This design comes from an exercise in tuning for small area and a short achievable clock period on the open sky130 flow, not from production work. Some runs may be left out. An edit can pass the tests and still lose a function that they never use. No functional check of the RTL was part of any run shown here.

Fig. 1: run 1, met1 routing
(1.5 px per µm)
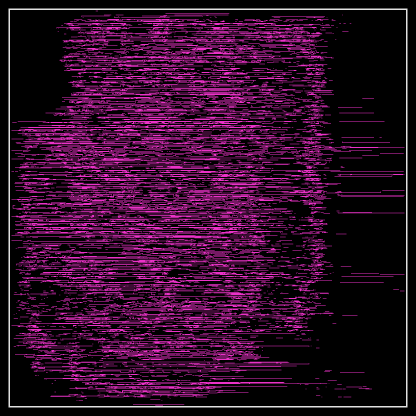
Fig. 2: run 1, the clock tree on the layout
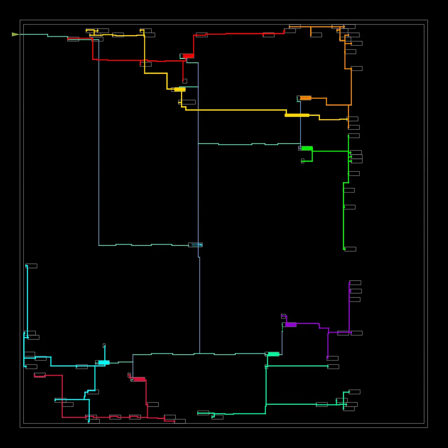
Fig. 3: run 1, full-chip view from the flow's report step
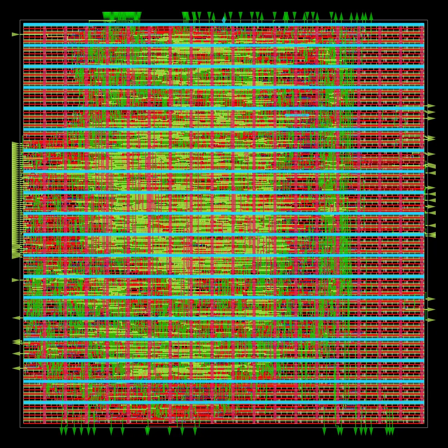
[design/flow/flow/run.sh]
#!/bin/bash
# Standard ORFS layout with two changes:
#  - synthesis runs `synth -noabc` (the quick generic ABC pass inside synth is
#    skipped), so extract_fa sees the RTL's XOR/majority structure and maps
#    full adders without the inverters it otherwise puts around them;
#  - extra make variables from flow/make_args.txt (e.g. the port buffer cell).
# Each tool's output goes to its own log here and under orfs/logs.
set -euo pipefail
here=$(pwd)
sed '1s/yosys synth -nofsm -noshare/yosys synth -nofsm -noshare -noabc/' synth_recipe.tcl > my_synth.tcl
grep -q -- '-noabc' my_synth.tcl
sed "s#SYNTH_SCRIPT=[^ ]*#SYNTH_SCRIPT=$here/my_synth.tcl#" standard.sh > my_standard.sh
grep -q "SYNTH_SCRIPT=$here/my_synth.tcl" my_standard.sh
extra=()
if [[ -f flow/make_args.txt ]]; then
  while IFS= read -r line; do [[ -n "$line" ]] && extra+=("$line"); done < flow/make_args.txt
fi
bash my_standard.sh "${extra[@]}" synth > synth.log 2>&1
bash my_standard.sh "${extra[@]}" finish > layout.log 2>&1
test -f out/final.def
[design/flow/flow/make_args.txt]
BUFFER_PORTS_ARGS=-buffer_cell sky130_fd_sc_hd__buf_2
[design/flow/standard.sh]
#!/bin/bash
# synth_recipe.tcl (not shown) runs the flow's synth.tcl, then flattens the netlist and writes it again
# the make line also repeats each setting of config.mk as NAME=value (left out here)
make -C /OpenROAD-flow-scripts/flow DESIGN_CONFIG=/design/flow/config.mk WORK_HOME=/design/flow/orfs CLKGATE_MAP_FILE= SYNTH_SCRIPT=/design/flow/synth_recipe.tcl "${@:-finish}"
[design/flow/config.mk]
export PLATFORM = sky130hd
export DESIGN_NAME = MAF
export DESIGN_NICKNAME = MAF
export VERILOG_FILES = /design/flow/design.v
export SDC_FILE = /design/flow/constraint.sdc
export NUM_CORES = 4
export LEC_CHECK = 0
export ABC_CLOCK_PERIOD_IN_PS = 4000
export CAP_MARGIN = 20
export CORE_MARGIN = 2
export CORE_UTILIZATION = 40
export SLEW_MARGIN = 20
[design/flow/constraint.sdc]
create_clock -name core_clock -period 10.0 [get_ports {clk}]
set_input_delay 2.0000 -clock core_clock [delete_from_list [all_inputs] [get_ports {clk}]]
set_output_delay 2.0000 -clock core_clock [all_outputs]
set_load 0.01 [all_outputs]
[design/flow/design.v]
`timescale 1ns / 1ps
module MAF(
    input clk,
    input  [31:0] A, B, C,
    input  [1:0]  func,
    output reg [63:0] Result
    );
    wire s1;
    wire c2;
    wire s3;
    wire c4;
    wire s5;
    wire c6;
    wire s7;
    wire c8;
    wire s9;
    wire c10;
    wire s11;
    wire c12;
    wire s13;
    wire c14;
    wire s15;
    wire c16;
    wire s17;
    wire c18;
    wire s19;
    wire c20;
    wire s21;
    wire c22;
    wire s23;
    wire c24;
    wire s25;
    wire c26;
    wire s27;
    wire c28;
    wire s29;
    wire c30;
    wire s31;
    wire c32;
    wire s33;
    wire c34;
    wire s35;
    wire c36;
    wire s37;
    wire c38;
    wire s39;
    wire c40;
    wire s41;
    wire c42;
    wire s43;
    wire c44;
    wire s45;
    wire c46;
    wire s47;
    wire c48;
    wire s49;
    wire c50;
    wire s51;
    wire c52;
    wire s53;
    wire c54;
    wire s55;
    wire c56;
    wire s57;
    wire c58;
    wire s59;
    wire c60;
    wire s61;
    wire c62;
    wire s63;
    wire c64;
    wire s65;
    wire c66;
    wire s67;
    wire c68;
    wire s69;
    wire c70;
    wire s71;
    wire c72;
    wire s73;
    wire c74;
    wire s75;
    wire c76;
    wire s77;
    wire c78;
    wire s79;
    wire c80;
    wire s81;
    wire c82;
    wire s83;
    wire c84;
    wire s85;
    wire c86;
    wire s87;
    wire c88;
    wire s89;
    wire c90;
    wire s91;
    wire c92;
    wire s93;
    wire c94;
    wire s95;
    wire c96;
    wire s97;
    wire c98;
    wire s99;
    wire c100;
    wire s101;
    wire c102;
    wire s103;
    wire c104;
    wire s105;
    wire c106;
    wire s107;
    wire c108;
    wire s109;
    wire c110;
    wire s111;
    wire c112;
    wire s113;
    wire c114;
    wire s115;
    wire c116;
    wire s117;
    wire c118;
    wire s119;
    wire c120;
    wire s121;
    wire c122;
    wire s123;
    wire c124;
    wire s125;
    wire c126;
    wire s127;
    wire c128;
    wire s129;
    wire c130;
    wire s131;
    wire c132;
    wire s133;
    wire c134;
    wire s135;
    wire c136;
    wire s137;
    wire c138;
    wire s139;
    wire c140;
    wire s141;
    wire c142;
    wire s143;
    wire c144;
    wire s145;
    wire c146;
    wire s147;
    wire c148;
    wire s149;
    wire c150;
    wire s151;
    wire c152;
    wire s153;
    wire c154;
    wire s155;
    wire c156;
    wire s157;
    wire c158;
    wire s159;
    wire c160;
    wire s161;
    wire c162;
    wire s163;
    wire c164;
    wire s165;
    wire c166;
    wire s167;
    wire c168;
    wire s169;
    wire c170;
    wire s171;
    wire c172;
    wire s173;
    wire c174;
    wire s175;
    wire c176;
    wire s177;
    wire c178;
    wire s179;
    wire c180;
    wire s181;
    wire c182;
    wire s183;
    wire c184;
    wire s185;
    wire c186;
    wire s187;
    wire c188;
    wire s189;
    wire c190;
    wire s191;
    wire c192;
    wire s193;
    wire c194;
    wire s195;
    wire c196;
    wire s197;
    wire c198;
    wire s199;
    wire c200;
    wire s201;
    wire c202;
    wire s203;
    wire c204;
    wire s205;
    wire c206;
    wire s207;
    wire c208;
    wire s209;
    wire c210;
    wire s211;
    wire c212;
    wire s213;
    wire c214;
    wire s215;
    wire c216;
    wire s217;
    wire c218;
    wire s219;
    wire c220;
    wire s221;
    wire c222;
    wire s223;
    wire c224;
    wire s225;
    wire c226;
    wire s227;
    wire c228;
    wire s229;
    wire c230;
    wire s231;
    wire c232;
    wire s233;
    wire c234;
    wire s235;
    wire c236;
    wire s237;
    wire c238;
    wire s239;
    wire c240;
    wire s241;
    wire c242;
    wire s243;
    wire c244;
    wire s245;
    wire c246;
    wire s247;
    wire c248;
    wire s249;
    wire c250;
    wire s251;
    wire c252;
    wire s253;
    wire c254;
    wire s255;
    wire c256;
    wire s257;
    wire c258;
    wire s259;
    wire c260;
    wire s261;
    wire c262;
    wire s263;
    wire c264;
    wire s265;
    wire c266;
    wire s267;
    wire c268;
    wire s269;
    wire c270;
    wire s271;
    wire c272;
    wire s273;
    wire c274;
    wire s275;
    wire c276;
    wire s277;
    wire c278;
    wire s279;
    wire c280;
    wire s281;
    wire c282;
    wire s283;
    wire c284;
    wire s285;
    wire c286;
    wire s287;
    wire c288;
    wire s289;
    wire c290;
    wire s291;
    wire c292;
    wire s293;
    wire c294;
    wire s295;
    wire c296;
    wire s297;
    wire c298;
    wire s299;
    wire c300;
    wire s301;
    wire c302;
    wire s303;
    wire c304;
    wire s305;
    wire c306;
    wire s307;
    wire c308;
    wire s309;
    wire c310;
    wire s311;
    wire c312;
    wire s313;
    wire c314;
    wire s315;
    wire c316;
    wire s317;
    wire c318;
    wire s319;
    wire c320;
    wire s321;
    wire c322;
    wire s323;
    wire c324;
    wire s325;
    wire c326;
    wire s327;
    wire c328;
    wire s329;
    wire c330;
    wire s331;
    wire c332;
    wire s333;
    wire c334;
    wire s335;
    wire c336;
    wire s337;
    wire c338;
    wire s339;
    wire c340;
    wire s341;
    wire c342;
    wire s343;
    wire c344;
    wire s345;
    wire c346;
    wire s347;
    wire c348;
    wire s349;
    wire c350;
    wire s351;
    wire c352;
    wire s353;
    wire c354;
    wire s355;
    wire c356;
    wire s357;
    wire c358;
    wire s359;
    wire c360;
    wire s361;
    wire c362;
    wire s363;
    wire c364;
    wire s365;
    wire c366;
    wire s367;
    wire c368;
    wire s369;
    wire c370;
    wire s371;
    wire c372;
    wire s373;
    wire c374;
    wire s375;
    wire c376;
    wire s377;
    wire c378;
    wire s379;
    wire c380;
    wire s381;
    wire c382;
    wire s383;
    wire c384;
    wire s385;
    wire c386;
    wire s387;
    wire c388;
    wire s389;
    wire c390;
    wire s391;
    wire c392;
    wire s393;
    wire c394;
    wire s395;
    wire c396;
    wire s397;
    wire c398;
    wire s399;
    wire c400;
    wire s401;
    wire c402;
    wire s403;
    wire c404;
    wire s405;
    wire c406;
    wire s407;
    wire c408;
    wire s409;
    wire c410;
    wire s411;
    wire c412;
    wire s413;
    wire c414;
    wire s415;
    wire c416;
    wire s417;
    wire c418;
    wire s419;
    wire c420;
    wire s421;
    wire c422;
    wire s423;
    wire c424;
    wire s425;
    wire c426;
    wire s427;
    wire c428;
    wire s429;
    wire c430;
    wire s431;
    wire c432;
    wire s433;
    wire c434;
    wire s435;
    wire c436;
    wire s437;
    wire c438;
    wire s439;
    wire c440;
    wire s441;
    wire c442;
    wire s443;
    wire c444;
    wire s445;
    wire c446;
    wire s447;
    wire c448;
    wire s449;
    wire c450;
    wire s451;
    wire c452;
    wire s453;
    wire c454;
    wire s455;
    wire c456;
    wire s457;
    wire c458;
    wire s459;
    wire c460;
    wire s461;
    wire c462;
    wire s463;
    wire c464;
    wire s465;
    wire c466;
    wire s467;
    wire c468;
    wire s469;
    wire c470;
    wire s471;
    wire c472;
    wire s473;
    wire c474;
    wire s475;
    wire c476;
    wire s477;
    wire c478;
    wire s479;
    wire c480;
    wire s481;
    wire c482;
    wire s483;
    wire c484;
    wire s485;
    wire c486;
    wire s487;
    wire c488;
    wire s489;
    wire c490;
    wire s491;
    wire c492;
    wire s493;
    wire c494;
    wire s495;
    wire c496;
    wire s497;
    wire c498;
    wire s499;
    wire c500;
    wire s501;
    wire c502;
    wire s503;
    wire c504;
    wire s505;
    wire c506;
    wire s507;
    wire c508;
    wire s509;
    wire c510;
    wire s511;
    wire c512;
    wire s513;
    wire c514;
    wire s515;
    wire c516;
    wire s517;
    wire c518;
    wire s519;
    wire c520;
    wire s521;
    wire c522;
    wire s523;
    wire c524;
    wire s525;
    wire c526;
    wire s527;
    wire c528;
    wire s529;
    wire c530;
    wire s531;
    wire c532;
    wire s533;
    wire c534;
    wire s535;
    wire c536;
    wire s537;
    wire c538;
    wire s539;
    wire c540;
    wire s541;
    wire c542;
    wire s543;
    wire c544;
    wire s545;
    wire c546;
    wire s547;
    wire c548;
    wire s549;
    wire c550;
    wire s551;
    wire c552;
    wire s553;
    wire c554;
    wire s555;
    wire c556;
    wire s557;
    wire c558;
    wire s559;
    wire c560;
    wire s561;
    wire c562;
    wire s563;
    wire c564;
    wire s565;
    wire c566;
    wire s567;
    wire c568;
    wire s569;
    wire c570;
    wire s571;
    wire c572;
    wire s573;
    wire c574;
    wire s575;
    wire c576;
    wire s577;
    wire c578;
    wire s579;
    wire c580;
    wire s581;
    wire c582;
    wire s583;
    wire c584;
    wire s585;
    wire c586;
    wire s587;
    wire c588;
    wire s589;
    wire c590;
    wire s591;
    wire c592;
    wire s593;
    wire c594;
    wire s595;
    wire c596;
    wire s597;
    wire c598;
    wire s599;
    wire c600;
    wire s601;
    wire c602;
    wire s603;
    wire c604;
    wire s605;
    wire c606;
    wire s607;
    wire c608;
    wire s609;
    wire c610;
    wire s611;
    wire c612;
    wire s613;
    wire c614;
    wire s615;
    wire c616;
    wire s617;
    wire c618;
    wire s619;
    wire c620;
    wire s621;
    wire c622;
    wire s623;
    wire c624;
    wire s625;
    wire c626;
    wire s627;
    wire c628;
    wire s629;
    wire c630;
    wire s631;
    wire c632;
    wire s633;
    wire c634;
    wire s635;
    wire c636;
    wire s637;
    wire c638;
    wire s639;
    wire c640;
    wire s641;
    wire c642;
    wire s643;
    wire c644;
    wire s645;
    wire c646;
    wire s647;
    wire c648;
    wire s649;
    wire c650;
    wire s651;
    wire c652;
    wire s653;
    wire c654;
    wire s655;
    wire c656;
    wire s657;
    wire c658;
    wire s659;
    wire c660;
    wire s661;
    wire c662;
    wire s663;
    wire c664;
    wire s665;
    wire c666;
    wire s667;
    wire c668;
    wire s669;
    wire c670;
    wire s671;
    wire c672;
    wire s673;
    wire c674;
    wire s675;
    wire c676;
    wire s677;
    wire c678;
    wire s679;
    wire c680;
    wire s681;
    wire c682;
    wire s683;
    wire c684;
    wire s685;
    wire c686;
    wire s687;
    wire c688;
    wire s689;
    wire c690;
    wire s691;
    wire c692;
    wire s693;
    wire c694;
    wire s695;
    wire c696;
    wire s697;
    wire c698;
    wire s699;
    wire c700;
    wire s701;
    wire c702;
    wire s703;
    wire c704;
    wire s705;
    wire c706;
    wire s707;
    wire c708;
    wire s709;
    wire c710;
    wire s711;
    wire c712;
    wire s713;
    wire c714;
    wire s715;
    wire c716;
    wire s717;
    wire c718;
    wire s719;
    wire c720;
    wire s721;
    wire c722;
    wire s723;
    wire c724;
    wire s725;
    wire c726;
    wire s727;
    wire c728;
    wire s729;
    wire c730;
    wire s731;
    wire c732;
    wire s733;
    wire c734;
    wire s735;
    wire c736;
    wire s737;
    wire c738;
    wire s739;
    wire c740;
    wire s741;
    wire c742;
    wire s743;
    wire c744;
    wire s745;
    wire c746;
    wire s747;
    wire c748;
    wire s749;
    wire c750;
    wire s751;
    wire c752;
    wire s753;
    wire c754;
    wire s755;
    wire c756;
    wire s757;
    wire c758;
    wire s759;
    wire c760;
    wire s761;
    wire c762;
    wire s763;
    wire c764;
    wire s765;
    wire c766;
    wire s767;
    wire c768;
    wire s769;
    wire c770;
    wire s771;
    wire c772;
    wire s773;
    wire c774;
    wire s775;
    wire c776;
    wire s777;
    wire c778;
    wire s779;
    wire c780;
    wire s781;
    wire c782;
    wire s783;
    wire c784;
    wire s785;
    wire c786;
    wire s787;
    wire c788;
    wire s789;
    wire c790;
    wire s791;
    wire c792;
    wire s793;
    wire c794;
    wire s795;
    wire c796;
    wire s797;
    wire c798;
    wire s799;
    wire c800;
    wire s801;
    wire c802;
    wire s803;
    wire c804;
    wire s805;
    wire c806;
    wire s807;
    wire c808;
    wire s809;
    wire c810;
    wire s811;
    wire c812;
    wire s813;
    wire c814;
    wire s815;
    wire c816;
    wire s817;
    wire c818;
    wire s819;
    wire c820;
    wire s821;
    wire c822;
    wire s823;
    wire c824;
    wire s825;
    wire c826;
    wire s827;
    wire c828;
    wire s829;
    wire c830;
    wire s831;
    wire c832;
    wire s833;
    wire c834;
    wire s835;
    wire c836;
    wire s837;
    wire c838;
    wire s839;
    wire c840;
    wire s841;
    wire c842;
    wire s843;
    wire c844;
    wire s845;
    wire c846;
    wire s847;
    wire c848;
    wire s849;
    wire c850;
    wire s851;
    wire c852;
    wire s853;
    wire c854;
    wire s855;
    wire c856;
    wire s857;
    wire c858;
    wire s859;
    wire c860;
    wire s861;
    wire c862;
    wire s863;
    wire c864;
    wire s865;
    wire c866;
    wire s867;
    wire c868;
    wire s869;
    wire c870;
    wire s871;
    wire c872;
    wire s873;
    wire c874;
    wire s875;
    wire c876;
    wire s877;
    wire c878;
    wire s879;
    wire c880;
    wire s881;
    wire c882;
    wire s883;
    wire c884;
    wire s885;
    wire c886;
    wire s887;
    wire c888;
    wire s889;
    wire c890;
    wire s891;
    wire c892;
    wire s893;
    wire c894;
    wire s895;
    wire c896;
    wire s897;
    wire c898;
    wire s899;
    wire c900;
    wire s901;
    wire c902;
    wire s903;
    wire c904;
    wire s905;
    wire c906;
    wire s907;
    wire c908;
    wire s909;
    wire c910;
    wire s911;
    wire c912;
    wire s913;
    wire c914;
    wire s915;
    wire c916;
    wire s917;
    wire c918;
    wire s919;
    wire c920;
    wire s921;
    wire c922;
    wire s923;
    wire c924;
    wire s925;
    wire c926;
    wire s927;
    wire c928;
    wire s929;
    wire c930;
    wire s931;
    wire c932;
    wire s933;
    wire c934;
    wire s935;
    wire c936;
    wire s937;
    wire c938;
    wire s939;
    wire c940;
    wire s941;
    wire c942;
    wire s943;
    wire c944;
    wire s945;
    wire c946;
    wire s947;
    wire c948;
    wire s949;
    wire c950;
    wire s951;
    wire c952;
    wire s953;
    wire c954;
    wire s955;
    wire c956;
    wire s957;
    wire c958;
    wire s959;
    wire c960;
    wire s961;
    wire c962;
    wire s963;
    wire c964;
    wire s965;
    wire c966;
    wire s967;
    wire c968;
    wire s969;
    wire c970;
    wire s971;
    wire c972;
    wire s973;
    wire c974;
    wire s975;
    wire c976;
    wire s977;
    wire c978;
    wire s979;
    wire c980;
    wire s981;
    wire c982;
    wire s983;
    wire c984;
    wire s985;
    wire c986;
    wire s987;
    wire c988;
    wire s989;
    wire c990;
    wire s991;
    wire c992;
    wire s993;
    wire c994;
    wire s995;
    wire c996;
    wire s997;
    wire c998;
    wire s999;
    wire c1000;
    wire s1001;
    wire c1002;
    wire s1003;
    wire c1004;
    wire s1005;
    wire c1006;
    wire s1007;
    wire c1008;
    wire s1009;
    wire c1010;
    wire s1011;
    wire c1012;
    wire s1013;
    wire c1014;
    wire s1015;
    wire c1016;
    wire s1017;
    wire c1018;
    wire s1019;
    wire c1020;
    wire s1021;
    wire c1022;
    wire s1023;
    wire c1024;
    wire s1025;
    wire c1026;
    wire s1027;
    wire c1028;
    wire s1029;
    wire c1030;
    wire s1031;
    wire c1032;
    wire s1033;
    wire c1034;
    wire s1035;
    wire c1036;
    wire s1037;
    wire c1038;
    wire s1039;
    wire c1040;
    wire s1041;
    wire c1042;
    wire s1043;
    wire c1044;
    wire s1045;
    wire c1046;
    wire s1047;
    wire c1048;
    wire s1049;
    wire c1050;
    wire s1051;
    wire c1052;
    wire s1053;
    wire c1054;
    wire s1055;
    wire c1056;
    wire s1057;
    wire c1058;
    wire s1059;
    wire c1060;
    wire s1061;
    wire c1062;
    wire s1063;
    wire c1064;
    wire s1065;
    wire c1066;
    wire s1067;
    wire c1068;
    wire s1069;
    wire c1070;
    wire s1071;
    wire c1072;
    wire s1073;
    wire c1074;
    wire s1075;
    wire c1076;
    wire s1077;
    wire c1078;
    wire s1079;
    wire c1080;
    wire s1081;
    wire c1082;
    wire s1083;
    wire c1084;
    wire s1085;
    wire c1086;
    wire s1087;
    wire c1088;
    wire s1089;
    wire c1090;
    wire s1091;
    wire c1092;
    wire s1093;
    wire c1094;
    wire s1095;
    wire c1096;
    wire s1097;
    wire c1098;
    wire s1099;
    wire c1100;
    wire s1101;
    wire c1102;
    wire s1103;
    wire c1104;
    wire s1105;
    wire c1106;
    wire s1107;
    wire c1108;
    wire s1109;
    wire c1110;
    wire s1111;
    wire c1112;
    wire s1113;
    wire c1114;
    wire s1115;
    wire c1116;
    wire s1117;
    wire c1118;
    wire s1119;
    wire c1120;
    wire s1121;
    wire c1122;
    wire s1123;
    wire c1124;
    wire s1125;
    wire c1126;
    wire s1127;
    wire c1128;
    wire s1129;
    wire c1130;
    wire s1131;
    wire c1132;
    wire s1133;
    wire c1134;
    wire s1135;
    wire c1136;
    wire s1137;
    wire c1138;
    wire s1139;
    wire c1140;
    wire s1141;
    wire c1142;
    wire s1143;
    wire c1144;
    wire s1145;
    wire c1146;
    wire s1147;
    wire c1148;
    wire pg1149;
    wire pg1150;
    wire pp1151;
    wire pg1152;
    wire pp1153;
    wire pg1154;
    wire pp1155;
    wire pg1156;
    wire pp1157;
    wire pg1158;
    wire pp1159;
    wire pg1160;
    wire pp1161;
    wire pg1162;
    wire pp1163;
    wire pg1164;
    wire pp1165;
    wire pg1166;
    wire pp1167;
    wire pg1168;
    wire pp1169;
    wire pg1170;
    wire pp1171;
    wire pg1172;
    wire pp1173;
    wire pg1174;
    wire pp1175;
    wire pg1176;
    wire pp1177;
    wire pg1178;
    wire pp1179;
    wire pg1180;
    wire pp1181;
    wire pg1182;
    wire pp1183;
    wire pg1184;
    wire pp1185;
    wire pg1186;
    wire pp1187;
    wire pg1188;
    wire pp1189;
    wire pg1190;
    wire pp1191;
    wire pg1192;
    wire pp1193;
    wire pg1194;
    wire pp1195;
    wire pg1196;
    wire pp1197;
    wire pg1198;
    wire pp1199;
    wire pg1200;
    wire pp1201;
    wire pg1202;
    wire pp1203;
    wire pg1204;
    wire pp1205;
    wire pg1206;
    wire pp1207;
    wire pg1208;
    wire pp1209;
    wire pg1210;
    wire pp1211;
    wire pg1212;
    wire pp1213;
    wire pg1214;
    wire pp1215;
    wire pg1216;
    wire pp1217;
    wire pg1218;
    wire pp1219;
    wire pg1220;
    wire pp1221;
    wire pg1222;
    wire pp1223;
    wire pg1224;
    wire pp1225;
    wire pg1226;
    wire pp1227;
    wire pg1228;
    wire pp1229;
    wire pg1230;
    wire pp1231;
    wire pg1232;
    wire pp1233;
    wire pg1234;
    wire pp1235;
    wire pg1236;
    wire pp1237;
    wire pg1238;
    wire pp1239;
    wire pg1240;
    wire pp1241;
    wire pg1242;
    wire pp1243;
    wire pg1244;
    wire pp1245;
    wire pg1246;
    wire pp1247;
    wire pg1248;
    wire pp1249;
    wire pg1250;
    wire pp1251;
    wire pg1252;
    wire pp1253;
    wire pg1254;
    wire pp1255;
    wire pg1256;
    wire pp1257;
    wire pg1258;
    wire pp1259;
    wire pg1260;
    wire pp1261;
    wire pg1262;
    wire pp1263;
    wire pg1264;
    wire pp1265;
    wire pg1266;
    wire pp1267;
    wire pg1268;
    wire pp1269;
    wire pg1270;
    wire pp1271;
    wire pg1272;
    wire pp1273;
    wire pg1274;
    wire pg1275;
    wire pg1276;
    wire pp1277;
    wire pg1278;
    wire pp1279;
    wire pg1280;
    wire pp1281;
    wire pg1282;
    wire pp1283;
    wire pg1284;
    wire pp1285;
    wire pg1286;
    wire pp1287;
    wire pg1288;
    wire pp1289;
    wire pg1290;
    wire pp1291;
    wire pg1292;
    wire pp1293;
    wire pg1294;
    wire pp1295;
    wire pg1296;
    wire pp1297;
    wire pg1298;
    wire pp1299;
    wire pg1300;
    wire pp1301;
    wire pg1302;
    wire pp1303;
    wire pg1304;
    wire pp1305;
    wire pg1306;
    wire pp1307;
    wire pg1308;
    wire pp1309;
    wire pg1310;
    wire pp1311;
    wire pg1312;
    wire pp1313;
    wire pg1314;
    wire pp1315;
    wire pg1316;
    wire pp1317;
    wire pg1318;
    wire pp1319;
    wire pg1320;
    wire pp1321;
    wire pg1322;
    wire pp1323;
    wire pg1324;
    wire pp1325;
    wire pg1326;
    wire pp1327;
    wire pg1328;
    wire pp1329;
    wire pg1330;
    wire pp1331;
    wire pg1332;
    wire pp1333;
    wire pg1334;
    wire pp1335;
    wire pg1336;
    wire pp1337;
    wire pg1338;
    wire pp1339;
    wire pg1340;
    wire pp1341;
    wire pg1342;
    wire pp1343;
    wire pg1344;
    wire pp1345;
    wire pg1346;
    wire pp1347;
    wire pg1348;
    wire pp1349;
    wire pg1350;
    wire pp1351;
    wire pg1352;
    wire pp1353;
    wire pg1354;
    wire pp1355;
    wire pg1356;
    wire pp1357;
    wire pg1358;
    wire pp1359;
    wire pg1360;
    wire pp1361;
    wire pg1362;
    wire pp1363;
    wire pg1364;
    wire pp1365;
    wire pg1366;
    wire pp1367;
    wire pg1368;
    wire pp1369;
    wire pg1370;
    wire pp1371;
    wire pg1372;
    wire pp1373;
    wire pg1374;
    wire pp1375;
    wire pg1376;
    wire pp1377;
    wire pg1378;
    wire pp1379;
    wire pg1380;
    wire pp1381;
    wire pg1382;
    wire pp1383;
    wire pg1384;
    wire pp1385;
    wire pg1386;
    wire pp1387;
    wire pg1388;
    wire pp1389;
    wire pg1390;
    wire pp1391;
    wire pg1392;
    wire pp1393;
    wire pg1394;
    wire pp1395;
    wire pg1396;
    wire pg1397;
    wire pg1398;
    wire pg1399;
    wire pg1400;
    wire pp1401;
    wire pg1402;
    wire pp1403;
    wire pg1404;
    wire pp1405;
    wire pg1406;
    wire pp1407;
    wire pg1408;
    wire pp1409;
    wire pg1410;
    wire pp1411;
    wire pg1412;
    wire pp1413;
    wire pg1414;
    wire pp1415;
    wire pg1416;
    wire pp1417;
    wire pg1418;
    wire pp1419;
    wire pg1420;
    wire pp1421;
    wire pg1422;
    wire pp1423;
    wire pg1424;
    wire pp1425;
    wire pg1426;
    wire pp1427;
    wire pg1428;
    wire pp1429;
    wire pg1430;
    wire pp1431;
    wire pg1432;
    wire pp1433;
    wire pg1434;
    wire pp1435;
    wire pg1436;
    wire pp1437;
    wire pg1438;
    wire pp1439;
    wire pg1440;
    wire pp1441;
    wire pg1442;
    wire pp1443;
    wire pg1444;
    wire pp1445;
    wire pg1446;
    wire pp1447;
    wire pg1448;
    wire pp1449;
    wire pg1450;
    wire pp1451;
    wire pg1452;
    wire pp1453;
    wire pg1454;
    wire pp1455;
    wire pg1456;
    wire pp1457;
    wire pg1458;
    wire pp1459;
    wire pg1460;
    wire pp1461;
    wire pg1462;
    wire pp1463;
    wire pg1464;
    wire pp1465;
    wire pg1466;
    wire pp1467;
    wire pg1468;
    wire pp1469;
    wire pg1470;
    wire pp1471;
    wire pg1472;
    wire pp1473;
    wire pg1474;
    wire pp1475;
    wire pg1476;
    wire pp1477;
    wire pg1478;
    wire pp1479;
    wire pg1480;
    wire pp1481;
    wire pg1482;
    wire pp1483;
    wire pg1484;
    wire pp1485;
    wire pg1486;
    wire pp1487;
    wire pg1488;
    wire pp1489;
    wire pg1490;
    wire pp1491;
    wire pg1492;
    wire pp1493;
    wire pg1494;
    wire pp1495;
    wire pg1496;
    wire pp1497;
    wire pg1498;
    wire pp1499;
    wire pg1500;
    wire pp1501;
    wire pg1502;
    wire pp1503;
    wire pg1504;
    wire pp1505;
    wire pg1506;
    wire pp1507;
    wire pg1508;
    wire pp1509;
    wire pg1510;
    wire pp1511;
    wire pg1512;
    wire pg1513;
    wire pg1514;
    wire pg1515;
    wire pg1516;
    wire pg1517;
    wire pg1518;
    wire pg1519;
    wire pg1520;
    wire pp1521;
    wire pg1522;
    wire pp1523;
    wire pg1524;
    wire pp1525;
    wire pg1526;
    wire pp1527;
    wire pg1528;
    wire pp1529;
    wire pg1530;
    wire pp1531;
    wire pg1532;
    wire pp1533;
    wire pg1534;
    wire pp1535;
    wire pg1536;
    wire pp1537;
    wire pg1538;
    wire pp1539;
    wire pg1540;
    wire pp1541;
    wire pg1542;
    wire pp1543;
    wire pg1544;
    wire pp1545;
    wire pg1546;
    wire pp1547;
    wire pg1548;
    wire pp1549;
    wire pg1550;
    wire pp1551;
    wire pg1552;
    wire pp1553;
    wire pg1554;
    wire pp1555;
    wire pg1556;
    wire pp1557;
    wire pg1558;
    wire pp1559;
    wire pg1560;
    wire pp1561;
    wire pg1562;
    wire pp1563;
    wire pg1564;
    wire pp1565;
    wire pg1566;
    wire pp1567;
    wire pg1568;
    wire pp1569;
    wire pg1570;
    wire pp1571;
    wire pg1572;
    wire pp1573;
    wire pg1574;
    wire pp1575;
    wire pg1576;
    wire pp1577;
    wire pg1578;
    wire pp1579;
    wire pg1580;
    wire pp1581;
    wire pg1582;
    wire pp1583;
    wire pg1584;
    wire pp1585;
    wire pg1586;
    wire pp1587;
    wire pg1588;
    wire pp1589;
    wire pg1590;
    wire pp1591;
    wire pg1592;
    wire pp1593;
    wire pg1594;
    wire pp1595;
    wire pg1596;
    wire pp1597;
    wire pg1598;
    wire pp1599;
    wire pg1600;
    wire pp1601;
    wire pg1602;
    wire pp1603;
    wire pg1604;
    wire pp1605;
    wire pg1606;
    wire pp1607;
    wire pg1608;
    wire pp1609;
    wire pg1610;
    wire pp1611;
    wire pg1612;
    wire pp1613;
    wire pg1614;
    wire pp1615;
    wire pg1616;
    wire pg1617;
    wire pg1618;
    wire pg1619;
    wire pg1620;
    wire pg1621;
    wire pg1622;
    wire pg1623;
    wire pg1624;
    wire pg1625;
    wire pg1626;
    wire pg1627;
    wire pg1628;
    wire pg1629;
    wire pg1630;
    wire pg1631;
    wire pg1632;
    wire pp1633;
    wire pg1634;
    wire pp1635;
    wire pg1636;
    wire pp1637;
    wire pg1638;
    wire pp1639;
    wire pg1640;
    wire pp1641;
    wire pg1642;
    wire pp1643;
    wire pg1644;
    wire pp1645;
    wire pg1646;
    wire pp1647;
    wire pg1648;
    wire pp1649;
    wire pg1650;
    wire pp1651;
    wire pg1652;
    wire pp1653;
    wire pg1654;
    wire pp1655;
    wire pg1656;
    wire pp1657;
    wire pg1658;
    wire pp1659;
    wire pg1660;
    wire pp1661;
    wire pg1662;
    wire pp1663;
    wire pg1664;
    wire pp1665;
    wire pg1666;
    wire pp1667;
    wire pg1668;
    wire pp1669;
    wire pg1670;
    wire pp1671;
    wire pg1672;
    wire pp1673;
    wire pg1674;
    wire pp1675;
    wire pg1676;
    wire pp1677;
    wire pg1678;
    wire pp1679;
    wire pg1680;
    wire pp1681;
    wire pg1682;
    wire pp1683;
    wire pg1684;
    wire pp1685;
    wire pg1686;
    wire pp1687;
    wire pg1688;
    wire pp1689;
    wire pg1690;
    wire pp1691;
    wire pg1692;
    wire pp1693;
    wire pg1694;
    wire pp1695;
    wire pg1696;
    wire pg1697;
    wire pg1698;
    wire pg1699;
    wire pg1700;
    wire pg1701;
    wire pg1702;
    wire pg1703;
    wire pg1704;
    wire pg1705;
    wire pg1706;
    wire pg1707;
    wire pg1708;
    wire pg1709;
    wire pg1710;
    wire pg1711;
    wire pg1712;
    wire pg1713;
    wire pg1714;
    wire pg1715;
    wire pg1716;
    wire pg1717;
    wire pg1718;
    wire pg1719;
    wire pg1720;
    wire pg1721;
    wire pg1722;
    wire pg1723;
    wire pg1724;
    wire pg1725;
    wire pg1726;
    wire pg1727;
    wire mul_n = func[0];
    wire addc  = func[0] ^ func[1];
    wire [31:0] be = {B[31:1] & {31{~mul_n}}, B[0] | mul_n};
    wire [31:0] ce = C & {32{addc}};
    wire [34:0] bx = {2'b00, be, 1'b0};
    wire b0_2 = bx[2], b0_1 = bx[1], b0_0 = bx[0];
    wire one0 = b0_1 ^ b0_0;
    wire two0 = (b0_2 & ~b0_1 & ~b0_0) | (~b0_2 & b0_1 & b0_0);
    wire neg0 = b0_2;
    wire [32:0] pp0 = (({1'b0, A} & {33{one0}}) | ({A, 1'b0} & {33{two0}})) ^ {33{neg0}};
    wire b1_2 = bx[4], b1_1 = bx[3], b1_0 = bx[2];
    wire one1 = b1_1 ^ b1_0;
    wire two1 = (b1_2 & ~b1_1 & ~b1_0) | (~b1_2 & b1_1 & b1_0);
    wire neg1 = b1_2;
    wire [32:0] pp1 = (({1'b0, A} & {33{one1}}) | ({A, 1'b0} & {33{two1}})) ^ {33{neg1}};
    wire b2_2 = bx[6], b2_1 = bx[5], b2_0 = bx[4];
    wire one2 = b2_1 ^ b2_0;
    wire two2 = (b2_2 & ~b2_1 & ~b2_0) | (~b2_2 & b2_1 & b2_0);
    wire neg2 = b2_2;
    wire [32:0] pp2 = (({1'b0, A} & {33{one2}}) | ({A, 1'b0} & {33{two2}})) ^ {33{neg2}};
    wire b3_2 = bx[8], b3_1 = bx[7], b3_0 = bx[6];
    wire one3 = b3_1 ^ b3_0;
    wire two3 = (b3_2 & ~b3_1 & ~b3_0) | (~b3_2 & b3_1 & b3_0);
    wire neg3 = b3_2;
    wire [32:0] pp3 = (({1'b0, A} & {33{one3}}) | ({A, 1'b0} & {33{two3}})) ^ {33{neg3}};
    wire b4_2 = bx[10], b4_1 = bx[9], b4_0 = bx[8];
    wire one4 = b4_1 ^ b4_0;
    wire two4 = (b4_2 & ~b4_1 & ~b4_0) | (~b4_2 & b4_1 & b4_0);
    wire neg4 = b4_2;
    wire [32:0] pp4 = (({1'b0, A} & {33{one4}}) | ({A, 1'b0} & {33{two4}})) ^ {33{neg4}};
    wire b5_2 = bx[12], b5_1 = bx[11], b5_0 = bx[10];
    wire one5 = b5_1 ^ b5_0;
    wire two5 = (b5_2 & ~b5_1 & ~b5_0) | (~b5_2 & b5_1 & b5_0);
    wire neg5 = b5_2;
    wire [32:0] pp5 = (({1'b0, A} & {33{one5}}) | ({A, 1'b0} & {33{two5}})) ^ {33{neg5}};
    wire b6_2 = bx[14], b6_1 = bx[13], b6_0 = bx[12];
    wire one6 = b6_1 ^ b6_0;
    wire two6 = (b6_2 & ~b6_1 & ~b6_0) | (~b6_2 & b6_1 & b6_0);
    wire neg6 = b6_2;
    wire [32:0] pp6 = (({1'b0, A} & {33{one6}}) | ({A, 1'b0} & {33{two6}})) ^ {33{neg6}};
    wire b7_2 = bx[16], b7_1 = bx[15], b7_0 = bx[14];
    wire one7 = b7_1 ^ b7_0;
    wire two7 = (b7_2 & ~b7_1 & ~b7_0) | (~b7_2 & b7_1 & b7_0);
    wire neg7 = b7_2;
    wire [32:0] pp7 = (({1'b0, A} & {33{one7}}) | ({A, 1'b0} & {33{two7}})) ^ {33{neg7}};
    wire b8_2 = bx[18], b8_1 = bx[17], b8_0 = bx[16];
    wire one8 = b8_1 ^ b8_0;
    wire two8 = (b8_2 & ~b8_1 & ~b8_0) | (~b8_2 & b8_1 & b8_0);
    wire neg8 = b8_2;
    wire [32:0] pp8 = (({1'b0, A} & {33{one8}}) | ({A, 1'b0} & {33{two8}})) ^ {33{neg8}};
    wire b9_2 = bx[20], b9_1 = bx[19], b9_0 = bx[18];
    wire one9 = b9_1 ^ b9_0;
    wire two9 = (b9_2 & ~b9_1 & ~b9_0) | (~b9_2 & b9_1 & b9_0);
    wire neg9 = b9_2;
    wire [32:0] pp9 = (({1'b0, A} & {33{one9}}) | ({A, 1'b0} & {33{two9}})) ^ {33{neg9}};
    wire b10_2 = bx[22], b10_1 = bx[21], b10_0 = bx[20];
    wire one10 = b10_1 ^ b10_0;
    wire two10 = (b10_2 & ~b10_1 & ~b10_0) | (~b10_2 & b10_1 & b10_0);
    wire neg10 = b10_2;
    wire [32:0] pp10 = (({1'b0, A} & {33{one10}}) | ({A, 1'b0} & {33{two10}})) ^ {33{neg10}};
    wire b11_2 = bx[24], b11_1 = bx[23], b11_0 = bx[22];
    wire one11 = b11_1 ^ b11_0;
    wire two11 = (b11_2 & ~b11_1 & ~b11_0) | (~b11_2 & b11_1 & b11_0);
    wire neg11 = b11_2;
    wire [32:0] pp11 = (({1'b0, A} & {33{one11}}) | ({A, 1'b0} & {33{two11}})) ^ {33{neg11}};
    wire b12_2 = bx[26], b12_1 = bx[25], b12_0 = bx[24];
    wire one12 = b12_1 ^ b12_0;
    wire two12 = (b12_2 & ~b12_1 & ~b12_0) | (~b12_2 & b12_1 & b12_0);
    wire neg12 = b12_2;
    wire [32:0] pp12 = (({1'b0, A} & {33{one12}}) | ({A, 1'b0} & {33{two12}})) ^ {33{neg12}};
    wire b13_2 = bx[28], b13_1 = bx[27], b13_0 = bx[26];
    wire one13 = b13_1 ^ b13_0;
    wire two13 = (b13_2 & ~b13_1 & ~b13_0) | (~b13_2 & b13_1 & b13_0);
    wire neg13 = b13_2;
    wire [32:0] pp13 = (({1'b0, A} & {33{one13}}) | ({A, 1'b0} & {33{two13}})) ^ {33{neg13}};
    wire b14_2 = bx[30], b14_1 = bx[29], b14_0 = bx[28];
    wire one14 = b14_1 ^ b14_0;
    wire two14 = (b14_2 & ~b14_1 & ~b14_0) | (~b14_2 & b14_1 & b14_0);
    wire neg14 = b14_2;
    wire [32:0] pp14 = (({1'b0, A} & {33{one14}}) | ({A, 1'b0} & {33{two14}})) ^ {33{neg14}};
    wire b15_2 = bx[32], b15_1 = bx[31], b15_0 = bx[30];
    wire one15 = b15_1 ^ b15_0;
    wire two15 = (b15_2 & ~b15_1 & ~b15_0) | (~b15_2 & b15_1 & b15_0);
    wire neg15 = b15_2;
    wire [32:0] pp15 = (({1'b0, A} & {33{one15}}) | ({A, 1'b0} & {33{two15}})) ^ {33{neg15}};
    wire b16_2 = bx[34], b16_1 = bx[33], b16_0 = bx[32];
    assign s1 = ce[0] ^ neg0;
    assign c2 = ce[0] & neg0;
    assign s3 = ce[1] ^ c2;
    assign c4 = ce[1] & c2;
    assign s5 = ce[2] ^ neg1 ^ pp0[2];
    assign c6 = (ce[2] & neg1) | (ce[2] & pp0[2]) | (neg1 & pp0[2]);
    assign s7 = pp1[0] ^ c4;
    assign c8 = pp1[0] & c4;
    assign s9 = ce[3] ^ pp0[3] ^ pp1[1];
    assign c10 = (ce[3] & pp0[3]) | (ce[3] & pp1[1]) | (pp0[3] & pp1[1]);
    assign s11 = c8 ^ c6;
    assign c12 = c8 & c6;
    assign s13 = ce[4] ^ neg2 ^ pp0[4];
    assign c14 = (ce[4] & neg2) | (ce[4] & pp0[4]) | (neg2 & pp0[4]);
    assign s15 = pp1[2] ^ pp2[0] ^ c10;
    assign c16 = (pp1[2] & pp2[0]) | (pp1[2] & c10) | (pp2[0] & c10);
    assign s17 = s13 ^ c12;
    assign c18 = s13 & c12;
    assign s19 = ce[5] ^ pp0[5] ^ pp1[3];
    assign c20 = (ce[5] & pp0[5]) | (ce[5] & pp1[3]) | (pp0[5] & pp1[3]);
    assign s21 = pp2[1] ^ c14 ^ s19;
    assign c22 = (pp2[1] & c14) | (pp2[1] & s19) | (c14 & s19);
    assign s23 = c18 ^ c16;
    assign c24 = c18 & c16;
    assign s25 = ce[6] ^ neg3 ^ pp0[6];
    assign c26 = (ce[6] & neg3) | (ce[6] & pp0[6]) | (neg3 & pp0[6]);
    assign s27 = pp1[4] ^ pp2[2] ^ pp3[0];
    assign c28 = (pp1[4] & pp2[2]) | (pp1[4] & pp3[0]) | (pp2[2] & pp3[0]);
    assign s29 = c20 ^ s25 ^ s27;
    assign c30 = (c20 & s25) | (c20 & s27) | (s25 & s27);
    assign s31 = c22 ^ s29;
    assign c32 = c22 & s29;
    assign s33 = ce[7] ^ pp0[7] ^ pp1[5];
    assign c34 = (ce[7] & pp0[7]) | (ce[7] & pp1[5]) | (pp0[7] & pp1[5]);
    assign s35 = pp2[3] ^ pp3[1] ^ c26;
    assign c36 = (pp2[3] & pp3[1]) | (pp2[3] & c26) | (pp3[1] & c26);
    assign s37 = c28 ^ s33 ^ c30;
    assign c38 = (c28 & s33) | (c28 & c30) | (s33 & c30);
    assign s39 = s35 ^ c32;
    assign c40 = s35 & c32;
    assign s41 = ce[8] ^ neg4 ^ pp0[8];
    assign c42 = (ce[8] & neg4) | (ce[8] & pp0[8]) | (neg4 & pp0[8]);
    assign s43 = pp1[6] ^ pp2[4] ^ pp3[2];
    assign c44 = (pp1[6] & pp2[4]) | (pp1[6] & pp3[2]) | (pp2[4] & pp3[2]);
    assign s45 = pp4[0] ^ c34 ^ s41;
    assign c46 = (pp4[0] & c34) | (pp4[0] & s41) | (c34 & s41);
    assign s47 = s43 ^ c36 ^ s45;
    assign c48 = (s43 & c36) | (s43 & s45) | (c36 & s45);
    assign s49 = c40 ^ c38;
    assign c50 = c40 & c38;
    assign s51 = ce[9] ^ pp0[9] ^ pp1[7];
    assign c52 = (ce[9] & pp0[9]) | (ce[9] & pp1[7]) | (pp0[9] & pp1[7]);
    assign s53 = pp2[5] ^ pp3[3] ^ pp4[1];
    assign c54 = (pp2[5] & pp3[3]) | (pp2[5] & pp4[1]) | (pp3[3] & pp4[1]);
    assign s55 = c42 ^ c44 ^ s51;
    assign c56 = (c42 & c44) | (c42 & s51) | (c44 & s51);
    assign s57 = s53 ^ c46 ^ s55;
    assign c58 = (s53 & c46) | (s53 & s55) | (c46 & s55);
    assign s59 = c48 ^ s57;
    assign c60 = c48 & s57;
    assign s61 = ce[10] ^ neg5 ^ pp0[10];
    assign c62 = (ce[10] & neg5) | (ce[10] & pp0[10]) | (neg5 & pp0[10]);
    assign s63 = pp1[8] ^ pp2[6] ^ pp3[4];
    assign c64 = (pp1[8] & pp2[6]) | (pp1[8] & pp3[4]) | (pp2[6] & pp3[4]);
    assign s65 = pp4[2] ^ pp5[0] ^ c52;
    assign c66 = (pp4[2] & pp5[0]) | (pp4[2] & c52) | (pp5[0] & c52);
    assign s67 = c54 ^ s61 ^ s63;
    assign c68 = (c54 & s61) | (c54 & s63) | (s61 & s63);
    assign s69 = c56 ^ s65 ^ s67;
    assign c70 = (c56 & s65) | (c56 & s67) | (s65 & s67);
    assign s71 = c58 ^ s69;
    assign c72 = c58 & s69;
    assign s73 = ce[11] ^ pp0[11] ^ pp1[9];
    assign c74 = (ce[11] & pp0[11]) | (ce[11] & pp1[9]) | (pp0[11] & pp1[9]);
    assign s75 = pp2[7] ^ pp3[5] ^ pp4[3];
    assign c76 = (pp2[7] & pp3[5]) | (pp2[7] & pp4[3]) | (pp3[5] & pp4[3]);
    assign s77 = pp5[1] ^ c62 ^ c64;
    assign c78 = (pp5[1] & c62) | (pp5[1] & c64) | (c62 & c64);
    assign s79 = s73 ^ s75 ^ c66;
    assign c80 = (s73 & s75) | (s73 & c66) | (s75 & c66);
    assign s81 = c68 ^ s77 ^ s79;
    assign c82 = (c68 & s77) | (c68 & s79) | (s77 & s79);
    assign s83 = c70 ^ c72;
    assign c84 = c70 & c72;
    assign s85 = ce[12] ^ neg6 ^ pp0[12];
    assign c86 = (ce[12] & neg6) | (ce[12] & pp0[12]) | (neg6 & pp0[12]);
    assign s87 = pp1[10] ^ pp2[8] ^ pp3[6];
    assign c88 = (pp1[10] & pp2[8]) | (pp1[10] & pp3[6]) | (pp2[8] & pp3[6]);
    assign s89 = pp4[4] ^ pp5[2] ^ pp6[0];
    assign c90 = (pp4[4] & pp5[2]) | (pp4[4] & pp6[0]) | (pp5[2] & pp6[0]);
    assign s91 = c74 ^ c76 ^ s85;
    assign c92 = (c74 & c76) | (c74 & s85) | (c76 & s85);
    assign s93 = s87 ^ s89 ^ c78;
    assign c94 = (s87 & s89) | (s87 & c78) | (s89 & c78);
    assign s95 = s91 ^ c80 ^ s93;
    assign c96 = (s91 & c80) | (s91 & s93) | (c80 & s93);
    assign s97 = c82 ^ c84;
    assign c98 = c82 & c84;
    assign s99 = ce[13] ^ pp0[13] ^ pp1[11];
    assign c100 = (ce[13] & pp0[13]) | (ce[13] & pp1[11]) | (pp0[13] & pp1[11]);
    assign s101 = pp2[9] ^ pp3[7] ^ pp4[5];
    assign c102 = (pp2[9] & pp3[7]) | (pp2[9] & pp4[5]) | (pp3[7] & pp4[5]);
    assign s103 = pp5[3] ^ pp6[1] ^ c86;
    assign c104 = (pp5[3] & pp6[1]) | (pp5[3] & c86) | (pp6[1] & c86);
    assign s105 = c88 ^ c90 ^ s99;
    assign c106 = (c88 & c90) | (c88 & s99) | (c90 & s99);
    assign s107 = s101 ^ c92 ^ s103;
    assign c108 = (s101 & c92) | (s101 & s103) | (c92 & s103);
    assign s109 = s105 ^ c94 ^ s107;
    assign c110 = (s105 & c94) | (s105 & s107) | (c94 & s107);
    assign s111 = c96 ^ s109;
    assign c112 = c96 & s109;
    assign s113 = ce[14] ^ neg7 ^ pp0[14];
    assign c114 = (ce[14] & neg7) | (ce[14] & pp0[14]) | (neg7 & pp0[14]);
    assign s115 = pp1[12] ^ pp2[10] ^ pp3[8];
    assign c116 = (pp1[12] & pp2[10]) | (pp1[12] & pp3[8]) | (pp2[10] & pp3[8]);
    assign s117 = pp4[6] ^ pp5[4] ^ pp6[2];
    assign c118 = (pp4[6] & pp5[4]) | (pp4[6] & pp6[2]) | (pp5[4] & pp6[2]);
    assign s119 = pp7[0] ^ c100 ^ c102;
    assign c120 = (pp7[0] & c100) | (pp7[0] & c102) | (c100 & c102);
    assign s121 = s113 ^ s115 ^ s117;
    assign c122 = (s113 & s115) | (s113 & s117) | (s115 & s117);
    assign s123 = c104 ^ c106 ^ s119;
    assign c124 = (c104 & c106) | (c104 & s119) | (c106 & s119);
    assign s125 = s121 ^ c108 ^ s123;
    assign c126 = (s121 & c108) | (s121 & s123) | (c108 & s123);
    assign s127 = c110 ^ s125;
    assign c128 = c110 & s125;
    assign s129 = ce[15] ^ pp0[15] ^ pp1[13];
    assign c130 = (ce[15] & pp0[15]) | (ce[15] & pp1[13]) | (pp0[15] & pp1[13]);
    assign s131 = pp2[11] ^ pp3[9] ^ pp4[7];
    assign c132 = (pp2[11] & pp3[9]) | (pp2[11] & pp4[7]) | (pp3[9] & pp4[7]);
    assign s133 = pp5[5] ^ pp6[3] ^ pp7[1];
    assign c134 = (pp5[5] & pp6[3]) | (pp5[5] & pp7[1]) | (pp6[3] & pp7[1]);
    assign s135 = c114 ^ c116 ^ c118;
    assign c136 = (c114 & c116) | (c114 & c118) | (c116 & c118);
    assign s137 = s129 ^ s131 ^ s133;
    assign c138 = (s129 & s131) | (s129 & s133) | (s131 & s133);
    assign s139 = c120 ^ c122 ^ s135;
    assign c140 = (c120 & c122) | (c120 & s135) | (c122 & s135);
    assign s141 = s137 ^ c124 ^ s139;
    assign c142 = (s137 & c124) | (s137 & s139) | (c124 & s139);
    assign s143 = c126 ^ s141;
    assign c144 = c126 & s141;
    assign s145 = ce[16] ^ neg8 ^ pp0[16];
    assign c146 = (ce[16] & neg8) | (ce[16] & pp0[16]) | (neg8 & pp0[16]);
    assign s147 = pp1[14] ^ pp2[12] ^ pp3[10];
    assign c148 = (pp1[14] & pp2[12]) | (pp1[14] & pp3[10]) | (pp2[12] & pp3[10]);
    assign s149 = pp4[8] ^ pp5[6] ^ pp6[4];
    assign c150 = (pp4[8] & pp5[6]) | (pp4[8] & pp6[4]) | (pp5[6] & pp6[4]);
    assign s151 = pp7[2] ^ pp8[0] ^ c130;
    assign c152 = (pp7[2] & pp8[0]) | (pp7[2] & c130) | (pp8[0] & c130);
    assign s153 = c132 ^ c134 ^ s145;
    assign c154 = (c132 & c134) | (c132 & s145) | (c134 & s145);
    assign s155 = s147 ^ s149 ^ c136;
    assign c156 = (s147 & s149) | (s147 & c136) | (s149 & c136);
    assign s157 = c138 ^ s151 ^ s153;
    assign c158 = (c138 & s151) | (c138 & s153) | (s151 & s153);
    assign s159 = c140 ^ s155 ^ s157;
    assign c160 = (c140 & s155) | (c140 & s157) | (s155 & s157);
    assign s161 = c142 ^ s159;
    assign c162 = c142 & s159;
    assign s163 = ce[17] ^ pp0[17] ^ pp1[15];
    assign c164 = (ce[17] & pp0[17]) | (ce[17] & pp1[15]) | (pp0[17] & pp1[15]);
    assign s165 = pp2[13] ^ pp3[11] ^ pp4[9];
    assign c166 = (pp2[13] & pp3[11]) | (pp2[13] & pp4[9]) | (pp3[11] & pp4[9]);
    assign s167 = pp5[7] ^ pp6[5] ^ pp7[3];
    assign c168 = (pp5[7] & pp6[5]) | (pp5[7] & pp7[3]) | (pp6[5] & pp7[3]);
    assign s169 = pp8[1] ^ c146 ^ c148;
    assign c170 = (pp8[1] & c146) | (pp8[1] & c148) | (c146 & c148);
    assign s171 = c150 ^ s163 ^ s165;
    assign c172 = (c150 & s163) | (c150 & s165) | (s163 & s165);
    assign s173 = s167 ^ c152 ^ c154;
    assign c174 = (s167 & c152) | (s167 & c154) | (c152 & c154);
    assign s175 = s169 ^ s171 ^ c156;
    assign c176 = (s169 & s171) | (s169 & c156) | (s171 & c156);
    assign s177 = c158 ^ s173 ^ s175;
    assign c178 = (c158 & s173) | (c158 & s175) | (s173 & s175);
    assign s179 = c160 ^ c162;
    assign c180 = c160 & c162;
    assign s181 = ce[18] ^ neg9 ^ pp0[18];
    assign c182 = (ce[18] & neg9) | (ce[18] & pp0[18]) | (neg9 & pp0[18]);
    assign s183 = pp1[16] ^ pp2[14] ^ pp3[12];
    assign c184 = (pp1[16] & pp2[14]) | (pp1[16] & pp3[12]) | (pp2[14] & pp3[12]);
    assign s185 = pp4[10] ^ pp5[8] ^ pp6[6];
    assign c186 = (pp4[10] & pp5[8]) | (pp4[10] & pp6[6]) | (pp5[8] & pp6[6]);
    assign s187 = pp7[4] ^ pp8[2] ^ pp9[0];
    assign c188 = (pp7[4] & pp8[2]) | (pp7[4] & pp9[0]) | (pp8[2] & pp9[0]);
    assign s189 = c164 ^ c166 ^ c168;
    assign c190 = (c164 & c166) | (c164 & c168) | (c166 & c168);
    assign s191 = s181 ^ s183 ^ s185;
    assign c192 = (s181 & s183) | (s181 & s185) | (s183 & s185);
    assign s193 = s187 ^ c170 ^ c172;
    assign c194 = (s187 & c170) | (s187 & c172) | (c170 & c172);
    assign s195 = s189 ^ s191 ^ c174;
    assign c196 = (s189 & s191) | (s189 & c174) | (s191 & c174);
    assign s197 = s193 ^ c176 ^ s195;
    assign c198 = (s193 & c176) | (s193 & s195) | (c176 & s195);
    assign s199 = c178 ^ c180;
    assign c200 = c178 & c180;
    assign s201 = ce[19] ^ pp0[19] ^ pp1[17];
    assign c202 = (ce[19] & pp0[19]) | (ce[19] & pp1[17]) | (pp0[19] & pp1[17]);
    assign s203 = pp2[15] ^ pp3[13] ^ pp4[11];
    assign c204 = (pp2[15] & pp3[13]) | (pp2[15] & pp4[11]) | (pp3[13] & pp4[11]);
    assign s205 = pp5[9] ^ pp6[7] ^ pp7[5];
    assign c206 = (pp5[9] & pp6[7]) | (pp5[9] & pp7[5]) | (pp6[7] & pp7[5]);
    assign s207 = pp8[3] ^ pp9[1] ^ c182;
    assign c208 = (pp8[3] & pp9[1]) | (pp8[3] & c182) | (pp9[1] & c182);
    assign s209 = c184 ^ c186 ^ c188;
    assign c210 = (c184 & c186) | (c184 & c188) | (c186 & c188);
    assign s211 = s201 ^ s203 ^ s205;
    assign c212 = (s201 & s203) | (s201 & s205) | (s203 & s205);
    assign s213 = c190 ^ c192 ^ s207;
    assign c214 = (c190 & c192) | (c190 & s207) | (c192 & s207);
    assign s215 = s209 ^ s211 ^ c194;
    assign c216 = (s209 & s211) | (s209 & c194) | (s211 & c194);
    assign s217 = s213 ^ c196 ^ s215;
    assign c218 = (s213 & c196) | (s213 & s215) | (c196 & s215);
    assign s219 = c198 ^ s217;
    assign c220 = c198 & s217;
    assign s221 = ce[20] ^ neg10 ^ pp0[20];
    assign c222 = (ce[20] & neg10) | (ce[20] & pp0[20]) | (neg10 & pp0[20]);
    assign s223 = pp1[18] ^ pp2[16] ^ pp3[14];
    assign c224 = (pp1[18] & pp2[16]) | (pp1[18] & pp3[14]) | (pp2[16] & pp3[14]);
    assign s225 = pp4[12] ^ pp5[10] ^ pp6[8];
    assign c226 = (pp4[12] & pp5[10]) | (pp4[12] & pp6[8]) | (pp5[10] & pp6[8]);
    assign s227 = pp7[6] ^ pp8[4] ^ pp9[2];
    assign c228 = (pp7[6] & pp8[4]) | (pp7[6] & pp9[2]) | (pp8[4] & pp9[2]);
    assign s229 = pp10[0] ^ c202 ^ c204;
    assign c230 = (pp10[0] & c202) | (pp10[0] & c204) | (c202 & c204);
    assign s231 = c206 ^ s221 ^ s223;
    assign c232 = (c206 & s221) | (c206 & s223) | (s221 & s223);
    assign s233 = s225 ^ s227 ^ c208;
    assign c234 = (s225 & s227) | (s225 & c208) | (s227 & c208);
    assign s235 = c210 ^ c212 ^ s229;
    assign c236 = (c210 & c212) | (c210 & s229) | (c212 & s229);
    assign s237 = s231 ^ c214 ^ s233;
    assign c238 = (s231 & c214) | (s231 & s233) | (c214 & s233);
    assign s239 = s235 ^ c216 ^ s237;
    assign c240 = (s235 & c216) | (s235 & s237) | (c216 & s237);
    assign s241 = c218 ^ s239;
    assign c242 = c218 & s239;
    assign s243 = ce[21] ^ pp0[21] ^ pp1[19];
    assign c244 = (ce[21] & pp0[21]) | (ce[21] & pp1[19]) | (pp0[21] & pp1[19]);
    assign s245 = pp2[17] ^ pp3[15] ^ pp4[13];
    assign c246 = (pp2[17] & pp3[15]) | (pp2[17] & pp4[13]) | (pp3[15] & pp4[13]);
    assign s247 = pp5[11] ^ pp6[9] ^ pp7[7];
    assign c248 = (pp5[11] & pp6[9]) | (pp5[11] & pp7[7]) | (pp6[9] & pp7[7]);
    assign s249 = pp8[5] ^ pp9[3] ^ pp10[1];
    assign c250 = (pp8[5] & pp9[3]) | (pp8[5] & pp10[1]) | (pp9[3] & pp10[1]);
    assign s251 = c222 ^ c224 ^ c226;
    assign c252 = (c222 & c224) | (c222 & c226) | (c224 & c226);
    assign s253 = c228 ^ s243 ^ s245;
    assign c254 = (c228 & s243) | (c228 & s245) | (s243 & s245);
    assign s255 = s247 ^ s249 ^ c230;
    assign c256 = (s247 & s249) | (s247 & c230) | (s249 & c230);
    assign s257 = c232 ^ s251 ^ s253;
    assign c258 = (c232 & s251) | (c232 & s253) | (s251 & s253);
    assign s259 = c234 ^ c236 ^ s255;
    assign c260 = (c234 & c236) | (c234 & s255) | (c236 & s255);
    assign s261 = s257 ^ c238 ^ s259;
    assign c262 = (s257 & c238) | (s257 & s259) | (c238 & s259);
    assign s263 = c240 ^ s261;
    assign c264 = c240 & s261;
    assign s265 = ce[22] ^ neg11 ^ pp0[22];
    assign c266 = (ce[22] & neg11) | (ce[22] & pp0[22]) | (neg11 & pp0[22]);
    assign s267 = pp1[20] ^ pp2[18] ^ pp3[16];
    assign c268 = (pp1[20] & pp2[18]) | (pp1[20] & pp3[16]) | (pp2[18] & pp3[16]);
    assign s269 = pp4[14] ^ pp5[12] ^ pp6[10];
    assign c270 = (pp4[14] & pp5[12]) | (pp4[14] & pp6[10]) | (pp5[12] & pp6[10]);
    assign s271 = pp7[8] ^ pp8[6] ^ pp9[4];
    assign c272 = (pp7[8] & pp8[6]) | (pp7[8] & pp9[4]) | (pp8[6] & pp9[4]);
    assign s273 = pp10[2] ^ pp11[0] ^ c244;
    assign c274 = (pp10[2] & pp11[0]) | (pp10[2] & c244) | (pp11[0] & c244);
    assign s275 = c246 ^ c248 ^ c250;
    assign c276 = (c246 & c248) | (c246 & c250) | (c248 & c250);
    assign s277 = s265 ^ s267 ^ s269;
    assign c278 = (s265 & s267) | (s265 & s269) | (s267 & s269);
    assign s279 = s271 ^ c252 ^ c254;
    assign c280 = (s271 & c252) | (s271 & c254) | (c252 & c254);
    assign s281 = s273 ^ s275 ^ s277;
    assign c282 = (s273 & s275) | (s273 & s277) | (s275 & s277);
    assign s283 = c256 ^ c258 ^ s279;
    assign c284 = (c256 & c258) | (c256 & s279) | (c258 & s279);
    assign s285 = s281 ^ c260 ^ s283;
    assign c286 = (s281 & c260) | (s281 & s283) | (c260 & s283);
    assign s287 = c262 ^ s285;
    assign c288 = c262 & s285;
    assign s289 = ce[23] ^ pp0[23] ^ pp1[21];
    assign c290 = (ce[23] & pp0[23]) | (ce[23] & pp1[21]) | (pp0[23] & pp1[21]);
    assign s291 = pp2[19] ^ pp3[17] ^ pp4[15];
    assign c292 = (pp2[19] & pp3[17]) | (pp2[19] & pp4[15]) | (pp3[17] & pp4[15]);
    assign s293 = pp5[13] ^ pp6[11] ^ pp7[9];
    assign c294 = (pp5[13] & pp6[11]) | (pp5[13] & pp7[9]) | (pp6[11] & pp7[9]);
    assign s295 = pp8[7] ^ pp9[5] ^ pp10[3];
    assign c296 = (pp8[7] & pp9[5]) | (pp8[7] & pp10[3]) | (pp9[5] & pp10[3]);
    assign s297 = pp11[1] ^ c266 ^ c268;
    assign c298 = (pp11[1] & c266) | (pp11[1] & c268) | (c266 & c268);
    assign s299 = c270 ^ c272 ^ s289;
    assign c300 = (c270 & c272) | (c270 & s289) | (c272 & s289);
    assign s301 = s291 ^ s293 ^ s295;
    assign c302 = (s291 & s293) | (s291 & s295) | (s293 & s295);
    assign s303 = c274 ^ c276 ^ c278;
    assign c304 = (c274 & c276) | (c274 & c278) | (c276 & c278);
    assign s305 = s297 ^ s299 ^ s301;
    assign c306 = (s297 & s299) | (s297 & s301) | (s299 & s301);
    assign s307 = c280 ^ c282 ^ s303;
    assign c308 = (c280 & c282) | (c280 & s303) | (c282 & s303);
    assign s309 = s305 ^ c284 ^ s307;
    assign c310 = (s305 & c284) | (s305 & s307) | (c284 & s307);
    assign s311 = c286 ^ s309;
    assign c312 = c286 & s309;
    assign s313 = ce[24] ^ neg12 ^ pp0[24];
    assign c314 = (ce[24] & neg12) | (ce[24] & pp0[24]) | (neg12 & pp0[24]);
    assign s315 = pp1[22] ^ pp2[20] ^ pp3[18];
    assign c316 = (pp1[22] & pp2[20]) | (pp1[22] & pp3[18]) | (pp2[20] & pp3[18]);
    assign s317 = pp4[16] ^ pp5[14] ^ pp6[12];
    assign c318 = (pp4[16] & pp5[14]) | (pp4[16] & pp6[12]) | (pp5[14] & pp6[12]);
    assign s319 = pp7[10] ^ pp8[8] ^ pp9[6];
    assign c320 = (pp7[10] & pp8[8]) | (pp7[10] & pp9[6]) | (pp8[8] & pp9[6]);
    assign s321 = pp10[4] ^ pp11[2] ^ pp12[0];
    assign c322 = (pp10[4] & pp11[2]) | (pp10[4] & pp12[0]) | (pp11[2] & pp12[0]);
    assign s323 = c290 ^ c292 ^ c294;
    assign c324 = (c290 & c292) | (c290 & c294) | (c292 & c294);
    assign s325 = c296 ^ s313 ^ s315;
    assign c326 = (c296 & s313) | (c296 & s315) | (s313 & s315);
    assign s327 = s317 ^ s319 ^ s321;
    assign c328 = (s317 & s319) | (s317 & s321) | (s319 & s321);
    assign s329 = c298 ^ c300 ^ c302;
    assign c330 = (c298 & c300) | (c298 & c302) | (c300 & c302);
    assign s331 = s323 ^ s325 ^ s327;
    assign c332 = (s323 & s325) | (s323 & s327) | (s325 & s327);
    assign s333 = c304 ^ c306 ^ s329;
    assign c334 = (c304 & c306) | (c304 & s329) | (c306 & s329);
    assign s335 = s331 ^ c308 ^ s333;
    assign c336 = (s331 & c308) | (s331 & s333) | (c308 & s333);
    assign s337 = c310 ^ s335;
    assign c338 = c310 & s335;
    assign s339 = ce[25] ^ pp0[25] ^ pp1[23];
    assign c340 = (ce[25] & pp0[25]) | (ce[25] & pp1[23]) | (pp0[25] & pp1[23]);
    assign s341 = pp2[21] ^ pp3[19] ^ pp4[17];
    assign c342 = (pp2[21] & pp3[19]) | (pp2[21] & pp4[17]) | (pp3[19] & pp4[17]);
    assign s343 = pp5[15] ^ pp6[13] ^ pp7[11];
    assign c344 = (pp5[15] & pp6[13]) | (pp5[15] & pp7[11]) | (pp6[13] & pp7[11]);
    assign s345 = pp8[9] ^ pp9[7] ^ pp10[5];
    assign c346 = (pp8[9] & pp9[7]) | (pp8[9] & pp10[5]) | (pp9[7] & pp10[5]);
    assign s347 = pp11[3] ^ pp12[1] ^ c314;
    assign c348 = (pp11[3] & pp12[1]) | (pp11[3] & c314) | (pp12[1] & c314);
    assign s349 = c316 ^ c318 ^ c320;
    assign c350 = (c316 & c318) | (c316 & c320) | (c318 & c320);
    assign s351 = c322 ^ s339 ^ s341;
    assign c352 = (c322 & s339) | (c322 & s341) | (s339 & s341);
    assign s353 = s343 ^ s345 ^ c324;
    assign c354 = (s343 & s345) | (s343 & c324) | (s345 & c324);
    assign s355 = c326 ^ c328 ^ s347;
    assign c356 = (c326 & c328) | (c326 & s347) | (c328 & s347);
    assign s357 = s349 ^ s351 ^ c330;
    assign c358 = (s349 & s351) | (s349 & c330) | (s351 & c330);
    assign s359 = s353 ^ c332 ^ s355;
    assign c360 = (s353 & c332) | (s353 & s355) | (c332 & s355);
    assign s361 = c334 ^ s357 ^ s359;
    assign c362 = (c334 & s357) | (c334 & s359) | (s357 & s359);
    assign s363 = c336 ^ s361;
    assign c364 = c336 & s361;
    assign s365 = ce[26] ^ neg13 ^ pp0[26];
    assign c366 = (ce[26] & neg13) | (ce[26] & pp0[26]) | (neg13 & pp0[26]);
    assign s367 = pp1[24] ^ pp2[22] ^ pp3[20];
    assign c368 = (pp1[24] & pp2[22]) | (pp1[24] & pp3[20]) | (pp2[22] & pp3[20]);
    assign s369 = pp4[18] ^ pp5[16] ^ pp6[14];
    assign c370 = (pp4[18] & pp5[16]) | (pp4[18] & pp6[14]) | (pp5[16] & pp6[14]);
    assign s371 = pp7[12] ^ pp8[10] ^ pp9[8];
    assign c372 = (pp7[12] & pp8[10]) | (pp7[12] & pp9[8]) | (pp8[10] & pp9[8]);
    assign s373 = pp10[6] ^ pp11[4] ^ pp12[2];
    assign c374 = (pp10[6] & pp11[4]) | (pp10[6] & pp12[2]) | (pp11[4] & pp12[2]);
    assign s375 = pp13[0] ^ c340 ^ c342;
    assign c376 = (pp13[0] & c340) | (pp13[0] & c342) | (c340 & c342);
    assign s377 = c344 ^ c346 ^ s365;
    assign c378 = (c344 & c346) | (c344 & s365) | (c346 & s365);
    assign s379 = s367 ^ s369 ^ s371;
    assign c380 = (s367 & s369) | (s367 & s371) | (s369 & s371);
    assign s381 = s373 ^ c348 ^ c350;
    assign c382 = (s373 & c348) | (s373 & c350) | (c348 & c350);
    assign s383 = c352 ^ s375 ^ s377;
    assign c384 = (c352 & s375) | (c352 & s377) | (s375 & s377);
    assign s385 = s379 ^ c354 ^ c356;
    assign c386 = (s379 & c354) | (s379 & c356) | (c354 & c356);
    assign s387 = s381 ^ s383 ^ c358;
    assign c388 = (s381 & s383) | (s381 & c358) | (s383 & c358);
    assign s389 = c360 ^ s385 ^ s387;
    assign c390 = (c360 & s385) | (c360 & s387) | (s385 & s387);
    assign s391 = c362 ^ c364;
    assign c392 = c362 & c364;
    assign s393 = ce[27] ^ pp0[27] ^ pp1[25];
    assign c394 = (ce[27] & pp0[27]) | (ce[27] & pp1[25]) | (pp0[27] & pp1[25]);
    assign s395 = pp2[23] ^ pp3[21] ^ pp4[19];
    assign c396 = (pp2[23] & pp3[21]) | (pp2[23] & pp4[19]) | (pp3[21] & pp4[19]);
    assign s397 = pp5[17] ^ pp6[15] ^ pp7[13];
    assign c398 = (pp5[17] & pp6[15]) | (pp5[17] & pp7[13]) | (pp6[15] & pp7[13]);
    assign s399 = pp8[11] ^ pp9[9] ^ pp10[7];
    assign c400 = (pp8[11] & pp9[9]) | (pp8[11] & pp10[7]) | (pp9[9] & pp10[7]);
    assign s401 = pp11[5] ^ pp12[3] ^ pp13[1];
    assign c402 = (pp11[5] & pp12[3]) | (pp11[5] & pp13[1]) | (pp12[3] & pp13[1]);
    assign s403 = c366 ^ c368 ^ c370;
    assign c404 = (c366 & c368) | (c366 & c370) | (c368 & c370);
    assign s405 = c372 ^ c374 ^ s393;
    assign c406 = (c372 & c374) | (c372 & s393) | (c374 & s393);
    assign s407 = s395 ^ s397 ^ s399;
    assign c408 = (s395 & s397) | (s395 & s399) | (s397 & s399);
    assign s409 = s401 ^ c376 ^ c378;
    assign c410 = (s401 & c376) | (s401 & c378) | (c376 & c378);
    assign s411 = c380 ^ s403 ^ s405;
    assign c412 = (c380 & s403) | (c380 & s405) | (s403 & s405);
    assign s413 = s407 ^ c382 ^ c384;
    assign c414 = (s407 & c382) | (s407 & c384) | (c382 & c384);
    assign s415 = s409 ^ s411 ^ c386;
    assign c416 = (s409 & s411) | (s409 & c386) | (s411 & c386);
    assign s417 = s413 ^ c388 ^ s415;
    assign c418 = (s413 & c388) | (s413 & s415) | (c388 & s415);
    assign s419 = c390 ^ c392;
    assign c420 = c390 & c392;
    assign s421 = ce[28] ^ neg14 ^ pp0[28];
    assign c422 = (ce[28] & neg14) | (ce[28] & pp0[28]) | (neg14 & pp0[28]);
    assign s423 = pp1[26] ^ pp2[24] ^ pp3[22];
    assign c424 = (pp1[26] & pp2[24]) | (pp1[26] & pp3[22]) | (pp2[24] & pp3[22]);
    assign s425 = pp4[20] ^ pp5[18] ^ pp6[16];
    assign c426 = (pp4[20] & pp5[18]) | (pp4[20] & pp6[16]) | (pp5[18] & pp6[16]);
    assign s427 = pp7[14] ^ pp8[12] ^ pp9[10];
    assign c428 = (pp7[14] & pp8[12]) | (pp7[14] & pp9[10]) | (pp8[12] & pp9[10]);
    assign s429 = pp10[8] ^ pp11[6] ^ pp12[4];
    assign c430 = (pp10[8] & pp11[6]) | (pp10[8] & pp12[4]) | (pp11[6] & pp12[4]);
    assign s431 = pp13[2] ^ pp14[0] ^ c394;
    assign c432 = (pp13[2] & pp14[0]) | (pp13[2] & c394) | (pp14[0] & c394);
    assign s433 = c396 ^ c398 ^ c400;
    assign c434 = (c396 & c398) | (c396 & c400) | (c398 & c400);
    assign s435 = c402 ^ s421 ^ s423;
    assign c436 = (c402 & s421) | (c402 & s423) | (s421 & s423);
    assign s437 = s425 ^ s427 ^ s429;
    assign c438 = (s425 & s427) | (s425 & s429) | (s427 & s429);
    assign s439 = c404 ^ c406 ^ c408;
    assign c440 = (c404 & c406) | (c404 & c408) | (c406 & c408);
    assign s441 = s431 ^ s433 ^ s435;
    assign c442 = (s431 & s433) | (s431 & s435) | (s433 & s435);
    assign s443 = s437 ^ c410 ^ c412;
    assign c444 = (s437 & c410) | (s437 & c412) | (c410 & c412);
    assign s445 = s439 ^ s441 ^ c414;
    assign c446 = (s439 & s441) | (s439 & c414) | (s441 & c414);
    assign s447 = s443 ^ c416 ^ s445;
    assign c448 = (s443 & c416) | (s443 & s445) | (c416 & s445);
    assign s449 = c418 ^ s447;
    assign c450 = c418 & s447;
    assign s451 = ce[29] ^ pp0[29] ^ pp1[27];
    assign c452 = (ce[29] & pp0[29]) | (ce[29] & pp1[27]) | (pp0[29] & pp1[27]);
    assign s453 = pp2[25] ^ pp3[23] ^ pp4[21];
    assign c454 = (pp2[25] & pp3[23]) | (pp2[25] & pp4[21]) | (pp3[23] & pp4[21]);
    assign s455 = pp5[19] ^ pp6[17] ^ pp7[15];
    assign c456 = (pp5[19] & pp6[17]) | (pp5[19] & pp7[15]) | (pp6[17] & pp7[15]);
    assign s457 = pp8[13] ^ pp9[11] ^ pp10[9];
    assign c458 = (pp8[13] & pp9[11]) | (pp8[13] & pp10[9]) | (pp9[11] & pp10[9]);
    assign s459 = pp11[7] ^ pp12[5] ^ pp13[3];
    assign c460 = (pp11[7] & pp12[5]) | (pp11[7] & pp13[3]) | (pp12[5] & pp13[3]);
    assign s461 = pp14[1] ^ c422 ^ c424;
    assign c462 = (pp14[1] & c422) | (pp14[1] & c424) | (c422 & c424);
    assign s463 = c426 ^ c428 ^ c430;
    assign c464 = (c426 & c428) | (c426 & c430) | (c428 & c430);
    assign s465 = s451 ^ s453 ^ s455;
    assign c466 = (s451 & s453) | (s451 & s455) | (s453 & s455);
    assign s467 = s457 ^ s459 ^ c432;
    assign c468 = (s457 & s459) | (s457 & c432) | (s459 & c432);
    assign s469 = c434 ^ c436 ^ c438;
    assign c470 = (c434 & c436) | (c434 & c438) | (c436 & c438);
    assign s471 = s461 ^ s463 ^ s465;
    assign c472 = (s461 & s463) | (s461 & s465) | (s463 & s465);
    assign s473 = c440 ^ s467 ^ c442;
    assign c474 = (c440 & s467) | (c440 & c442) | (s467 & c442);
    assign s475 = s469 ^ s471 ^ c444;
    assign c476 = (s469 & s471) | (s469 & c444) | (s471 & c444);
    assign s477 = s473 ^ c446 ^ s475;
    assign c478 = (s473 & c446) | (s473 & s475) | (c446 & s475);
    assign s479 = c448 ^ s477;
    assign c480 = c448 & s477;
    assign s481 = ce[30] ^ neg15 ^ pp0[30];
    assign c482 = (ce[30] & neg15) | (ce[30] & pp0[30]) | (neg15 & pp0[30]);
    assign s483 = pp1[28] ^ pp2[26] ^ pp3[24];
    assign c484 = (pp1[28] & pp2[26]) | (pp1[28] & pp3[24]) | (pp2[26] & pp3[24]);
    assign s485 = pp4[22] ^ pp5[20] ^ pp6[18];
    assign c486 = (pp4[22] & pp5[20]) | (pp4[22] & pp6[18]) | (pp5[20] & pp6[18]);
    assign s487 = pp7[16] ^ pp8[14] ^ pp9[12];
    assign c488 = (pp7[16] & pp8[14]) | (pp7[16] & pp9[12]) | (pp8[14] & pp9[12]);
    assign s489 = pp10[10] ^ pp11[8] ^ pp12[6];
    assign c490 = (pp10[10] & pp11[8]) | (pp10[10] & pp12[6]) | (pp11[8] & pp12[6]);
    assign s491 = pp13[4] ^ pp14[2] ^ pp15[0];
    assign c492 = (pp13[4] & pp14[2]) | (pp13[4] & pp15[0]) | (pp14[2] & pp15[0]);
    assign s493 = c452 ^ c454 ^ c456;
    assign c494 = (c452 & c454) | (c452 & c456) | (c454 & c456);
    assign s495 = c458 ^ c460 ^ s481;
    assign c496 = (c458 & c460) | (c458 & s481) | (c460 & s481);
    assign s497 = s483 ^ s485 ^ s487;
    assign c498 = (s483 & s485) | (s483 & s487) | (s485 & s487);
    assign s499 = s489 ^ s491 ^ c462;
    assign c500 = (s489 & s491) | (s489 & c462) | (s491 & c462);
    assign s501 = c464 ^ c466 ^ s493;
    assign c502 = (c464 & c466) | (c464 & s493) | (c466 & s493);
    assign s503 = s495 ^ s497 ^ c468;
    assign c504 = (s495 & s497) | (s495 & c468) | (s497 & c468);
    assign s505 = c470 ^ s499 ^ c472;
    assign c506 = (c470 & s499) | (c470 & c472) | (s499 & c472);
    assign s507 = s501 ^ s503 ^ c474;
    assign c508 = (s501 & s503) | (s501 & c474) | (s503 & c474);
    assign s509 = s505 ^ c476 ^ s507;
    assign c510 = (s505 & c476) | (s505 & s507) | (c476 & s507);
    assign s511 = c478 ^ s509;
    assign c512 = c478 & s509;
    assign s513 = ce[31] ^ pp0[31] ^ pp1[29];
    assign c514 = (ce[31] & pp0[31]) | (ce[31] & pp1[29]) | (pp0[31] & pp1[29]);
    assign s515 = pp2[27] ^ pp3[25] ^ pp4[23];
    assign c516 = (pp2[27] & pp3[25]) | (pp2[27] & pp4[23]) | (pp3[25] & pp4[23]);
    assign s517 = pp5[21] ^ pp6[19] ^ pp7[17];
    assign c518 = (pp5[21] & pp6[19]) | (pp5[21] & pp7[17]) | (pp6[19] & pp7[17]);
    assign s519 = pp8[15] ^ pp9[13] ^ pp10[11];
    assign c520 = (pp8[15] & pp9[13]) | (pp8[15] & pp10[11]) | (pp9[13] & pp10[11]);
    assign s521 = pp11[9] ^ pp12[7] ^ pp13[5];
    assign c522 = (pp11[9] & pp12[7]) | (pp11[9] & pp13[5]) | (pp12[7] & pp13[5]);
    assign s523 = pp14[3] ^ pp15[1] ^ c482;
    assign c524 = (pp14[3] & pp15[1]) | (pp14[3] & c482) | (pp15[1] & c482);
    assign s525 = c484 ^ c486 ^ c488;
    assign c526 = (c484 & c486) | (c484 & c488) | (c486 & c488);
    assign s527 = c490 ^ c492 ^ s513;
    assign c528 = (c490 & c492) | (c490 & s513) | (c492 & s513);
    assign s529 = s515 ^ s517 ^ s519;
    assign c530 = (s515 & s517) | (s515 & s519) | (s517 & s519);
    assign s531 = s521 ^ c494 ^ c496;
    assign c532 = (s521 & c494) | (s521 & c496) | (c494 & c496);
    assign s533 = c498 ^ s523 ^ s525;
    assign c534 = (c498 & s523) | (c498 & s525) | (s523 & s525);
    assign s535 = s527 ^ s529 ^ c500;
    assign c536 = (s527 & s529) | (s527 & c500) | (s529 & c500);
    assign s537 = c502 ^ s531 ^ s533;
    assign c538 = (c502 & s531) | (c502 & s533) | (s531 & s533);
    assign s539 = c504 ^ s535 ^ c506;
    assign c540 = (c504 & s535) | (c504 & c506) | (s535 & c506);
    assign s541 = s537 ^ c508 ^ s539;
    assign c542 = (s537 & c508) | (s537 & s539) | (c508 & s539);
    assign s543 = c510 ^ s541;
    assign c544 = c510 & s541;
    assign s545 = (A[0] & b16_0) ^ pp0[32] ^ pp1[30];
    assign c546 = ((A[0] & b16_0) & pp0[32]) | ((A[0] & b16_0) & pp1[30]) | (pp0[32] & pp1[30]);
    assign s547 = pp2[28] ^ pp3[26] ^ pp4[24];
    assign c548 = (pp2[28] & pp3[26]) | (pp2[28] & pp4[24]) | (pp3[26] & pp4[24]);
    assign s549 = pp5[22] ^ pp6[20] ^ pp7[18];
    assign c550 = (pp5[22] & pp6[20]) | (pp5[22] & pp7[18]) | (pp6[20] & pp7[18]);
    assign s551 = pp8[16] ^ pp9[14] ^ pp10[12];
    assign c552 = (pp8[16] & pp9[14]) | (pp8[16] & pp10[12]) | (pp9[14] & pp10[12]);
    assign s553 = pp11[10] ^ pp12[8] ^ pp13[6];
    assign c554 = (pp11[10] & pp12[8]) | (pp11[10] & pp13[6]) | (pp12[8] & pp13[6]);
    assign s555 = pp14[4] ^ pp15[2] ^ c514;
    assign c556 = (pp14[4] & pp15[2]) | (pp14[4] & c514) | (pp15[2] & c514);
    assign s557 = c516 ^ c518 ^ c520;
    assign c558 = (c516 & c518) | (c516 & c520) | (c518 & c520);
    assign s559 = c522 ^ s545 ^ s547;
    assign c560 = (c522 & s545) | (c522 & s547) | (s545 & s547);
    assign s561 = s549 ^ s551 ^ s553;
    assign c562 = (s549 & s551) | (s549 & s553) | (s551 & s553);
    assign s563 = c524 ^ c526 ^ c528;
    assign c564 = (c524 & c526) | (c524 & c528) | (c526 & c528);
    assign s565 = c530 ^ s555 ^ s557;
    assign c566 = (c530 & s555) | (c530 & s557) | (s555 & s557);
    assign s567 = s559 ^ s561 ^ c532;
    assign c568 = (s559 & s561) | (s559 & c532) | (s561 & c532);
    assign s569 = c534 ^ s563 ^ s565;
    assign c570 = (c534 & s563) | (c534 & s565) | (s563 & s565);
    assign s571 = c536 ^ c538 ^ s567;
    assign c572 = (c536 & c538) | (c536 & s567) | (c538 & s567);
    assign s573 = s569 ^ c540 ^ s571;
    assign c574 = (s569 & c540) | (s569 & s571) | (c540 & s571);
    assign s575 = c542 ^ s573;
    assign c576 = c542 & s573;
    assign s577 = ~((A[1] & b16_0)) ^ ~neg0 ^ pp1[31];
    assign c578 = (~((A[1] & b16_0)) & ~neg0) | (~((A[1] & b16_0)) & pp1[31]) | (~neg0 & pp1[31]);
    assign s579 = pp2[29] ^ pp3[27] ^ pp4[25];
    assign c580 = (pp2[29] & pp3[27]) | (pp2[29] & pp4[25]) | (pp3[27] & pp4[25]);
    assign s581 = pp5[23] ^ pp6[21] ^ pp7[19];
    assign c582 = (pp5[23] & pp6[21]) | (pp5[23] & pp7[19]) | (pp6[21] & pp7[19]);
    assign s583 = pp8[17] ^ pp9[15] ^ pp10[13];
    assign c584 = (pp8[17] & pp9[15]) | (pp8[17] & pp10[13]) | (pp9[15] & pp10[13]);
    assign s585 = pp11[11] ^ pp12[9] ^ pp13[7];
    assign c586 = (pp11[11] & pp12[9]) | (pp11[11] & pp13[7]) | (pp12[9] & pp13[7]);
    assign s587 = pp14[5] ^ pp15[3] ^ c546;
    assign c588 = (pp14[5] & pp15[3]) | (pp14[5] & c546) | (pp15[3] & c546);
    assign s589 = c548 ^ c550 ^ c552;
    assign c590 = (c548 & c550) | (c548 & c552) | (c550 & c552);
    assign s591 = c554 ^ s577 ^ s579;
    assign c592 = (c554 & s577) | (c554 & s579) | (s577 & s579);
    assign s593 = s581 ^ s583 ^ s585;
    assign c594 = (s581 & s583) | (s581 & s585) | (s583 & s585);
    assign s595 = c556 ^ c558 ^ c560;
    assign c596 = (c556 & c558) | (c556 & c560) | (c558 & c560);
    assign s597 = c562 ^ s587 ^ s589;
    assign c598 = (c562 & s587) | (c562 & s589) | (s587 & s589);
    assign s599 = s591 ^ s593 ^ c564;
    assign c600 = (s591 & s593) | (s591 & c564) | (s593 & c564);
    assign s601 = c566 ^ s595 ^ s597;
    assign c602 = (c566 & s595) | (c566 & s597) | (s595 & s597);
    assign s603 = c568 ^ c570 ^ s599;
    assign c604 = (c568 & c570) | (c568 & s599) | (c570 & s599);
    assign s605 = s601 ^ c572 ^ s603;
    assign c606 = (s601 & c572) | (s601 & s603) | (c572 & s603);
    assign s607 = c574 ^ s605;
    assign c608 = c574 & s605;
    assign s609 = (A[1] & b16_0) ^ ~((A[2] & b16_0)) ^ pp1[32];
    assign c610 = ((A[1] & b16_0) & ~((A[2] & b16_0))) | ((A[1] & b16_0) & pp1[32]) | (~((A[2] & b16_0)) & pp1[32]);
    assign s611 = pp2[30] ^ pp3[28] ^ pp4[26];
    assign c612 = (pp2[30] & pp3[28]) | (pp2[30] & pp4[26]) | (pp3[28] & pp4[26]);
    assign s613 = pp5[24] ^ pp6[22] ^ pp7[20];
    assign c614 = (pp5[24] & pp6[22]) | (pp5[24] & pp7[20]) | (pp6[22] & pp7[20]);
    assign s615 = pp8[18] ^ pp9[16] ^ pp10[14];
    assign c616 = (pp8[18] & pp9[16]) | (pp8[18] & pp10[14]) | (pp9[16] & pp10[14]);
    assign s617 = pp11[12] ^ pp12[10] ^ pp13[8];
    assign c618 = (pp11[12] & pp12[10]) | (pp11[12] & pp13[8]) | (pp12[10] & pp13[8]);
    assign s619 = pp14[6] ^ pp15[4] ^ c578;
    assign c620 = (pp14[6] & pp15[4]) | (pp14[6] & c578) | (pp15[4] & c578);
    assign s621 = c580 ^ c582 ^ c584;
    assign c622 = (c580 & c582) | (c580 & c584) | (c582 & c584);
    assign s623 = c586 ^ s609 ^ s611;
    assign c624 = (c586 & s609) | (c586 & s611) | (s609 & s611);
    assign s625 = s613 ^ s615 ^ s617;
    assign c626 = (s613 & s615) | (s613 & s617) | (s615 & s617);
    assign s627 = c588 ^ c590 ^ c592;
    assign c628 = (c588 & c590) | (c588 & c592) | (c590 & c592);
    assign s629 = c594 ^ s619 ^ s621;
    assign c630 = (c594 & s619) | (c594 & s621) | (s619 & s621);
    assign s631 = s623 ^ s625 ^ c596;
    assign c632 = (s623 & s625) | (s623 & c596) | (s625 & c596);
    assign s633 = c598 ^ s627 ^ s629;
    assign c634 = (c598 & s627) | (c598 & s629) | (s627 & s629);
    assign s635 = c600 ^ c602 ^ s631;
    assign c636 = (c600 & c602) | (c600 & s631) | (c602 & s631);
    assign s637 = s633 ^ c604 ^ s635;
    assign c638 = (s633 & c604) | (s633 & s635) | (c604 & s635);
    assign s639 = c606 ^ s637;
    assign c640 = c606 & s637;
    assign s641 = (A[3] & b16_0) ^ (A[2] & b16_0) ^ ~neg1;
    assign c642 = ((A[3] & b16_0) & (A[2] & b16_0)) | ((A[3] & b16_0) & ~neg1) | ((A[2] & b16_0) & ~neg1);
    assign s643 = pp2[31] ^ pp3[29] ^ pp4[27];
    assign c644 = (pp2[31] & pp3[29]) | (pp2[31] & pp4[27]) | (pp3[29] & pp4[27]);
    assign s645 = pp5[25] ^ pp6[23] ^ pp7[21];
    assign c646 = (pp5[25] & pp6[23]) | (pp5[25] & pp7[21]) | (pp6[23] & pp7[21]);
    assign s647 = pp8[19] ^ pp9[17] ^ pp10[15];
    assign c648 = (pp8[19] & pp9[17]) | (pp8[19] & pp10[15]) | (pp9[17] & pp10[15]);
    assign s649 = pp11[13] ^ pp12[11] ^ pp13[9];
    assign c650 = (pp11[13] & pp12[11]) | (pp11[13] & pp13[9]) | (pp12[11] & pp13[9]);
    assign s651 = pp14[7] ^ pp15[5] ^ s641;
    assign c652 = (pp14[7] & pp15[5]) | (pp14[7] & s641) | (pp15[5] & s641);
    assign s653 = c610 ^ c612 ^ c614;
    assign c654 = (c610 & c612) | (c610 & c614) | (c612 & c614);
    assign s655 = c616 ^ c618 ^ s643;
    assign c656 = (c616 & c618) | (c616 & s643) | (c618 & s643);
    assign s657 = s645 ^ s647 ^ s649;
    assign c658 = (s645 & s647) | (s645 & s649) | (s647 & s649);
    assign s659 = s651 ^ c620 ^ c622;
    assign c660 = (s651 & c620) | (s651 & c622) | (c620 & c622);
    assign s661 = c624 ^ c626 ^ s653;
    assign c662 = (c624 & c626) | (c624 & s653) | (c626 & s653);
    assign s663 = s655 ^ s657 ^ c628;
    assign c664 = (s655 & s657) | (s655 & c628) | (s657 & c628);
    assign s665 = c630 ^ s659 ^ s661;
    assign c666 = (c630 & s659) | (c630 & s661) | (s659 & s661);
    assign s667 = c632 ^ c634 ^ s663;
    assign c668 = (c632 & c634) | (c632 & s663) | (c634 & s663);
    assign s669 = s665 ^ c636 ^ s667;
    assign c670 = (s665 & c636) | (s665 & s667) | (c636 & s667);
    assign s671 = c638 ^ s669;
    assign c672 = c638 & s669;
    assign s673 = ~((A[4] & b16_0)) ^ pp2[32] ^ pp3[30];
    assign c674 = (~((A[4] & b16_0)) & pp2[32]) | (~((A[4] & b16_0)) & pp3[30]) | (pp2[32] & pp3[30]);
    assign s675 = pp4[28] ^ pp5[26] ^ pp6[24];
    assign c676 = (pp4[28] & pp5[26]) | (pp4[28] & pp6[24]) | (pp5[26] & pp6[24]);
    assign s677 = pp7[22] ^ pp8[20] ^ pp9[18];
    assign c678 = (pp7[22] & pp8[20]) | (pp7[22] & pp9[18]) | (pp8[20] & pp9[18]);
    assign s679 = pp10[16] ^ pp11[14] ^ pp12[12];
    assign c680 = (pp10[16] & pp11[14]) | (pp10[16] & pp12[12]) | (pp11[14] & pp12[12]);
    assign s681 = pp13[10] ^ pp14[8] ^ pp15[6];
    assign c682 = (pp13[10] & pp14[8]) | (pp13[10] & pp15[6]) | (pp14[8] & pp15[6]);
    assign s683 = c642 ^ c644 ^ c646;
    assign c684 = (c642 & c644) | (c642 & c646) | (c644 & c646);
    assign s685 = c648 ^ c650 ^ s673;
    assign c686 = (c648 & c650) | (c648 & s673) | (c650 & s673);
    assign s687 = s675 ^ s677 ^ s679;
    assign c688 = (s675 & s677) | (s675 & s679) | (s677 & s679);
    assign s689 = s681 ^ c652 ^ c654;
    assign c690 = (s681 & c652) | (s681 & c654) | (c652 & c654);
    assign s691 = c656 ^ c658 ^ s683;
    assign c692 = (c656 & c658) | (c656 & s683) | (c658 & s683);
    assign s693 = s685 ^ s687 ^ c660;
    assign c694 = (s685 & s687) | (s685 & c660) | (s687 & c660);
    assign s695 = c662 ^ s689 ^ s691;
    assign c696 = (c662 & s689) | (c662 & s691) | (s689 & s691);
    assign s697 = c664 ^ s693 ^ c666;
    assign c698 = (c664 & s693) | (c664 & c666) | (s693 & c666);
    assign s699 = s695 ^ c668 ^ s697;
    assign c700 = (s695 & c668) | (s695 & s697) | (c668 & s697);
    assign s701 = c670 ^ s699;
    assign c702 = c670 & s699;
    assign s703 = (A[5] & b16_0) ^ (A[4] & b16_0) ^ ~neg2;
    assign c704 = ((A[5] & b16_0) & (A[4] & b16_0)) | ((A[5] & b16_0) & ~neg2) | ((A[4] & b16_0) & ~neg2);
    assign s705 = pp3[31] ^ pp4[29] ^ pp5[27];
    assign c706 = (pp3[31] & pp4[29]) | (pp3[31] & pp5[27]) | (pp4[29] & pp5[27]);
    assign s707 = pp6[25] ^ pp7[23] ^ pp8[21];
    assign c708 = (pp6[25] & pp7[23]) | (pp6[25] & pp8[21]) | (pp7[23] & pp8[21]);
    assign s709 = pp9[19] ^ pp10[17] ^ pp11[15];
    assign c710 = (pp9[19] & pp10[17]) | (pp9[19] & pp11[15]) | (pp10[17] & pp11[15]);
    assign s711 = pp12[13] ^ pp13[11] ^ pp14[9];
    assign c712 = (pp12[13] & pp13[11]) | (pp12[13] & pp14[9]) | (pp13[11] & pp14[9]);
    assign s713 = pp15[7] ^ s703 ^ c674;
    assign c714 = (pp15[7] & s703) | (pp15[7] & c674) | (s703 & c674);
    assign s715 = c676 ^ c678 ^ c680;
    assign c716 = (c676 & c678) | (c676 & c680) | (c678 & c680);
    assign s717 = c682 ^ s705 ^ s707;
    assign c718 = (c682 & s705) | (c682 & s707) | (s705 & s707);
    assign s719 = s709 ^ s711 ^ c684;
    assign c720 = (s709 & s711) | (s709 & c684) | (s711 & c684);
    assign s721 = c686 ^ c688 ^ s713;
    assign c722 = (c686 & c688) | (c686 & s713) | (c688 & s713);
    assign s723 = s715 ^ s717 ^ c690;
    assign c724 = (s715 & s717) | (s715 & c690) | (s717 & c690);
    assign s725 = c692 ^ s719 ^ s721;
    assign c726 = (c692 & s719) | (c692 & s721) | (s719 & s721);
    assign s727 = c694 ^ s723 ^ c696;
    assign c728 = (c694 & s723) | (c694 & c696) | (s723 & c696);
    assign s729 = s725 ^ c698 ^ s727;
    assign c730 = (s725 & c698) | (s725 & s727) | (c698 & s727);
    assign s731 = c700 ^ s729;
    assign c732 = c700 & s729;
    assign s733 = ~((A[6] & b16_0)) ^ pp3[32] ^ pp4[30];
    assign c734 = (~((A[6] & b16_0)) & pp3[32]) | (~((A[6] & b16_0)) & pp4[30]) | (pp3[32] & pp4[30]);
    assign s735 = pp5[28] ^ pp6[26] ^ pp7[24];
    assign c736 = (pp5[28] & pp6[26]) | (pp5[28] & pp7[24]) | (pp6[26] & pp7[24]);
    assign s737 = pp8[22] ^ pp9[20] ^ pp10[18];
    assign c738 = (pp8[22] & pp9[20]) | (pp8[22] & pp10[18]) | (pp9[20] & pp10[18]);
    assign s739 = pp11[16] ^ pp12[14] ^ pp13[12];
    assign c740 = (pp11[16] & pp12[14]) | (pp11[16] & pp13[12]) | (pp12[14] & pp13[12]);
    assign s741 = pp14[10] ^ pp15[8] ^ c704;
    assign c742 = (pp14[10] & pp15[8]) | (pp14[10] & c704) | (pp15[8] & c704);
    assign s743 = c706 ^ c708 ^ c710;
    assign c744 = (c706 & c708) | (c706 & c710) | (c708 & c710);
    assign s745 = c712 ^ s733 ^ s735;
    assign c746 = (c712 & s733) | (c712 & s735) | (s733 & s735);
    assign s747 = s737 ^ s739 ^ s741;
    assign c748 = (s737 & s739) | (s737 & s741) | (s739 & s741);
    assign s749 = c714 ^ c716 ^ c718;
    assign c750 = (c714 & c716) | (c714 & c718) | (c716 & c718);
    assign s751 = s743 ^ s745 ^ s747;
    assign c752 = (s743 & s745) | (s743 & s747) | (s745 & s747);
    assign s753 = c720 ^ c722 ^ s749;
    assign c754 = (c720 & c722) | (c720 & s749) | (c722 & s749);
    assign s755 = s751 ^ c724 ^ c726;
    assign c756 = (s751 & c724) | (s751 & c726) | (c724 & c726);
    assign s757 = s753 ^ c728 ^ s755;
    assign c758 = (s753 & c728) | (s753 & s755) | (c728 & s755);
    assign s759 = c730 ^ s757;
    assign c760 = c730 & s757;
    assign s761 = (A[7] & b16_0) ^ (A[6] & b16_0) ^ ~neg3;
    assign c762 = ((A[7] & b16_0) & (A[6] & b16_0)) | ((A[7] & b16_0) & ~neg3) | ((A[6] & b16_0) & ~neg3);
    assign s763 = pp4[31] ^ pp5[29] ^ pp6[27];
    assign c764 = (pp4[31] & pp5[29]) | (pp4[31] & pp6[27]) | (pp5[29] & pp6[27]);
    assign s765 = pp7[25] ^ pp8[23] ^ pp9[21];
    assign c766 = (pp7[25] & pp8[23]) | (pp7[25] & pp9[21]) | (pp8[23] & pp9[21]);
    assign s767 = pp10[19] ^ pp11[17] ^ pp12[15];
    assign c768 = (pp10[19] & pp11[17]) | (pp10[19] & pp12[15]) | (pp11[17] & pp12[15]);
    assign s769 = pp13[13] ^ pp14[11] ^ pp15[9];
    assign c770 = (pp13[13] & pp14[11]) | (pp13[13] & pp15[9]) | (pp14[11] & pp15[9]);
    assign s771 = s761 ^ c734 ^ c736;
    assign c772 = (s761 & c734) | (s761 & c736) | (c734 & c736);
    assign s773 = c738 ^ c740 ^ s763;
    assign c774 = (c738 & c740) | (c738 & s763) | (c740 & s763);
    assign s775 = s765 ^ s767 ^ s769;
    assign c776 = (s765 & s767) | (s765 & s769) | (s767 & s769);
    assign s777 = c742 ^ c744 ^ c746;
    assign c778 = (c742 & c744) | (c742 & c746) | (c744 & c746);
    assign s779 = s771 ^ s773 ^ s775;
    assign c780 = (s771 & s773) | (s771 & s775) | (s773 & s775);
    assign s781 = c748 ^ c750 ^ s777;
    assign c782 = (c748 & c750) | (c748 & s777) | (c750 & s777);
    assign s783 = s779 ^ c752 ^ c754;
    assign c784 = (s779 & c752) | (s779 & c754) | (c752 & c754);
    assign s785 = s781 ^ c756 ^ s783;
    assign c786 = (s781 & c756) | (s781 & s783) | (c756 & s783);
    assign s787 = c758 ^ s785;
    assign c788 = c758 & s785;
    assign s789 = ~((A[8] & b16_0)) ^ pp4[32] ^ pp5[30];
    assign c790 = (~((A[8] & b16_0)) & pp4[32]) | (~((A[8] & b16_0)) & pp5[30]) | (pp4[32] & pp5[30]);
    assign s791 = pp6[28] ^ pp7[26] ^ pp8[24];
    assign c792 = (pp6[28] & pp7[26]) | (pp6[28] & pp8[24]) | (pp7[26] & pp8[24]);
    assign s793 = pp9[22] ^ pp10[20] ^ pp11[18];
    assign c794 = (pp9[22] & pp10[20]) | (pp9[22] & pp11[18]) | (pp10[20] & pp11[18]);
    assign s795 = pp12[16] ^ pp13[14] ^ pp14[12];
    assign c796 = (pp12[16] & pp13[14]) | (pp12[16] & pp14[12]) | (pp13[14] & pp14[12]);
    assign s797 = pp15[10] ^ c762 ^ c764;
    assign c798 = (pp15[10] & c762) | (pp15[10] & c764) | (c762 & c764);
    assign s799 = c766 ^ c768 ^ c770;
    assign c800 = (c766 & c768) | (c766 & c770) | (c768 & c770);
    assign s801 = s789 ^ s791 ^ s793;
    assign c802 = (s789 & s791) | (s789 & s793) | (s791 & s793);
    assign s803 = s795 ^ c772 ^ c774;
    assign c804 = (s795 & c772) | (s795 & c774) | (c772 & c774);
    assign s805 = c776 ^ s797 ^ s799;
    assign c806 = (c776 & s797) | (c776 & s799) | (s797 & s799);
    assign s807 = s801 ^ c778 ^ c780;
    assign c808 = (s801 & c778) | (s801 & c780) | (c778 & c780);
    assign s809 = s803 ^ s805 ^ c782;
    assign c810 = (s803 & s805) | (s803 & c782) | (s805 & c782);
    assign s811 = s807 ^ c784 ^ s809;
    assign c812 = (s807 & c784) | (s807 & s809) | (c784 & s809);
    assign s813 = c786 ^ s811;
    assign c814 = c786 & s811;
    assign s815 = (A[9] & b16_0) ^ (A[8] & b16_0) ^ ~neg4;
    assign c816 = ((A[9] & b16_0) & (A[8] & b16_0)) | ((A[9] & b16_0) & ~neg4) | ((A[8] & b16_0) & ~neg4);
    assign s817 = pp5[31] ^ pp6[29] ^ pp7[27];
    assign c818 = (pp5[31] & pp6[29]) | (pp5[31] & pp7[27]) | (pp6[29] & pp7[27]);
    assign s819 = pp8[25] ^ pp9[23] ^ pp10[21];
    assign c820 = (pp8[25] & pp9[23]) | (pp8[25] & pp10[21]) | (pp9[23] & pp10[21]);
    assign s821 = pp11[19] ^ pp12[17] ^ pp13[15];
    assign c822 = (pp11[19] & pp12[17]) | (pp11[19] & pp13[15]) | (pp12[17] & pp13[15]);
    assign s823 = pp14[13] ^ pp15[11] ^ s815;
    assign c824 = (pp14[13] & pp15[11]) | (pp14[13] & s815) | (pp15[11] & s815);
    assign s825 = c790 ^ c792 ^ c794;
    assign c826 = (c790 & c792) | (c790 & c794) | (c792 & c794);
    assign s827 = c796 ^ s817 ^ s819;
    assign c828 = (c796 & s817) | (c796 & s819) | (s817 & s819);
    assign s829 = s821 ^ s823 ^ c798;
    assign c830 = (s821 & s823) | (s821 & c798) | (s823 & c798);
    assign s831 = c800 ^ c802 ^ s825;
    assign c832 = (c800 & c802) | (c800 & s825) | (c802 & s825);
    assign s833 = s827 ^ c804 ^ c806;
    assign c834 = (s827 & c804) | (s827 & c806) | (c804 & c806);
    assign s835 = s829 ^ s831 ^ c808;
    assign c836 = (s829 & s831) | (s829 & c808) | (s831 & c808);
    assign s837 = s833 ^ c810 ^ s835;
    assign c838 = (s833 & c810) | (s833 & s835) | (c810 & s835);
    assign s839 = c812 ^ s837;
    assign c840 = c812 & s837;
    assign s841 = ~((A[10] & b16_0)) ^ pp5[32] ^ pp6[30];
    assign c842 = (~((A[10] & b16_0)) & pp5[32]) | (~((A[10] & b16_0)) & pp6[30]) | (pp5[32] & pp6[30]);
    assign s843 = pp7[28] ^ pp8[26] ^ pp9[24];
    assign c844 = (pp7[28] & pp8[26]) | (pp7[28] & pp9[24]) | (pp8[26] & pp9[24]);
    assign s845 = pp10[22] ^ pp11[20] ^ pp12[18];
    assign c846 = (pp10[22] & pp11[20]) | (pp10[22] & pp12[18]) | (pp11[20] & pp12[18]);
    assign s847 = pp13[16] ^ pp14[14] ^ pp15[12];
    assign c848 = (pp13[16] & pp14[14]) | (pp13[16] & pp15[12]) | (pp14[14] & pp15[12]);
    assign s849 = c816 ^ c818 ^ c820;
    assign c850 = (c816 & c818) | (c816 & c820) | (c818 & c820);
    assign s851 = c822 ^ s841 ^ s843;
    assign c852 = (c822 & s841) | (c822 & s843) | (s841 & s843);
    assign s853 = s845 ^ s847 ^ c824;
    assign c854 = (s845 & s847) | (s845 & c824) | (s847 & c824);
    assign s855 = c826 ^ c828 ^ s849;
    assign c856 = (c826 & c828) | (c826 & s849) | (c828 & s849);
    assign s857 = s851 ^ s853 ^ c830;
    assign c858 = (s851 & s853) | (s851 & c830) | (s853 & c830);
    assign s859 = c832 ^ s855 ^ c834;
    assign c860 = (c832 & s855) | (c832 & c834) | (s855 & c834);
    assign s861 = s857 ^ c836 ^ s859;
    assign c862 = (s857 & c836) | (s857 & s859) | (c836 & s859);
    assign s863 = c838 ^ s861;
    assign c864 = c838 & s861;
    assign s865 = (A[11] & b16_0) ^ (A[10] & b16_0) ^ ~neg5;
    assign c866 = ((A[11] & b16_0) & (A[10] & b16_0)) | ((A[11] & b16_0) & ~neg5) | ((A[10] & b16_0) & ~neg5);
    assign s867 = pp6[31] ^ pp7[29] ^ pp8[27];
    assign c868 = (pp6[31] & pp7[29]) | (pp6[31] & pp8[27]) | (pp7[29] & pp8[27]);
    assign s869 = pp9[25] ^ pp10[23] ^ pp11[21];
    assign c870 = (pp9[25] & pp10[23]) | (pp9[25] & pp11[21]) | (pp10[23] & pp11[21]);
    assign s871 = pp12[19] ^ pp13[17] ^ pp14[15];
    assign c872 = (pp12[19] & pp13[17]) | (pp12[19] & pp14[15]) | (pp13[17] & pp14[15]);
    assign s873 = pp15[13] ^ s865 ^ c842;
    assign c874 = (pp15[13] & s865) | (pp15[13] & c842) | (s865 & c842);
    assign s875 = c844 ^ c846 ^ c848;
    assign c876 = (c844 & c846) | (c844 & c848) | (c846 & c848);
    assign s877 = s867 ^ s869 ^ s871;
    assign c878 = (s867 & s869) | (s867 & s871) | (s869 & s871);
    assign s879 = c850 ^ c852 ^ s873;
    assign c880 = (c850 & c852) | (c850 & s873) | (c852 & s873);
    assign s881 = s875 ^ s877 ^ c854;
    assign c882 = (s875 & s877) | (s875 & c854) | (s877 & c854);
    assign s883 = c856 ^ s879 ^ s881;
    assign c884 = (c856 & s879) | (c856 & s881) | (s879 & s881);
    assign s885 = c858 ^ s883 ^ c860;
    assign c886 = (c858 & s883) | (c858 & c860) | (s883 & c860);
    assign s887 = c862 ^ s885;
    assign c888 = c862 & s885;
    assign s889 = ~((A[12] & b16_0)) ^ pp6[32] ^ pp7[30];
    assign c890 = (~((A[12] & b16_0)) & pp6[32]) | (~((A[12] & b16_0)) & pp7[30]) | (pp6[32] & pp7[30]);
    assign s891 = pp8[28] ^ pp9[26] ^ pp10[24];
    assign c892 = (pp8[28] & pp9[26]) | (pp8[28] & pp10[24]) | (pp9[26] & pp10[24]);
    assign s893 = pp11[22] ^ pp12[20] ^ pp13[18];
    assign c894 = (pp11[22] & pp12[20]) | (pp11[22] & pp13[18]) | (pp12[20] & pp13[18]);
    assign s895 = pp14[16] ^ pp15[14] ^ c866;
    assign c896 = (pp14[16] & pp15[14]) | (pp14[16] & c866) | (pp15[14] & c866);
    assign s897 = c868 ^ c870 ^ c872;
    assign c898 = (c868 & c870) | (c868 & c872) | (c870 & c872);
    assign s899 = s889 ^ s891 ^ s893;
    assign c900 = (s889 & s891) | (s889 & s893) | (s891 & s893);
    assign s901 = s895 ^ c874 ^ c876;
    assign c902 = (s895 & c874) | (s895 & c876) | (c874 & c876);
    assign s903 = c878 ^ s897 ^ s899;
    assign c904 = (c878 & s897) | (c878 & s899) | (s897 & s899);
    assign s905 = c880 ^ s901 ^ s903;
    assign c906 = (c880 & s901) | (c880 & s903) | (s901 & s903);
    assign s907 = c882 ^ s905 ^ c884;
    assign c908 = (c882 & s905) | (c882 & c884) | (s905 & c884);
    assign s909 = s907 ^ c886;
    assign c910 = s907 & c886;
    assign s911 = (A[13] & b16_0) ^ (A[12] & b16_0) ^ ~neg6;
    assign c912 = ((A[13] & b16_0) & (A[12] & b16_0)) | ((A[13] & b16_0) & ~neg6) | ((A[12] & b16_0) & ~neg6);
    assign s913 = pp7[31] ^ pp8[29] ^ pp9[27];
    assign c914 = (pp7[31] & pp8[29]) | (pp7[31] & pp9[27]) | (pp8[29] & pp9[27]);
    assign s915 = pp10[25] ^ pp11[23] ^ pp12[21];
    assign c916 = (pp10[25] & pp11[23]) | (pp10[25] & pp12[21]) | (pp11[23] & pp12[21]);
    assign s917 = pp13[19] ^ pp14[17] ^ pp15[15];
    assign c918 = (pp13[19] & pp14[17]) | (pp13[19] & pp15[15]) | (pp14[17] & pp15[15]);
    assign s919 = s911 ^ c890 ^ c892;
    assign c920 = (s911 & c890) | (s911 & c892) | (c890 & c892);
    assign s921 = c894 ^ s913 ^ s915;
    assign c922 = (c894 & s913) | (c894 & s915) | (s913 & s915);
    assign s923 = s917 ^ c896 ^ c898;
    assign c924 = (s917 & c896) | (s917 & c898) | (c896 & c898);
    assign s925 = c900 ^ s919 ^ s921;
    assign c926 = (c900 & s919) | (c900 & s921) | (s919 & s921);
    assign s927 = c902 ^ s923 ^ c904;
    assign c928 = (c902 & s923) | (c902 & c904) | (s923 & c904);
    assign s929 = s925 ^ c906 ^ s927;
    assign c930 = (s925 & c906) | (s925 & s927) | (c906 & s927);
    assign s931 = s929 ^ c908;
    assign c932 = s929 & c908;
    assign s933 = ~((A[14] & b16_0)) ^ pp7[32] ^ pp8[30];
    assign c934 = (~((A[14] & b16_0)) & pp7[32]) | (~((A[14] & b16_0)) & pp8[30]) | (pp7[32] & pp8[30]);
    assign s935 = pp9[28] ^ pp10[26] ^ pp11[24];
    assign c936 = (pp9[28] & pp10[26]) | (pp9[28] & pp11[24]) | (pp10[26] & pp11[24]);
    assign s937 = pp12[22] ^ pp13[20] ^ pp14[18];
    assign c938 = (pp12[22] & pp13[20]) | (pp12[22] & pp14[18]) | (pp13[20] & pp14[18]);
    assign s939 = pp15[16] ^ c912 ^ c914;
    assign c940 = (pp15[16] & c912) | (pp15[16] & c914) | (c912 & c914);
    assign s941 = c916 ^ c918 ^ s933;
    assign c942 = (c916 & c918) | (c916 & s933) | (c918 & s933);
    assign s943 = s935 ^ s937 ^ c920;
    assign c944 = (s935 & s937) | (s935 & c920) | (s937 & c920);
    assign s945 = c922 ^ s939 ^ s941;
    assign c946 = (c922 & s939) | (c922 & s941) | (s939 & s941);
    assign s947 = c924 ^ s943 ^ c926;
    assign c948 = (c924 & s943) | (c924 & c926) | (s943 & c926);
    assign s949 = s945 ^ c928 ^ s947;
    assign c950 = (s945 & c928) | (s945 & s947) | (c928 & s947);
    assign s951 = c930 ^ s949;
    assign c952 = c930 & s949;
    assign s953 = (A[15] & b16_0) ^ (A[14] & b16_0) ^ ~neg7;
    assign c954 = ((A[15] & b16_0) & (A[14] & b16_0)) | ((A[15] & b16_0) & ~neg7) | ((A[14] & b16_0) & ~neg7);
    assign s955 = pp8[31] ^ pp9[29] ^ pp10[27];
    assign c956 = (pp8[31] & pp9[29]) | (pp8[31] & pp10[27]) | (pp9[29] & pp10[27]);
    assign s957 = pp11[25] ^ pp12[23] ^ pp13[21];
    assign c958 = (pp11[25] & pp12[23]) | (pp11[25] & pp13[21]) | (pp12[23] & pp13[21]);
    assign s959 = pp14[19] ^ pp15[17] ^ s953;
    assign c960 = (pp14[19] & pp15[17]) | (pp14[19] & s953) | (pp15[17] & s953);
    assign s961 = c934 ^ c936 ^ c938;
    assign c962 = (c934 & c936) | (c934 & c938) | (c936 & c938);
    assign s963 = s955 ^ s957 ^ s959;
    assign c964 = (s955 & s957) | (s955 & s959) | (s957 & s959);
    assign s965 = c940 ^ c942 ^ s961;
    assign c966 = (c940 & c942) | (c940 & s961) | (c942 & s961);
    assign s967 = s963 ^ c944 ^ c946;
    assign c968 = (s963 & c944) | (s963 & c946) | (c944 & c946);
    assign s969 = s965 ^ c948 ^ s967;
    assign c970 = (s965 & c948) | (s965 & s967) | (c948 & s967);
    assign s971 = c950 ^ s969;
    assign c972 = c950 & s969;
    assign s973 = ~((A[16] & b16_0)) ^ pp8[32] ^ pp9[30];
    assign c974 = (~((A[16] & b16_0)) & pp8[32]) | (~((A[16] & b16_0)) & pp9[30]) | (pp8[32] & pp9[30]);
    assign s975 = pp10[28] ^ pp11[26] ^ pp12[24];
    assign c976 = (pp10[28] & pp11[26]) | (pp10[28] & pp12[24]) | (pp11[26] & pp12[24]);
    assign s977 = pp13[22] ^ pp14[20] ^ pp15[18];
    assign c978 = (pp13[22] & pp14[20]) | (pp13[22] & pp15[18]) | (pp14[20] & pp15[18]);
    assign s979 = c954 ^ c956 ^ c958;
    assign c980 = (c954 & c956) | (c954 & c958) | (c956 & c958);
    assign s981 = s973 ^ s975 ^ s977;
    assign c982 = (s973 & s975) | (s973 & s977) | (s975 & s977);
    assign s983 = c960 ^ c962 ^ s979;
    assign c984 = (c960 & c962) | (c960 & s979) | (c962 & s979);
    assign s985 = s981 ^ c964 ^ c966;
    assign c986 = (s981 & c964) | (s981 & c966) | (c964 & c966);
    assign s987 = s983 ^ c968 ^ s985;
    assign c988 = (s983 & c968) | (s983 & s985) | (c968 & s985);
    assign s989 = c970 ^ s987;
    assign c990 = c970 & s987;
    assign s991 = (A[17] & b16_0) ^ (A[16] & b16_0) ^ ~neg8;
    assign c992 = ((A[17] & b16_0) & (A[16] & b16_0)) | ((A[17] & b16_0) & ~neg8) | ((A[16] & b16_0) & ~neg8);
    assign s993 = pp9[31] ^ pp10[29] ^ pp11[27];
    assign c994 = (pp9[31] & pp10[29]) | (pp9[31] & pp11[27]) | (pp10[29] & pp11[27]);
    assign s995 = pp12[25] ^ pp13[23] ^ pp14[21];
    assign c996 = (pp12[25] & pp13[23]) | (pp12[25] & pp14[21]) | (pp13[23] & pp14[21]);
    assign s997 = pp15[19] ^ s991 ^ c974;
    assign c998 = (pp15[19] & s991) | (pp15[19] & c974) | (s991 & c974);
    assign s999 = c976 ^ c978 ^ s993;
    assign c1000 = (c976 & c978) | (c976 & s993) | (c978 & s993);
    assign s1001 = s995 ^ c980 ^ c982;
    assign c1002 = (s995 & c980) | (s995 & c982) | (c980 & c982);
    assign s1003 = s997 ^ s999 ^ c984;
    assign c1004 = (s997 & s999) | (s997 & c984) | (s999 & c984);
    assign s1005 = s1001 ^ c986 ^ s1003;
    assign c1006 = (s1001 & c986) | (s1001 & s1003) | (c986 & s1003);
    assign s1007 = c988 ^ s1005;
    assign c1008 = c988 & s1005;
    assign s1009 = ~((A[18] & b16_0)) ^ pp9[32] ^ pp10[30];
    assign c1010 = (~((A[18] & b16_0)) & pp9[32]) | (~((A[18] & b16_0)) & pp10[30]) | (pp9[32] & pp10[30]);
    assign s1011 = pp11[28] ^ pp12[26] ^ pp13[24];
    assign c1012 = (pp11[28] & pp12[26]) | (pp11[28] & pp13[24]) | (pp12[26] & pp13[24]);
    assign s1013 = pp14[22] ^ pp15[20] ^ c992;
    assign c1014 = (pp14[22] & pp15[20]) | (pp14[22] & c992) | (pp15[20] & c992);
    assign s1015 = c994 ^ c996 ^ s1009;
    assign c1016 = (c994 & c996) | (c994 & s1009) | (c996 & s1009);
    assign s1017 = s1011 ^ s1013 ^ c998;
    assign c1018 = (s1011 & s1013) | (s1011 & c998) | (s1013 & c998);
    assign s1019 = c1000 ^ s1015 ^ c1002;
    assign c1020 = (c1000 & s1015) | (c1000 & c1002) | (s1015 & c1002);
    assign s1021 = s1017 ^ c1004 ^ s1019;
    assign c1022 = (s1017 & c1004) | (s1017 & s1019) | (c1004 & s1019);
    assign s1023 = c1006 ^ s1021;
    assign c1024 = c1006 & s1021;
    assign s1025 = (A[19] & b16_0) ^ (A[18] & b16_0) ^ ~neg9;
    assign c1026 = ((A[19] & b16_0) & (A[18] & b16_0)) | ((A[19] & b16_0) & ~neg9) | ((A[18] & b16_0) & ~neg9);
    assign s1027 = pp10[31] ^ pp11[29] ^ pp12[27];
    assign c1028 = (pp10[31] & pp11[29]) | (pp10[31] & pp12[27]) | (pp11[29] & pp12[27]);
    assign s1029 = pp13[25] ^ pp14[23] ^ pp15[21];
    assign c1030 = (pp13[25] & pp14[23]) | (pp13[25] & pp15[21]) | (pp14[23] & pp15[21]);
    assign s1031 = s1025 ^ c1010 ^ c1012;
    assign c1032 = (s1025 & c1010) | (s1025 & c1012) | (c1010 & c1012);
    assign s1033 = s1027 ^ s1029 ^ c1014;
    assign c1034 = (s1027 & s1029) | (s1027 & c1014) | (s1029 & c1014);
    assign s1035 = c1016 ^ s1031 ^ s1033;
    assign c1036 = (c1016 & s1031) | (c1016 & s1033) | (s1031 & s1033);
    assign s1037 = c1018 ^ s1035 ^ c1020;
    assign c1038 = (c1018 & s1035) | (c1018 & c1020) | (s1035 & c1020);
    assign s1039 = c1022 ^ s1037;
    assign c1040 = c1022 & s1037;
    assign s1041 = ~((A[20] & b16_0)) ^ pp10[32] ^ pp11[30];
    assign c1042 = (~((A[20] & b16_0)) & pp10[32]) | (~((A[20] & b16_0)) & pp11[30]) | (pp10[32] & pp11[30]);
    assign s1043 = pp12[28] ^ pp13[26] ^ pp14[24];
    assign c1044 = (pp12[28] & pp13[26]) | (pp12[28] & pp14[24]) | (pp13[26] & pp14[24]);
    assign s1045 = pp15[22] ^ c1026 ^ c1028;
    assign c1046 = (pp15[22] & c1026) | (pp15[22] & c1028) | (c1026 & c1028);
    assign s1047 = c1030 ^ s1041 ^ s1043;
    assign c1048 = (c1030 & s1041) | (c1030 & s1043) | (s1041 & s1043);
    assign s1049 = c1032 ^ s1045 ^ s1047;
    assign c1050 = (c1032 & s1045) | (c1032 & s1047) | (s1045 & s1047);
    assign s1051 = c1034 ^ s1049 ^ c1036;
    assign c1052 = (c1034 & s1049) | (c1034 & c1036) | (s1049 & c1036);
    assign s1053 = s1051 ^ c1038;
    assign c1054 = s1051 & c1038;
    assign s1055 = (A[21] & b16_0) ^ (A[20] & b16_0) ^ ~neg10;
    assign c1056 = ((A[21] & b16_0) & (A[20] & b16_0)) | ((A[21] & b16_0) & ~neg10) | ((A[20] & b16_0) & ~neg10);
    assign s1057 = pp11[31] ^ pp12[29] ^ pp13[27];
    assign c1058 = (pp11[31] & pp12[29]) | (pp11[31] & pp13[27]) | (pp12[29] & pp13[27]);
    assign s1059 = pp14[25] ^ pp15[23] ^ s1055;
    assign c1060 = (pp14[25] & pp15[23]) | (pp14[25] & s1055) | (pp15[23] & s1055);
    assign s1061 = c1042 ^ c1044 ^ s1057;
    assign c1062 = (c1042 & c1044) | (c1042 & s1057) | (c1044 & s1057);
    assign s1063 = s1059 ^ c1046 ^ c1048;
    assign c1064 = (s1059 & c1046) | (s1059 & c1048) | (c1046 & c1048);
    assign s1065 = s1061 ^ c1050 ^ s1063;
    assign c1066 = (s1061 & c1050) | (s1061 & s1063) | (c1050 & s1063);
    assign s1067 = s1065 ^ c1052;
    assign c1068 = s1065 & c1052;
    assign s1069 = ~((A[22] & b16_0)) ^ pp11[32] ^ pp12[30];
    assign c1070 = (~((A[22] & b16_0)) & pp11[32]) | (~((A[22] & b16_0)) & pp12[30]) | (pp11[32] & pp12[30]);
    assign s1071 = pp13[28] ^ pp14[26] ^ pp15[24];
    assign c1072 = (pp13[28] & pp14[26]) | (pp13[28] & pp15[24]) | (pp14[26] & pp15[24]);
    assign s1073 = c1056 ^ c1058 ^ s1069;
    assign c1074 = (c1056 & c1058) | (c1056 & s1069) | (c1058 & s1069);
    assign s1075 = s1071 ^ c1060 ^ c1062;
    assign c1076 = (s1071 & c1060) | (s1071 & c1062) | (c1060 & c1062);
    assign s1077 = s1073 ^ c1064 ^ s1075;
    assign c1078 = (s1073 & c1064) | (s1073 & s1075) | (c1064 & s1075);
    assign s1079 = c1066 ^ s1077;
    assign c1080 = c1066 & s1077;
    assign s1081 = (A[23] & b16_0) ^ (A[22] & b16_0) ^ ~neg11;
    assign c1082 = ((A[23] & b16_0) & (A[22] & b16_0)) | ((A[23] & b16_0) & ~neg11) | ((A[22] & b16_0) & ~neg11);
    assign s1083 = pp12[31] ^ pp13[29] ^ pp14[27];
    assign c1084 = (pp12[31] & pp13[29]) | (pp12[31] & pp14[27]) | (pp13[29] & pp14[27]);
    assign s1085 = pp15[25] ^ s1081 ^ c1070;
    assign c1086 = (pp15[25] & s1081) | (pp15[25] & c1070) | (s1081 & c1070);
    assign s1087 = c1072 ^ s1083 ^ c1074;
    assign c1088 = (c1072 & s1083) | (c1072 & c1074) | (s1083 & c1074);
    assign s1089 = s1085 ^ c1076 ^ s1087;
    assign c1090 = (s1085 & c1076) | (s1085 & s1087) | (c1076 & s1087);
    assign s1091 = c1078 ^ s1089;
    assign c1092 = c1078 & s1089;
    assign s1093 = ~((A[24] & b16_0)) ^ pp12[32] ^ pp13[30];
    assign c1094 = (~((A[24] & b16_0)) & pp12[32]) | (~((A[24] & b16_0)) & pp13[30]) | (pp12[32] & pp13[30]);
    assign s1095 = pp14[28] ^ pp15[26] ^ c1082;
    assign c1096 = (pp14[28] & pp15[26]) | (pp14[28] & c1082) | (pp15[26] & c1082);
    assign s1097 = c1084 ^ s1093 ^ s1095;
    assign c1098 = (c1084 & s1093) | (c1084 & s1095) | (s1093 & s1095);
    assign s1099 = c1086 ^ s1097 ^ c1088;
    assign c1100 = (c1086 & s1097) | (c1086 & c1088) | (s1097 & c1088);
    assign s1101 = c1090 ^ s1099;
    assign c1102 = c1090 & s1099;
    assign s1103 = (A[25] & b16_0) ^ (A[24] & b16_0) ^ ~neg12;
    assign c1104 = ((A[25] & b16_0) & (A[24] & b16_0)) | ((A[25] & b16_0) & ~neg12) | ((A[24] & b16_0) & ~neg12);
    assign s1105 = pp13[31] ^ pp14[29] ^ pp15[27];
    assign c1106 = (pp13[31] & pp14[29]) | (pp13[31] & pp15[27]) | (pp14[29] & pp15[27]);
    assign s1107 = s1103 ^ c1094 ^ s1105;
    assign c1108 = (s1103 & c1094) | (s1103 & s1105) | (c1094 & s1105);
    assign s1109 = c1096 ^ s1107 ^ c1098;
    assign c1110 = (c1096 & s1107) | (c1096 & c1098) | (s1107 & c1098);
    assign s1111 = s1109 ^ c1100;
    assign c1112 = s1109 & c1100;
    assign s1113 = ~((A[26] & b16_0)) ^ pp13[32] ^ pp14[30];
    assign c1114 = (~((A[26] & b16_0)) & pp13[32]) | (~((A[26] & b16_0)) & pp14[30]) | (pp13[32] & pp14[30]);
    assign s1115 = pp15[28] ^ c1104 ^ c1106;
    assign c1116 = (pp15[28] & c1104) | (pp15[28] & c1106) | (c1104 & c1106);
    assign s1117 = s1113 ^ c1108 ^ s1115;
    assign c1118 = (s1113 & c1108) | (s1113 & s1115) | (c1108 & s1115);
    assign s1119 = s1117 ^ c1110;
    assign c1120 = s1117 & c1110;
    assign s1121 = (A[27] & b16_0) ^ (A[26] & b16_0) ^ ~neg13;
    assign c1122 = ((A[27] & b16_0) & (A[26] & b16_0)) | ((A[27] & b16_0) & ~neg13) | ((A[26] & b16_0) & ~neg13);
    assign s1123 = pp14[31] ^ pp15[29] ^ s1121;
    assign c1124 = (pp14[31] & pp15[29]) | (pp14[31] & s1121) | (pp15[29] & s1121);
    assign s1125 = c1114 ^ s1123 ^ c1116;
    assign c1126 = (c1114 & s1123) | (c1114 & c1116) | (s1123 & c1116);
    assign s1127 = c1118 ^ s1125;
    assign c1128 = c1118 & s1125;
    assign s1129 = ~((A[28] & b16_0)) ^ pp14[32] ^ pp15[30];
    assign c1130 = (~((A[28] & b16_0)) & pp14[32]) | (~((A[28] & b16_0)) & pp15[30]) | (pp14[32] & pp15[30]);
    assign s1131 = c1122 ^ s1129 ^ c1124;
    assign c1132 = (c1122 & s1129) | (c1122 & c1124) | (s1129 & c1124);
    assign s1133 = s1131 ^ c1126;
    assign c1134 = s1131 & c1126;
    assign s1135 = (A[29] & b16_0) ^ (A[28] & b16_0) ^ ~neg14;
    assign c1136 = ((A[29] & b16_0) & (A[28] & b16_0)) | ((A[29] & b16_0) & ~neg14) | ((A[28] & b16_0) & ~neg14);
    assign s1137 = pp15[31] ^ s1135 ^ c1130;
    assign c1138 = (pp15[31] & s1135) | (pp15[31] & c1130) | (s1135 & c1130);
    assign s1139 = s1137 ^ c1132;
    assign c1140 = s1137 & c1132;
    assign s1141 = ~((A[30] & b16_0)) ^ pp15[32] ^ c1136;
    assign c1142 = (~((A[30] & b16_0)) & pp15[32]) | (~((A[30] & b16_0)) & c1136) | (pp15[32] & c1136);
    assign s1143 = s1141 ^ c1138;
    assign c1144 = s1141 & c1138;
    assign s1145 = (A[31] & b16_0) ^ (A[30] & b16_0) ^ ~neg15;
    assign c1146 = ((A[31] & b16_0) & (A[30] & b16_0)) | ((A[31] & b16_0) & ~neg15) | ((A[30] & b16_0) & ~neg15);
    assign s1147 = s1145 ^ c1142;
    assign c1148 = s1145 & c1142;
    wire [63:0] ra = {c1144, c1140, c1134, c1128, c1120, c1112, c1102, c1092, c1080, c1068, c1054, c1040, c1024, c1008, c990, c972, c952, c932, c910, c888, c864, c840, c814, c788, c760, c732, c702, c672, c640, c608, c576, c544, c512, c480, c450, c420, s417, s389, c338, c312, c288, c264, c242, c220, c200, s197, s177, c144, c128, c112, c98, s95, s81, c60, c50, s47, s37, c24, s21, s15, s9, s5, pp0[1], pp0[0]};
    wire [63:0] rb = {s1147, s1143, s1139, s1133, s1127, s1119, s1111, s1101, s1091, s1079, s1067, s1053, s1039, s1023, s1007, s989, s971, s951, s931, s909, s887, s863, s839, s813, s787, s759, s731, s701, s671, s639, s607, s575, s543, s511, s479, s449, s419, s391, s363, s337, s311, s287, s263, s241, s219, s199, s179, s161, s143, s127, s111, s97, s83, s71, s59, s49, s39, s31, s23, s17, s11, s7, s3, s1};
    wire [63:0] sum;
    wire [63:0] g0 = ra & rb, p0 = ra ^ rb;
    assign pg1149 = g0[1] | (p0[1] & g0[0]);
    assign pg1150 = g0[2] | (p0[2] & g0[1]);
    assign pp1151 = p0[2] & p0[1];
    assign pg1152 = g0[3] | (p0[3] & g0[2]);
    assign pp1153 = p0[3] & p0[2];
    assign pg1154 = g0[4] | (p0[4] & g0[3]);
    assign pp1155 = p0[4] & p0[3];
    assign pg1156 = g0[5] | (p0[5] & g0[4]);
    assign pp1157 = p0[5] & p0[4];
    assign pg1158 = g0[6] | (p0[6] & g0[5]);
    assign pp1159 = p0[6] & p0[5];
    assign pg1160 = g0[7] | (p0[7] & g0[6]);
    assign pp1161 = p0[7] & p0[6];
    assign pg1162 = g0[8] | (p0[8] & g0[7]);
    assign pp1163 = p0[8] & p0[7];
    assign pg1164 = g0[9] | (p0[9] & g0[8]);
    assign pp1165 = p0[9] & p0[8];
    assign pg1166 = g0[10] | (p0[10] & g0[9]);
    assign pp1167 = p0[10] & p0[9];
    assign pg1168 = g0[11] | (p0[11] & g0[10]);
    assign pp1169 = p0[11] & p0[10];
    assign pg1170 = g0[12] | (p0[12] & g0[11]);
    assign pp1171 = p0[12] & p0[11];
    assign pg1172 = g0[13] | (p0[13] & g0[12]);
    assign pp1173 = p0[13] & p0[12];
    assign pg1174 = g0[14] | (p0[14] & g0[13]);
    assign pp1175 = p0[14] & p0[13];
    assign pg1176 = g0[15] | (p0[15] & g0[14]);
    assign pp1177 = p0[15] & p0[14];
    assign pg1178 = g0[16] | (p0[16] & g0[15]);
    assign pp1179 = p0[16] & p0[15];
    assign pg1180 = g0[17] | (p0[17] & g0[16]);
    assign pp1181 = p0[17] & p0[16];
    assign pg1182 = g0[18] | (p0[18] & g0[17]);
    assign pp1183 = p0[18] & p0[17];
    assign pg1184 = g0[19] | (p0[19] & g0[18]);
    assign pp1185 = p0[19] & p0[18];
    assign pg1186 = g0[20] | (p0[20] & g0[19]);
    assign pp1187 = p0[20] & p0[19];
    assign pg1188 = g0[21] | (p0[21] & g0[20]);
    assign pp1189 = p0[21] & p0[20];
    assign pg1190 = g0[22] | (p0[22] & g0[21]);
    assign pp1191 = p0[22] & p0[21];
    assign pg1192 = g0[23] | (p0[23] & g0[22]);
    assign pp1193 = p0[23] & p0[22];
    assign pg1194 = g0[24] | (p0[24] & g0[23]);
    assign pp1195 = p0[24] & p0[23];
    assign pg1196 = g0[25] | (p0[25] & g0[24]);
    assign pp1197 = p0[25] & p0[24];
    assign pg1198 = g0[26] | (p0[26] & g0[25]);
    assign pp1199 = p0[26] & p0[25];
    assign pg1200 = g0[27] | (p0[27] & g0[26]);
    assign pp1201 = p0[27] & p0[26];
    assign pg1202 = g0[28] | (p0[28] & g0[27]);
    assign pp1203 = p0[28] & p0[27];
    assign pg1204 = g0[29] | (p0[29] & g0[28]);
    assign pp1205 = p0[29] & p0[28];
    assign pg1206 = g0[30] | (p0[30] & g0[29]);
    assign pp1207 = p0[30] & p0[29];
    assign pg1208 = g0[31] | (p0[31] & g0[30]);
    assign pp1209 = p0[31] & p0[30];
    assign pg1210 = g0[32] | (p0[32] & g0[31]);
    assign pp1211 = p0[32] & p0[31];
    assign pg1212 = g0[33] | (p0[33] & g0[32]);
    assign pp1213 = p0[33] & p0[32];
    assign pg1214 = g0[34] | (p0[34] & g0[33]);
    assign pp1215 = p0[34] & p0[33];
    assign pg1216 = g0[35] | (p0[35] & g0[34]);
    assign pp1217 = p0[35] & p0[34];
    assign pg1218 = g0[36] | (p0[36] & g0[35]);
    assign pp1219 = p0[36] & p0[35];
    assign pg1220 = g0[37] | (p0[37] & g0[36]);
    assign pp1221 = p0[37] & p0[36];
    assign pg1222 = g0[38] | (p0[38] & g0[37]);
    assign pp1223 = p0[38] & p0[37];
    assign pg1224 = g0[39] | (p0[39] & g0[38]);
    assign pp1225 = p0[39] & p0[38];
    assign pg1226 = g0[40] | (p0[40] & g0[39]);
    assign pp1227 = p0[40] & p0[39];
    assign pg1228 = g0[41] | (p0[41] & g0[40]);
    assign pp1229 = p0[41] & p0[40];
    assign pg1230 = g0[42] | (p0[42] & g0[41]);
    assign pp1231 = p0[42] & p0[41];
    assign pg1232 = g0[43] | (p0[43] & g0[42]);
    assign pp1233 = p0[43] & p0[42];
    assign pg1234 = g0[44] | (p0[44] & g0[43]);
    assign pp1235 = p0[44] & p0[43];
    assign pg1236 = g0[45] | (p0[45] & g0[44]);
    assign pp1237 = p0[45] & p0[44];
    assign pg1238 = g0[46] | (p0[46] & g0[45]);
    assign pp1239 = p0[46] & p0[45];
    assign pg1240 = g0[47] | (p0[47] & g0[46]);
    assign pp1241 = p0[47] & p0[46];
    assign pg1242 = g0[48] | (p0[48] & g0[47]);
    assign pp1243 = p0[48] & p0[47];
    assign pg1244 = g0[49] | (p0[49] & g0[48]);
    assign pp1245 = p0[49] & p0[48];
    assign pg1246 = g0[50] | (p0[50] & g0[49]);
    assign pp1247 = p0[50] & p0[49];
    assign pg1248 = g0[51] | (p0[51] & g0[50]);
    assign pp1249 = p0[51] & p0[50];
    assign pg1250 = g0[52] | (p0[52] & g0[51]);
    assign pp1251 = p0[52] & p0[51];
    assign pg1252 = g0[53] | (p0[53] & g0[52]);
    assign pp1253 = p0[53] & p0[52];
    assign pg1254 = g0[54] | (p0[54] & g0[53]);
    assign pp1255 = p0[54] & p0[53];
    assign pg1256 = g0[55] | (p0[55] & g0[54]);
    assign pp1257 = p0[55] & p0[54];
    assign pg1258 = g0[56] | (p0[56] & g0[55]);
    assign pp1259 = p0[56] & p0[55];
    assign pg1260 = g0[57] | (p0[57] & g0[56]);
    assign pp1261 = p0[57] & p0[56];
    assign pg1262 = g0[58] | (p0[58] & g0[57]);
    assign pp1263 = p0[58] & p0[57];
    assign pg1264 = g0[59] | (p0[59] & g0[58]);
    assign pp1265 = p0[59] & p0[58];
    assign pg1266 = g0[60] | (p0[60] & g0[59]);
    assign pp1267 = p0[60] & p0[59];
    assign pg1268 = g0[61] | (p0[61] & g0[60]);
    assign pp1269 = p0[61] & p0[60];
    assign pg1270 = g0[62] | (p0[62] & g0[61]);
    assign pp1271 = p0[62] & p0[61];
    assign pg1272 = g0[63] | (p0[63] & g0[62]);
    assign pp1273 = p0[63] & p0[62];
    assign pg1274 = pg1150 | (pp1151 & g0[0]);
    assign pg1275 = pg1152 | (pp1153 & pg1149);
    assign pg1276 = pg1154 | (pp1155 & pg1150);
    assign pp1277 = pp1155 & pp1151;
    assign pg1278 = pg1156 | (pp1157 & pg1152);
    assign pp1279 = pp1157 & pp1153;
    assign pg1280 = pg1158 | (pp1159 & pg1154);
    assign pp1281 = pp1159 & pp1155;
    assign pg1282 = pg1160 | (pp1161 & pg1156);
    assign pp1283 = pp1161 & pp1157;
    assign pg1284 = pg1162 | (pp1163 & pg1158);
    assign pp1285 = pp1163 & pp1159;
    assign pg1286 = pg1164 | (pp1165 & pg1160);
    assign pp1287 = pp1165 & pp1161;
    assign pg1288 = pg1166 | (pp1167 & pg1162);
    assign pp1289 = pp1167 & pp1163;
    assign pg1290 = pg1168 | (pp1169 & pg1164);
    assign pp1291 = pp1169 & pp1165;
    assign pg1292 = pg1170 | (pp1171 & pg1166);
    assign pp1293 = pp1171 & pp1167;
    assign pg1294 = pg1172 | (pp1173 & pg1168);
    assign pp1295 = pp1173 & pp1169;
    assign pg1296 = pg1174 | (pp1175 & pg1170);
    assign pp1297 = pp1175 & pp1171;
    assign pg1298 = pg1176 | (pp1177 & pg1172);
    assign pp1299 = pp1177 & pp1173;
    assign pg1300 = pg1178 | (pp1179 & pg1174);
    assign pp1301 = pp1179 & pp1175;
    assign pg1302 = pg1180 | (pp1181 & pg1176);
    assign pp1303 = pp1181 & pp1177;
    assign pg1304 = pg1182 | (pp1183 & pg1178);
    assign pp1305 = pp1183 & pp1179;
    assign pg1306 = pg1184 | (pp1185 & pg1180);
    assign pp1307 = pp1185 & pp1181;
    assign pg1308 = pg1186 | (pp1187 & pg1182);
    assign pp1309 = pp1187 & pp1183;
    assign pg1310 = pg1188 | (pp1189 & pg1184);
    assign pp1311 = pp1189 & pp1185;
    assign pg1312 = pg1190 | (pp1191 & pg1186);
    assign pp1313 = pp1191 & pp1187;
    assign pg1314 = pg1192 | (pp1193 & pg1188);
    assign pp1315 = pp1193 & pp1189;
    assign pg1316 = pg1194 | (pp1195 & pg1190);
    assign pp1317 = pp1195 & pp1191;
    assign pg1318 = pg1196 | (pp1197 & pg1192);
    assign pp1319 = pp1197 & pp1193;
    assign pg1320 = pg1198 | (pp1199 & pg1194);
    assign pp1321 = pp1199 & pp1195;
    assign pg1322 = pg1200 | (pp1201 & pg1196);
    assign pp1323 = pp1201 & pp1197;
    assign pg1324 = pg1202 | (pp1203 & pg1198);
    assign pp1325 = pp1203 & pp1199;
    assign pg1326 = pg1204 | (pp1205 & pg1200);
    assign pp1327 = pp1205 & pp1201;
    assign pg1328 = pg1206 | (pp1207 & pg1202);
    assign pp1329 = pp1207 & pp1203;
    assign pg1330 = pg1208 | (pp1209 & pg1204);
    assign pp1331 = pp1209 & pp1205;
    assign pg1332 = pg1210 | (pp1211 & pg1206);
    assign pp1333 = pp1211 & pp1207;
    assign pg1334 = pg1212 | (pp1213 & pg1208);
    assign pp1335 = pp1213 & pp1209;
    assign pg1336 = pg1214 | (pp1215 & pg1210);
    assign pp1337 = pp1215 & pp1211;
    assign pg1338 = pg1216 | (pp1217 & pg1212);
    assign pp1339 = pp1217 & pp1213;
    assign pg1340 = pg1218 | (pp1219 & pg1214);
    assign pp1341 = pp1219 & pp1215;
    assign pg1342 = pg1220 | (pp1221 & pg1216);
    assign pp1343 = pp1221 & pp1217;
    assign pg1344 = pg1222 | (pp1223 & pg1218);
    assign pp1345 = pp1223 & pp1219;
    assign pg1346 = pg1224 | (pp1225 & pg1220);
    assign pp1347 = pp1225 & pp1221;
    assign pg1348 = pg1226 | (pp1227 & pg1222);
    assign pp1349 = pp1227 & pp1223;
    assign pg1350 = pg1228 | (pp1229 & pg1224);
    assign pp1351 = pp1229 & pp1225;
    assign pg1352 = pg1230 | (pp1231 & pg1226);
    assign pp1353 = pp1231 & pp1227;
    assign pg1354 = pg1232 | (pp1233 & pg1228);
    assign pp1355 = pp1233 & pp1229;
    assign pg1356 = pg1234 | (pp1235 & pg1230);
    assign pp1357 = pp1235 & pp1231;
    assign pg1358 = pg1236 | (pp1237 & pg1232);
    assign pp1359 = pp1237 & pp1233;
    assign pg1360 = pg1238 | (pp1239 & pg1234);
    assign pp1361 = pp1239 & pp1235;
    assign pg1362 = pg1240 | (pp1241 & pg1236);
    assign pp1363 = pp1241 & pp1237;
    assign pg1364 = pg1242 | (pp1243 & pg1238);
    assign pp1365 = pp1243 & pp1239;
    assign pg1366 = pg1244 | (pp1245 & pg1240);
    assign pp1367 = pp1245 & pp1241;
    assign pg1368 = pg1246 | (pp1247 & pg1242);
    assign pp1369 = pp1247 & pp1243;
    assign pg1370 = pg1248 | (pp1249 & pg1244);
    assign pp1371 = pp1249 & pp1245;
    assign pg1372 = pg1250 | (pp1251 & pg1246);
    assign pp1373 = pp1251 & pp1247;
    assign pg1374 = pg1252 | (pp1253 & pg1248);
    assign pp1375 = pp1253 & pp1249;
    assign pg1376 = pg1254 | (pp1255 & pg1250);
    assign pp1377 = pp1255 & pp1251;
    assign pg1378 = pg1256 | (pp1257 & pg1252);
    assign pp1379 = pp1257 & pp1253;
    assign pg1380 = pg1258 | (pp1259 & pg1254);
    assign pp1381 = pp1259 & pp1255;
    assign pg1382 = pg1260 | (pp1261 & pg1256);
    assign pp1383 = pp1261 & pp1257;
    assign pg1384 = pg1262 | (pp1263 & pg1258);
    assign pp1385 = pp1263 & pp1259;
    assign pg1386 = pg1264 | (pp1265 & pg1260);
    assign pp1387 = pp1265 & pp1261;
    assign pg1388 = pg1266 | (pp1267 & pg1262);
    assign pp1389 = pp1267 & pp1263;
    assign pg1390 = pg1268 | (pp1269 & pg1264);
    assign pp1391 = pp1269 & pp1265;
    assign pg1392 = pg1270 | (pp1271 & pg1266);
    assign pp1393 = pp1271 & pp1267;
    assign pg1394 = pg1272 | (pp1273 & pg1268);
    assign pp1395 = pp1273 & pp1269;
    assign pg1396 = pg1276 | (pp1277 & g0[0]);
    assign pg1397 = pg1278 | (pp1279 & pg1149);
    assign pg1398 = pg1280 | (pp1281 & pg1274);
    assign pg1399 = pg1282 | (pp1283 & pg1275);
    assign pg1400 = pg1284 | (pp1285 & pg1276);
    assign pp1401 = pp1285 & pp1277;
    assign pg1402 = pg1286 | (pp1287 & pg1278);
    assign pp1403 = pp1287 & pp1279;
    assign pg1404 = pg1288 | (pp1289 & pg1280);
    assign pp1405 = pp1289 & pp1281;
    assign pg1406 = pg1290 | (pp1291 & pg1282);
    assign pp1407 = pp1291 & pp1283;
    assign pg1408 = pg1292 | (pp1293 & pg1284);
    assign pp1409 = pp1293 & pp1285;
    assign pg1410 = pg1294 | (pp1295 & pg1286);
    assign pp1411 = pp1295 & pp1287;
    assign pg1412 = pg1296 | (pp1297 & pg1288);
    assign pp1413 = pp1297 & pp1289;
    assign pg1414 = pg1298 | (pp1299 & pg1290);
    assign pp1415 = pp1299 & pp1291;
    assign pg1416 = pg1300 | (pp1301 & pg1292);
    assign pp1417 = pp1301 & pp1293;
    assign pg1418 = pg1302 | (pp1303 & pg1294);
    assign pp1419 = pp1303 & pp1295;
    assign pg1420 = pg1304 | (pp1305 & pg1296);
    assign pp1421 = pp1305 & pp1297;
    assign pg1422 = pg1306 | (pp1307 & pg1298);
    assign pp1423 = pp1307 & pp1299;
    assign pg1424 = pg1308 | (pp1309 & pg1300);
    assign pp1425 = pp1309 & pp1301;
    assign pg1426 = pg1310 | (pp1311 & pg1302);
    assign pp1427 = pp1311 & pp1303;
    assign pg1428 = pg1312 | (pp1313 & pg1304);
    assign pp1429 = pp1313 & pp1305;
    assign pg1430 = pg1314 | (pp1315 & pg1306);
    assign pp1431 = pp1315 & pp1307;
    assign pg1432 = pg1316 | (pp1317 & pg1308);
    assign pp1433 = pp1317 & pp1309;
    assign pg1434 = pg1318 | (pp1319 & pg1310);
    assign pp1435 = pp1319 & pp1311;
    assign pg1436 = pg1320 | (pp1321 & pg1312);
    assign pp1437 = pp1321 & pp1313;
    assign pg1438 = pg1322 | (pp1323 & pg1314);
    assign pp1439 = pp1323 & pp1315;
    assign pg1440 = pg1324 | (pp1325 & pg1316);
    assign pp1441 = pp1325 & pp1317;
    assign pg1442 = pg1326 | (pp1327 & pg1318);
    assign pp1443 = pp1327 & pp1319;
    assign pg1444 = pg1328 | (pp1329 & pg1320);
    assign pp1445 = pp1329 & pp1321;
    assign pg1446 = pg1330 | (pp1331 & pg1322);
    assign pp1447 = pp1331 & pp1323;
    assign pg1448 = pg1332 | (pp1333 & pg1324);
    assign pp1449 = pp1333 & pp1325;
    assign pg1450 = pg1334 | (pp1335 & pg1326);
    assign pp1451 = pp1335 & pp1327;
    assign pg1452 = pg1336 | (pp1337 & pg1328);
    assign pp1453 = pp1337 & pp1329;
    assign pg1454 = pg1338 | (pp1339 & pg1330);
    assign pp1455 = pp1339 & pp1331;
    assign pg1456 = pg1340 | (pp1341 & pg1332);
    assign pp1457 = pp1341 & pp1333;
    assign pg1458 = pg1342 | (pp1343 & pg1334);
    assign pp1459 = pp1343 & pp1335;
    assign pg1460 = pg1344 | (pp1345 & pg1336);
    assign pp1461 = pp1345 & pp1337;
    assign pg1462 = pg1346 | (pp1347 & pg1338);
    assign pp1463 = pp1347 & pp1339;
    assign pg1464 = pg1348 | (pp1349 & pg1340);
    assign pp1465 = pp1349 & pp1341;
    assign pg1466 = pg1350 | (pp1351 & pg1342);
    assign pp1467 = pp1351 & pp1343;
    assign pg1468 = pg1352 | (pp1353 & pg1344);
    assign pp1469 = pp1353 & pp1345;
    assign pg1470 = pg1354 | (pp1355 & pg1346);
    assign pp1471 = pp1355 & pp1347;
    assign pg1472 = pg1356 | (pp1357 & pg1348);
    assign pp1473 = pp1357 & pp1349;
    assign pg1474 = pg1358 | (pp1359 & pg1350);
    assign pp1475 = pp1359 & pp1351;
    assign pg1476 = pg1360 | (pp1361 & pg1352);
    assign pp1477 = pp1361 & pp1353;
    assign pg1478 = pg1362 | (pp1363 & pg1354);
    assign pp1479 = pp1363 & pp1355;
    assign pg1480 = pg1364 | (pp1365 & pg1356);
    assign pp1481 = pp1365 & pp1357;
    assign pg1482 = pg1366 | (pp1367 & pg1358);
    assign pp1483 = pp1367 & pp1359;
    assign pg1484 = pg1368 | (pp1369 & pg1360);
    assign pp1485 = pp1369 & pp1361;
    assign pg1486 = pg1370 | (pp1371 & pg1362);
    assign pp1487 = pp1371 & pp1363;
    assign pg1488 = pg1372 | (pp1373 & pg1364);
    assign pp1489 = pp1373 & pp1365;
    assign pg1490 = pg1374 | (pp1375 & pg1366);
    assign pp1491 = pp1375 & pp1367;
    assign pg1492 = pg1376 | (pp1377 & pg1368);
    assign pp1493 = pp1377 & pp1369;
    assign pg1494 = pg1378 | (pp1379 & pg1370);
    assign pp1495 = pp1379 & pp1371;
    assign pg1496 = pg1380 | (pp1381 & pg1372);
    assign pp1497 = pp1381 & pp1373;
    assign pg1498 = pg1382 | (pp1383 & pg1374);
    assign pp1499 = pp1383 & pp1375;
    assign pg1500 = pg1384 | (pp1385 & pg1376);
    assign pp1501 = pp1385 & pp1377;
    assign pg1502 = pg1386 | (pp1387 & pg1378);
    assign pp1503 = pp1387 & pp1379;
    assign pg1504 = pg1388 | (pp1389 & pg1380);
    assign pp1505 = pp1389 & pp1381;
    assign pg1506 = pg1390 | (pp1391 & pg1382);
    assign pp1507 = pp1391 & pp1383;
    assign pg1508 = pg1392 | (pp1393 & pg1384);
    assign pp1509 = pp1393 & pp1385;
    assign pg1510 = pg1394 | (pp1395 & pg1386);
    assign pp1511 = pp1395 & pp1387;
    assign pg1512 = pg1400 | (pp1401 & g0[0]);
    assign pg1513 = pg1402 | (pp1403 & pg1149);
    assign pg1514 = pg1404 | (pp1405 & pg1274);
    assign pg1515 = pg1406 | (pp1407 & pg1275);
    assign pg1516 = pg1408 | (pp1409 & pg1396);
    assign pg1517 = pg1410 | (pp1411 & pg1397);
    assign pg1518 = pg1412 | (pp1413 & pg1398);
    assign pg1519 = pg1414 | (pp1415 & pg1399);
    assign pg1520 = pg1416 | (pp1417 & pg1400);
    assign pp1521 = pp1417 & pp1401;
    assign pg1522 = pg1418 | (pp1419 & pg1402);
    assign pp1523 = pp1419 & pp1403;
    assign pg1524 = pg1420 | (pp1421 & pg1404);
    assign pp1525 = pp1421 & pp1405;
    assign pg1526 = pg1422 | (pp1423 & pg1406);
    assign pp1527 = pp1423 & pp1407;
    assign pg1528 = pg1424 | (pp1425 & pg1408);
    assign pp1529 = pp1425 & pp1409;
    assign pg1530 = pg1426 | (pp1427 & pg1410);
    assign pp1531 = pp1427 & pp1411;
    assign pg1532 = pg1428 | (pp1429 & pg1412);
    assign pp1533 = pp1429 & pp1413;
    assign pg1534 = pg1430 | (pp1431 & pg1414);
    assign pp1535 = pp1431 & pp1415;
    assign pg1536 = pg1432 | (pp1433 & pg1416);
    assign pp1537 = pp1433 & pp1417;
    assign pg1538 = pg1434 | (pp1435 & pg1418);
    assign pp1539 = pp1435 & pp1419;
    assign pg1540 = pg1436 | (pp1437 & pg1420);
    assign pp1541 = pp1437 & pp1421;
    assign pg1542 = pg1438 | (pp1439 & pg1422);
    assign pp1543 = pp1439 & pp1423;
    assign pg1544 = pg1440 | (pp1441 & pg1424);
    assign pp1545 = pp1441 & pp1425;
    assign pg1546 = pg1442 | (pp1443 & pg1426);
    assign pp1547 = pp1443 & pp1427;
    assign pg1548 = pg1444 | (pp1445 & pg1428);
    assign pp1549 = pp1445 & pp1429;
    assign pg1550 = pg1446 | (pp1447 & pg1430);
    assign pp1551 = pp1447 & pp1431;
    assign pg1552 = pg1448 | (pp1449 & pg1432);
    assign pp1553 = pp1449 & pp1433;
    assign pg1554 = pg1450 | (pp1451 & pg1434);
    assign pp1555 = pp1451 & pp1435;
    assign pg1556 = pg1452 | (pp1453 & pg1436);
    assign pp1557 = pp1453 & pp1437;
    assign pg1558 = pg1454 | (pp1455 & pg1438);
    assign pp1559 = pp1455 & pp1439;
    assign pg1560 = pg1456 | (pp1457 & pg1440);
    assign pp1561 = pp1457 & pp1441;
    assign pg1562 = pg1458 | (pp1459 & pg1442);
    assign pp1563 = pp1459 & pp1443;
    assign pg1564 = pg1460 | (pp1461 & pg1444);
    assign pp1565 = pp1461 & pp1445;
    assign pg1566 = pg1462 | (pp1463 & pg1446);
    assign pp1567 = pp1463 & pp1447;
    assign pg1568 = pg1464 | (pp1465 & pg1448);
    assign pp1569 = pp1465 & pp1449;
    assign pg1570 = pg1466 | (pp1467 & pg1450);
    assign pp1571 = pp1467 & pp1451;
    assign pg1572 = pg1468 | (pp1469 & pg1452);
    assign pp1573 = pp1469 & pp1453;
    assign pg1574 = pg1470 | (pp1471 & pg1454);
    assign pp1575 = pp1471 & pp1455;
    assign pg1576 = pg1472 | (pp1473 & pg1456);
    assign pp1577 = pp1473 & pp1457;
    assign pg1578 = pg1474 | (pp1475 & pg1458);
    assign pp1579 = pp1475 & pp1459;
    assign pg1580 = pg1476 | (pp1477 & pg1460);
    assign pp1581 = pp1477 & pp1461;
    assign pg1582 = pg1478 | (pp1479 & pg1462);
    assign pp1583 = pp1479 & pp1463;
    assign pg1584 = pg1480 | (pp1481 & pg1464);
    assign pp1585 = pp1481 & pp1465;
    assign pg1586 = pg1482 | (pp1483 & pg1466);
    assign pp1587 = pp1483 & pp1467;
    assign pg1588 = pg1484 | (pp1485 & pg1468);
    assign pp1589 = pp1485 & pp1469;
    assign pg1590 = pg1486 | (pp1487 & pg1470);
    assign pp1591 = pp1487 & pp1471;
    assign pg1592 = pg1488 | (pp1489 & pg1472);
    assign pp1593 = pp1489 & pp1473;
    assign pg1594 = pg1490 | (pp1491 & pg1474);
    assign pp1595 = pp1491 & pp1475;
    assign pg1596 = pg1492 | (pp1493 & pg1476);
    assign pp1597 = pp1493 & pp1477;
    assign pg1598 = pg1494 | (pp1495 & pg1478);
    assign pp1599 = pp1495 & pp1479;
    assign pg1600 = pg1496 | (pp1497 & pg1480);
    assign pp1601 = pp1497 & pp1481;
    assign pg1602 = pg1498 | (pp1499 & pg1482);
    assign pp1603 = pp1499 & pp1483;
    assign pg1604 = pg1500 | (pp1501 & pg1484);
    assign pp1605 = pp1501 & pp1485;
    assign pg1606 = pg1502 | (pp1503 & pg1486);
    assign pp1607 = pp1503 & pp1487;
    assign pg1608 = pg1504 | (pp1505 & pg1488);
    assign pp1609 = pp1505 & pp1489;
    assign pg1610 = pg1506 | (pp1507 & pg1490);
    assign pp1611 = pp1507 & pp1491;
    assign pg1612 = pg1508 | (pp1509 & pg1492);
    assign pp1613 = pp1509 & pp1493;
    assign pg1614 = pg1510 | (pp1511 & pg1494);
    assign pp1615 = pp1511 & pp1495;
    assign pg1616 = pg1520 | (pp1521 & g0[0]);
    assign pg1617 = pg1522 | (pp1523 & pg1149);
    assign pg1618 = pg1524 | (pp1525 & pg1274);
    assign pg1619 = pg1526 | (pp1527 & pg1275);
    assign pg1620 = pg1528 | (pp1529 & pg1396);
    assign pg1621 = pg1530 | (pp1531 & pg1397);
    assign pg1622 = pg1532 | (pp1533 & pg1398);
    assign pg1623 = pg1534 | (pp1535 & pg1399);
    assign pg1624 = pg1536 | (pp1537 & pg1512);
    assign pg1625 = pg1538 | (pp1539 & pg1513);
    assign pg1626 = pg1540 | (pp1541 & pg1514);
    assign pg1627 = pg1542 | (pp1543 & pg1515);
    assign pg1628 = pg1544 | (pp1545 & pg1516);
    assign pg1629 = pg1546 | (pp1547 & pg1517);
    assign pg1630 = pg1548 | (pp1549 & pg1518);
    assign pg1631 = pg1550 | (pp1551 & pg1519);
    assign pg1632 = pg1552 | (pp1553 & pg1520);
    assign pp1633 = pp1553 & pp1521;
    assign pg1634 = pg1554 | (pp1555 & pg1522);
    assign pp1635 = pp1555 & pp1523;
    assign pg1636 = pg1556 | (pp1557 & pg1524);
    assign pp1637 = pp1557 & pp1525;
    assign pg1638 = pg1558 | (pp1559 & pg1526);
    assign pp1639 = pp1559 & pp1527;
    assign pg1640 = pg1560 | (pp1561 & pg1528);
    assign pp1641 = pp1561 & pp1529;
    assign pg1642 = pg1562 | (pp1563 & pg1530);
    assign pp1643 = pp1563 & pp1531;
    assign pg1644 = pg1564 | (pp1565 & pg1532);
    assign pp1645 = pp1565 & pp1533;
    assign pg1646 = pg1566 | (pp1567 & pg1534);
    assign pp1647 = pp1567 & pp1535;
    assign pg1648 = pg1568 | (pp1569 & pg1536);
    assign pp1649 = pp1569 & pp1537;
    assign pg1650 = pg1570 | (pp1571 & pg1538);
    assign pp1651 = pp1571 & pp1539;
    assign pg1652 = pg1572 | (pp1573 & pg1540);
    assign pp1653 = pp1573 & pp1541;
    assign pg1654 = pg1574 | (pp1575 & pg1542);
    assign pp1655 = pp1575 & pp1543;
    assign pg1656 = pg1576 | (pp1577 & pg1544);
    assign pp1657 = pp1577 & pp1545;
    assign pg1658 = pg1578 | (pp1579 & pg1546);
    assign pp1659 = pp1579 & pp1547;
    assign pg1660 = pg1580 | (pp1581 & pg1548);
    assign pp1661 = pp1581 & pp1549;
    assign pg1662 = pg1582 | (pp1583 & pg1550);
    assign pp1663 = pp1583 & pp1551;
    assign pg1664 = pg1584 | (pp1585 & pg1552);
    assign pp1665 = pp1585 & pp1553;
    assign pg1666 = pg1586 | (pp1587 & pg1554);
    assign pp1667 = pp1587 & pp1555;
    assign pg1668 = pg1588 | (pp1589 & pg1556);
    assign pp1669 = pp1589 & pp1557;
    assign pg1670 = pg1590 | (pp1591 & pg1558);
    assign pp1671 = pp1591 & pp1559;
    assign pg1672 = pg1592 | (pp1593 & pg1560);
    assign pp1673 = pp1593 & pp1561;
    assign pg1674 = pg1594 | (pp1595 & pg1562);
    assign pp1675 = pp1595 & pp1563;
    assign pg1676 = pg1596 | (pp1597 & pg1564);
    assign pp1677 = pp1597 & pp1565;
    assign pg1678 = pg1598 | (pp1599 & pg1566);
    assign pp1679 = pp1599 & pp1567;
    assign pg1680 = pg1600 | (pp1601 & pg1568);
    assign pp1681 = pp1601 & pp1569;
    assign pg1682 = pg1602 | (pp1603 & pg1570);
    assign pp1683 = pp1603 & pp1571;
    assign pg1684 = pg1604 | (pp1605 & pg1572);
    assign pp1685 = pp1605 & pp1573;
    assign pg1686 = pg1606 | (pp1607 & pg1574);
    assign pp1687 = pp1607 & pp1575;
    assign pg1688 = pg1608 | (pp1609 & pg1576);
    assign pp1689 = pp1609 & pp1577;
    assign pg1690 = pg1610 | (pp1611 & pg1578);
    assign pp1691 = pp1611 & pp1579;
    assign pg1692 = pg1612 | (pp1613 & pg1580);
    assign pp1693 = pp1613 & pp1581;
    assign pg1694 = pg1614 | (pp1615 & pg1582);
    assign pp1695 = pp1615 & pp1583;
    assign pg1696 = pg1632 | (pp1633 & g0[0]);
    assign pg1697 = pg1634 | (pp1635 & pg1149);
    assign pg1698 = pg1636 | (pp1637 & pg1274);
    assign pg1699 = pg1638 | (pp1639 & pg1275);
    assign pg1700 = pg1640 | (pp1641 & pg1396);
    assign pg1701 = pg1642 | (pp1643 & pg1397);
    assign pg1702 = pg1644 | (pp1645 & pg1398);
    assign pg1703 = pg1646 | (pp1647 & pg1399);
    assign pg1704 = pg1648 | (pp1649 & pg1512);
    assign pg1705 = pg1650 | (pp1651 & pg1513);
    assign pg1706 = pg1652 | (pp1653 & pg1514);
    assign pg1707 = pg1654 | (pp1655 & pg1515);
    assign pg1708 = pg1656 | (pp1657 & pg1516);
    assign pg1709 = pg1658 | (pp1659 & pg1517);
    assign pg1710 = pg1660 | (pp1661 & pg1518);
    assign pg1711 = pg1662 | (pp1663 & pg1519);
    assign pg1712 = pg1664 | (pp1665 & pg1616);
    assign pg1713 = pg1666 | (pp1667 & pg1617);
    assign pg1714 = pg1668 | (pp1669 & pg1618);
    assign pg1715 = pg1670 | (pp1671 & pg1619);
    assign pg1716 = pg1672 | (pp1673 & pg1620);
    assign pg1717 = pg1674 | (pp1675 & pg1621);
    assign pg1718 = pg1676 | (pp1677 & pg1622);
    assign pg1719 = pg1678 | (pp1679 & pg1623);
    assign pg1720 = pg1680 | (pp1681 & pg1624);
    assign pg1721 = pg1682 | (pp1683 & pg1625);
    assign pg1722 = pg1684 | (pp1685 & pg1626);
    assign pg1723 = pg1686 | (pp1687 & pg1627);
    assign pg1724 = pg1688 | (pp1689 & pg1628);
    assign pg1725 = pg1690 | (pp1691 & pg1629);
    assign pg1726 = pg1692 | (pp1693 & pg1630);
    assign pg1727 = pg1694 | (pp1695 & pg1631);
    wire [63:0] cin = {pg1726, pg1725, pg1724, pg1723, pg1722, pg1721, pg1720, pg1719, pg1718, pg1717, pg1716, pg1715, pg1714, pg1713, pg1712, pg1711, pg1710, pg1709, pg1708, pg1707, pg1706, pg1705, pg1704, pg1703, pg1702, pg1701, pg1700, pg1699, pg1698, pg1697, pg1696, pg1631, pg1630, pg1629, pg1628, pg1627, pg1626, pg1625, pg1624, pg1623, pg1622, pg1621, pg1620, pg1619, pg1618, pg1617, pg1616, pg1519, pg1518, pg1517, pg1516, pg1515, pg1514, pg1513, pg1512, pg1399, pg1398, pg1397, pg1396, pg1275, pg1274, pg1149, g0[0], 1'b0};
    assign sum = p0 ^ cin;
    always @(posedge clk) Result <= sum;
endmodule
==> impl_metrics.csv, run 1 <==
group,metric,value,unit
outcome,status,"finished clean",
layout,fill_cells,6567,
flow_run,drv_cap,0,
layout,clkbuf_count,10,
critical_path,crit_path_end_kind,"flip-flop",
floorplanning,fp-row-count,95,
layout,drive_above_1_share,13.3,%
layout,reg_top3,"Result (64)",
global_routing,met3_usage,12.1,%
floorplanning,nWellTaps,873,
layout,largest_reg_flops,64,
yosys,ys.flop_type,"dfxtp_1",
critical_path,crit_slowest_cell,"nor2_2",
sta,setup_viol,0,
clocking,tritoncts,"built",
layout,area_delta_synth_final,8.50,%
drt,wire_per_inst,28.9,µm
global_routing,busiest_layer,"met2",
clocking,clkTransAtPathRegs,0.07,ns
sta,tightest_slew,1.08,ns
layout,largest-register,"Result",
min_path,hold_end,"Result[0]",
yosys,post_synth.cell_area_avg,9.44,µm²
critical_path,critPathRequiredTime,10.29,ns
layout,multi_input_area_share,82.9,%
critical_path,worstSetupPathDepth,24,
min_path,holdPathStages,4,
placed_design,dp_hpwl,81800,µm
clocking,post_cts_buffers,0,
yosys,synth-adder-area-share,43.6,%
critical_path,cp_cell_sequence,"buf_4, nor2_2, buf_4, a22oi_1, xnor2_1, fa_1, fa_1, fa_1, fa_1, fa_1, fa_1, ha_1, ha_1, a21o_1, a21o_1, a21oi_1, buf_4, o21ai_0, a21oi_1, buf_4, buf_4, o21a_1, nand2_1, a221o_1",
clocking,ctsHoldBuffers,0,
yosys,yosysMostFrequentCell,"xnor2_1",
layout,clkCellAreaFrac,0.985,%
yosys,yosysWarnings,1,
clocking,cts_buffer_depth,2,
layout,multi_input_area,24300,µm²
yosys,post_synth_and_or_nand_nor_area_fraction,6.20,%
clocking,cts_buffers,9,
global_routing,grt_pass1_wl,161000,µm
sta,rsz0062_at_grt,"false",
global_routing,use_met2,44.0,%
drt,drtIter0Drc,3504,
layout,dominant-cell-class,"multi-input combinational cells",
drt,wl_met3,16000,µm
sta,max_freq,105,MHz
yosys,seq_area_frac_synth,4.74,%
critical_path,worstSetupStartpointType,"input port",
sta,timing.hold.ws,2.05,ns
critical_path,cp_num_buf_inv,5,
min_path,worstHoldStart,"C[0]",
yosys,synthesis.area,27000,µm²
floorplanning,ioPinCount,163,
min_path,min_path_type,"in2reg",
layout,nonClkBufAreaFrac,6.76,%
critical_path,cpMostUsedCell,"fa_1",
About Fig. 1:
wire length on this layer = 43.6 mm
main direction = horizontal
longest straight run = 89.7 µm
nets with wire on the layer = 3226
met1 usage: 42.9%
DR vias: 23800

About Fig. 2:
FFs & Latches: 64
H-tree depth: 3
CTS root buf: clkbuf_16

About Fig. 3:
DRT Wirelength: 108000 µm
final core utilization: 43.8%
Die H: 264 µm

[run 1: logic make-up (layout without fill, tap and decap cells)]
family,count (synthesis),in the layout
AO/OA/AOI/OAI,804,804
adder cells (fa/ha/maj),636,636
XOR/XNOR,571,571
buffers and inverters,434,414
AND/OR/NAND/NOR,353,353
flip-flops,64,64
multiplexers,2,2
other,0,3
[run 1: how the worst max path moves through the flow]
stage | startpoint | to | slack, ns
2_1_floorplan | func[0] | Result[59] | 1.37
3_3_place_gp | func[0] | Result[49] | 0.41
3_5_place_dp | func[0] | Result[49] | 0.27
4_1_cts | func[0] | Result[49] | 0.66
5_1_grt | func[0] | Result[49] | 0.31
6_report | func[0] | Result[54] | 0.45
[run 1: cells in the final DEF, fill, tap and decap left out, types with 68 or more instances in the layout]
cell	instances
buf_2	161
nand2_1	106
fa_1	510
buf_4	133
xnor2_1	548
ha_1	126
and2_1	68
a21oi_1	156
a22oi_1	465
inv_1	95
nor2_1	71
Fig. 4: run 1, gate-type map
(1.5 px per µm)
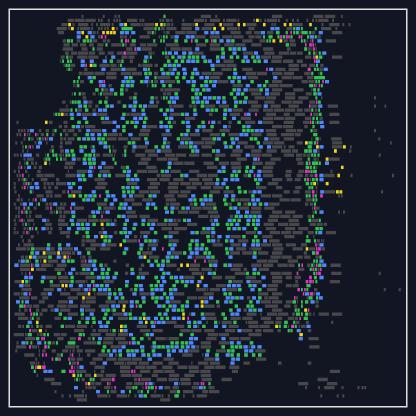

==> inputs of run 2 (changes only) <==
--- a/design/flow/config.mk
+++ b/design/flow/config.mk
@@ -9,4 +9,5 @@
 export CAP_MARGIN = 20
 export CORE_MARGIN = 2
-export CORE_UTILIZATION = 40
+export CORE_UTILIZATION = 55
+export SETUP_SLACK_MARGIN = 2
 export SLEW_MARGIN = 20
Fig. 5: run 2, gate-type map
(1.5 px per µm)
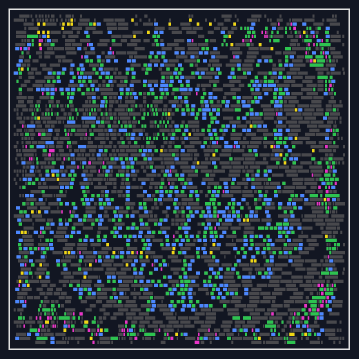
NAND gates -> magenta  # cells 139, most used nand2_1, where spread over the die
AND and OR gates -> yellow  # cells 81, most used and2_1, where spread over the die
inverting AOI/OAI gates -> green  # cells 727, most used a22oi_1, where spread over the die
XOR/XNOR gates -> blue  # cells 571, most used xnor2_1, where spread over the die
fraction of area in multi-input gates: 78.8%
commonest non-fill, non-tap cell in the layout: xnor2_1
non-filler cells, final: 3695

Fig. 6: run 2, the clock tree on the layout
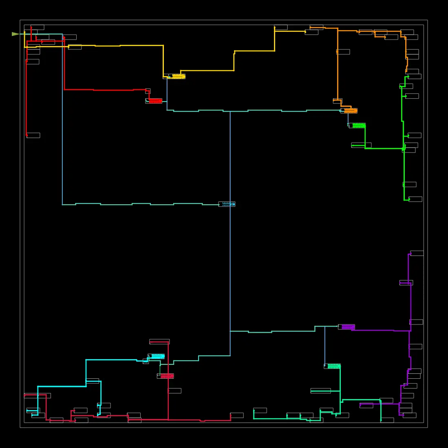
Num CTS Buffers: 9
clock sink total: 64

==> run 2 against run 1 <==
- still clean on timing, DRC and antenna
- final area is 12% higher
- wire length is 5.8% higher
- hold slack better by 0.084 ns
- highest routed layer unchanged
==> impl_metrics.csv, run 2 <==
group,metric,value,unit
critical_path,cp_num_buf_inv,4,
global_routing,grt_pass1_wl,163000,µm
layout,area_delta_synth_final,21.8,%
clocking,post_cts_buffers,106,
floorplanning,ioPinCount,163,
yosys,synthesis.area,27000,µm²
critical_path,crit_slowest_cell,"fa_1",
layout,mostFrequentLayoutCells,"xnor2_1, a22oi_1, fa_1",
layout,fill_cells,3855,
yosys,yosysWarnings,1,
sta,setup_viol,0,
drt,wl_met3,17300,µm
clocking,cts_buffer_depth,2,
layout,reg_top3,"Result (64)",
clocking,ctsHoldBuffers,0,
critical_path,worstSetupPathDepth,27,
critical_path,crit_start,"B[8]",
outcome,status,"finished clean",
min_path,worstHoldStart,"C[0]",
global_routing,met3_usage,17.6,%
clocking,clockRootBuffer,"clkbuf_16",
placed_design,dp_hpwl,82000,µm
min_path,holdPathStages,4,
critical_path,critPathRequiredTime,10.30,ns
critical_path,crit_path_end_kind,"flip-flop",
clocking,tritoncts,"built",
global_routing,use_met2,62.2,%
drt,drt-total-wl,114000,µm
layout,final_core_util,67.6,%
Fig. 7: run 2, met1 routing
(1.5 px per µm)
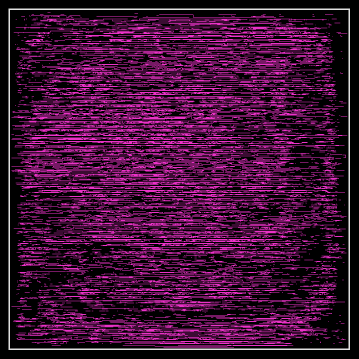
longest straight run = 112 µm
main direction = horizontal
nets with wire on the layer = 3420
wire length on this layer = 43.2 mm
met1 usage: 59.3%
DR vias: 25400

Fig. 8: run 2, cells coloured by class
(2 px per µm)
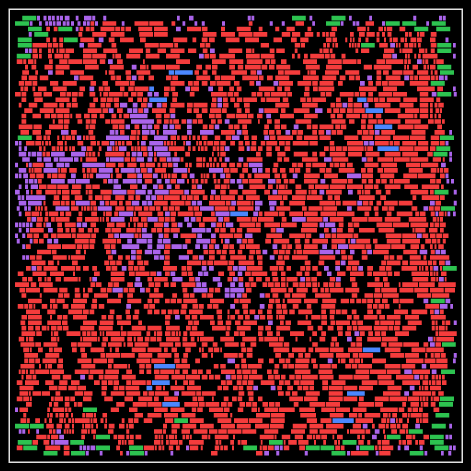
flops -> green  # cells 64, share of their area 4.0%
other buffers and delay cells -> purple  # cells 487, share of their area 13%
clock drivers and dummy loads -> blue  # cells 16, share of their area 1.1%
combinational and other logic -> red  # cells 2462, share of their area 82%
Seq area share: 3.89%
final instance area: 32900 µm²

## run 2: cell counts after synthesis
No cell type changed its count.
## run 2: metrics by stage
step / area (µm²) / instances
6_report: 32900 / 3695
3_5_place_dp: 29100 / 3525
3_3_place_gp: 29100 / 3525
2_1_floorplan: 27700 / 2864
5_1_grt: 32900 / 3693
4_1_cts: 31600 / 3652
## run 2: final cells by class
class | instances | area [µm²] | area share (%)
Clock buffer | 10 | 239 | 0.725
Inverter | 95 | 357 | 1.08
Tap cell | 664 | 831 | 2.52
Sequential cell | 64 | 1280 | 3.89
Clock inverter | 6 | 115 | 0.349
Multi-Input combinational cell | 2367 | 26000 | 78.8
Antenna cell | 2 | 5.00 | 0.0152
Timing Repair Buffer | 487 | 4160 | 12.6
## run 2: logic make-up (layout without fill, tap and decap cells)
kind of cell,after synthesis,after routing,synth area share [%]
compound gates,804,804,20.9
flops,64,64,4.74
other cells,0,2,0
simple gates,353,354,6.20
buf+inv,434,598,6.02
fa+ha+maj,636,636,43.6
xor+xnor,571,571,18.5
mux,2,2,0.0787
Fig. 9: run 2, local utilization
(1.5 px per µm) The die is cut into 23 by 23 equal tiles; dark purple is low, yellow is high, 0 to 100% covered.
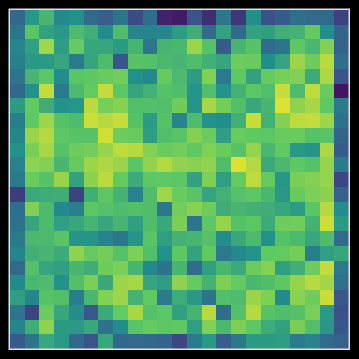

==> run 3: too many edits to list; what changed since run 2 <==
design/flow/design.v: 3555 -> 3538 lines; modules unchanged: 0
  MAF: edited, 3554 -> 3537 lines
==> design/flow/flow/make_args.txt (replaced) <==
BUFFER_PORTS_ARGS=-buffer_cell sky130_fd_sc_hd__buf_4
==> design/flow/config.mk (replaced) <==
export PLATFORM = sky130hd
export DESIGN_NAME = MAF
export DESIGN_NICKNAME = MAF
export VERILOG_FILES = /design/flow/design.v
export SDC_FILE = /design/flow/constraint.sdc
export NUM_CORES = 4
export LEC_CHECK = 0
export ABC_CLOCK_PERIOD_IN_PS = 1000
export CAP_MARGIN = 20
export CORE_MARGIN = 2
export CORE_UTILIZATION = 40
export SLEW_MARGIN = 20
Fig. 10: run 3, local utilization
(1.5 px per µm) The die is cut into 27 by 27 equal tiles; dark purple is low, yellow is high, 0 to 100% covered.
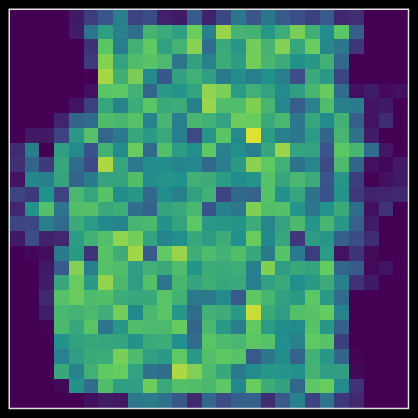
fullest tile = 95%
tiles over 75% full = 7.1%
mean over tiles = 41%
final core utilization: 43.9%
Initial Util: 40.5%
core box area: 67400 µm²

Fig. 11: run 3, full-chip view from the flow's report step
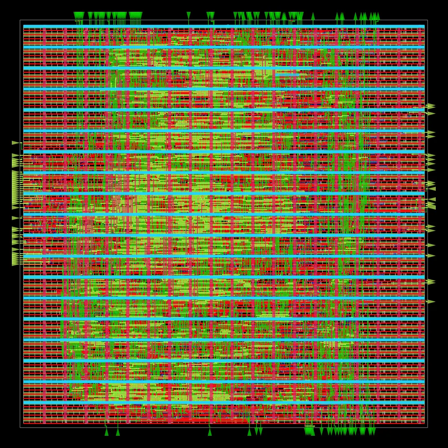
non-filler cells, final: 3692
final instance area: 29600 µm²
row cnt: 95
Die H: 265 µm

Fig. 12: run 3, the clock tree on the layout
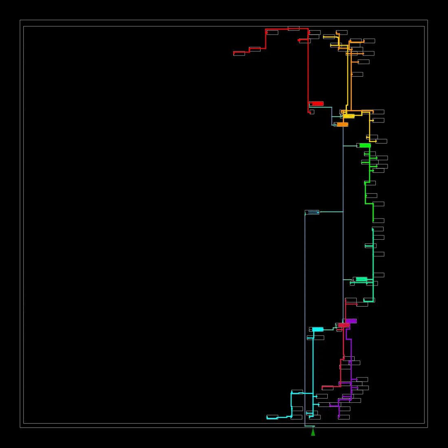

Fig. 13: run 3, cells coloured by class
(2 px per µm)
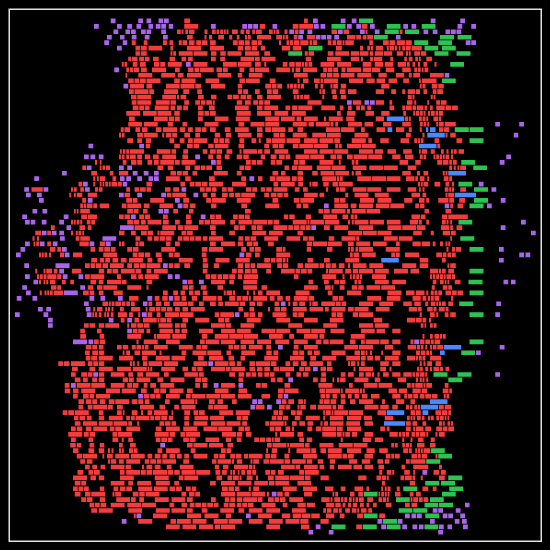
combinational and other logic -> red  # cells 2485, share of their area 87%
flops -> green  # cells 64, share of their area 4.5%
other buffers and delay cells -> purple  # cells 253, share of their area 6.9%
clock drivers and dummy loads -> blue  # cells 16, share of their area 1.1%
Seq area share: 4.33%

==> run 3 against run 2 <==
- setup slack got worse by 1.0 ns
- synthesized cell count increased by 0.56%
- still clean
- highest routed layer unchanged
- critical endpoint is now Result[60]
==> impl_metrics.csv, run 3 <==
group,metric,value,unit
outcome,status,"finished clean",
clocking,ctsHoldBuffers,0,
sta,max_freq,107,MHz
yosys,post_synth.cell_area_avg,9.48,µm²
clocking,post_cts_buffers,0,
yosys,syn-instance-count,2880,
sta,rsz0062_at_grt,"false",
yosys,yosysMostFrequentCell,"xnor2_1",
layout,layout_commonest_cell,"xnor2_1",
layout,drive_above_1_share,12.2,%
layout,inv_count,115,
clocking,cts_sinks,64,
critical_path,crit_path_end_kind,"flip-flop",
yosys,yosysWarnings,1,
global_routing,busiest_layer,"met2",
yosys,seq_area_frac_synth,4.69,%
critical_path,cp_cell_sequence,"buf_4, nor2_2, buf_4, a22oi_1, xnor2_1, fa_1, fa_1, fa_1, fa_1, fa_1, fa_1, ha_1, ha_1, nand2_1, a21o_1, a2111o_1, nor4_2, a211o_1, a311o_2, a41o_1, a31oi_1, xnor2_1",
layout,dominant-cell-class,"multi-input combinational cells",
placed_design,dp_hpwl,74600,µm
global_routing,use_met2,43.3,%
critical_path,cp_max_fo,41,
layout,multi_input_area,24500,µm²
critical_path,worstSetupStartpointType,"input port",
layout,n_all_buffers,253,
critical_path,crit_slowest_cell,"nor2_2",
layout,reg_top3,"Result (64)",
sta,tightest_slew,1.11,ns
min_path,holdPathStages,4,
placed_design,dpl_cell_area,29300,µm²
flow_run,drv_cap,0,
clocking,htreeDepth,3,
global_routing,grt_pass1_wl,156000,µm
critical_path,worstSetupPathDepth,22,
drt,drt-total-wl,104000,µm
floorplanning,nWellTaps,873,
clocking,tritoncts,"built",
min_path,worstHoldStart,"C[0]",
layout,ff_latch_area,1280,µm²
layout,fill_cells,6343,
critical_path,cp_num_buf_inv,2,
layout,seq_cells,64,
layout,multi_input_area_share,82.8,%
critical_path,crit_start,"func[0]",
critical_path,critPathRequiredTime,10.23,ns
drt,vias,23500,
sta,setup_viol,0,
clocking,clockRootBuffer,"clkbuf_16",
layout,largest_reg_flops,64,
yosys,ys.flop_type,"dfxtp_1",
global_routing,met3_usage,10.3,%
global_routing,met1_usage,39.8,%
clocking,clkTransAtPathRegs,0.06,ns
clocking,cts_buffers,9,
drt,wire_per_inst,28.3,µm
layout,multiInputCombCellCount,2370,
critical_path,cpMostUsedCell,"fa_1",
-- run 3: worst paths after layout --
kind                     end  slack, ns
setup / recovery  Result[60]       0.70
hold / removal     Result[0]       2.11
-- run 3: kinds of logic (layout without fill, tap and decap cells) --
family                   after synthesis  count (layout)  synth area share (%)
buffers and inverters                446             384                  6.29
flip-flops                            64              64                  4.69
XOR/XNOR                             571             571                  18.3
adder cells (fa/ha/maj)              636             636                  43.2
AND/OR/NAND/NOR                      358             358                  6.35
AO/OA/AOI/OAI                        805             805                  21.1
other                                  0               1                     0
-- run 3: tightest hold or removal path: stages --
cell and delay, ns:
buf_4 0.07, and2_1 0.11, ha_1 0.13, ha_1 0.12
-- run 3: per-stage QoR --
stage,instances,hold slack [ns],worst slack [ns],util (%)
global placement,3675,2.39,0.477,43.4
detailed placement,3675,2.39,0.393,43.4
global route,3691,2.13,0.376,43.9
finish,3692,2.11,0.697,43.9
floorplan,2880,2.30,1.32,-
CTS,3691,2.11,0.758,43.9
Fig. 14: run 3, gate-type map
(1.5 px per µm)
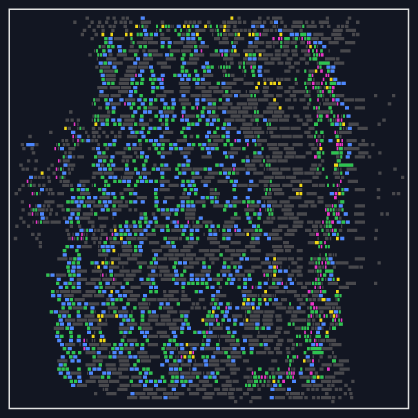

==> run 4: too many edits to list; what changed since run 3 <==
design/flow/design.v: 3538 -> 3539 lines; modules unchanged: 0
  MAF: edited, 3537 -> 3538 lines
Fig. 15: run 4, gate-type map
(1.5 px per µm)
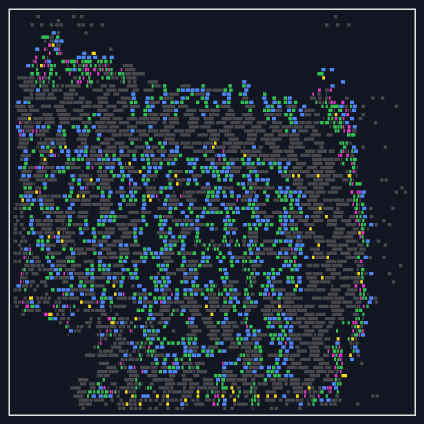
inverting AOI/OAI gates -> green  # cells 715, most used a22oi_1, where spread over the die
XOR/XNOR gates -> blue  # cells 575, most used xnor2_1
NAND gates -> magenta  # cells 146, most used nand2_1, where spread over the die
AND and OR gates -> yellow  # cells 76, most used and2_1, where spread over the die
fraction of area in multi-input gates: 79.4%
non-filler cells, final: 3753

Fig. 16: run 4, local utilization
(1.5 px per µm) The die is cut into 27 by 27 equal tiles; dark purple is low, yellow is high, 0 to 100% covered.
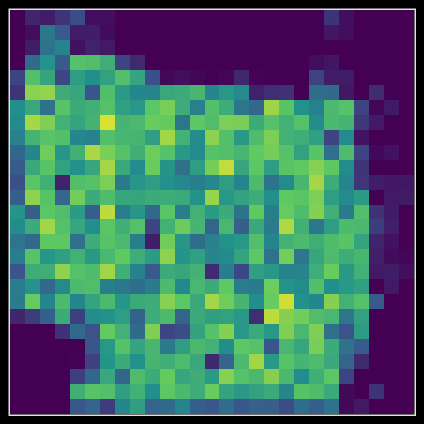
fullest tile = 94%
emptiest ninth of the die = north-east
mean over tiles = 40%
Initial Util: 40.4%
final core utilization: 43.7%
core box area: 69900 µm²

Fig. 17: run 4, the clock tree on the layout
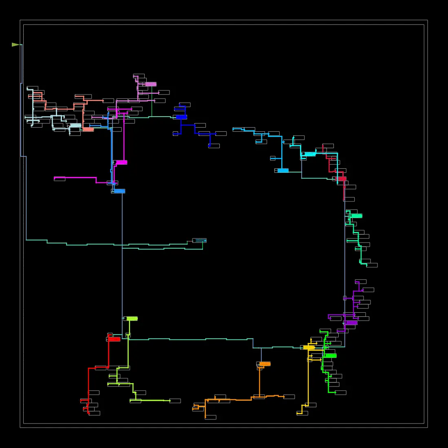
H-tree depth: 4
FFs & Latches: 128
clock sink total: 128

Fig. 18: run 4, met1 routing
(1.5 px per µm)
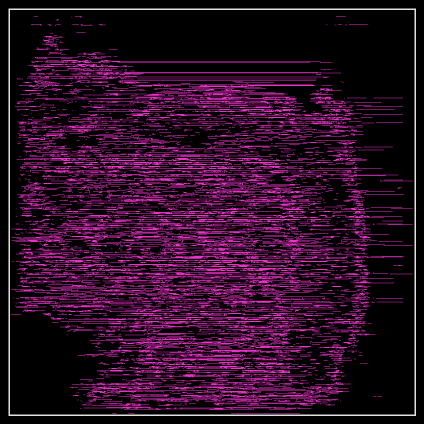
share of all routed wire = 38%
main direction = horizontal
longest straight run = 142 µm
DRT Wirelength: 110000 µm
met1 usage: 38.5%
DR vias: 24100

==> run 4 against run 3 <==
- still clean on timing, DRC and antenna
- final area rose by 3.2%
- flip-flop and latch count rose by 64
- final cell count rose by 1.7%
- non-clock buffer count fell by 44
- utilization fell by 0.20 points
- synthesized cell count rose by 0.90%
- clock-buffer cell count rose by 7
- die area rose by 3.4%
- via count rose by 2.4%
- critical path type unchanged
- largest cell class unchanged
==> impl_metrics.csv, run 4 <==
group,metric,value,unit
yosys,yosysWarnings,1,
sta,rsz0062_at_grt,"false",
global_routing,met3_usage,9.31,%
critical_path,cp_cell_sequence,"buf_4, buf_4, xor2_2, buf_4, and2_1, fa_1, fa_1, fa_1, fa_1, fa_1, fa_1",
floorplanning,die_h,270,µm
critical_path,critPathRequiredTime,10.36,ns
sta,max_freq,150,MHz
layout,area_delta_synth_final,8.22,%
layout,reg_top3,"r_a (64), r_b (64)",
clocking,tritoncts,"built",
critical_path,worstSetupStartpointType,"input port",
min_path,worstHoldStart,"C[0]",
drt,wl_met3,14400,µm
global_routing,grt_pass1_wl,164000,µm
drt,drtIter0Drc,3139,
clocking,ctsHoldBuffers,0,
critical_path,cp_num_buf_inv,3,
critical_path,cp_max_fo,45,
critical_path,worstSetupPathDepth,11,
clocking,clockRootBuffer,"clkbuf_16",
floorplanning,fp-row-count,97,
yosys,seq_area_frac_synth,9.08,%
clocking,cts_buffer_depth,2,
placed_design,placed_cells,3718,
min_path,min_path_type,"in2reg",
critical_path,crit_slowest_cell,"buf_4",
layout,fill_cells,6749,
sta,tightest_slew,1.15,ns
clocking,clkTransAtPathRegs,0.06,ns
clocking,post_cts_buffers,0,
global_routing,busiest_layer,"met2",
critical_path,crit_path_end_kind,"flip-flop",
outcome,status,"finished clean",
flow_run,drv_cap,0,
critical_path,cpMostUsedCell,"fa_1",
drt,wire_per_inst,29.2,µm
clocking,cts_buffers,17,
placed_design,pre_cts_ws,2.79,ns
layout,post-route-cell-area,30500,µm²
yosys,post_synth.cell_area_avg,9.71,µm²
floorplanning,ioPinCount,163,
==> run 4: cell type report <==
type	instances	area (µm²)	area share, %
timing repair buffer	209	1600	5.24
antenna	1	2.50	0.00819
clock buffer	17	425	1.39
multi-input combinational	2344	24300	79.4
clock inverter	15	148	0.483
inverter	99	372	1.22
tap	940	1180	3.85
sequential	128	2560	8.39
==> run 4: kinds of logic after synthesis <==
kind of cell | after synthesis | share of synthesized area [%]
compound gates | 779 | 19.4
fa+ha+maj | 636 | 41.8
xor+xnor | 575 | 17.8
buf+inv | 434 | 5.85
simple gates | 353 | 6.01
flops | 128 | 9.08
mux | 1 | 0.0355
==> run 4: worst min path at each step <==
stage | end | slack, ns | cells past startpoint
after floorplan | r_b[1] | 2.25 | 2
final | r_a[0] | 1.90 | 3
after detailed placement | r_b[1] | 2.38 | 3
after global routing | r_b[1] | 1.89 | 3
after global placement | r_a[0] | 2.39 | 3
after CTS | r_b[1] | 1.86 | 3
==> run 4: tightest hold or removal path: stages <==
cell	delay (ns)
buf_4	0.07
and2_1	0.14
ha_1	0.14
Fig. 19: run 4, full-chip view from the flow's report step
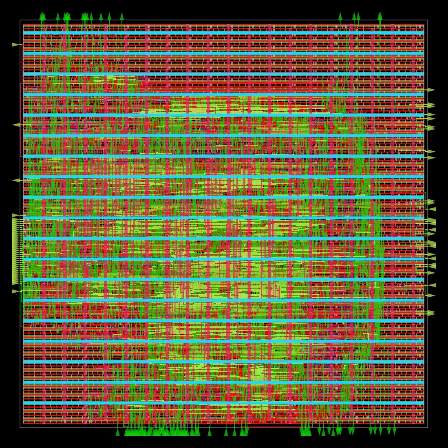

==> inputs of run 5 (changes only) <==
--- a/design/flow/design.v
+++ b/design/flow/design.v
@@ -1803,10 +1803,10 @@
     wire neg15 = bx[32];
     wire [32:0] pp15 = (({1'b0, A} & {33{one15}}) | ({A, 1'b0} & {33{two15}})) ^ {33{neg15}};
-    assign s1 = ce[22] ^ neg11;
-    assign c2 = ce[22] & neg11;
+    assign s1 = neg11 ^ ce[22];
+    assign c2 = neg11 & ce[22];
     assign s3 = ce[23] ^ pp0[23];
     assign c4 = ce[23] & pp0[23];
-    assign s5 = ce[24] ^ neg12 ^ pp0[24];
-    assign c6 = (ce[24] & neg12) | (ce[24] & pp0[24]) | (neg12 & pp0[24]);
+    assign s5 = neg12 ^ ce[24] ^ pp0[24];
+    assign c6 = (neg12 & ce[24]) | (neg12 & pp0[24]) | (ce[24] & pp0[24]);
     assign s7 = pp1[22] ^ pp2[20];
     assign c8 = pp1[22] & pp2[20];
@@ -1815,6 +1815,6 @@
     assign s11 = pp2[21] ^ pp3[19];
     assign c12 = pp2[21] & pp3[19];
-    assign s13 = ce[26] ^ neg13 ^ pp0[26];
-    assign c14 = (ce[26] & neg13) | (ce[26] & pp0[26]) | (neg13 & pp0[26]);
+    assign s13 = neg13 ^ ce[26] ^ pp0[26];
+    assign c14 = (neg13 & ce[26]) | (neg13 & pp0[26]) | (ce[26] & pp0[26]);
     assign s15 = pp1[24] ^ pp2[22] ^ pp3[20];
     assign c16 = (pp1[24] & pp2[22]) | (pp1[24] & pp3[20]) | (pp2[22] & pp3[20]);
@@ -1827,6 +1827,6 @@
     assign s23 = pp5[17] ^ pp6[15];
     assign c24 = pp5[17] & pp6[15];
-    assign s25 = ce[28] ^ neg14 ^ pp0[28];
-    assign c26 = (ce[28] & neg14) | (ce[28] & pp0[28]) | (neg14 & pp0[28]);
+    assign s25 = neg14 ^ ce[28] ^ pp0[28];
+    assign c26 = (neg14 & ce[28]) | (neg14 & pp0[28]) | (ce[28] & pp0[28]);
     assign s27 = pp1[26] ^ pp2[24] ^ pp3[22];
     assign c28 = (pp1[26] & pp2[24]) | (pp1[26] & pp3[22]) | (pp2[24] & pp3[22]);
@@ -1843,6 +1843,6 @@
     assign s39 = pp8[13] ^ pp9[11];
     assign c40 = pp8[13] & pp9[11];
-    assign s41 = ce[30] ^ neg15 ^ pp0[30];
-    assign c42 = (ce[30] & neg15) | (ce[30] & pp0[30]) | (neg15 & pp0[30]);
+    assign s41 = neg15 ^ ce[30] ^ pp0[30];
+    assign c42 = (neg15 & ce[30]) | (neg15 & pp0[30]) | (ce[30] & pp0[30]);
     assign s43 = pp1[28] ^ pp2[26] ^ pp3[24];
     assign c44 = (pp1[28] & pp2[26]) | (pp1[28] & pp3[24]) | (pp2[26] & pp3[24]);
@@ -1943,10 +1943,10 @@
     assign s139 = (A[11] & bx[32]) ^ (A[10] & bx[32]);
     assign c140 = (A[11] & bx[32]) & (A[10] & bx[32]);
-    assign s141 = ce[14] ^ neg7;
-    assign c142 = ce[14] & neg7;
+    assign s141 = neg7 ^ ce[14];
+    assign c142 = neg7 & ce[14];
     assign s143 = ce[15] ^ pp0[15];
     assign c144 = ce[15] & pp0[15];
-    assign s145 = ce[16] ^ neg8 ^ pp0[16];
-    assign c146 = (ce[16] & neg8) | (ce[16] & pp0[16]) | (neg8 & pp0[16]);
+    assign s145 = neg8 ^ ce[16] ^ pp0[16];
+    assign c146 = (neg8 & ce[16]) | (neg8 & pp0[16]) | (ce[16] & pp0[16]);
     assign s147 = pp1[14] ^ pp2[12];
     assign c148 = pp1[14] & pp2[12];
@@ -1955,6 +1955,6 @@
     assign s151 = pp2[13] ^ pp3[11];
     assign c152 = pp2[13] & pp3[11];
-    assign s153 = ce[18] ^ neg9 ^ pp0[18];
-    assign c154 = (ce[18] & neg9) | (ce[18] & pp0[18]) | (neg9 & pp0[18]);
+    assign s153 = neg9 ^ ce[18] ^ pp0[18];
+    assign c154 = (neg9 & ce[18]) | (neg9 & pp0[18]) | (ce[18] & pp0[18]);
     assign s155 = pp1[16] ^ pp2[14] ^ pp3[12];
     assign c156 = (pp1[16] & pp2[14]) | (pp1[16] & pp3[12]) | (pp2[14] & pp3[12]);
@@ -1967,6 +1967,6 @@
     assign s163 = pp5[9] ^ pp6[7];
     assign c164 = pp5[9] & pp6[7];
-    assign s165 = ce[20] ^ neg10 ^ pp0[20];
-    assign c166 = (ce[20] & neg10) | (ce[20] & pp0[20]) | (neg10 & pp0[20]);
+    assign s165 = neg10 ^ ce[20] ^ pp0[20];
+    assign c166 = (neg10 & ce[20]) | (neg10 & pp0[20]) | (ce[20] & pp0[20]);
     assign s167 = pp1[18] ^ pp2[16] ^ pp3[14];
     assign c168 = (pp1[18] & pp2[16]) | (pp1[18] & pp3[14]) | (pp2[16] & pp3[14]);
@@ -1983,12 +1983,12 @@
     assign s179 = pp8[5] ^ pp9[3];
     assign c180 = pp8[5] & pp9[3];
-    assign s181 = s1 ^ pp0[22] ^ pp1[20];
-    assign c182 = (s1 & pp0[22]) | (s1 & pp1[20]) | (pp0[22] & pp1[20]);
-    assign s183 = pp2[18] ^ pp3[16] ^ pp4[14];
-    assign c184 = (pp2[18] & pp3[16]) | (pp2[18] & pp4[14]) | (pp3[16] & pp4[14]);
-    assign s185 = pp5[12] ^ pp6[10] ^ pp7[8];
-    assign c186 = (pp5[12] & pp6[10]) | (pp5[12] & pp7[8]) | (pp6[10] & pp7[8]);
-    assign s187 = pp8[6] ^ pp9[4] ^ pp10[2];
-    assign c188 = (pp8[6] & pp9[4]) | (pp8[6] & pp10[2]) | (pp9[4] & pp10[2]);
+    assign s181 = pp0[22] ^ pp1[20] ^ pp2[18];
+    assign c182 = (pp0[22] & pp1[20]) | (pp0[22] & pp2[18]) | (pp1[20] & pp2[18]);
+    assign s183 = pp3[16] ^ pp4[14] ^ pp5[12];
+    assign c184 = (pp3[16] & pp4[14]) | (pp3[16] & pp5[12]) | (pp4[14] & pp5[12]);
+    assign s185 = pp6[10] ^ pp7[8] ^ pp8[6];
+    assign c186 = (pp6[10] & pp7[8]) | (pp6[10] & pp8[6]) | (pp7[8] & pp8[6]);
+    assign s187 = pp9[4] ^ pp10[2] ^ pp11[0];
+    assign c188 = (pp9[4] & pp10[2]) | (pp9[4] & pp11[0]) | (pp10[2] & pp11[0]);
     assign s189 = c2 ^ pp1[21] ^ pp2[19];
     assign c190 = (c2 & pp1[21]) | (c2 & pp2[19]) | (pp1[21] & pp2[19]);
@@ -2199,10 +2199,10 @@
     assign s395 = (A[19] & bx[32]) ^ (A[18] & bx[32]);
     assign c396 = (A[19] & bx[32]) & (A[18] & bx[32]);
-    assign s397 = ce[8] ^ neg4;
-    assign c398 = ce[8] & neg4;
+    assign s397 = neg4 ^ ce[8];
+    assign c398 = neg4 & ce[8];
     assign s399 = ce[9] ^ pp0[9];
     assign c400 = ce[9] & pp0[9];
-    assign s401 = ce[10] ^ neg5 ^ pp0[10];
-    assign c402 = (ce[10] & neg5) | (ce[10] & pp0[10]) | (neg5 & pp0[10]);
+    assign s401 = neg5 ^ ce[10] ^ pp0[10];
+    assign c402 = (neg5 & ce[10]) | (neg5 & pp0[10]) | (ce[10] & pp0[10]);
     assign s403 = pp1[8] ^ pp2[6];
     assign c404 = pp1[8] & pp2[6];
@@ -2211,6 +2211,6 @@
     assign s407 = pp2[7] ^ pp3[5];
     assign c408 = pp2[7] & pp3[5];
-    assign s409 = ce[12] ^ neg6 ^ pp0[12];
-    assign c410 = (ce[12] & neg6) | (ce[12] & pp0[12]) | (neg6 & pp0[12]);
+    assign s409 = neg6 ^ ce[12] ^ pp0[12];
+    assign c410 = (neg6 & ce[12]) | (neg6 & pp0[12]) | (ce[12] & pp0[12]);
     assign s411 = pp1[10] ^ pp2[8] ^ pp3[6];
     assign c412 = (pp1[10] & pp2[8]) | (pp1[10] & pp3[6]) | (pp2[8] & pp3[6]);
@@ -2223,10 +2223,10 @@
     assign s419 = pp5[3] ^ pp6[1];
     assign c420 = pp5[3] & pp6[1];
-    assign s421 = s141 ^ pp0[14] ^ pp1[12];
-    assign c422 = (s141 & pp0[14]) | (s141 & pp1[12]) | (pp0[14] & pp1[12]);
-    assign s423 = pp2[10] ^ pp3[8] ^ pp4[6];
-    assign c424 = (pp2[10] & pp3[8]) | (pp2[10] & pp4[6]) | (pp3[8] & pp4[6]);
-    assign s425 = pp5[4] ^ pp6[2] ^ pp7[0];
-    assign c426 = (pp5[4] & pp6[2]) | (pp5[4] & pp7[0]) | (pp6[2] & pp7[0]);
+    assign s421 = pp0[14] ^ pp1[12] ^ pp2[10];
+    assign c422 = (pp0[14] & pp1[12]) | (pp0[14] & pp2[10]) | (pp1[12] & pp2[10]);
+    assign s423 = pp3[8] ^ pp4[6] ^ pp5[4];
+    assign c424 = (pp3[8] & pp4[6]) | (pp3[8] & pp5[4]) | (pp4[6] & pp5[4]);
+    assign s425 = pp6[2] ^ pp7[0] ^ s141;
+    assign c426 = (pp6[2] & pp7[0]) | (pp6[2] & s141) | (pp7[0] & s141);
     assign s427 = c142 ^ pp1[13] ^ pp2[11];
     assign c428 = (c142 & pp1[13]) | (c142 & pp2[11]) | (pp1[13] & pp2[11]);
@@ -2271,6 +2271,6 @@
     assign s467 = s173 ^ s175 ^ s177;
     assign c468 = (s173 & s175) | (s173 & s177) | (s175 & s177);
-    assign s469 = pp11[0] ^ c180 ^ c174;
-    assign c470 = (pp11[0] & c180) | (pp11[0] & c174) | (c180 & c174);
+    assign s469 = s1 ^ c180 ^ c174;
+    assign c470 = (s1 & c180) | (s1 & c174) | (c180 & c174);
     assign s471 = c176 ^ c178 ^ s181;
     assign c472 = (c176 & c178) | (c176 & s181) | (c178 & s181);
@@ -2475,10 +2475,10 @@
     assign s671 = (A[25] & bx[32]) ^ (A[24] & bx[32]);
     assign c672 = (A[25] & bx[32]) & (A[24] & bx[32]);
-    assign s673 = ce[4] ^ neg2;
-    assign c674 = ce[4] & neg2;
+    assign s673 = neg2 ^ ce[4];
+    assign c674 = neg2 & ce[4];
     assign s675 = ce[5] ^ pp0[5];
     assign c676 = ce[5] & pp0[5];
-    assign s677 = ce[6] ^ neg3 ^ pp0[6];
-    assign c678 = (ce[6] & neg3) | (ce[6] & pp0[6]) | (neg3 & pp0[6]);
+    assign s677 = neg3 ^ ce[6] ^ pp0[6];
+    assign c678 = (neg3 & ce[6]) | (neg3 & pp0[6]) | (ce[6] & pp0[6]);
     assign s679 = pp1[4] ^ pp2[2];
     assign c680 = pp1[4] & pp2[2];
@@ -2487,8 +2487,8 @@
     assign s683 = pp2[3] ^ pp3[1];
     assign c684 = pp2[3] & pp3[1];
-    assign s685 = s397 ^ pp0[8] ^ pp1[6];
-    assign c686 = (s397 & pp0[8]) | (s397 & pp1[6]) | (pp0[8] & pp1[6]);
-    assign s687 = pp2[4] ^ pp3[2] ^ pp4[0];
-    assign c688 = (pp2[4] & pp3[2]) | (pp2[4] & pp4[0]) | (pp3[2] & pp4[0]);
+    assign s685 = pp0[8] ^ pp1[6] ^ pp2[4];
+    assign c686 = (pp0[8] & pp1[6]) | (pp0[8] & pp2[4]) | (pp1[6] & pp2[4]);
+    assign s687 = pp3[2] ^ pp4[0] ^ s397;
+    assign c688 = (pp3[2] & pp4[0]) | (pp3[2] & s397) | (pp4[0] & s397);
     assign s689 = c398 ^ pp1[7] ^ pp2[5];
     assign c690 = (c398 & pp1[7]) | (c398 & pp2[5]) | (pp1[7] & pp2[5]);
@@ -2699,10 +2699,10 @@
     assign s895 = (A[29] & bx[32]) ^ (A[28] & bx[32]);
     assign c896 = (A[29] & bx[32]) & (A[28] & bx[32]);
-    assign s897 = ce[2] ^ neg1;
-    assign c898 = ce[2] & neg1;
+    assign s897 = neg1 ^ ce[2];
+    assign c898 = neg1 & ce[2];
     assign s899 = ce[3] ^ pp0[3];
     assign c900 = ce[3] & pp0[3];
-    assign s901 = s673 ^ pp0[4] ^ pp1[2];
-    assign c902 = (s673 & pp0[4]) | (s673 & pp1[2]) | (pp0[4] & pp1[2]);
+    assign s901 = pp0[4] ^ pp1[2] ^ pp2[0];
+    assign c902 = (pp0[4] & pp1[2]) | (pp0[4] & pp2[0]) | (pp1[2] & pp2[0]);
     assign s903 = c674 ^ pp1[3] ^ pp2[1];
     assign c904 = (c674 & pp1[3]) | (c674 & pp2[1]) | (pp1[3] & pp2[1]);
@@ -2823,14 +2823,14 @@
     assign s1019 = (A[31] & bx[32]) ^ (A[30] & bx[32]);
     assign c1020 = (A[31] & bx[32]) & (A[30] & bx[32]);
-    assign s1021 = ce[0] ^ neg0;
-    assign c1022 = ce[0] & neg0;
+    assign s1021 = neg0 ^ ce[0];
+    assign c1022 = neg0 & ce[0];
     assign s1023 = ce[1] ^ pp0[1];
     assign c1024 = ce[1] & pp0[1];
-    assign s1025 = s897 ^ pp0[2] ^ pp1[0];
-    assign c1026 = (s897 & pp0[2]) | (s897 & pp1[0]) | (pp0[2] & pp1[0]);
+    assign s1025 = pp0[2] ^ pp1[0] ^ s897;
+    assign c1026 = (pp0[2] & pp1[0]) | (pp0[2] & s897) | (pp1[0] & s897);
     assign s1027 = c898 ^ pp1[1] ^ s899;
     assign c1028 = (c898 & pp1[1]) | (c898 & s899) | (pp1[1] & s899);
-    assign s1029 = pp2[0] ^ c900 ^ s901;
-    assign c1030 = (pp2[0] & c900) | (pp2[0] & s901) | (c900 & s901);
+    assign s1029 = s673 ^ c900 ^ s901;
+    assign c1030 = (s673 & c900) | (s673 & s901) | (c900 & s901);
     assign s1031 = s675 ^ c902 ^ s903;
     assign c1032 = (s675 & c902) | (s675 & s903) | (c902 & s903);
--- a/design/flow/config.mk
+++ b/design/flow/config.mk
@@ -6,7 +6,7 @@
 export NUM_CORES = 4
 export LEC_CHECK = 0
-export ABC_CLOCK_PERIOD_IN_PS = 1000
 export CAP_MARGIN = 20
 export CORE_MARGIN = 2
 export CORE_UTILIZATION = 40
+export SETUP_SLACK_MARGIN = 3.9
 export SLEW_MARGIN = 20
Fig. 20: run 5, full-chip view from the flow's report step
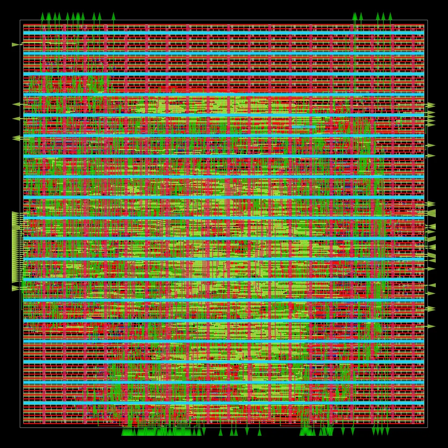
Die X: 270 µm
Ports: 163

Fig. 21: run 5, met1 routing
(1.5 px per µm)
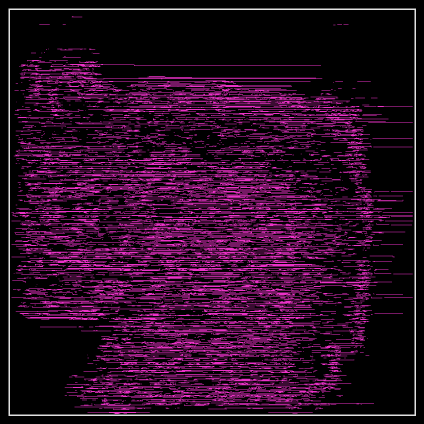
nets with wire on the layer = 3201
longest straight run = 146 µm
DR vias: 23800
met1 usage: 37.8%
DRT Wirelength: 108000 µm

==> run 5 against run 4 <==
- still clean
- synthesized cell count stayed put
- clock-buffer cell count is 1 higher
- final area is 1.1% higher
- synthesized area unchanged
- utilization up 0.49 points
- critical path depth decreased by 1
- critical path type unchanged
==> impl_metrics.csv, run 5 <==
group,metric,value,unit
sta,fin_ws,3.95,ns
global_routing,use_met2,44.4,%
clocking,clkTransAtPathRegs,0.06,ns
clocking,clockRootBuffer,"clkbuf_16",
clocking,tritoncts,"built",
layout,stdcell_count,3769,
min_path,min_path_type,"in2reg",
drt,wl_met3,14300,µm
clocking,post_cts_buffers,3,
yosys,synthesis.area,28200,µm²
critical_path,worstSetupStartpointType,"input port",
clocking,cts_buffer_depth,2,
flow_run,drv_cap,0,
yosys,yosysMostFrequentCell,"xnor2_1",
layout,mostFrequentLayoutCells,"xnor2_1, fa_1, a22oi_1",
outcome,status,"finished clean",
layout,area_delta_synth_final,9.43,%
yosys,yosysWarnings,1,
placed_design,dp_hpwl,72700,µm
clocking,htreeDepth,4,
layout,reg_top3,"r_a (64), r_b (64)",
sta,max_freq,165,MHz
critical_path,cp_num_buf_inv,2,
sta,tightest_slew,1.12,ns
critical_path,critPathRequiredTime,10.36,ns
global_routing,grt_pass1_wl,162000,µm
floorplanning,fp-row-count,97,
floorplanning,core-area,69900,µm²
yosys,syn-instance-count,2906,
critical_path,cpMostUsedCell,"fa_1",
critical_path,crit_path_end_kind,"flip-flop",
yosys,post_synth.cell_area_avg,9.71,µm²
drt,wire_per_inst,28.6,µm
Fig. 22: run 5, local utilization
(1.5 px per µm) The die is cut into 27 by 27 equal tiles; dark purple is low, yellow is high, 0 to 100% covered.
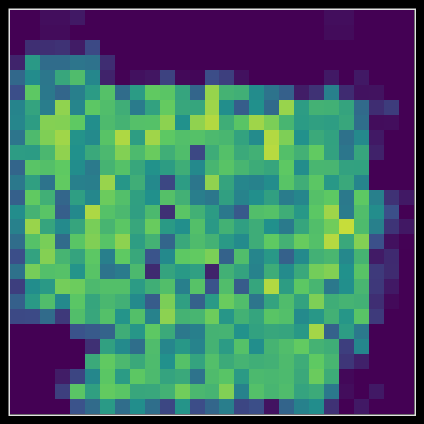
nearly empty tiles = 23%
mean over tiles = 41%
fullest tile = 91%
tiles over 75% full = 9.1%
emptiest ninth of the die = north-east
final core utilization: 44.2%

Fig. 23: run 5, the clock tree on the layout
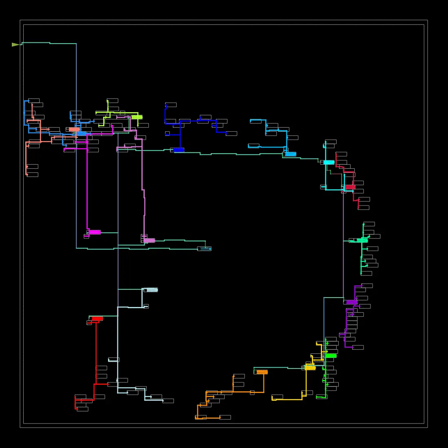
Num CTS Buffers: 17

run 5: cell types whose count changed in the layout (fill, tap and decap cells not counted), sizes merged:
cell	change
buf	+13
clkbuf	+4
clkinv	-3
clkinvlp	+1
inv	+1
run 5: final cells by class:
cell class	count	area [µm²]
Fill cell	6749	39000
Timing Repair Buffer	225	1840
Inverter	99	372
Tap cell	940	1180
Multi-Input combinational cell	2344	24400
Sequential cell	128	2560
Clock buffer	18	429
Clock inverter	14	145
Antenna cell	1	2.50
run 5: path summary, 6_finish.rpt:
kind    start  endpoint  slack (ns)  depth (start not counted)
max   func[0]   r_b[29]        3.95                         10
min      C[1]    r_b[1]        1.87                          3
run 5: cell families (layout without fill, tap and decap cells):
kind of cell | after synthesis | after routing | synth area share (%)
AOI/OAI and AO/OA | 779 | 779 | 19.4
adders and majority gates | 636 | 636 | 41.8
xor gates and xnor gates | 575 | 575 | 17.8
buffers and inverters | 434 | 356 | 5.85
and+or+nand+nor | 353 | 353 | 6.01
DFF | 128 | 128 | 9.08
muxes | 1 | 1 | 0.0355
other | 0 | 1 | 0

==> layout pictures side by side <==
Cells coloured by class.
(2 px per µm)
picture 1
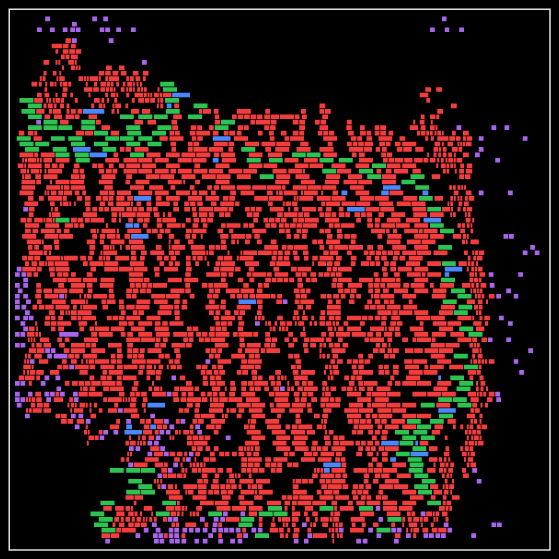
picture 2
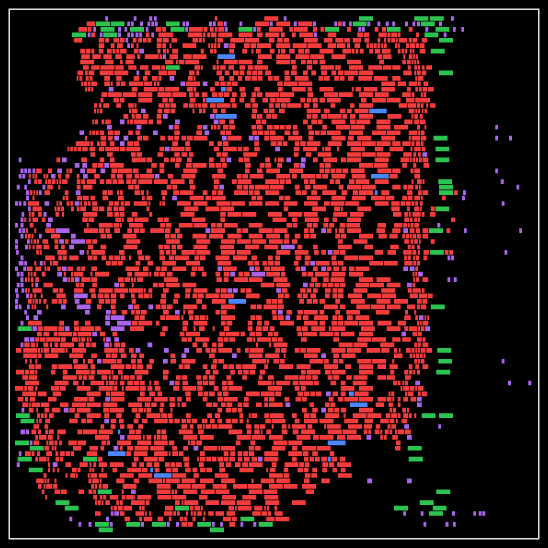
The one with the most sequential cells is picture 1.
- run 4 = picture 1
- run 1 = picture 2

## port drivers added, routing unchanged
In the flow no input, the clock included, has a driving cell. The finished layouts below were timed again as built, in two steps. Step 1 sets driving cells, clkbuf_16 on the clock port and buf_2 on the other inputs (assumed; they add their load-dependent delay and slew). Step 2, shift: input delay + t, output delay - t, t = (earliest + latest rising clock arrival at the registers) / 2. This alone moves slack from input paths to output paths. a / b / c = ideal / step 1 / step 2; a / b = the first two.
run	t, ns	setup WS [ns]	worst register clock-pin slew, ns
run 1	0.467	0.447 / 0.492 / 0.025	0.08 / 0.08
run 2	0.453	1.718 / 1.693 / 1.240	0.08 / 0.08
run 3	0.397	0.697 / 0.723 / 0.326	0.06 / 0.06
run 4	0.545	3.324 / 3.358 / 2.813	0.07 / 0.07
run 5	0.547	3.954 / 3.990 / 3.443	0.07 / 0.07
After both steps every run listed still meets setup and hold.
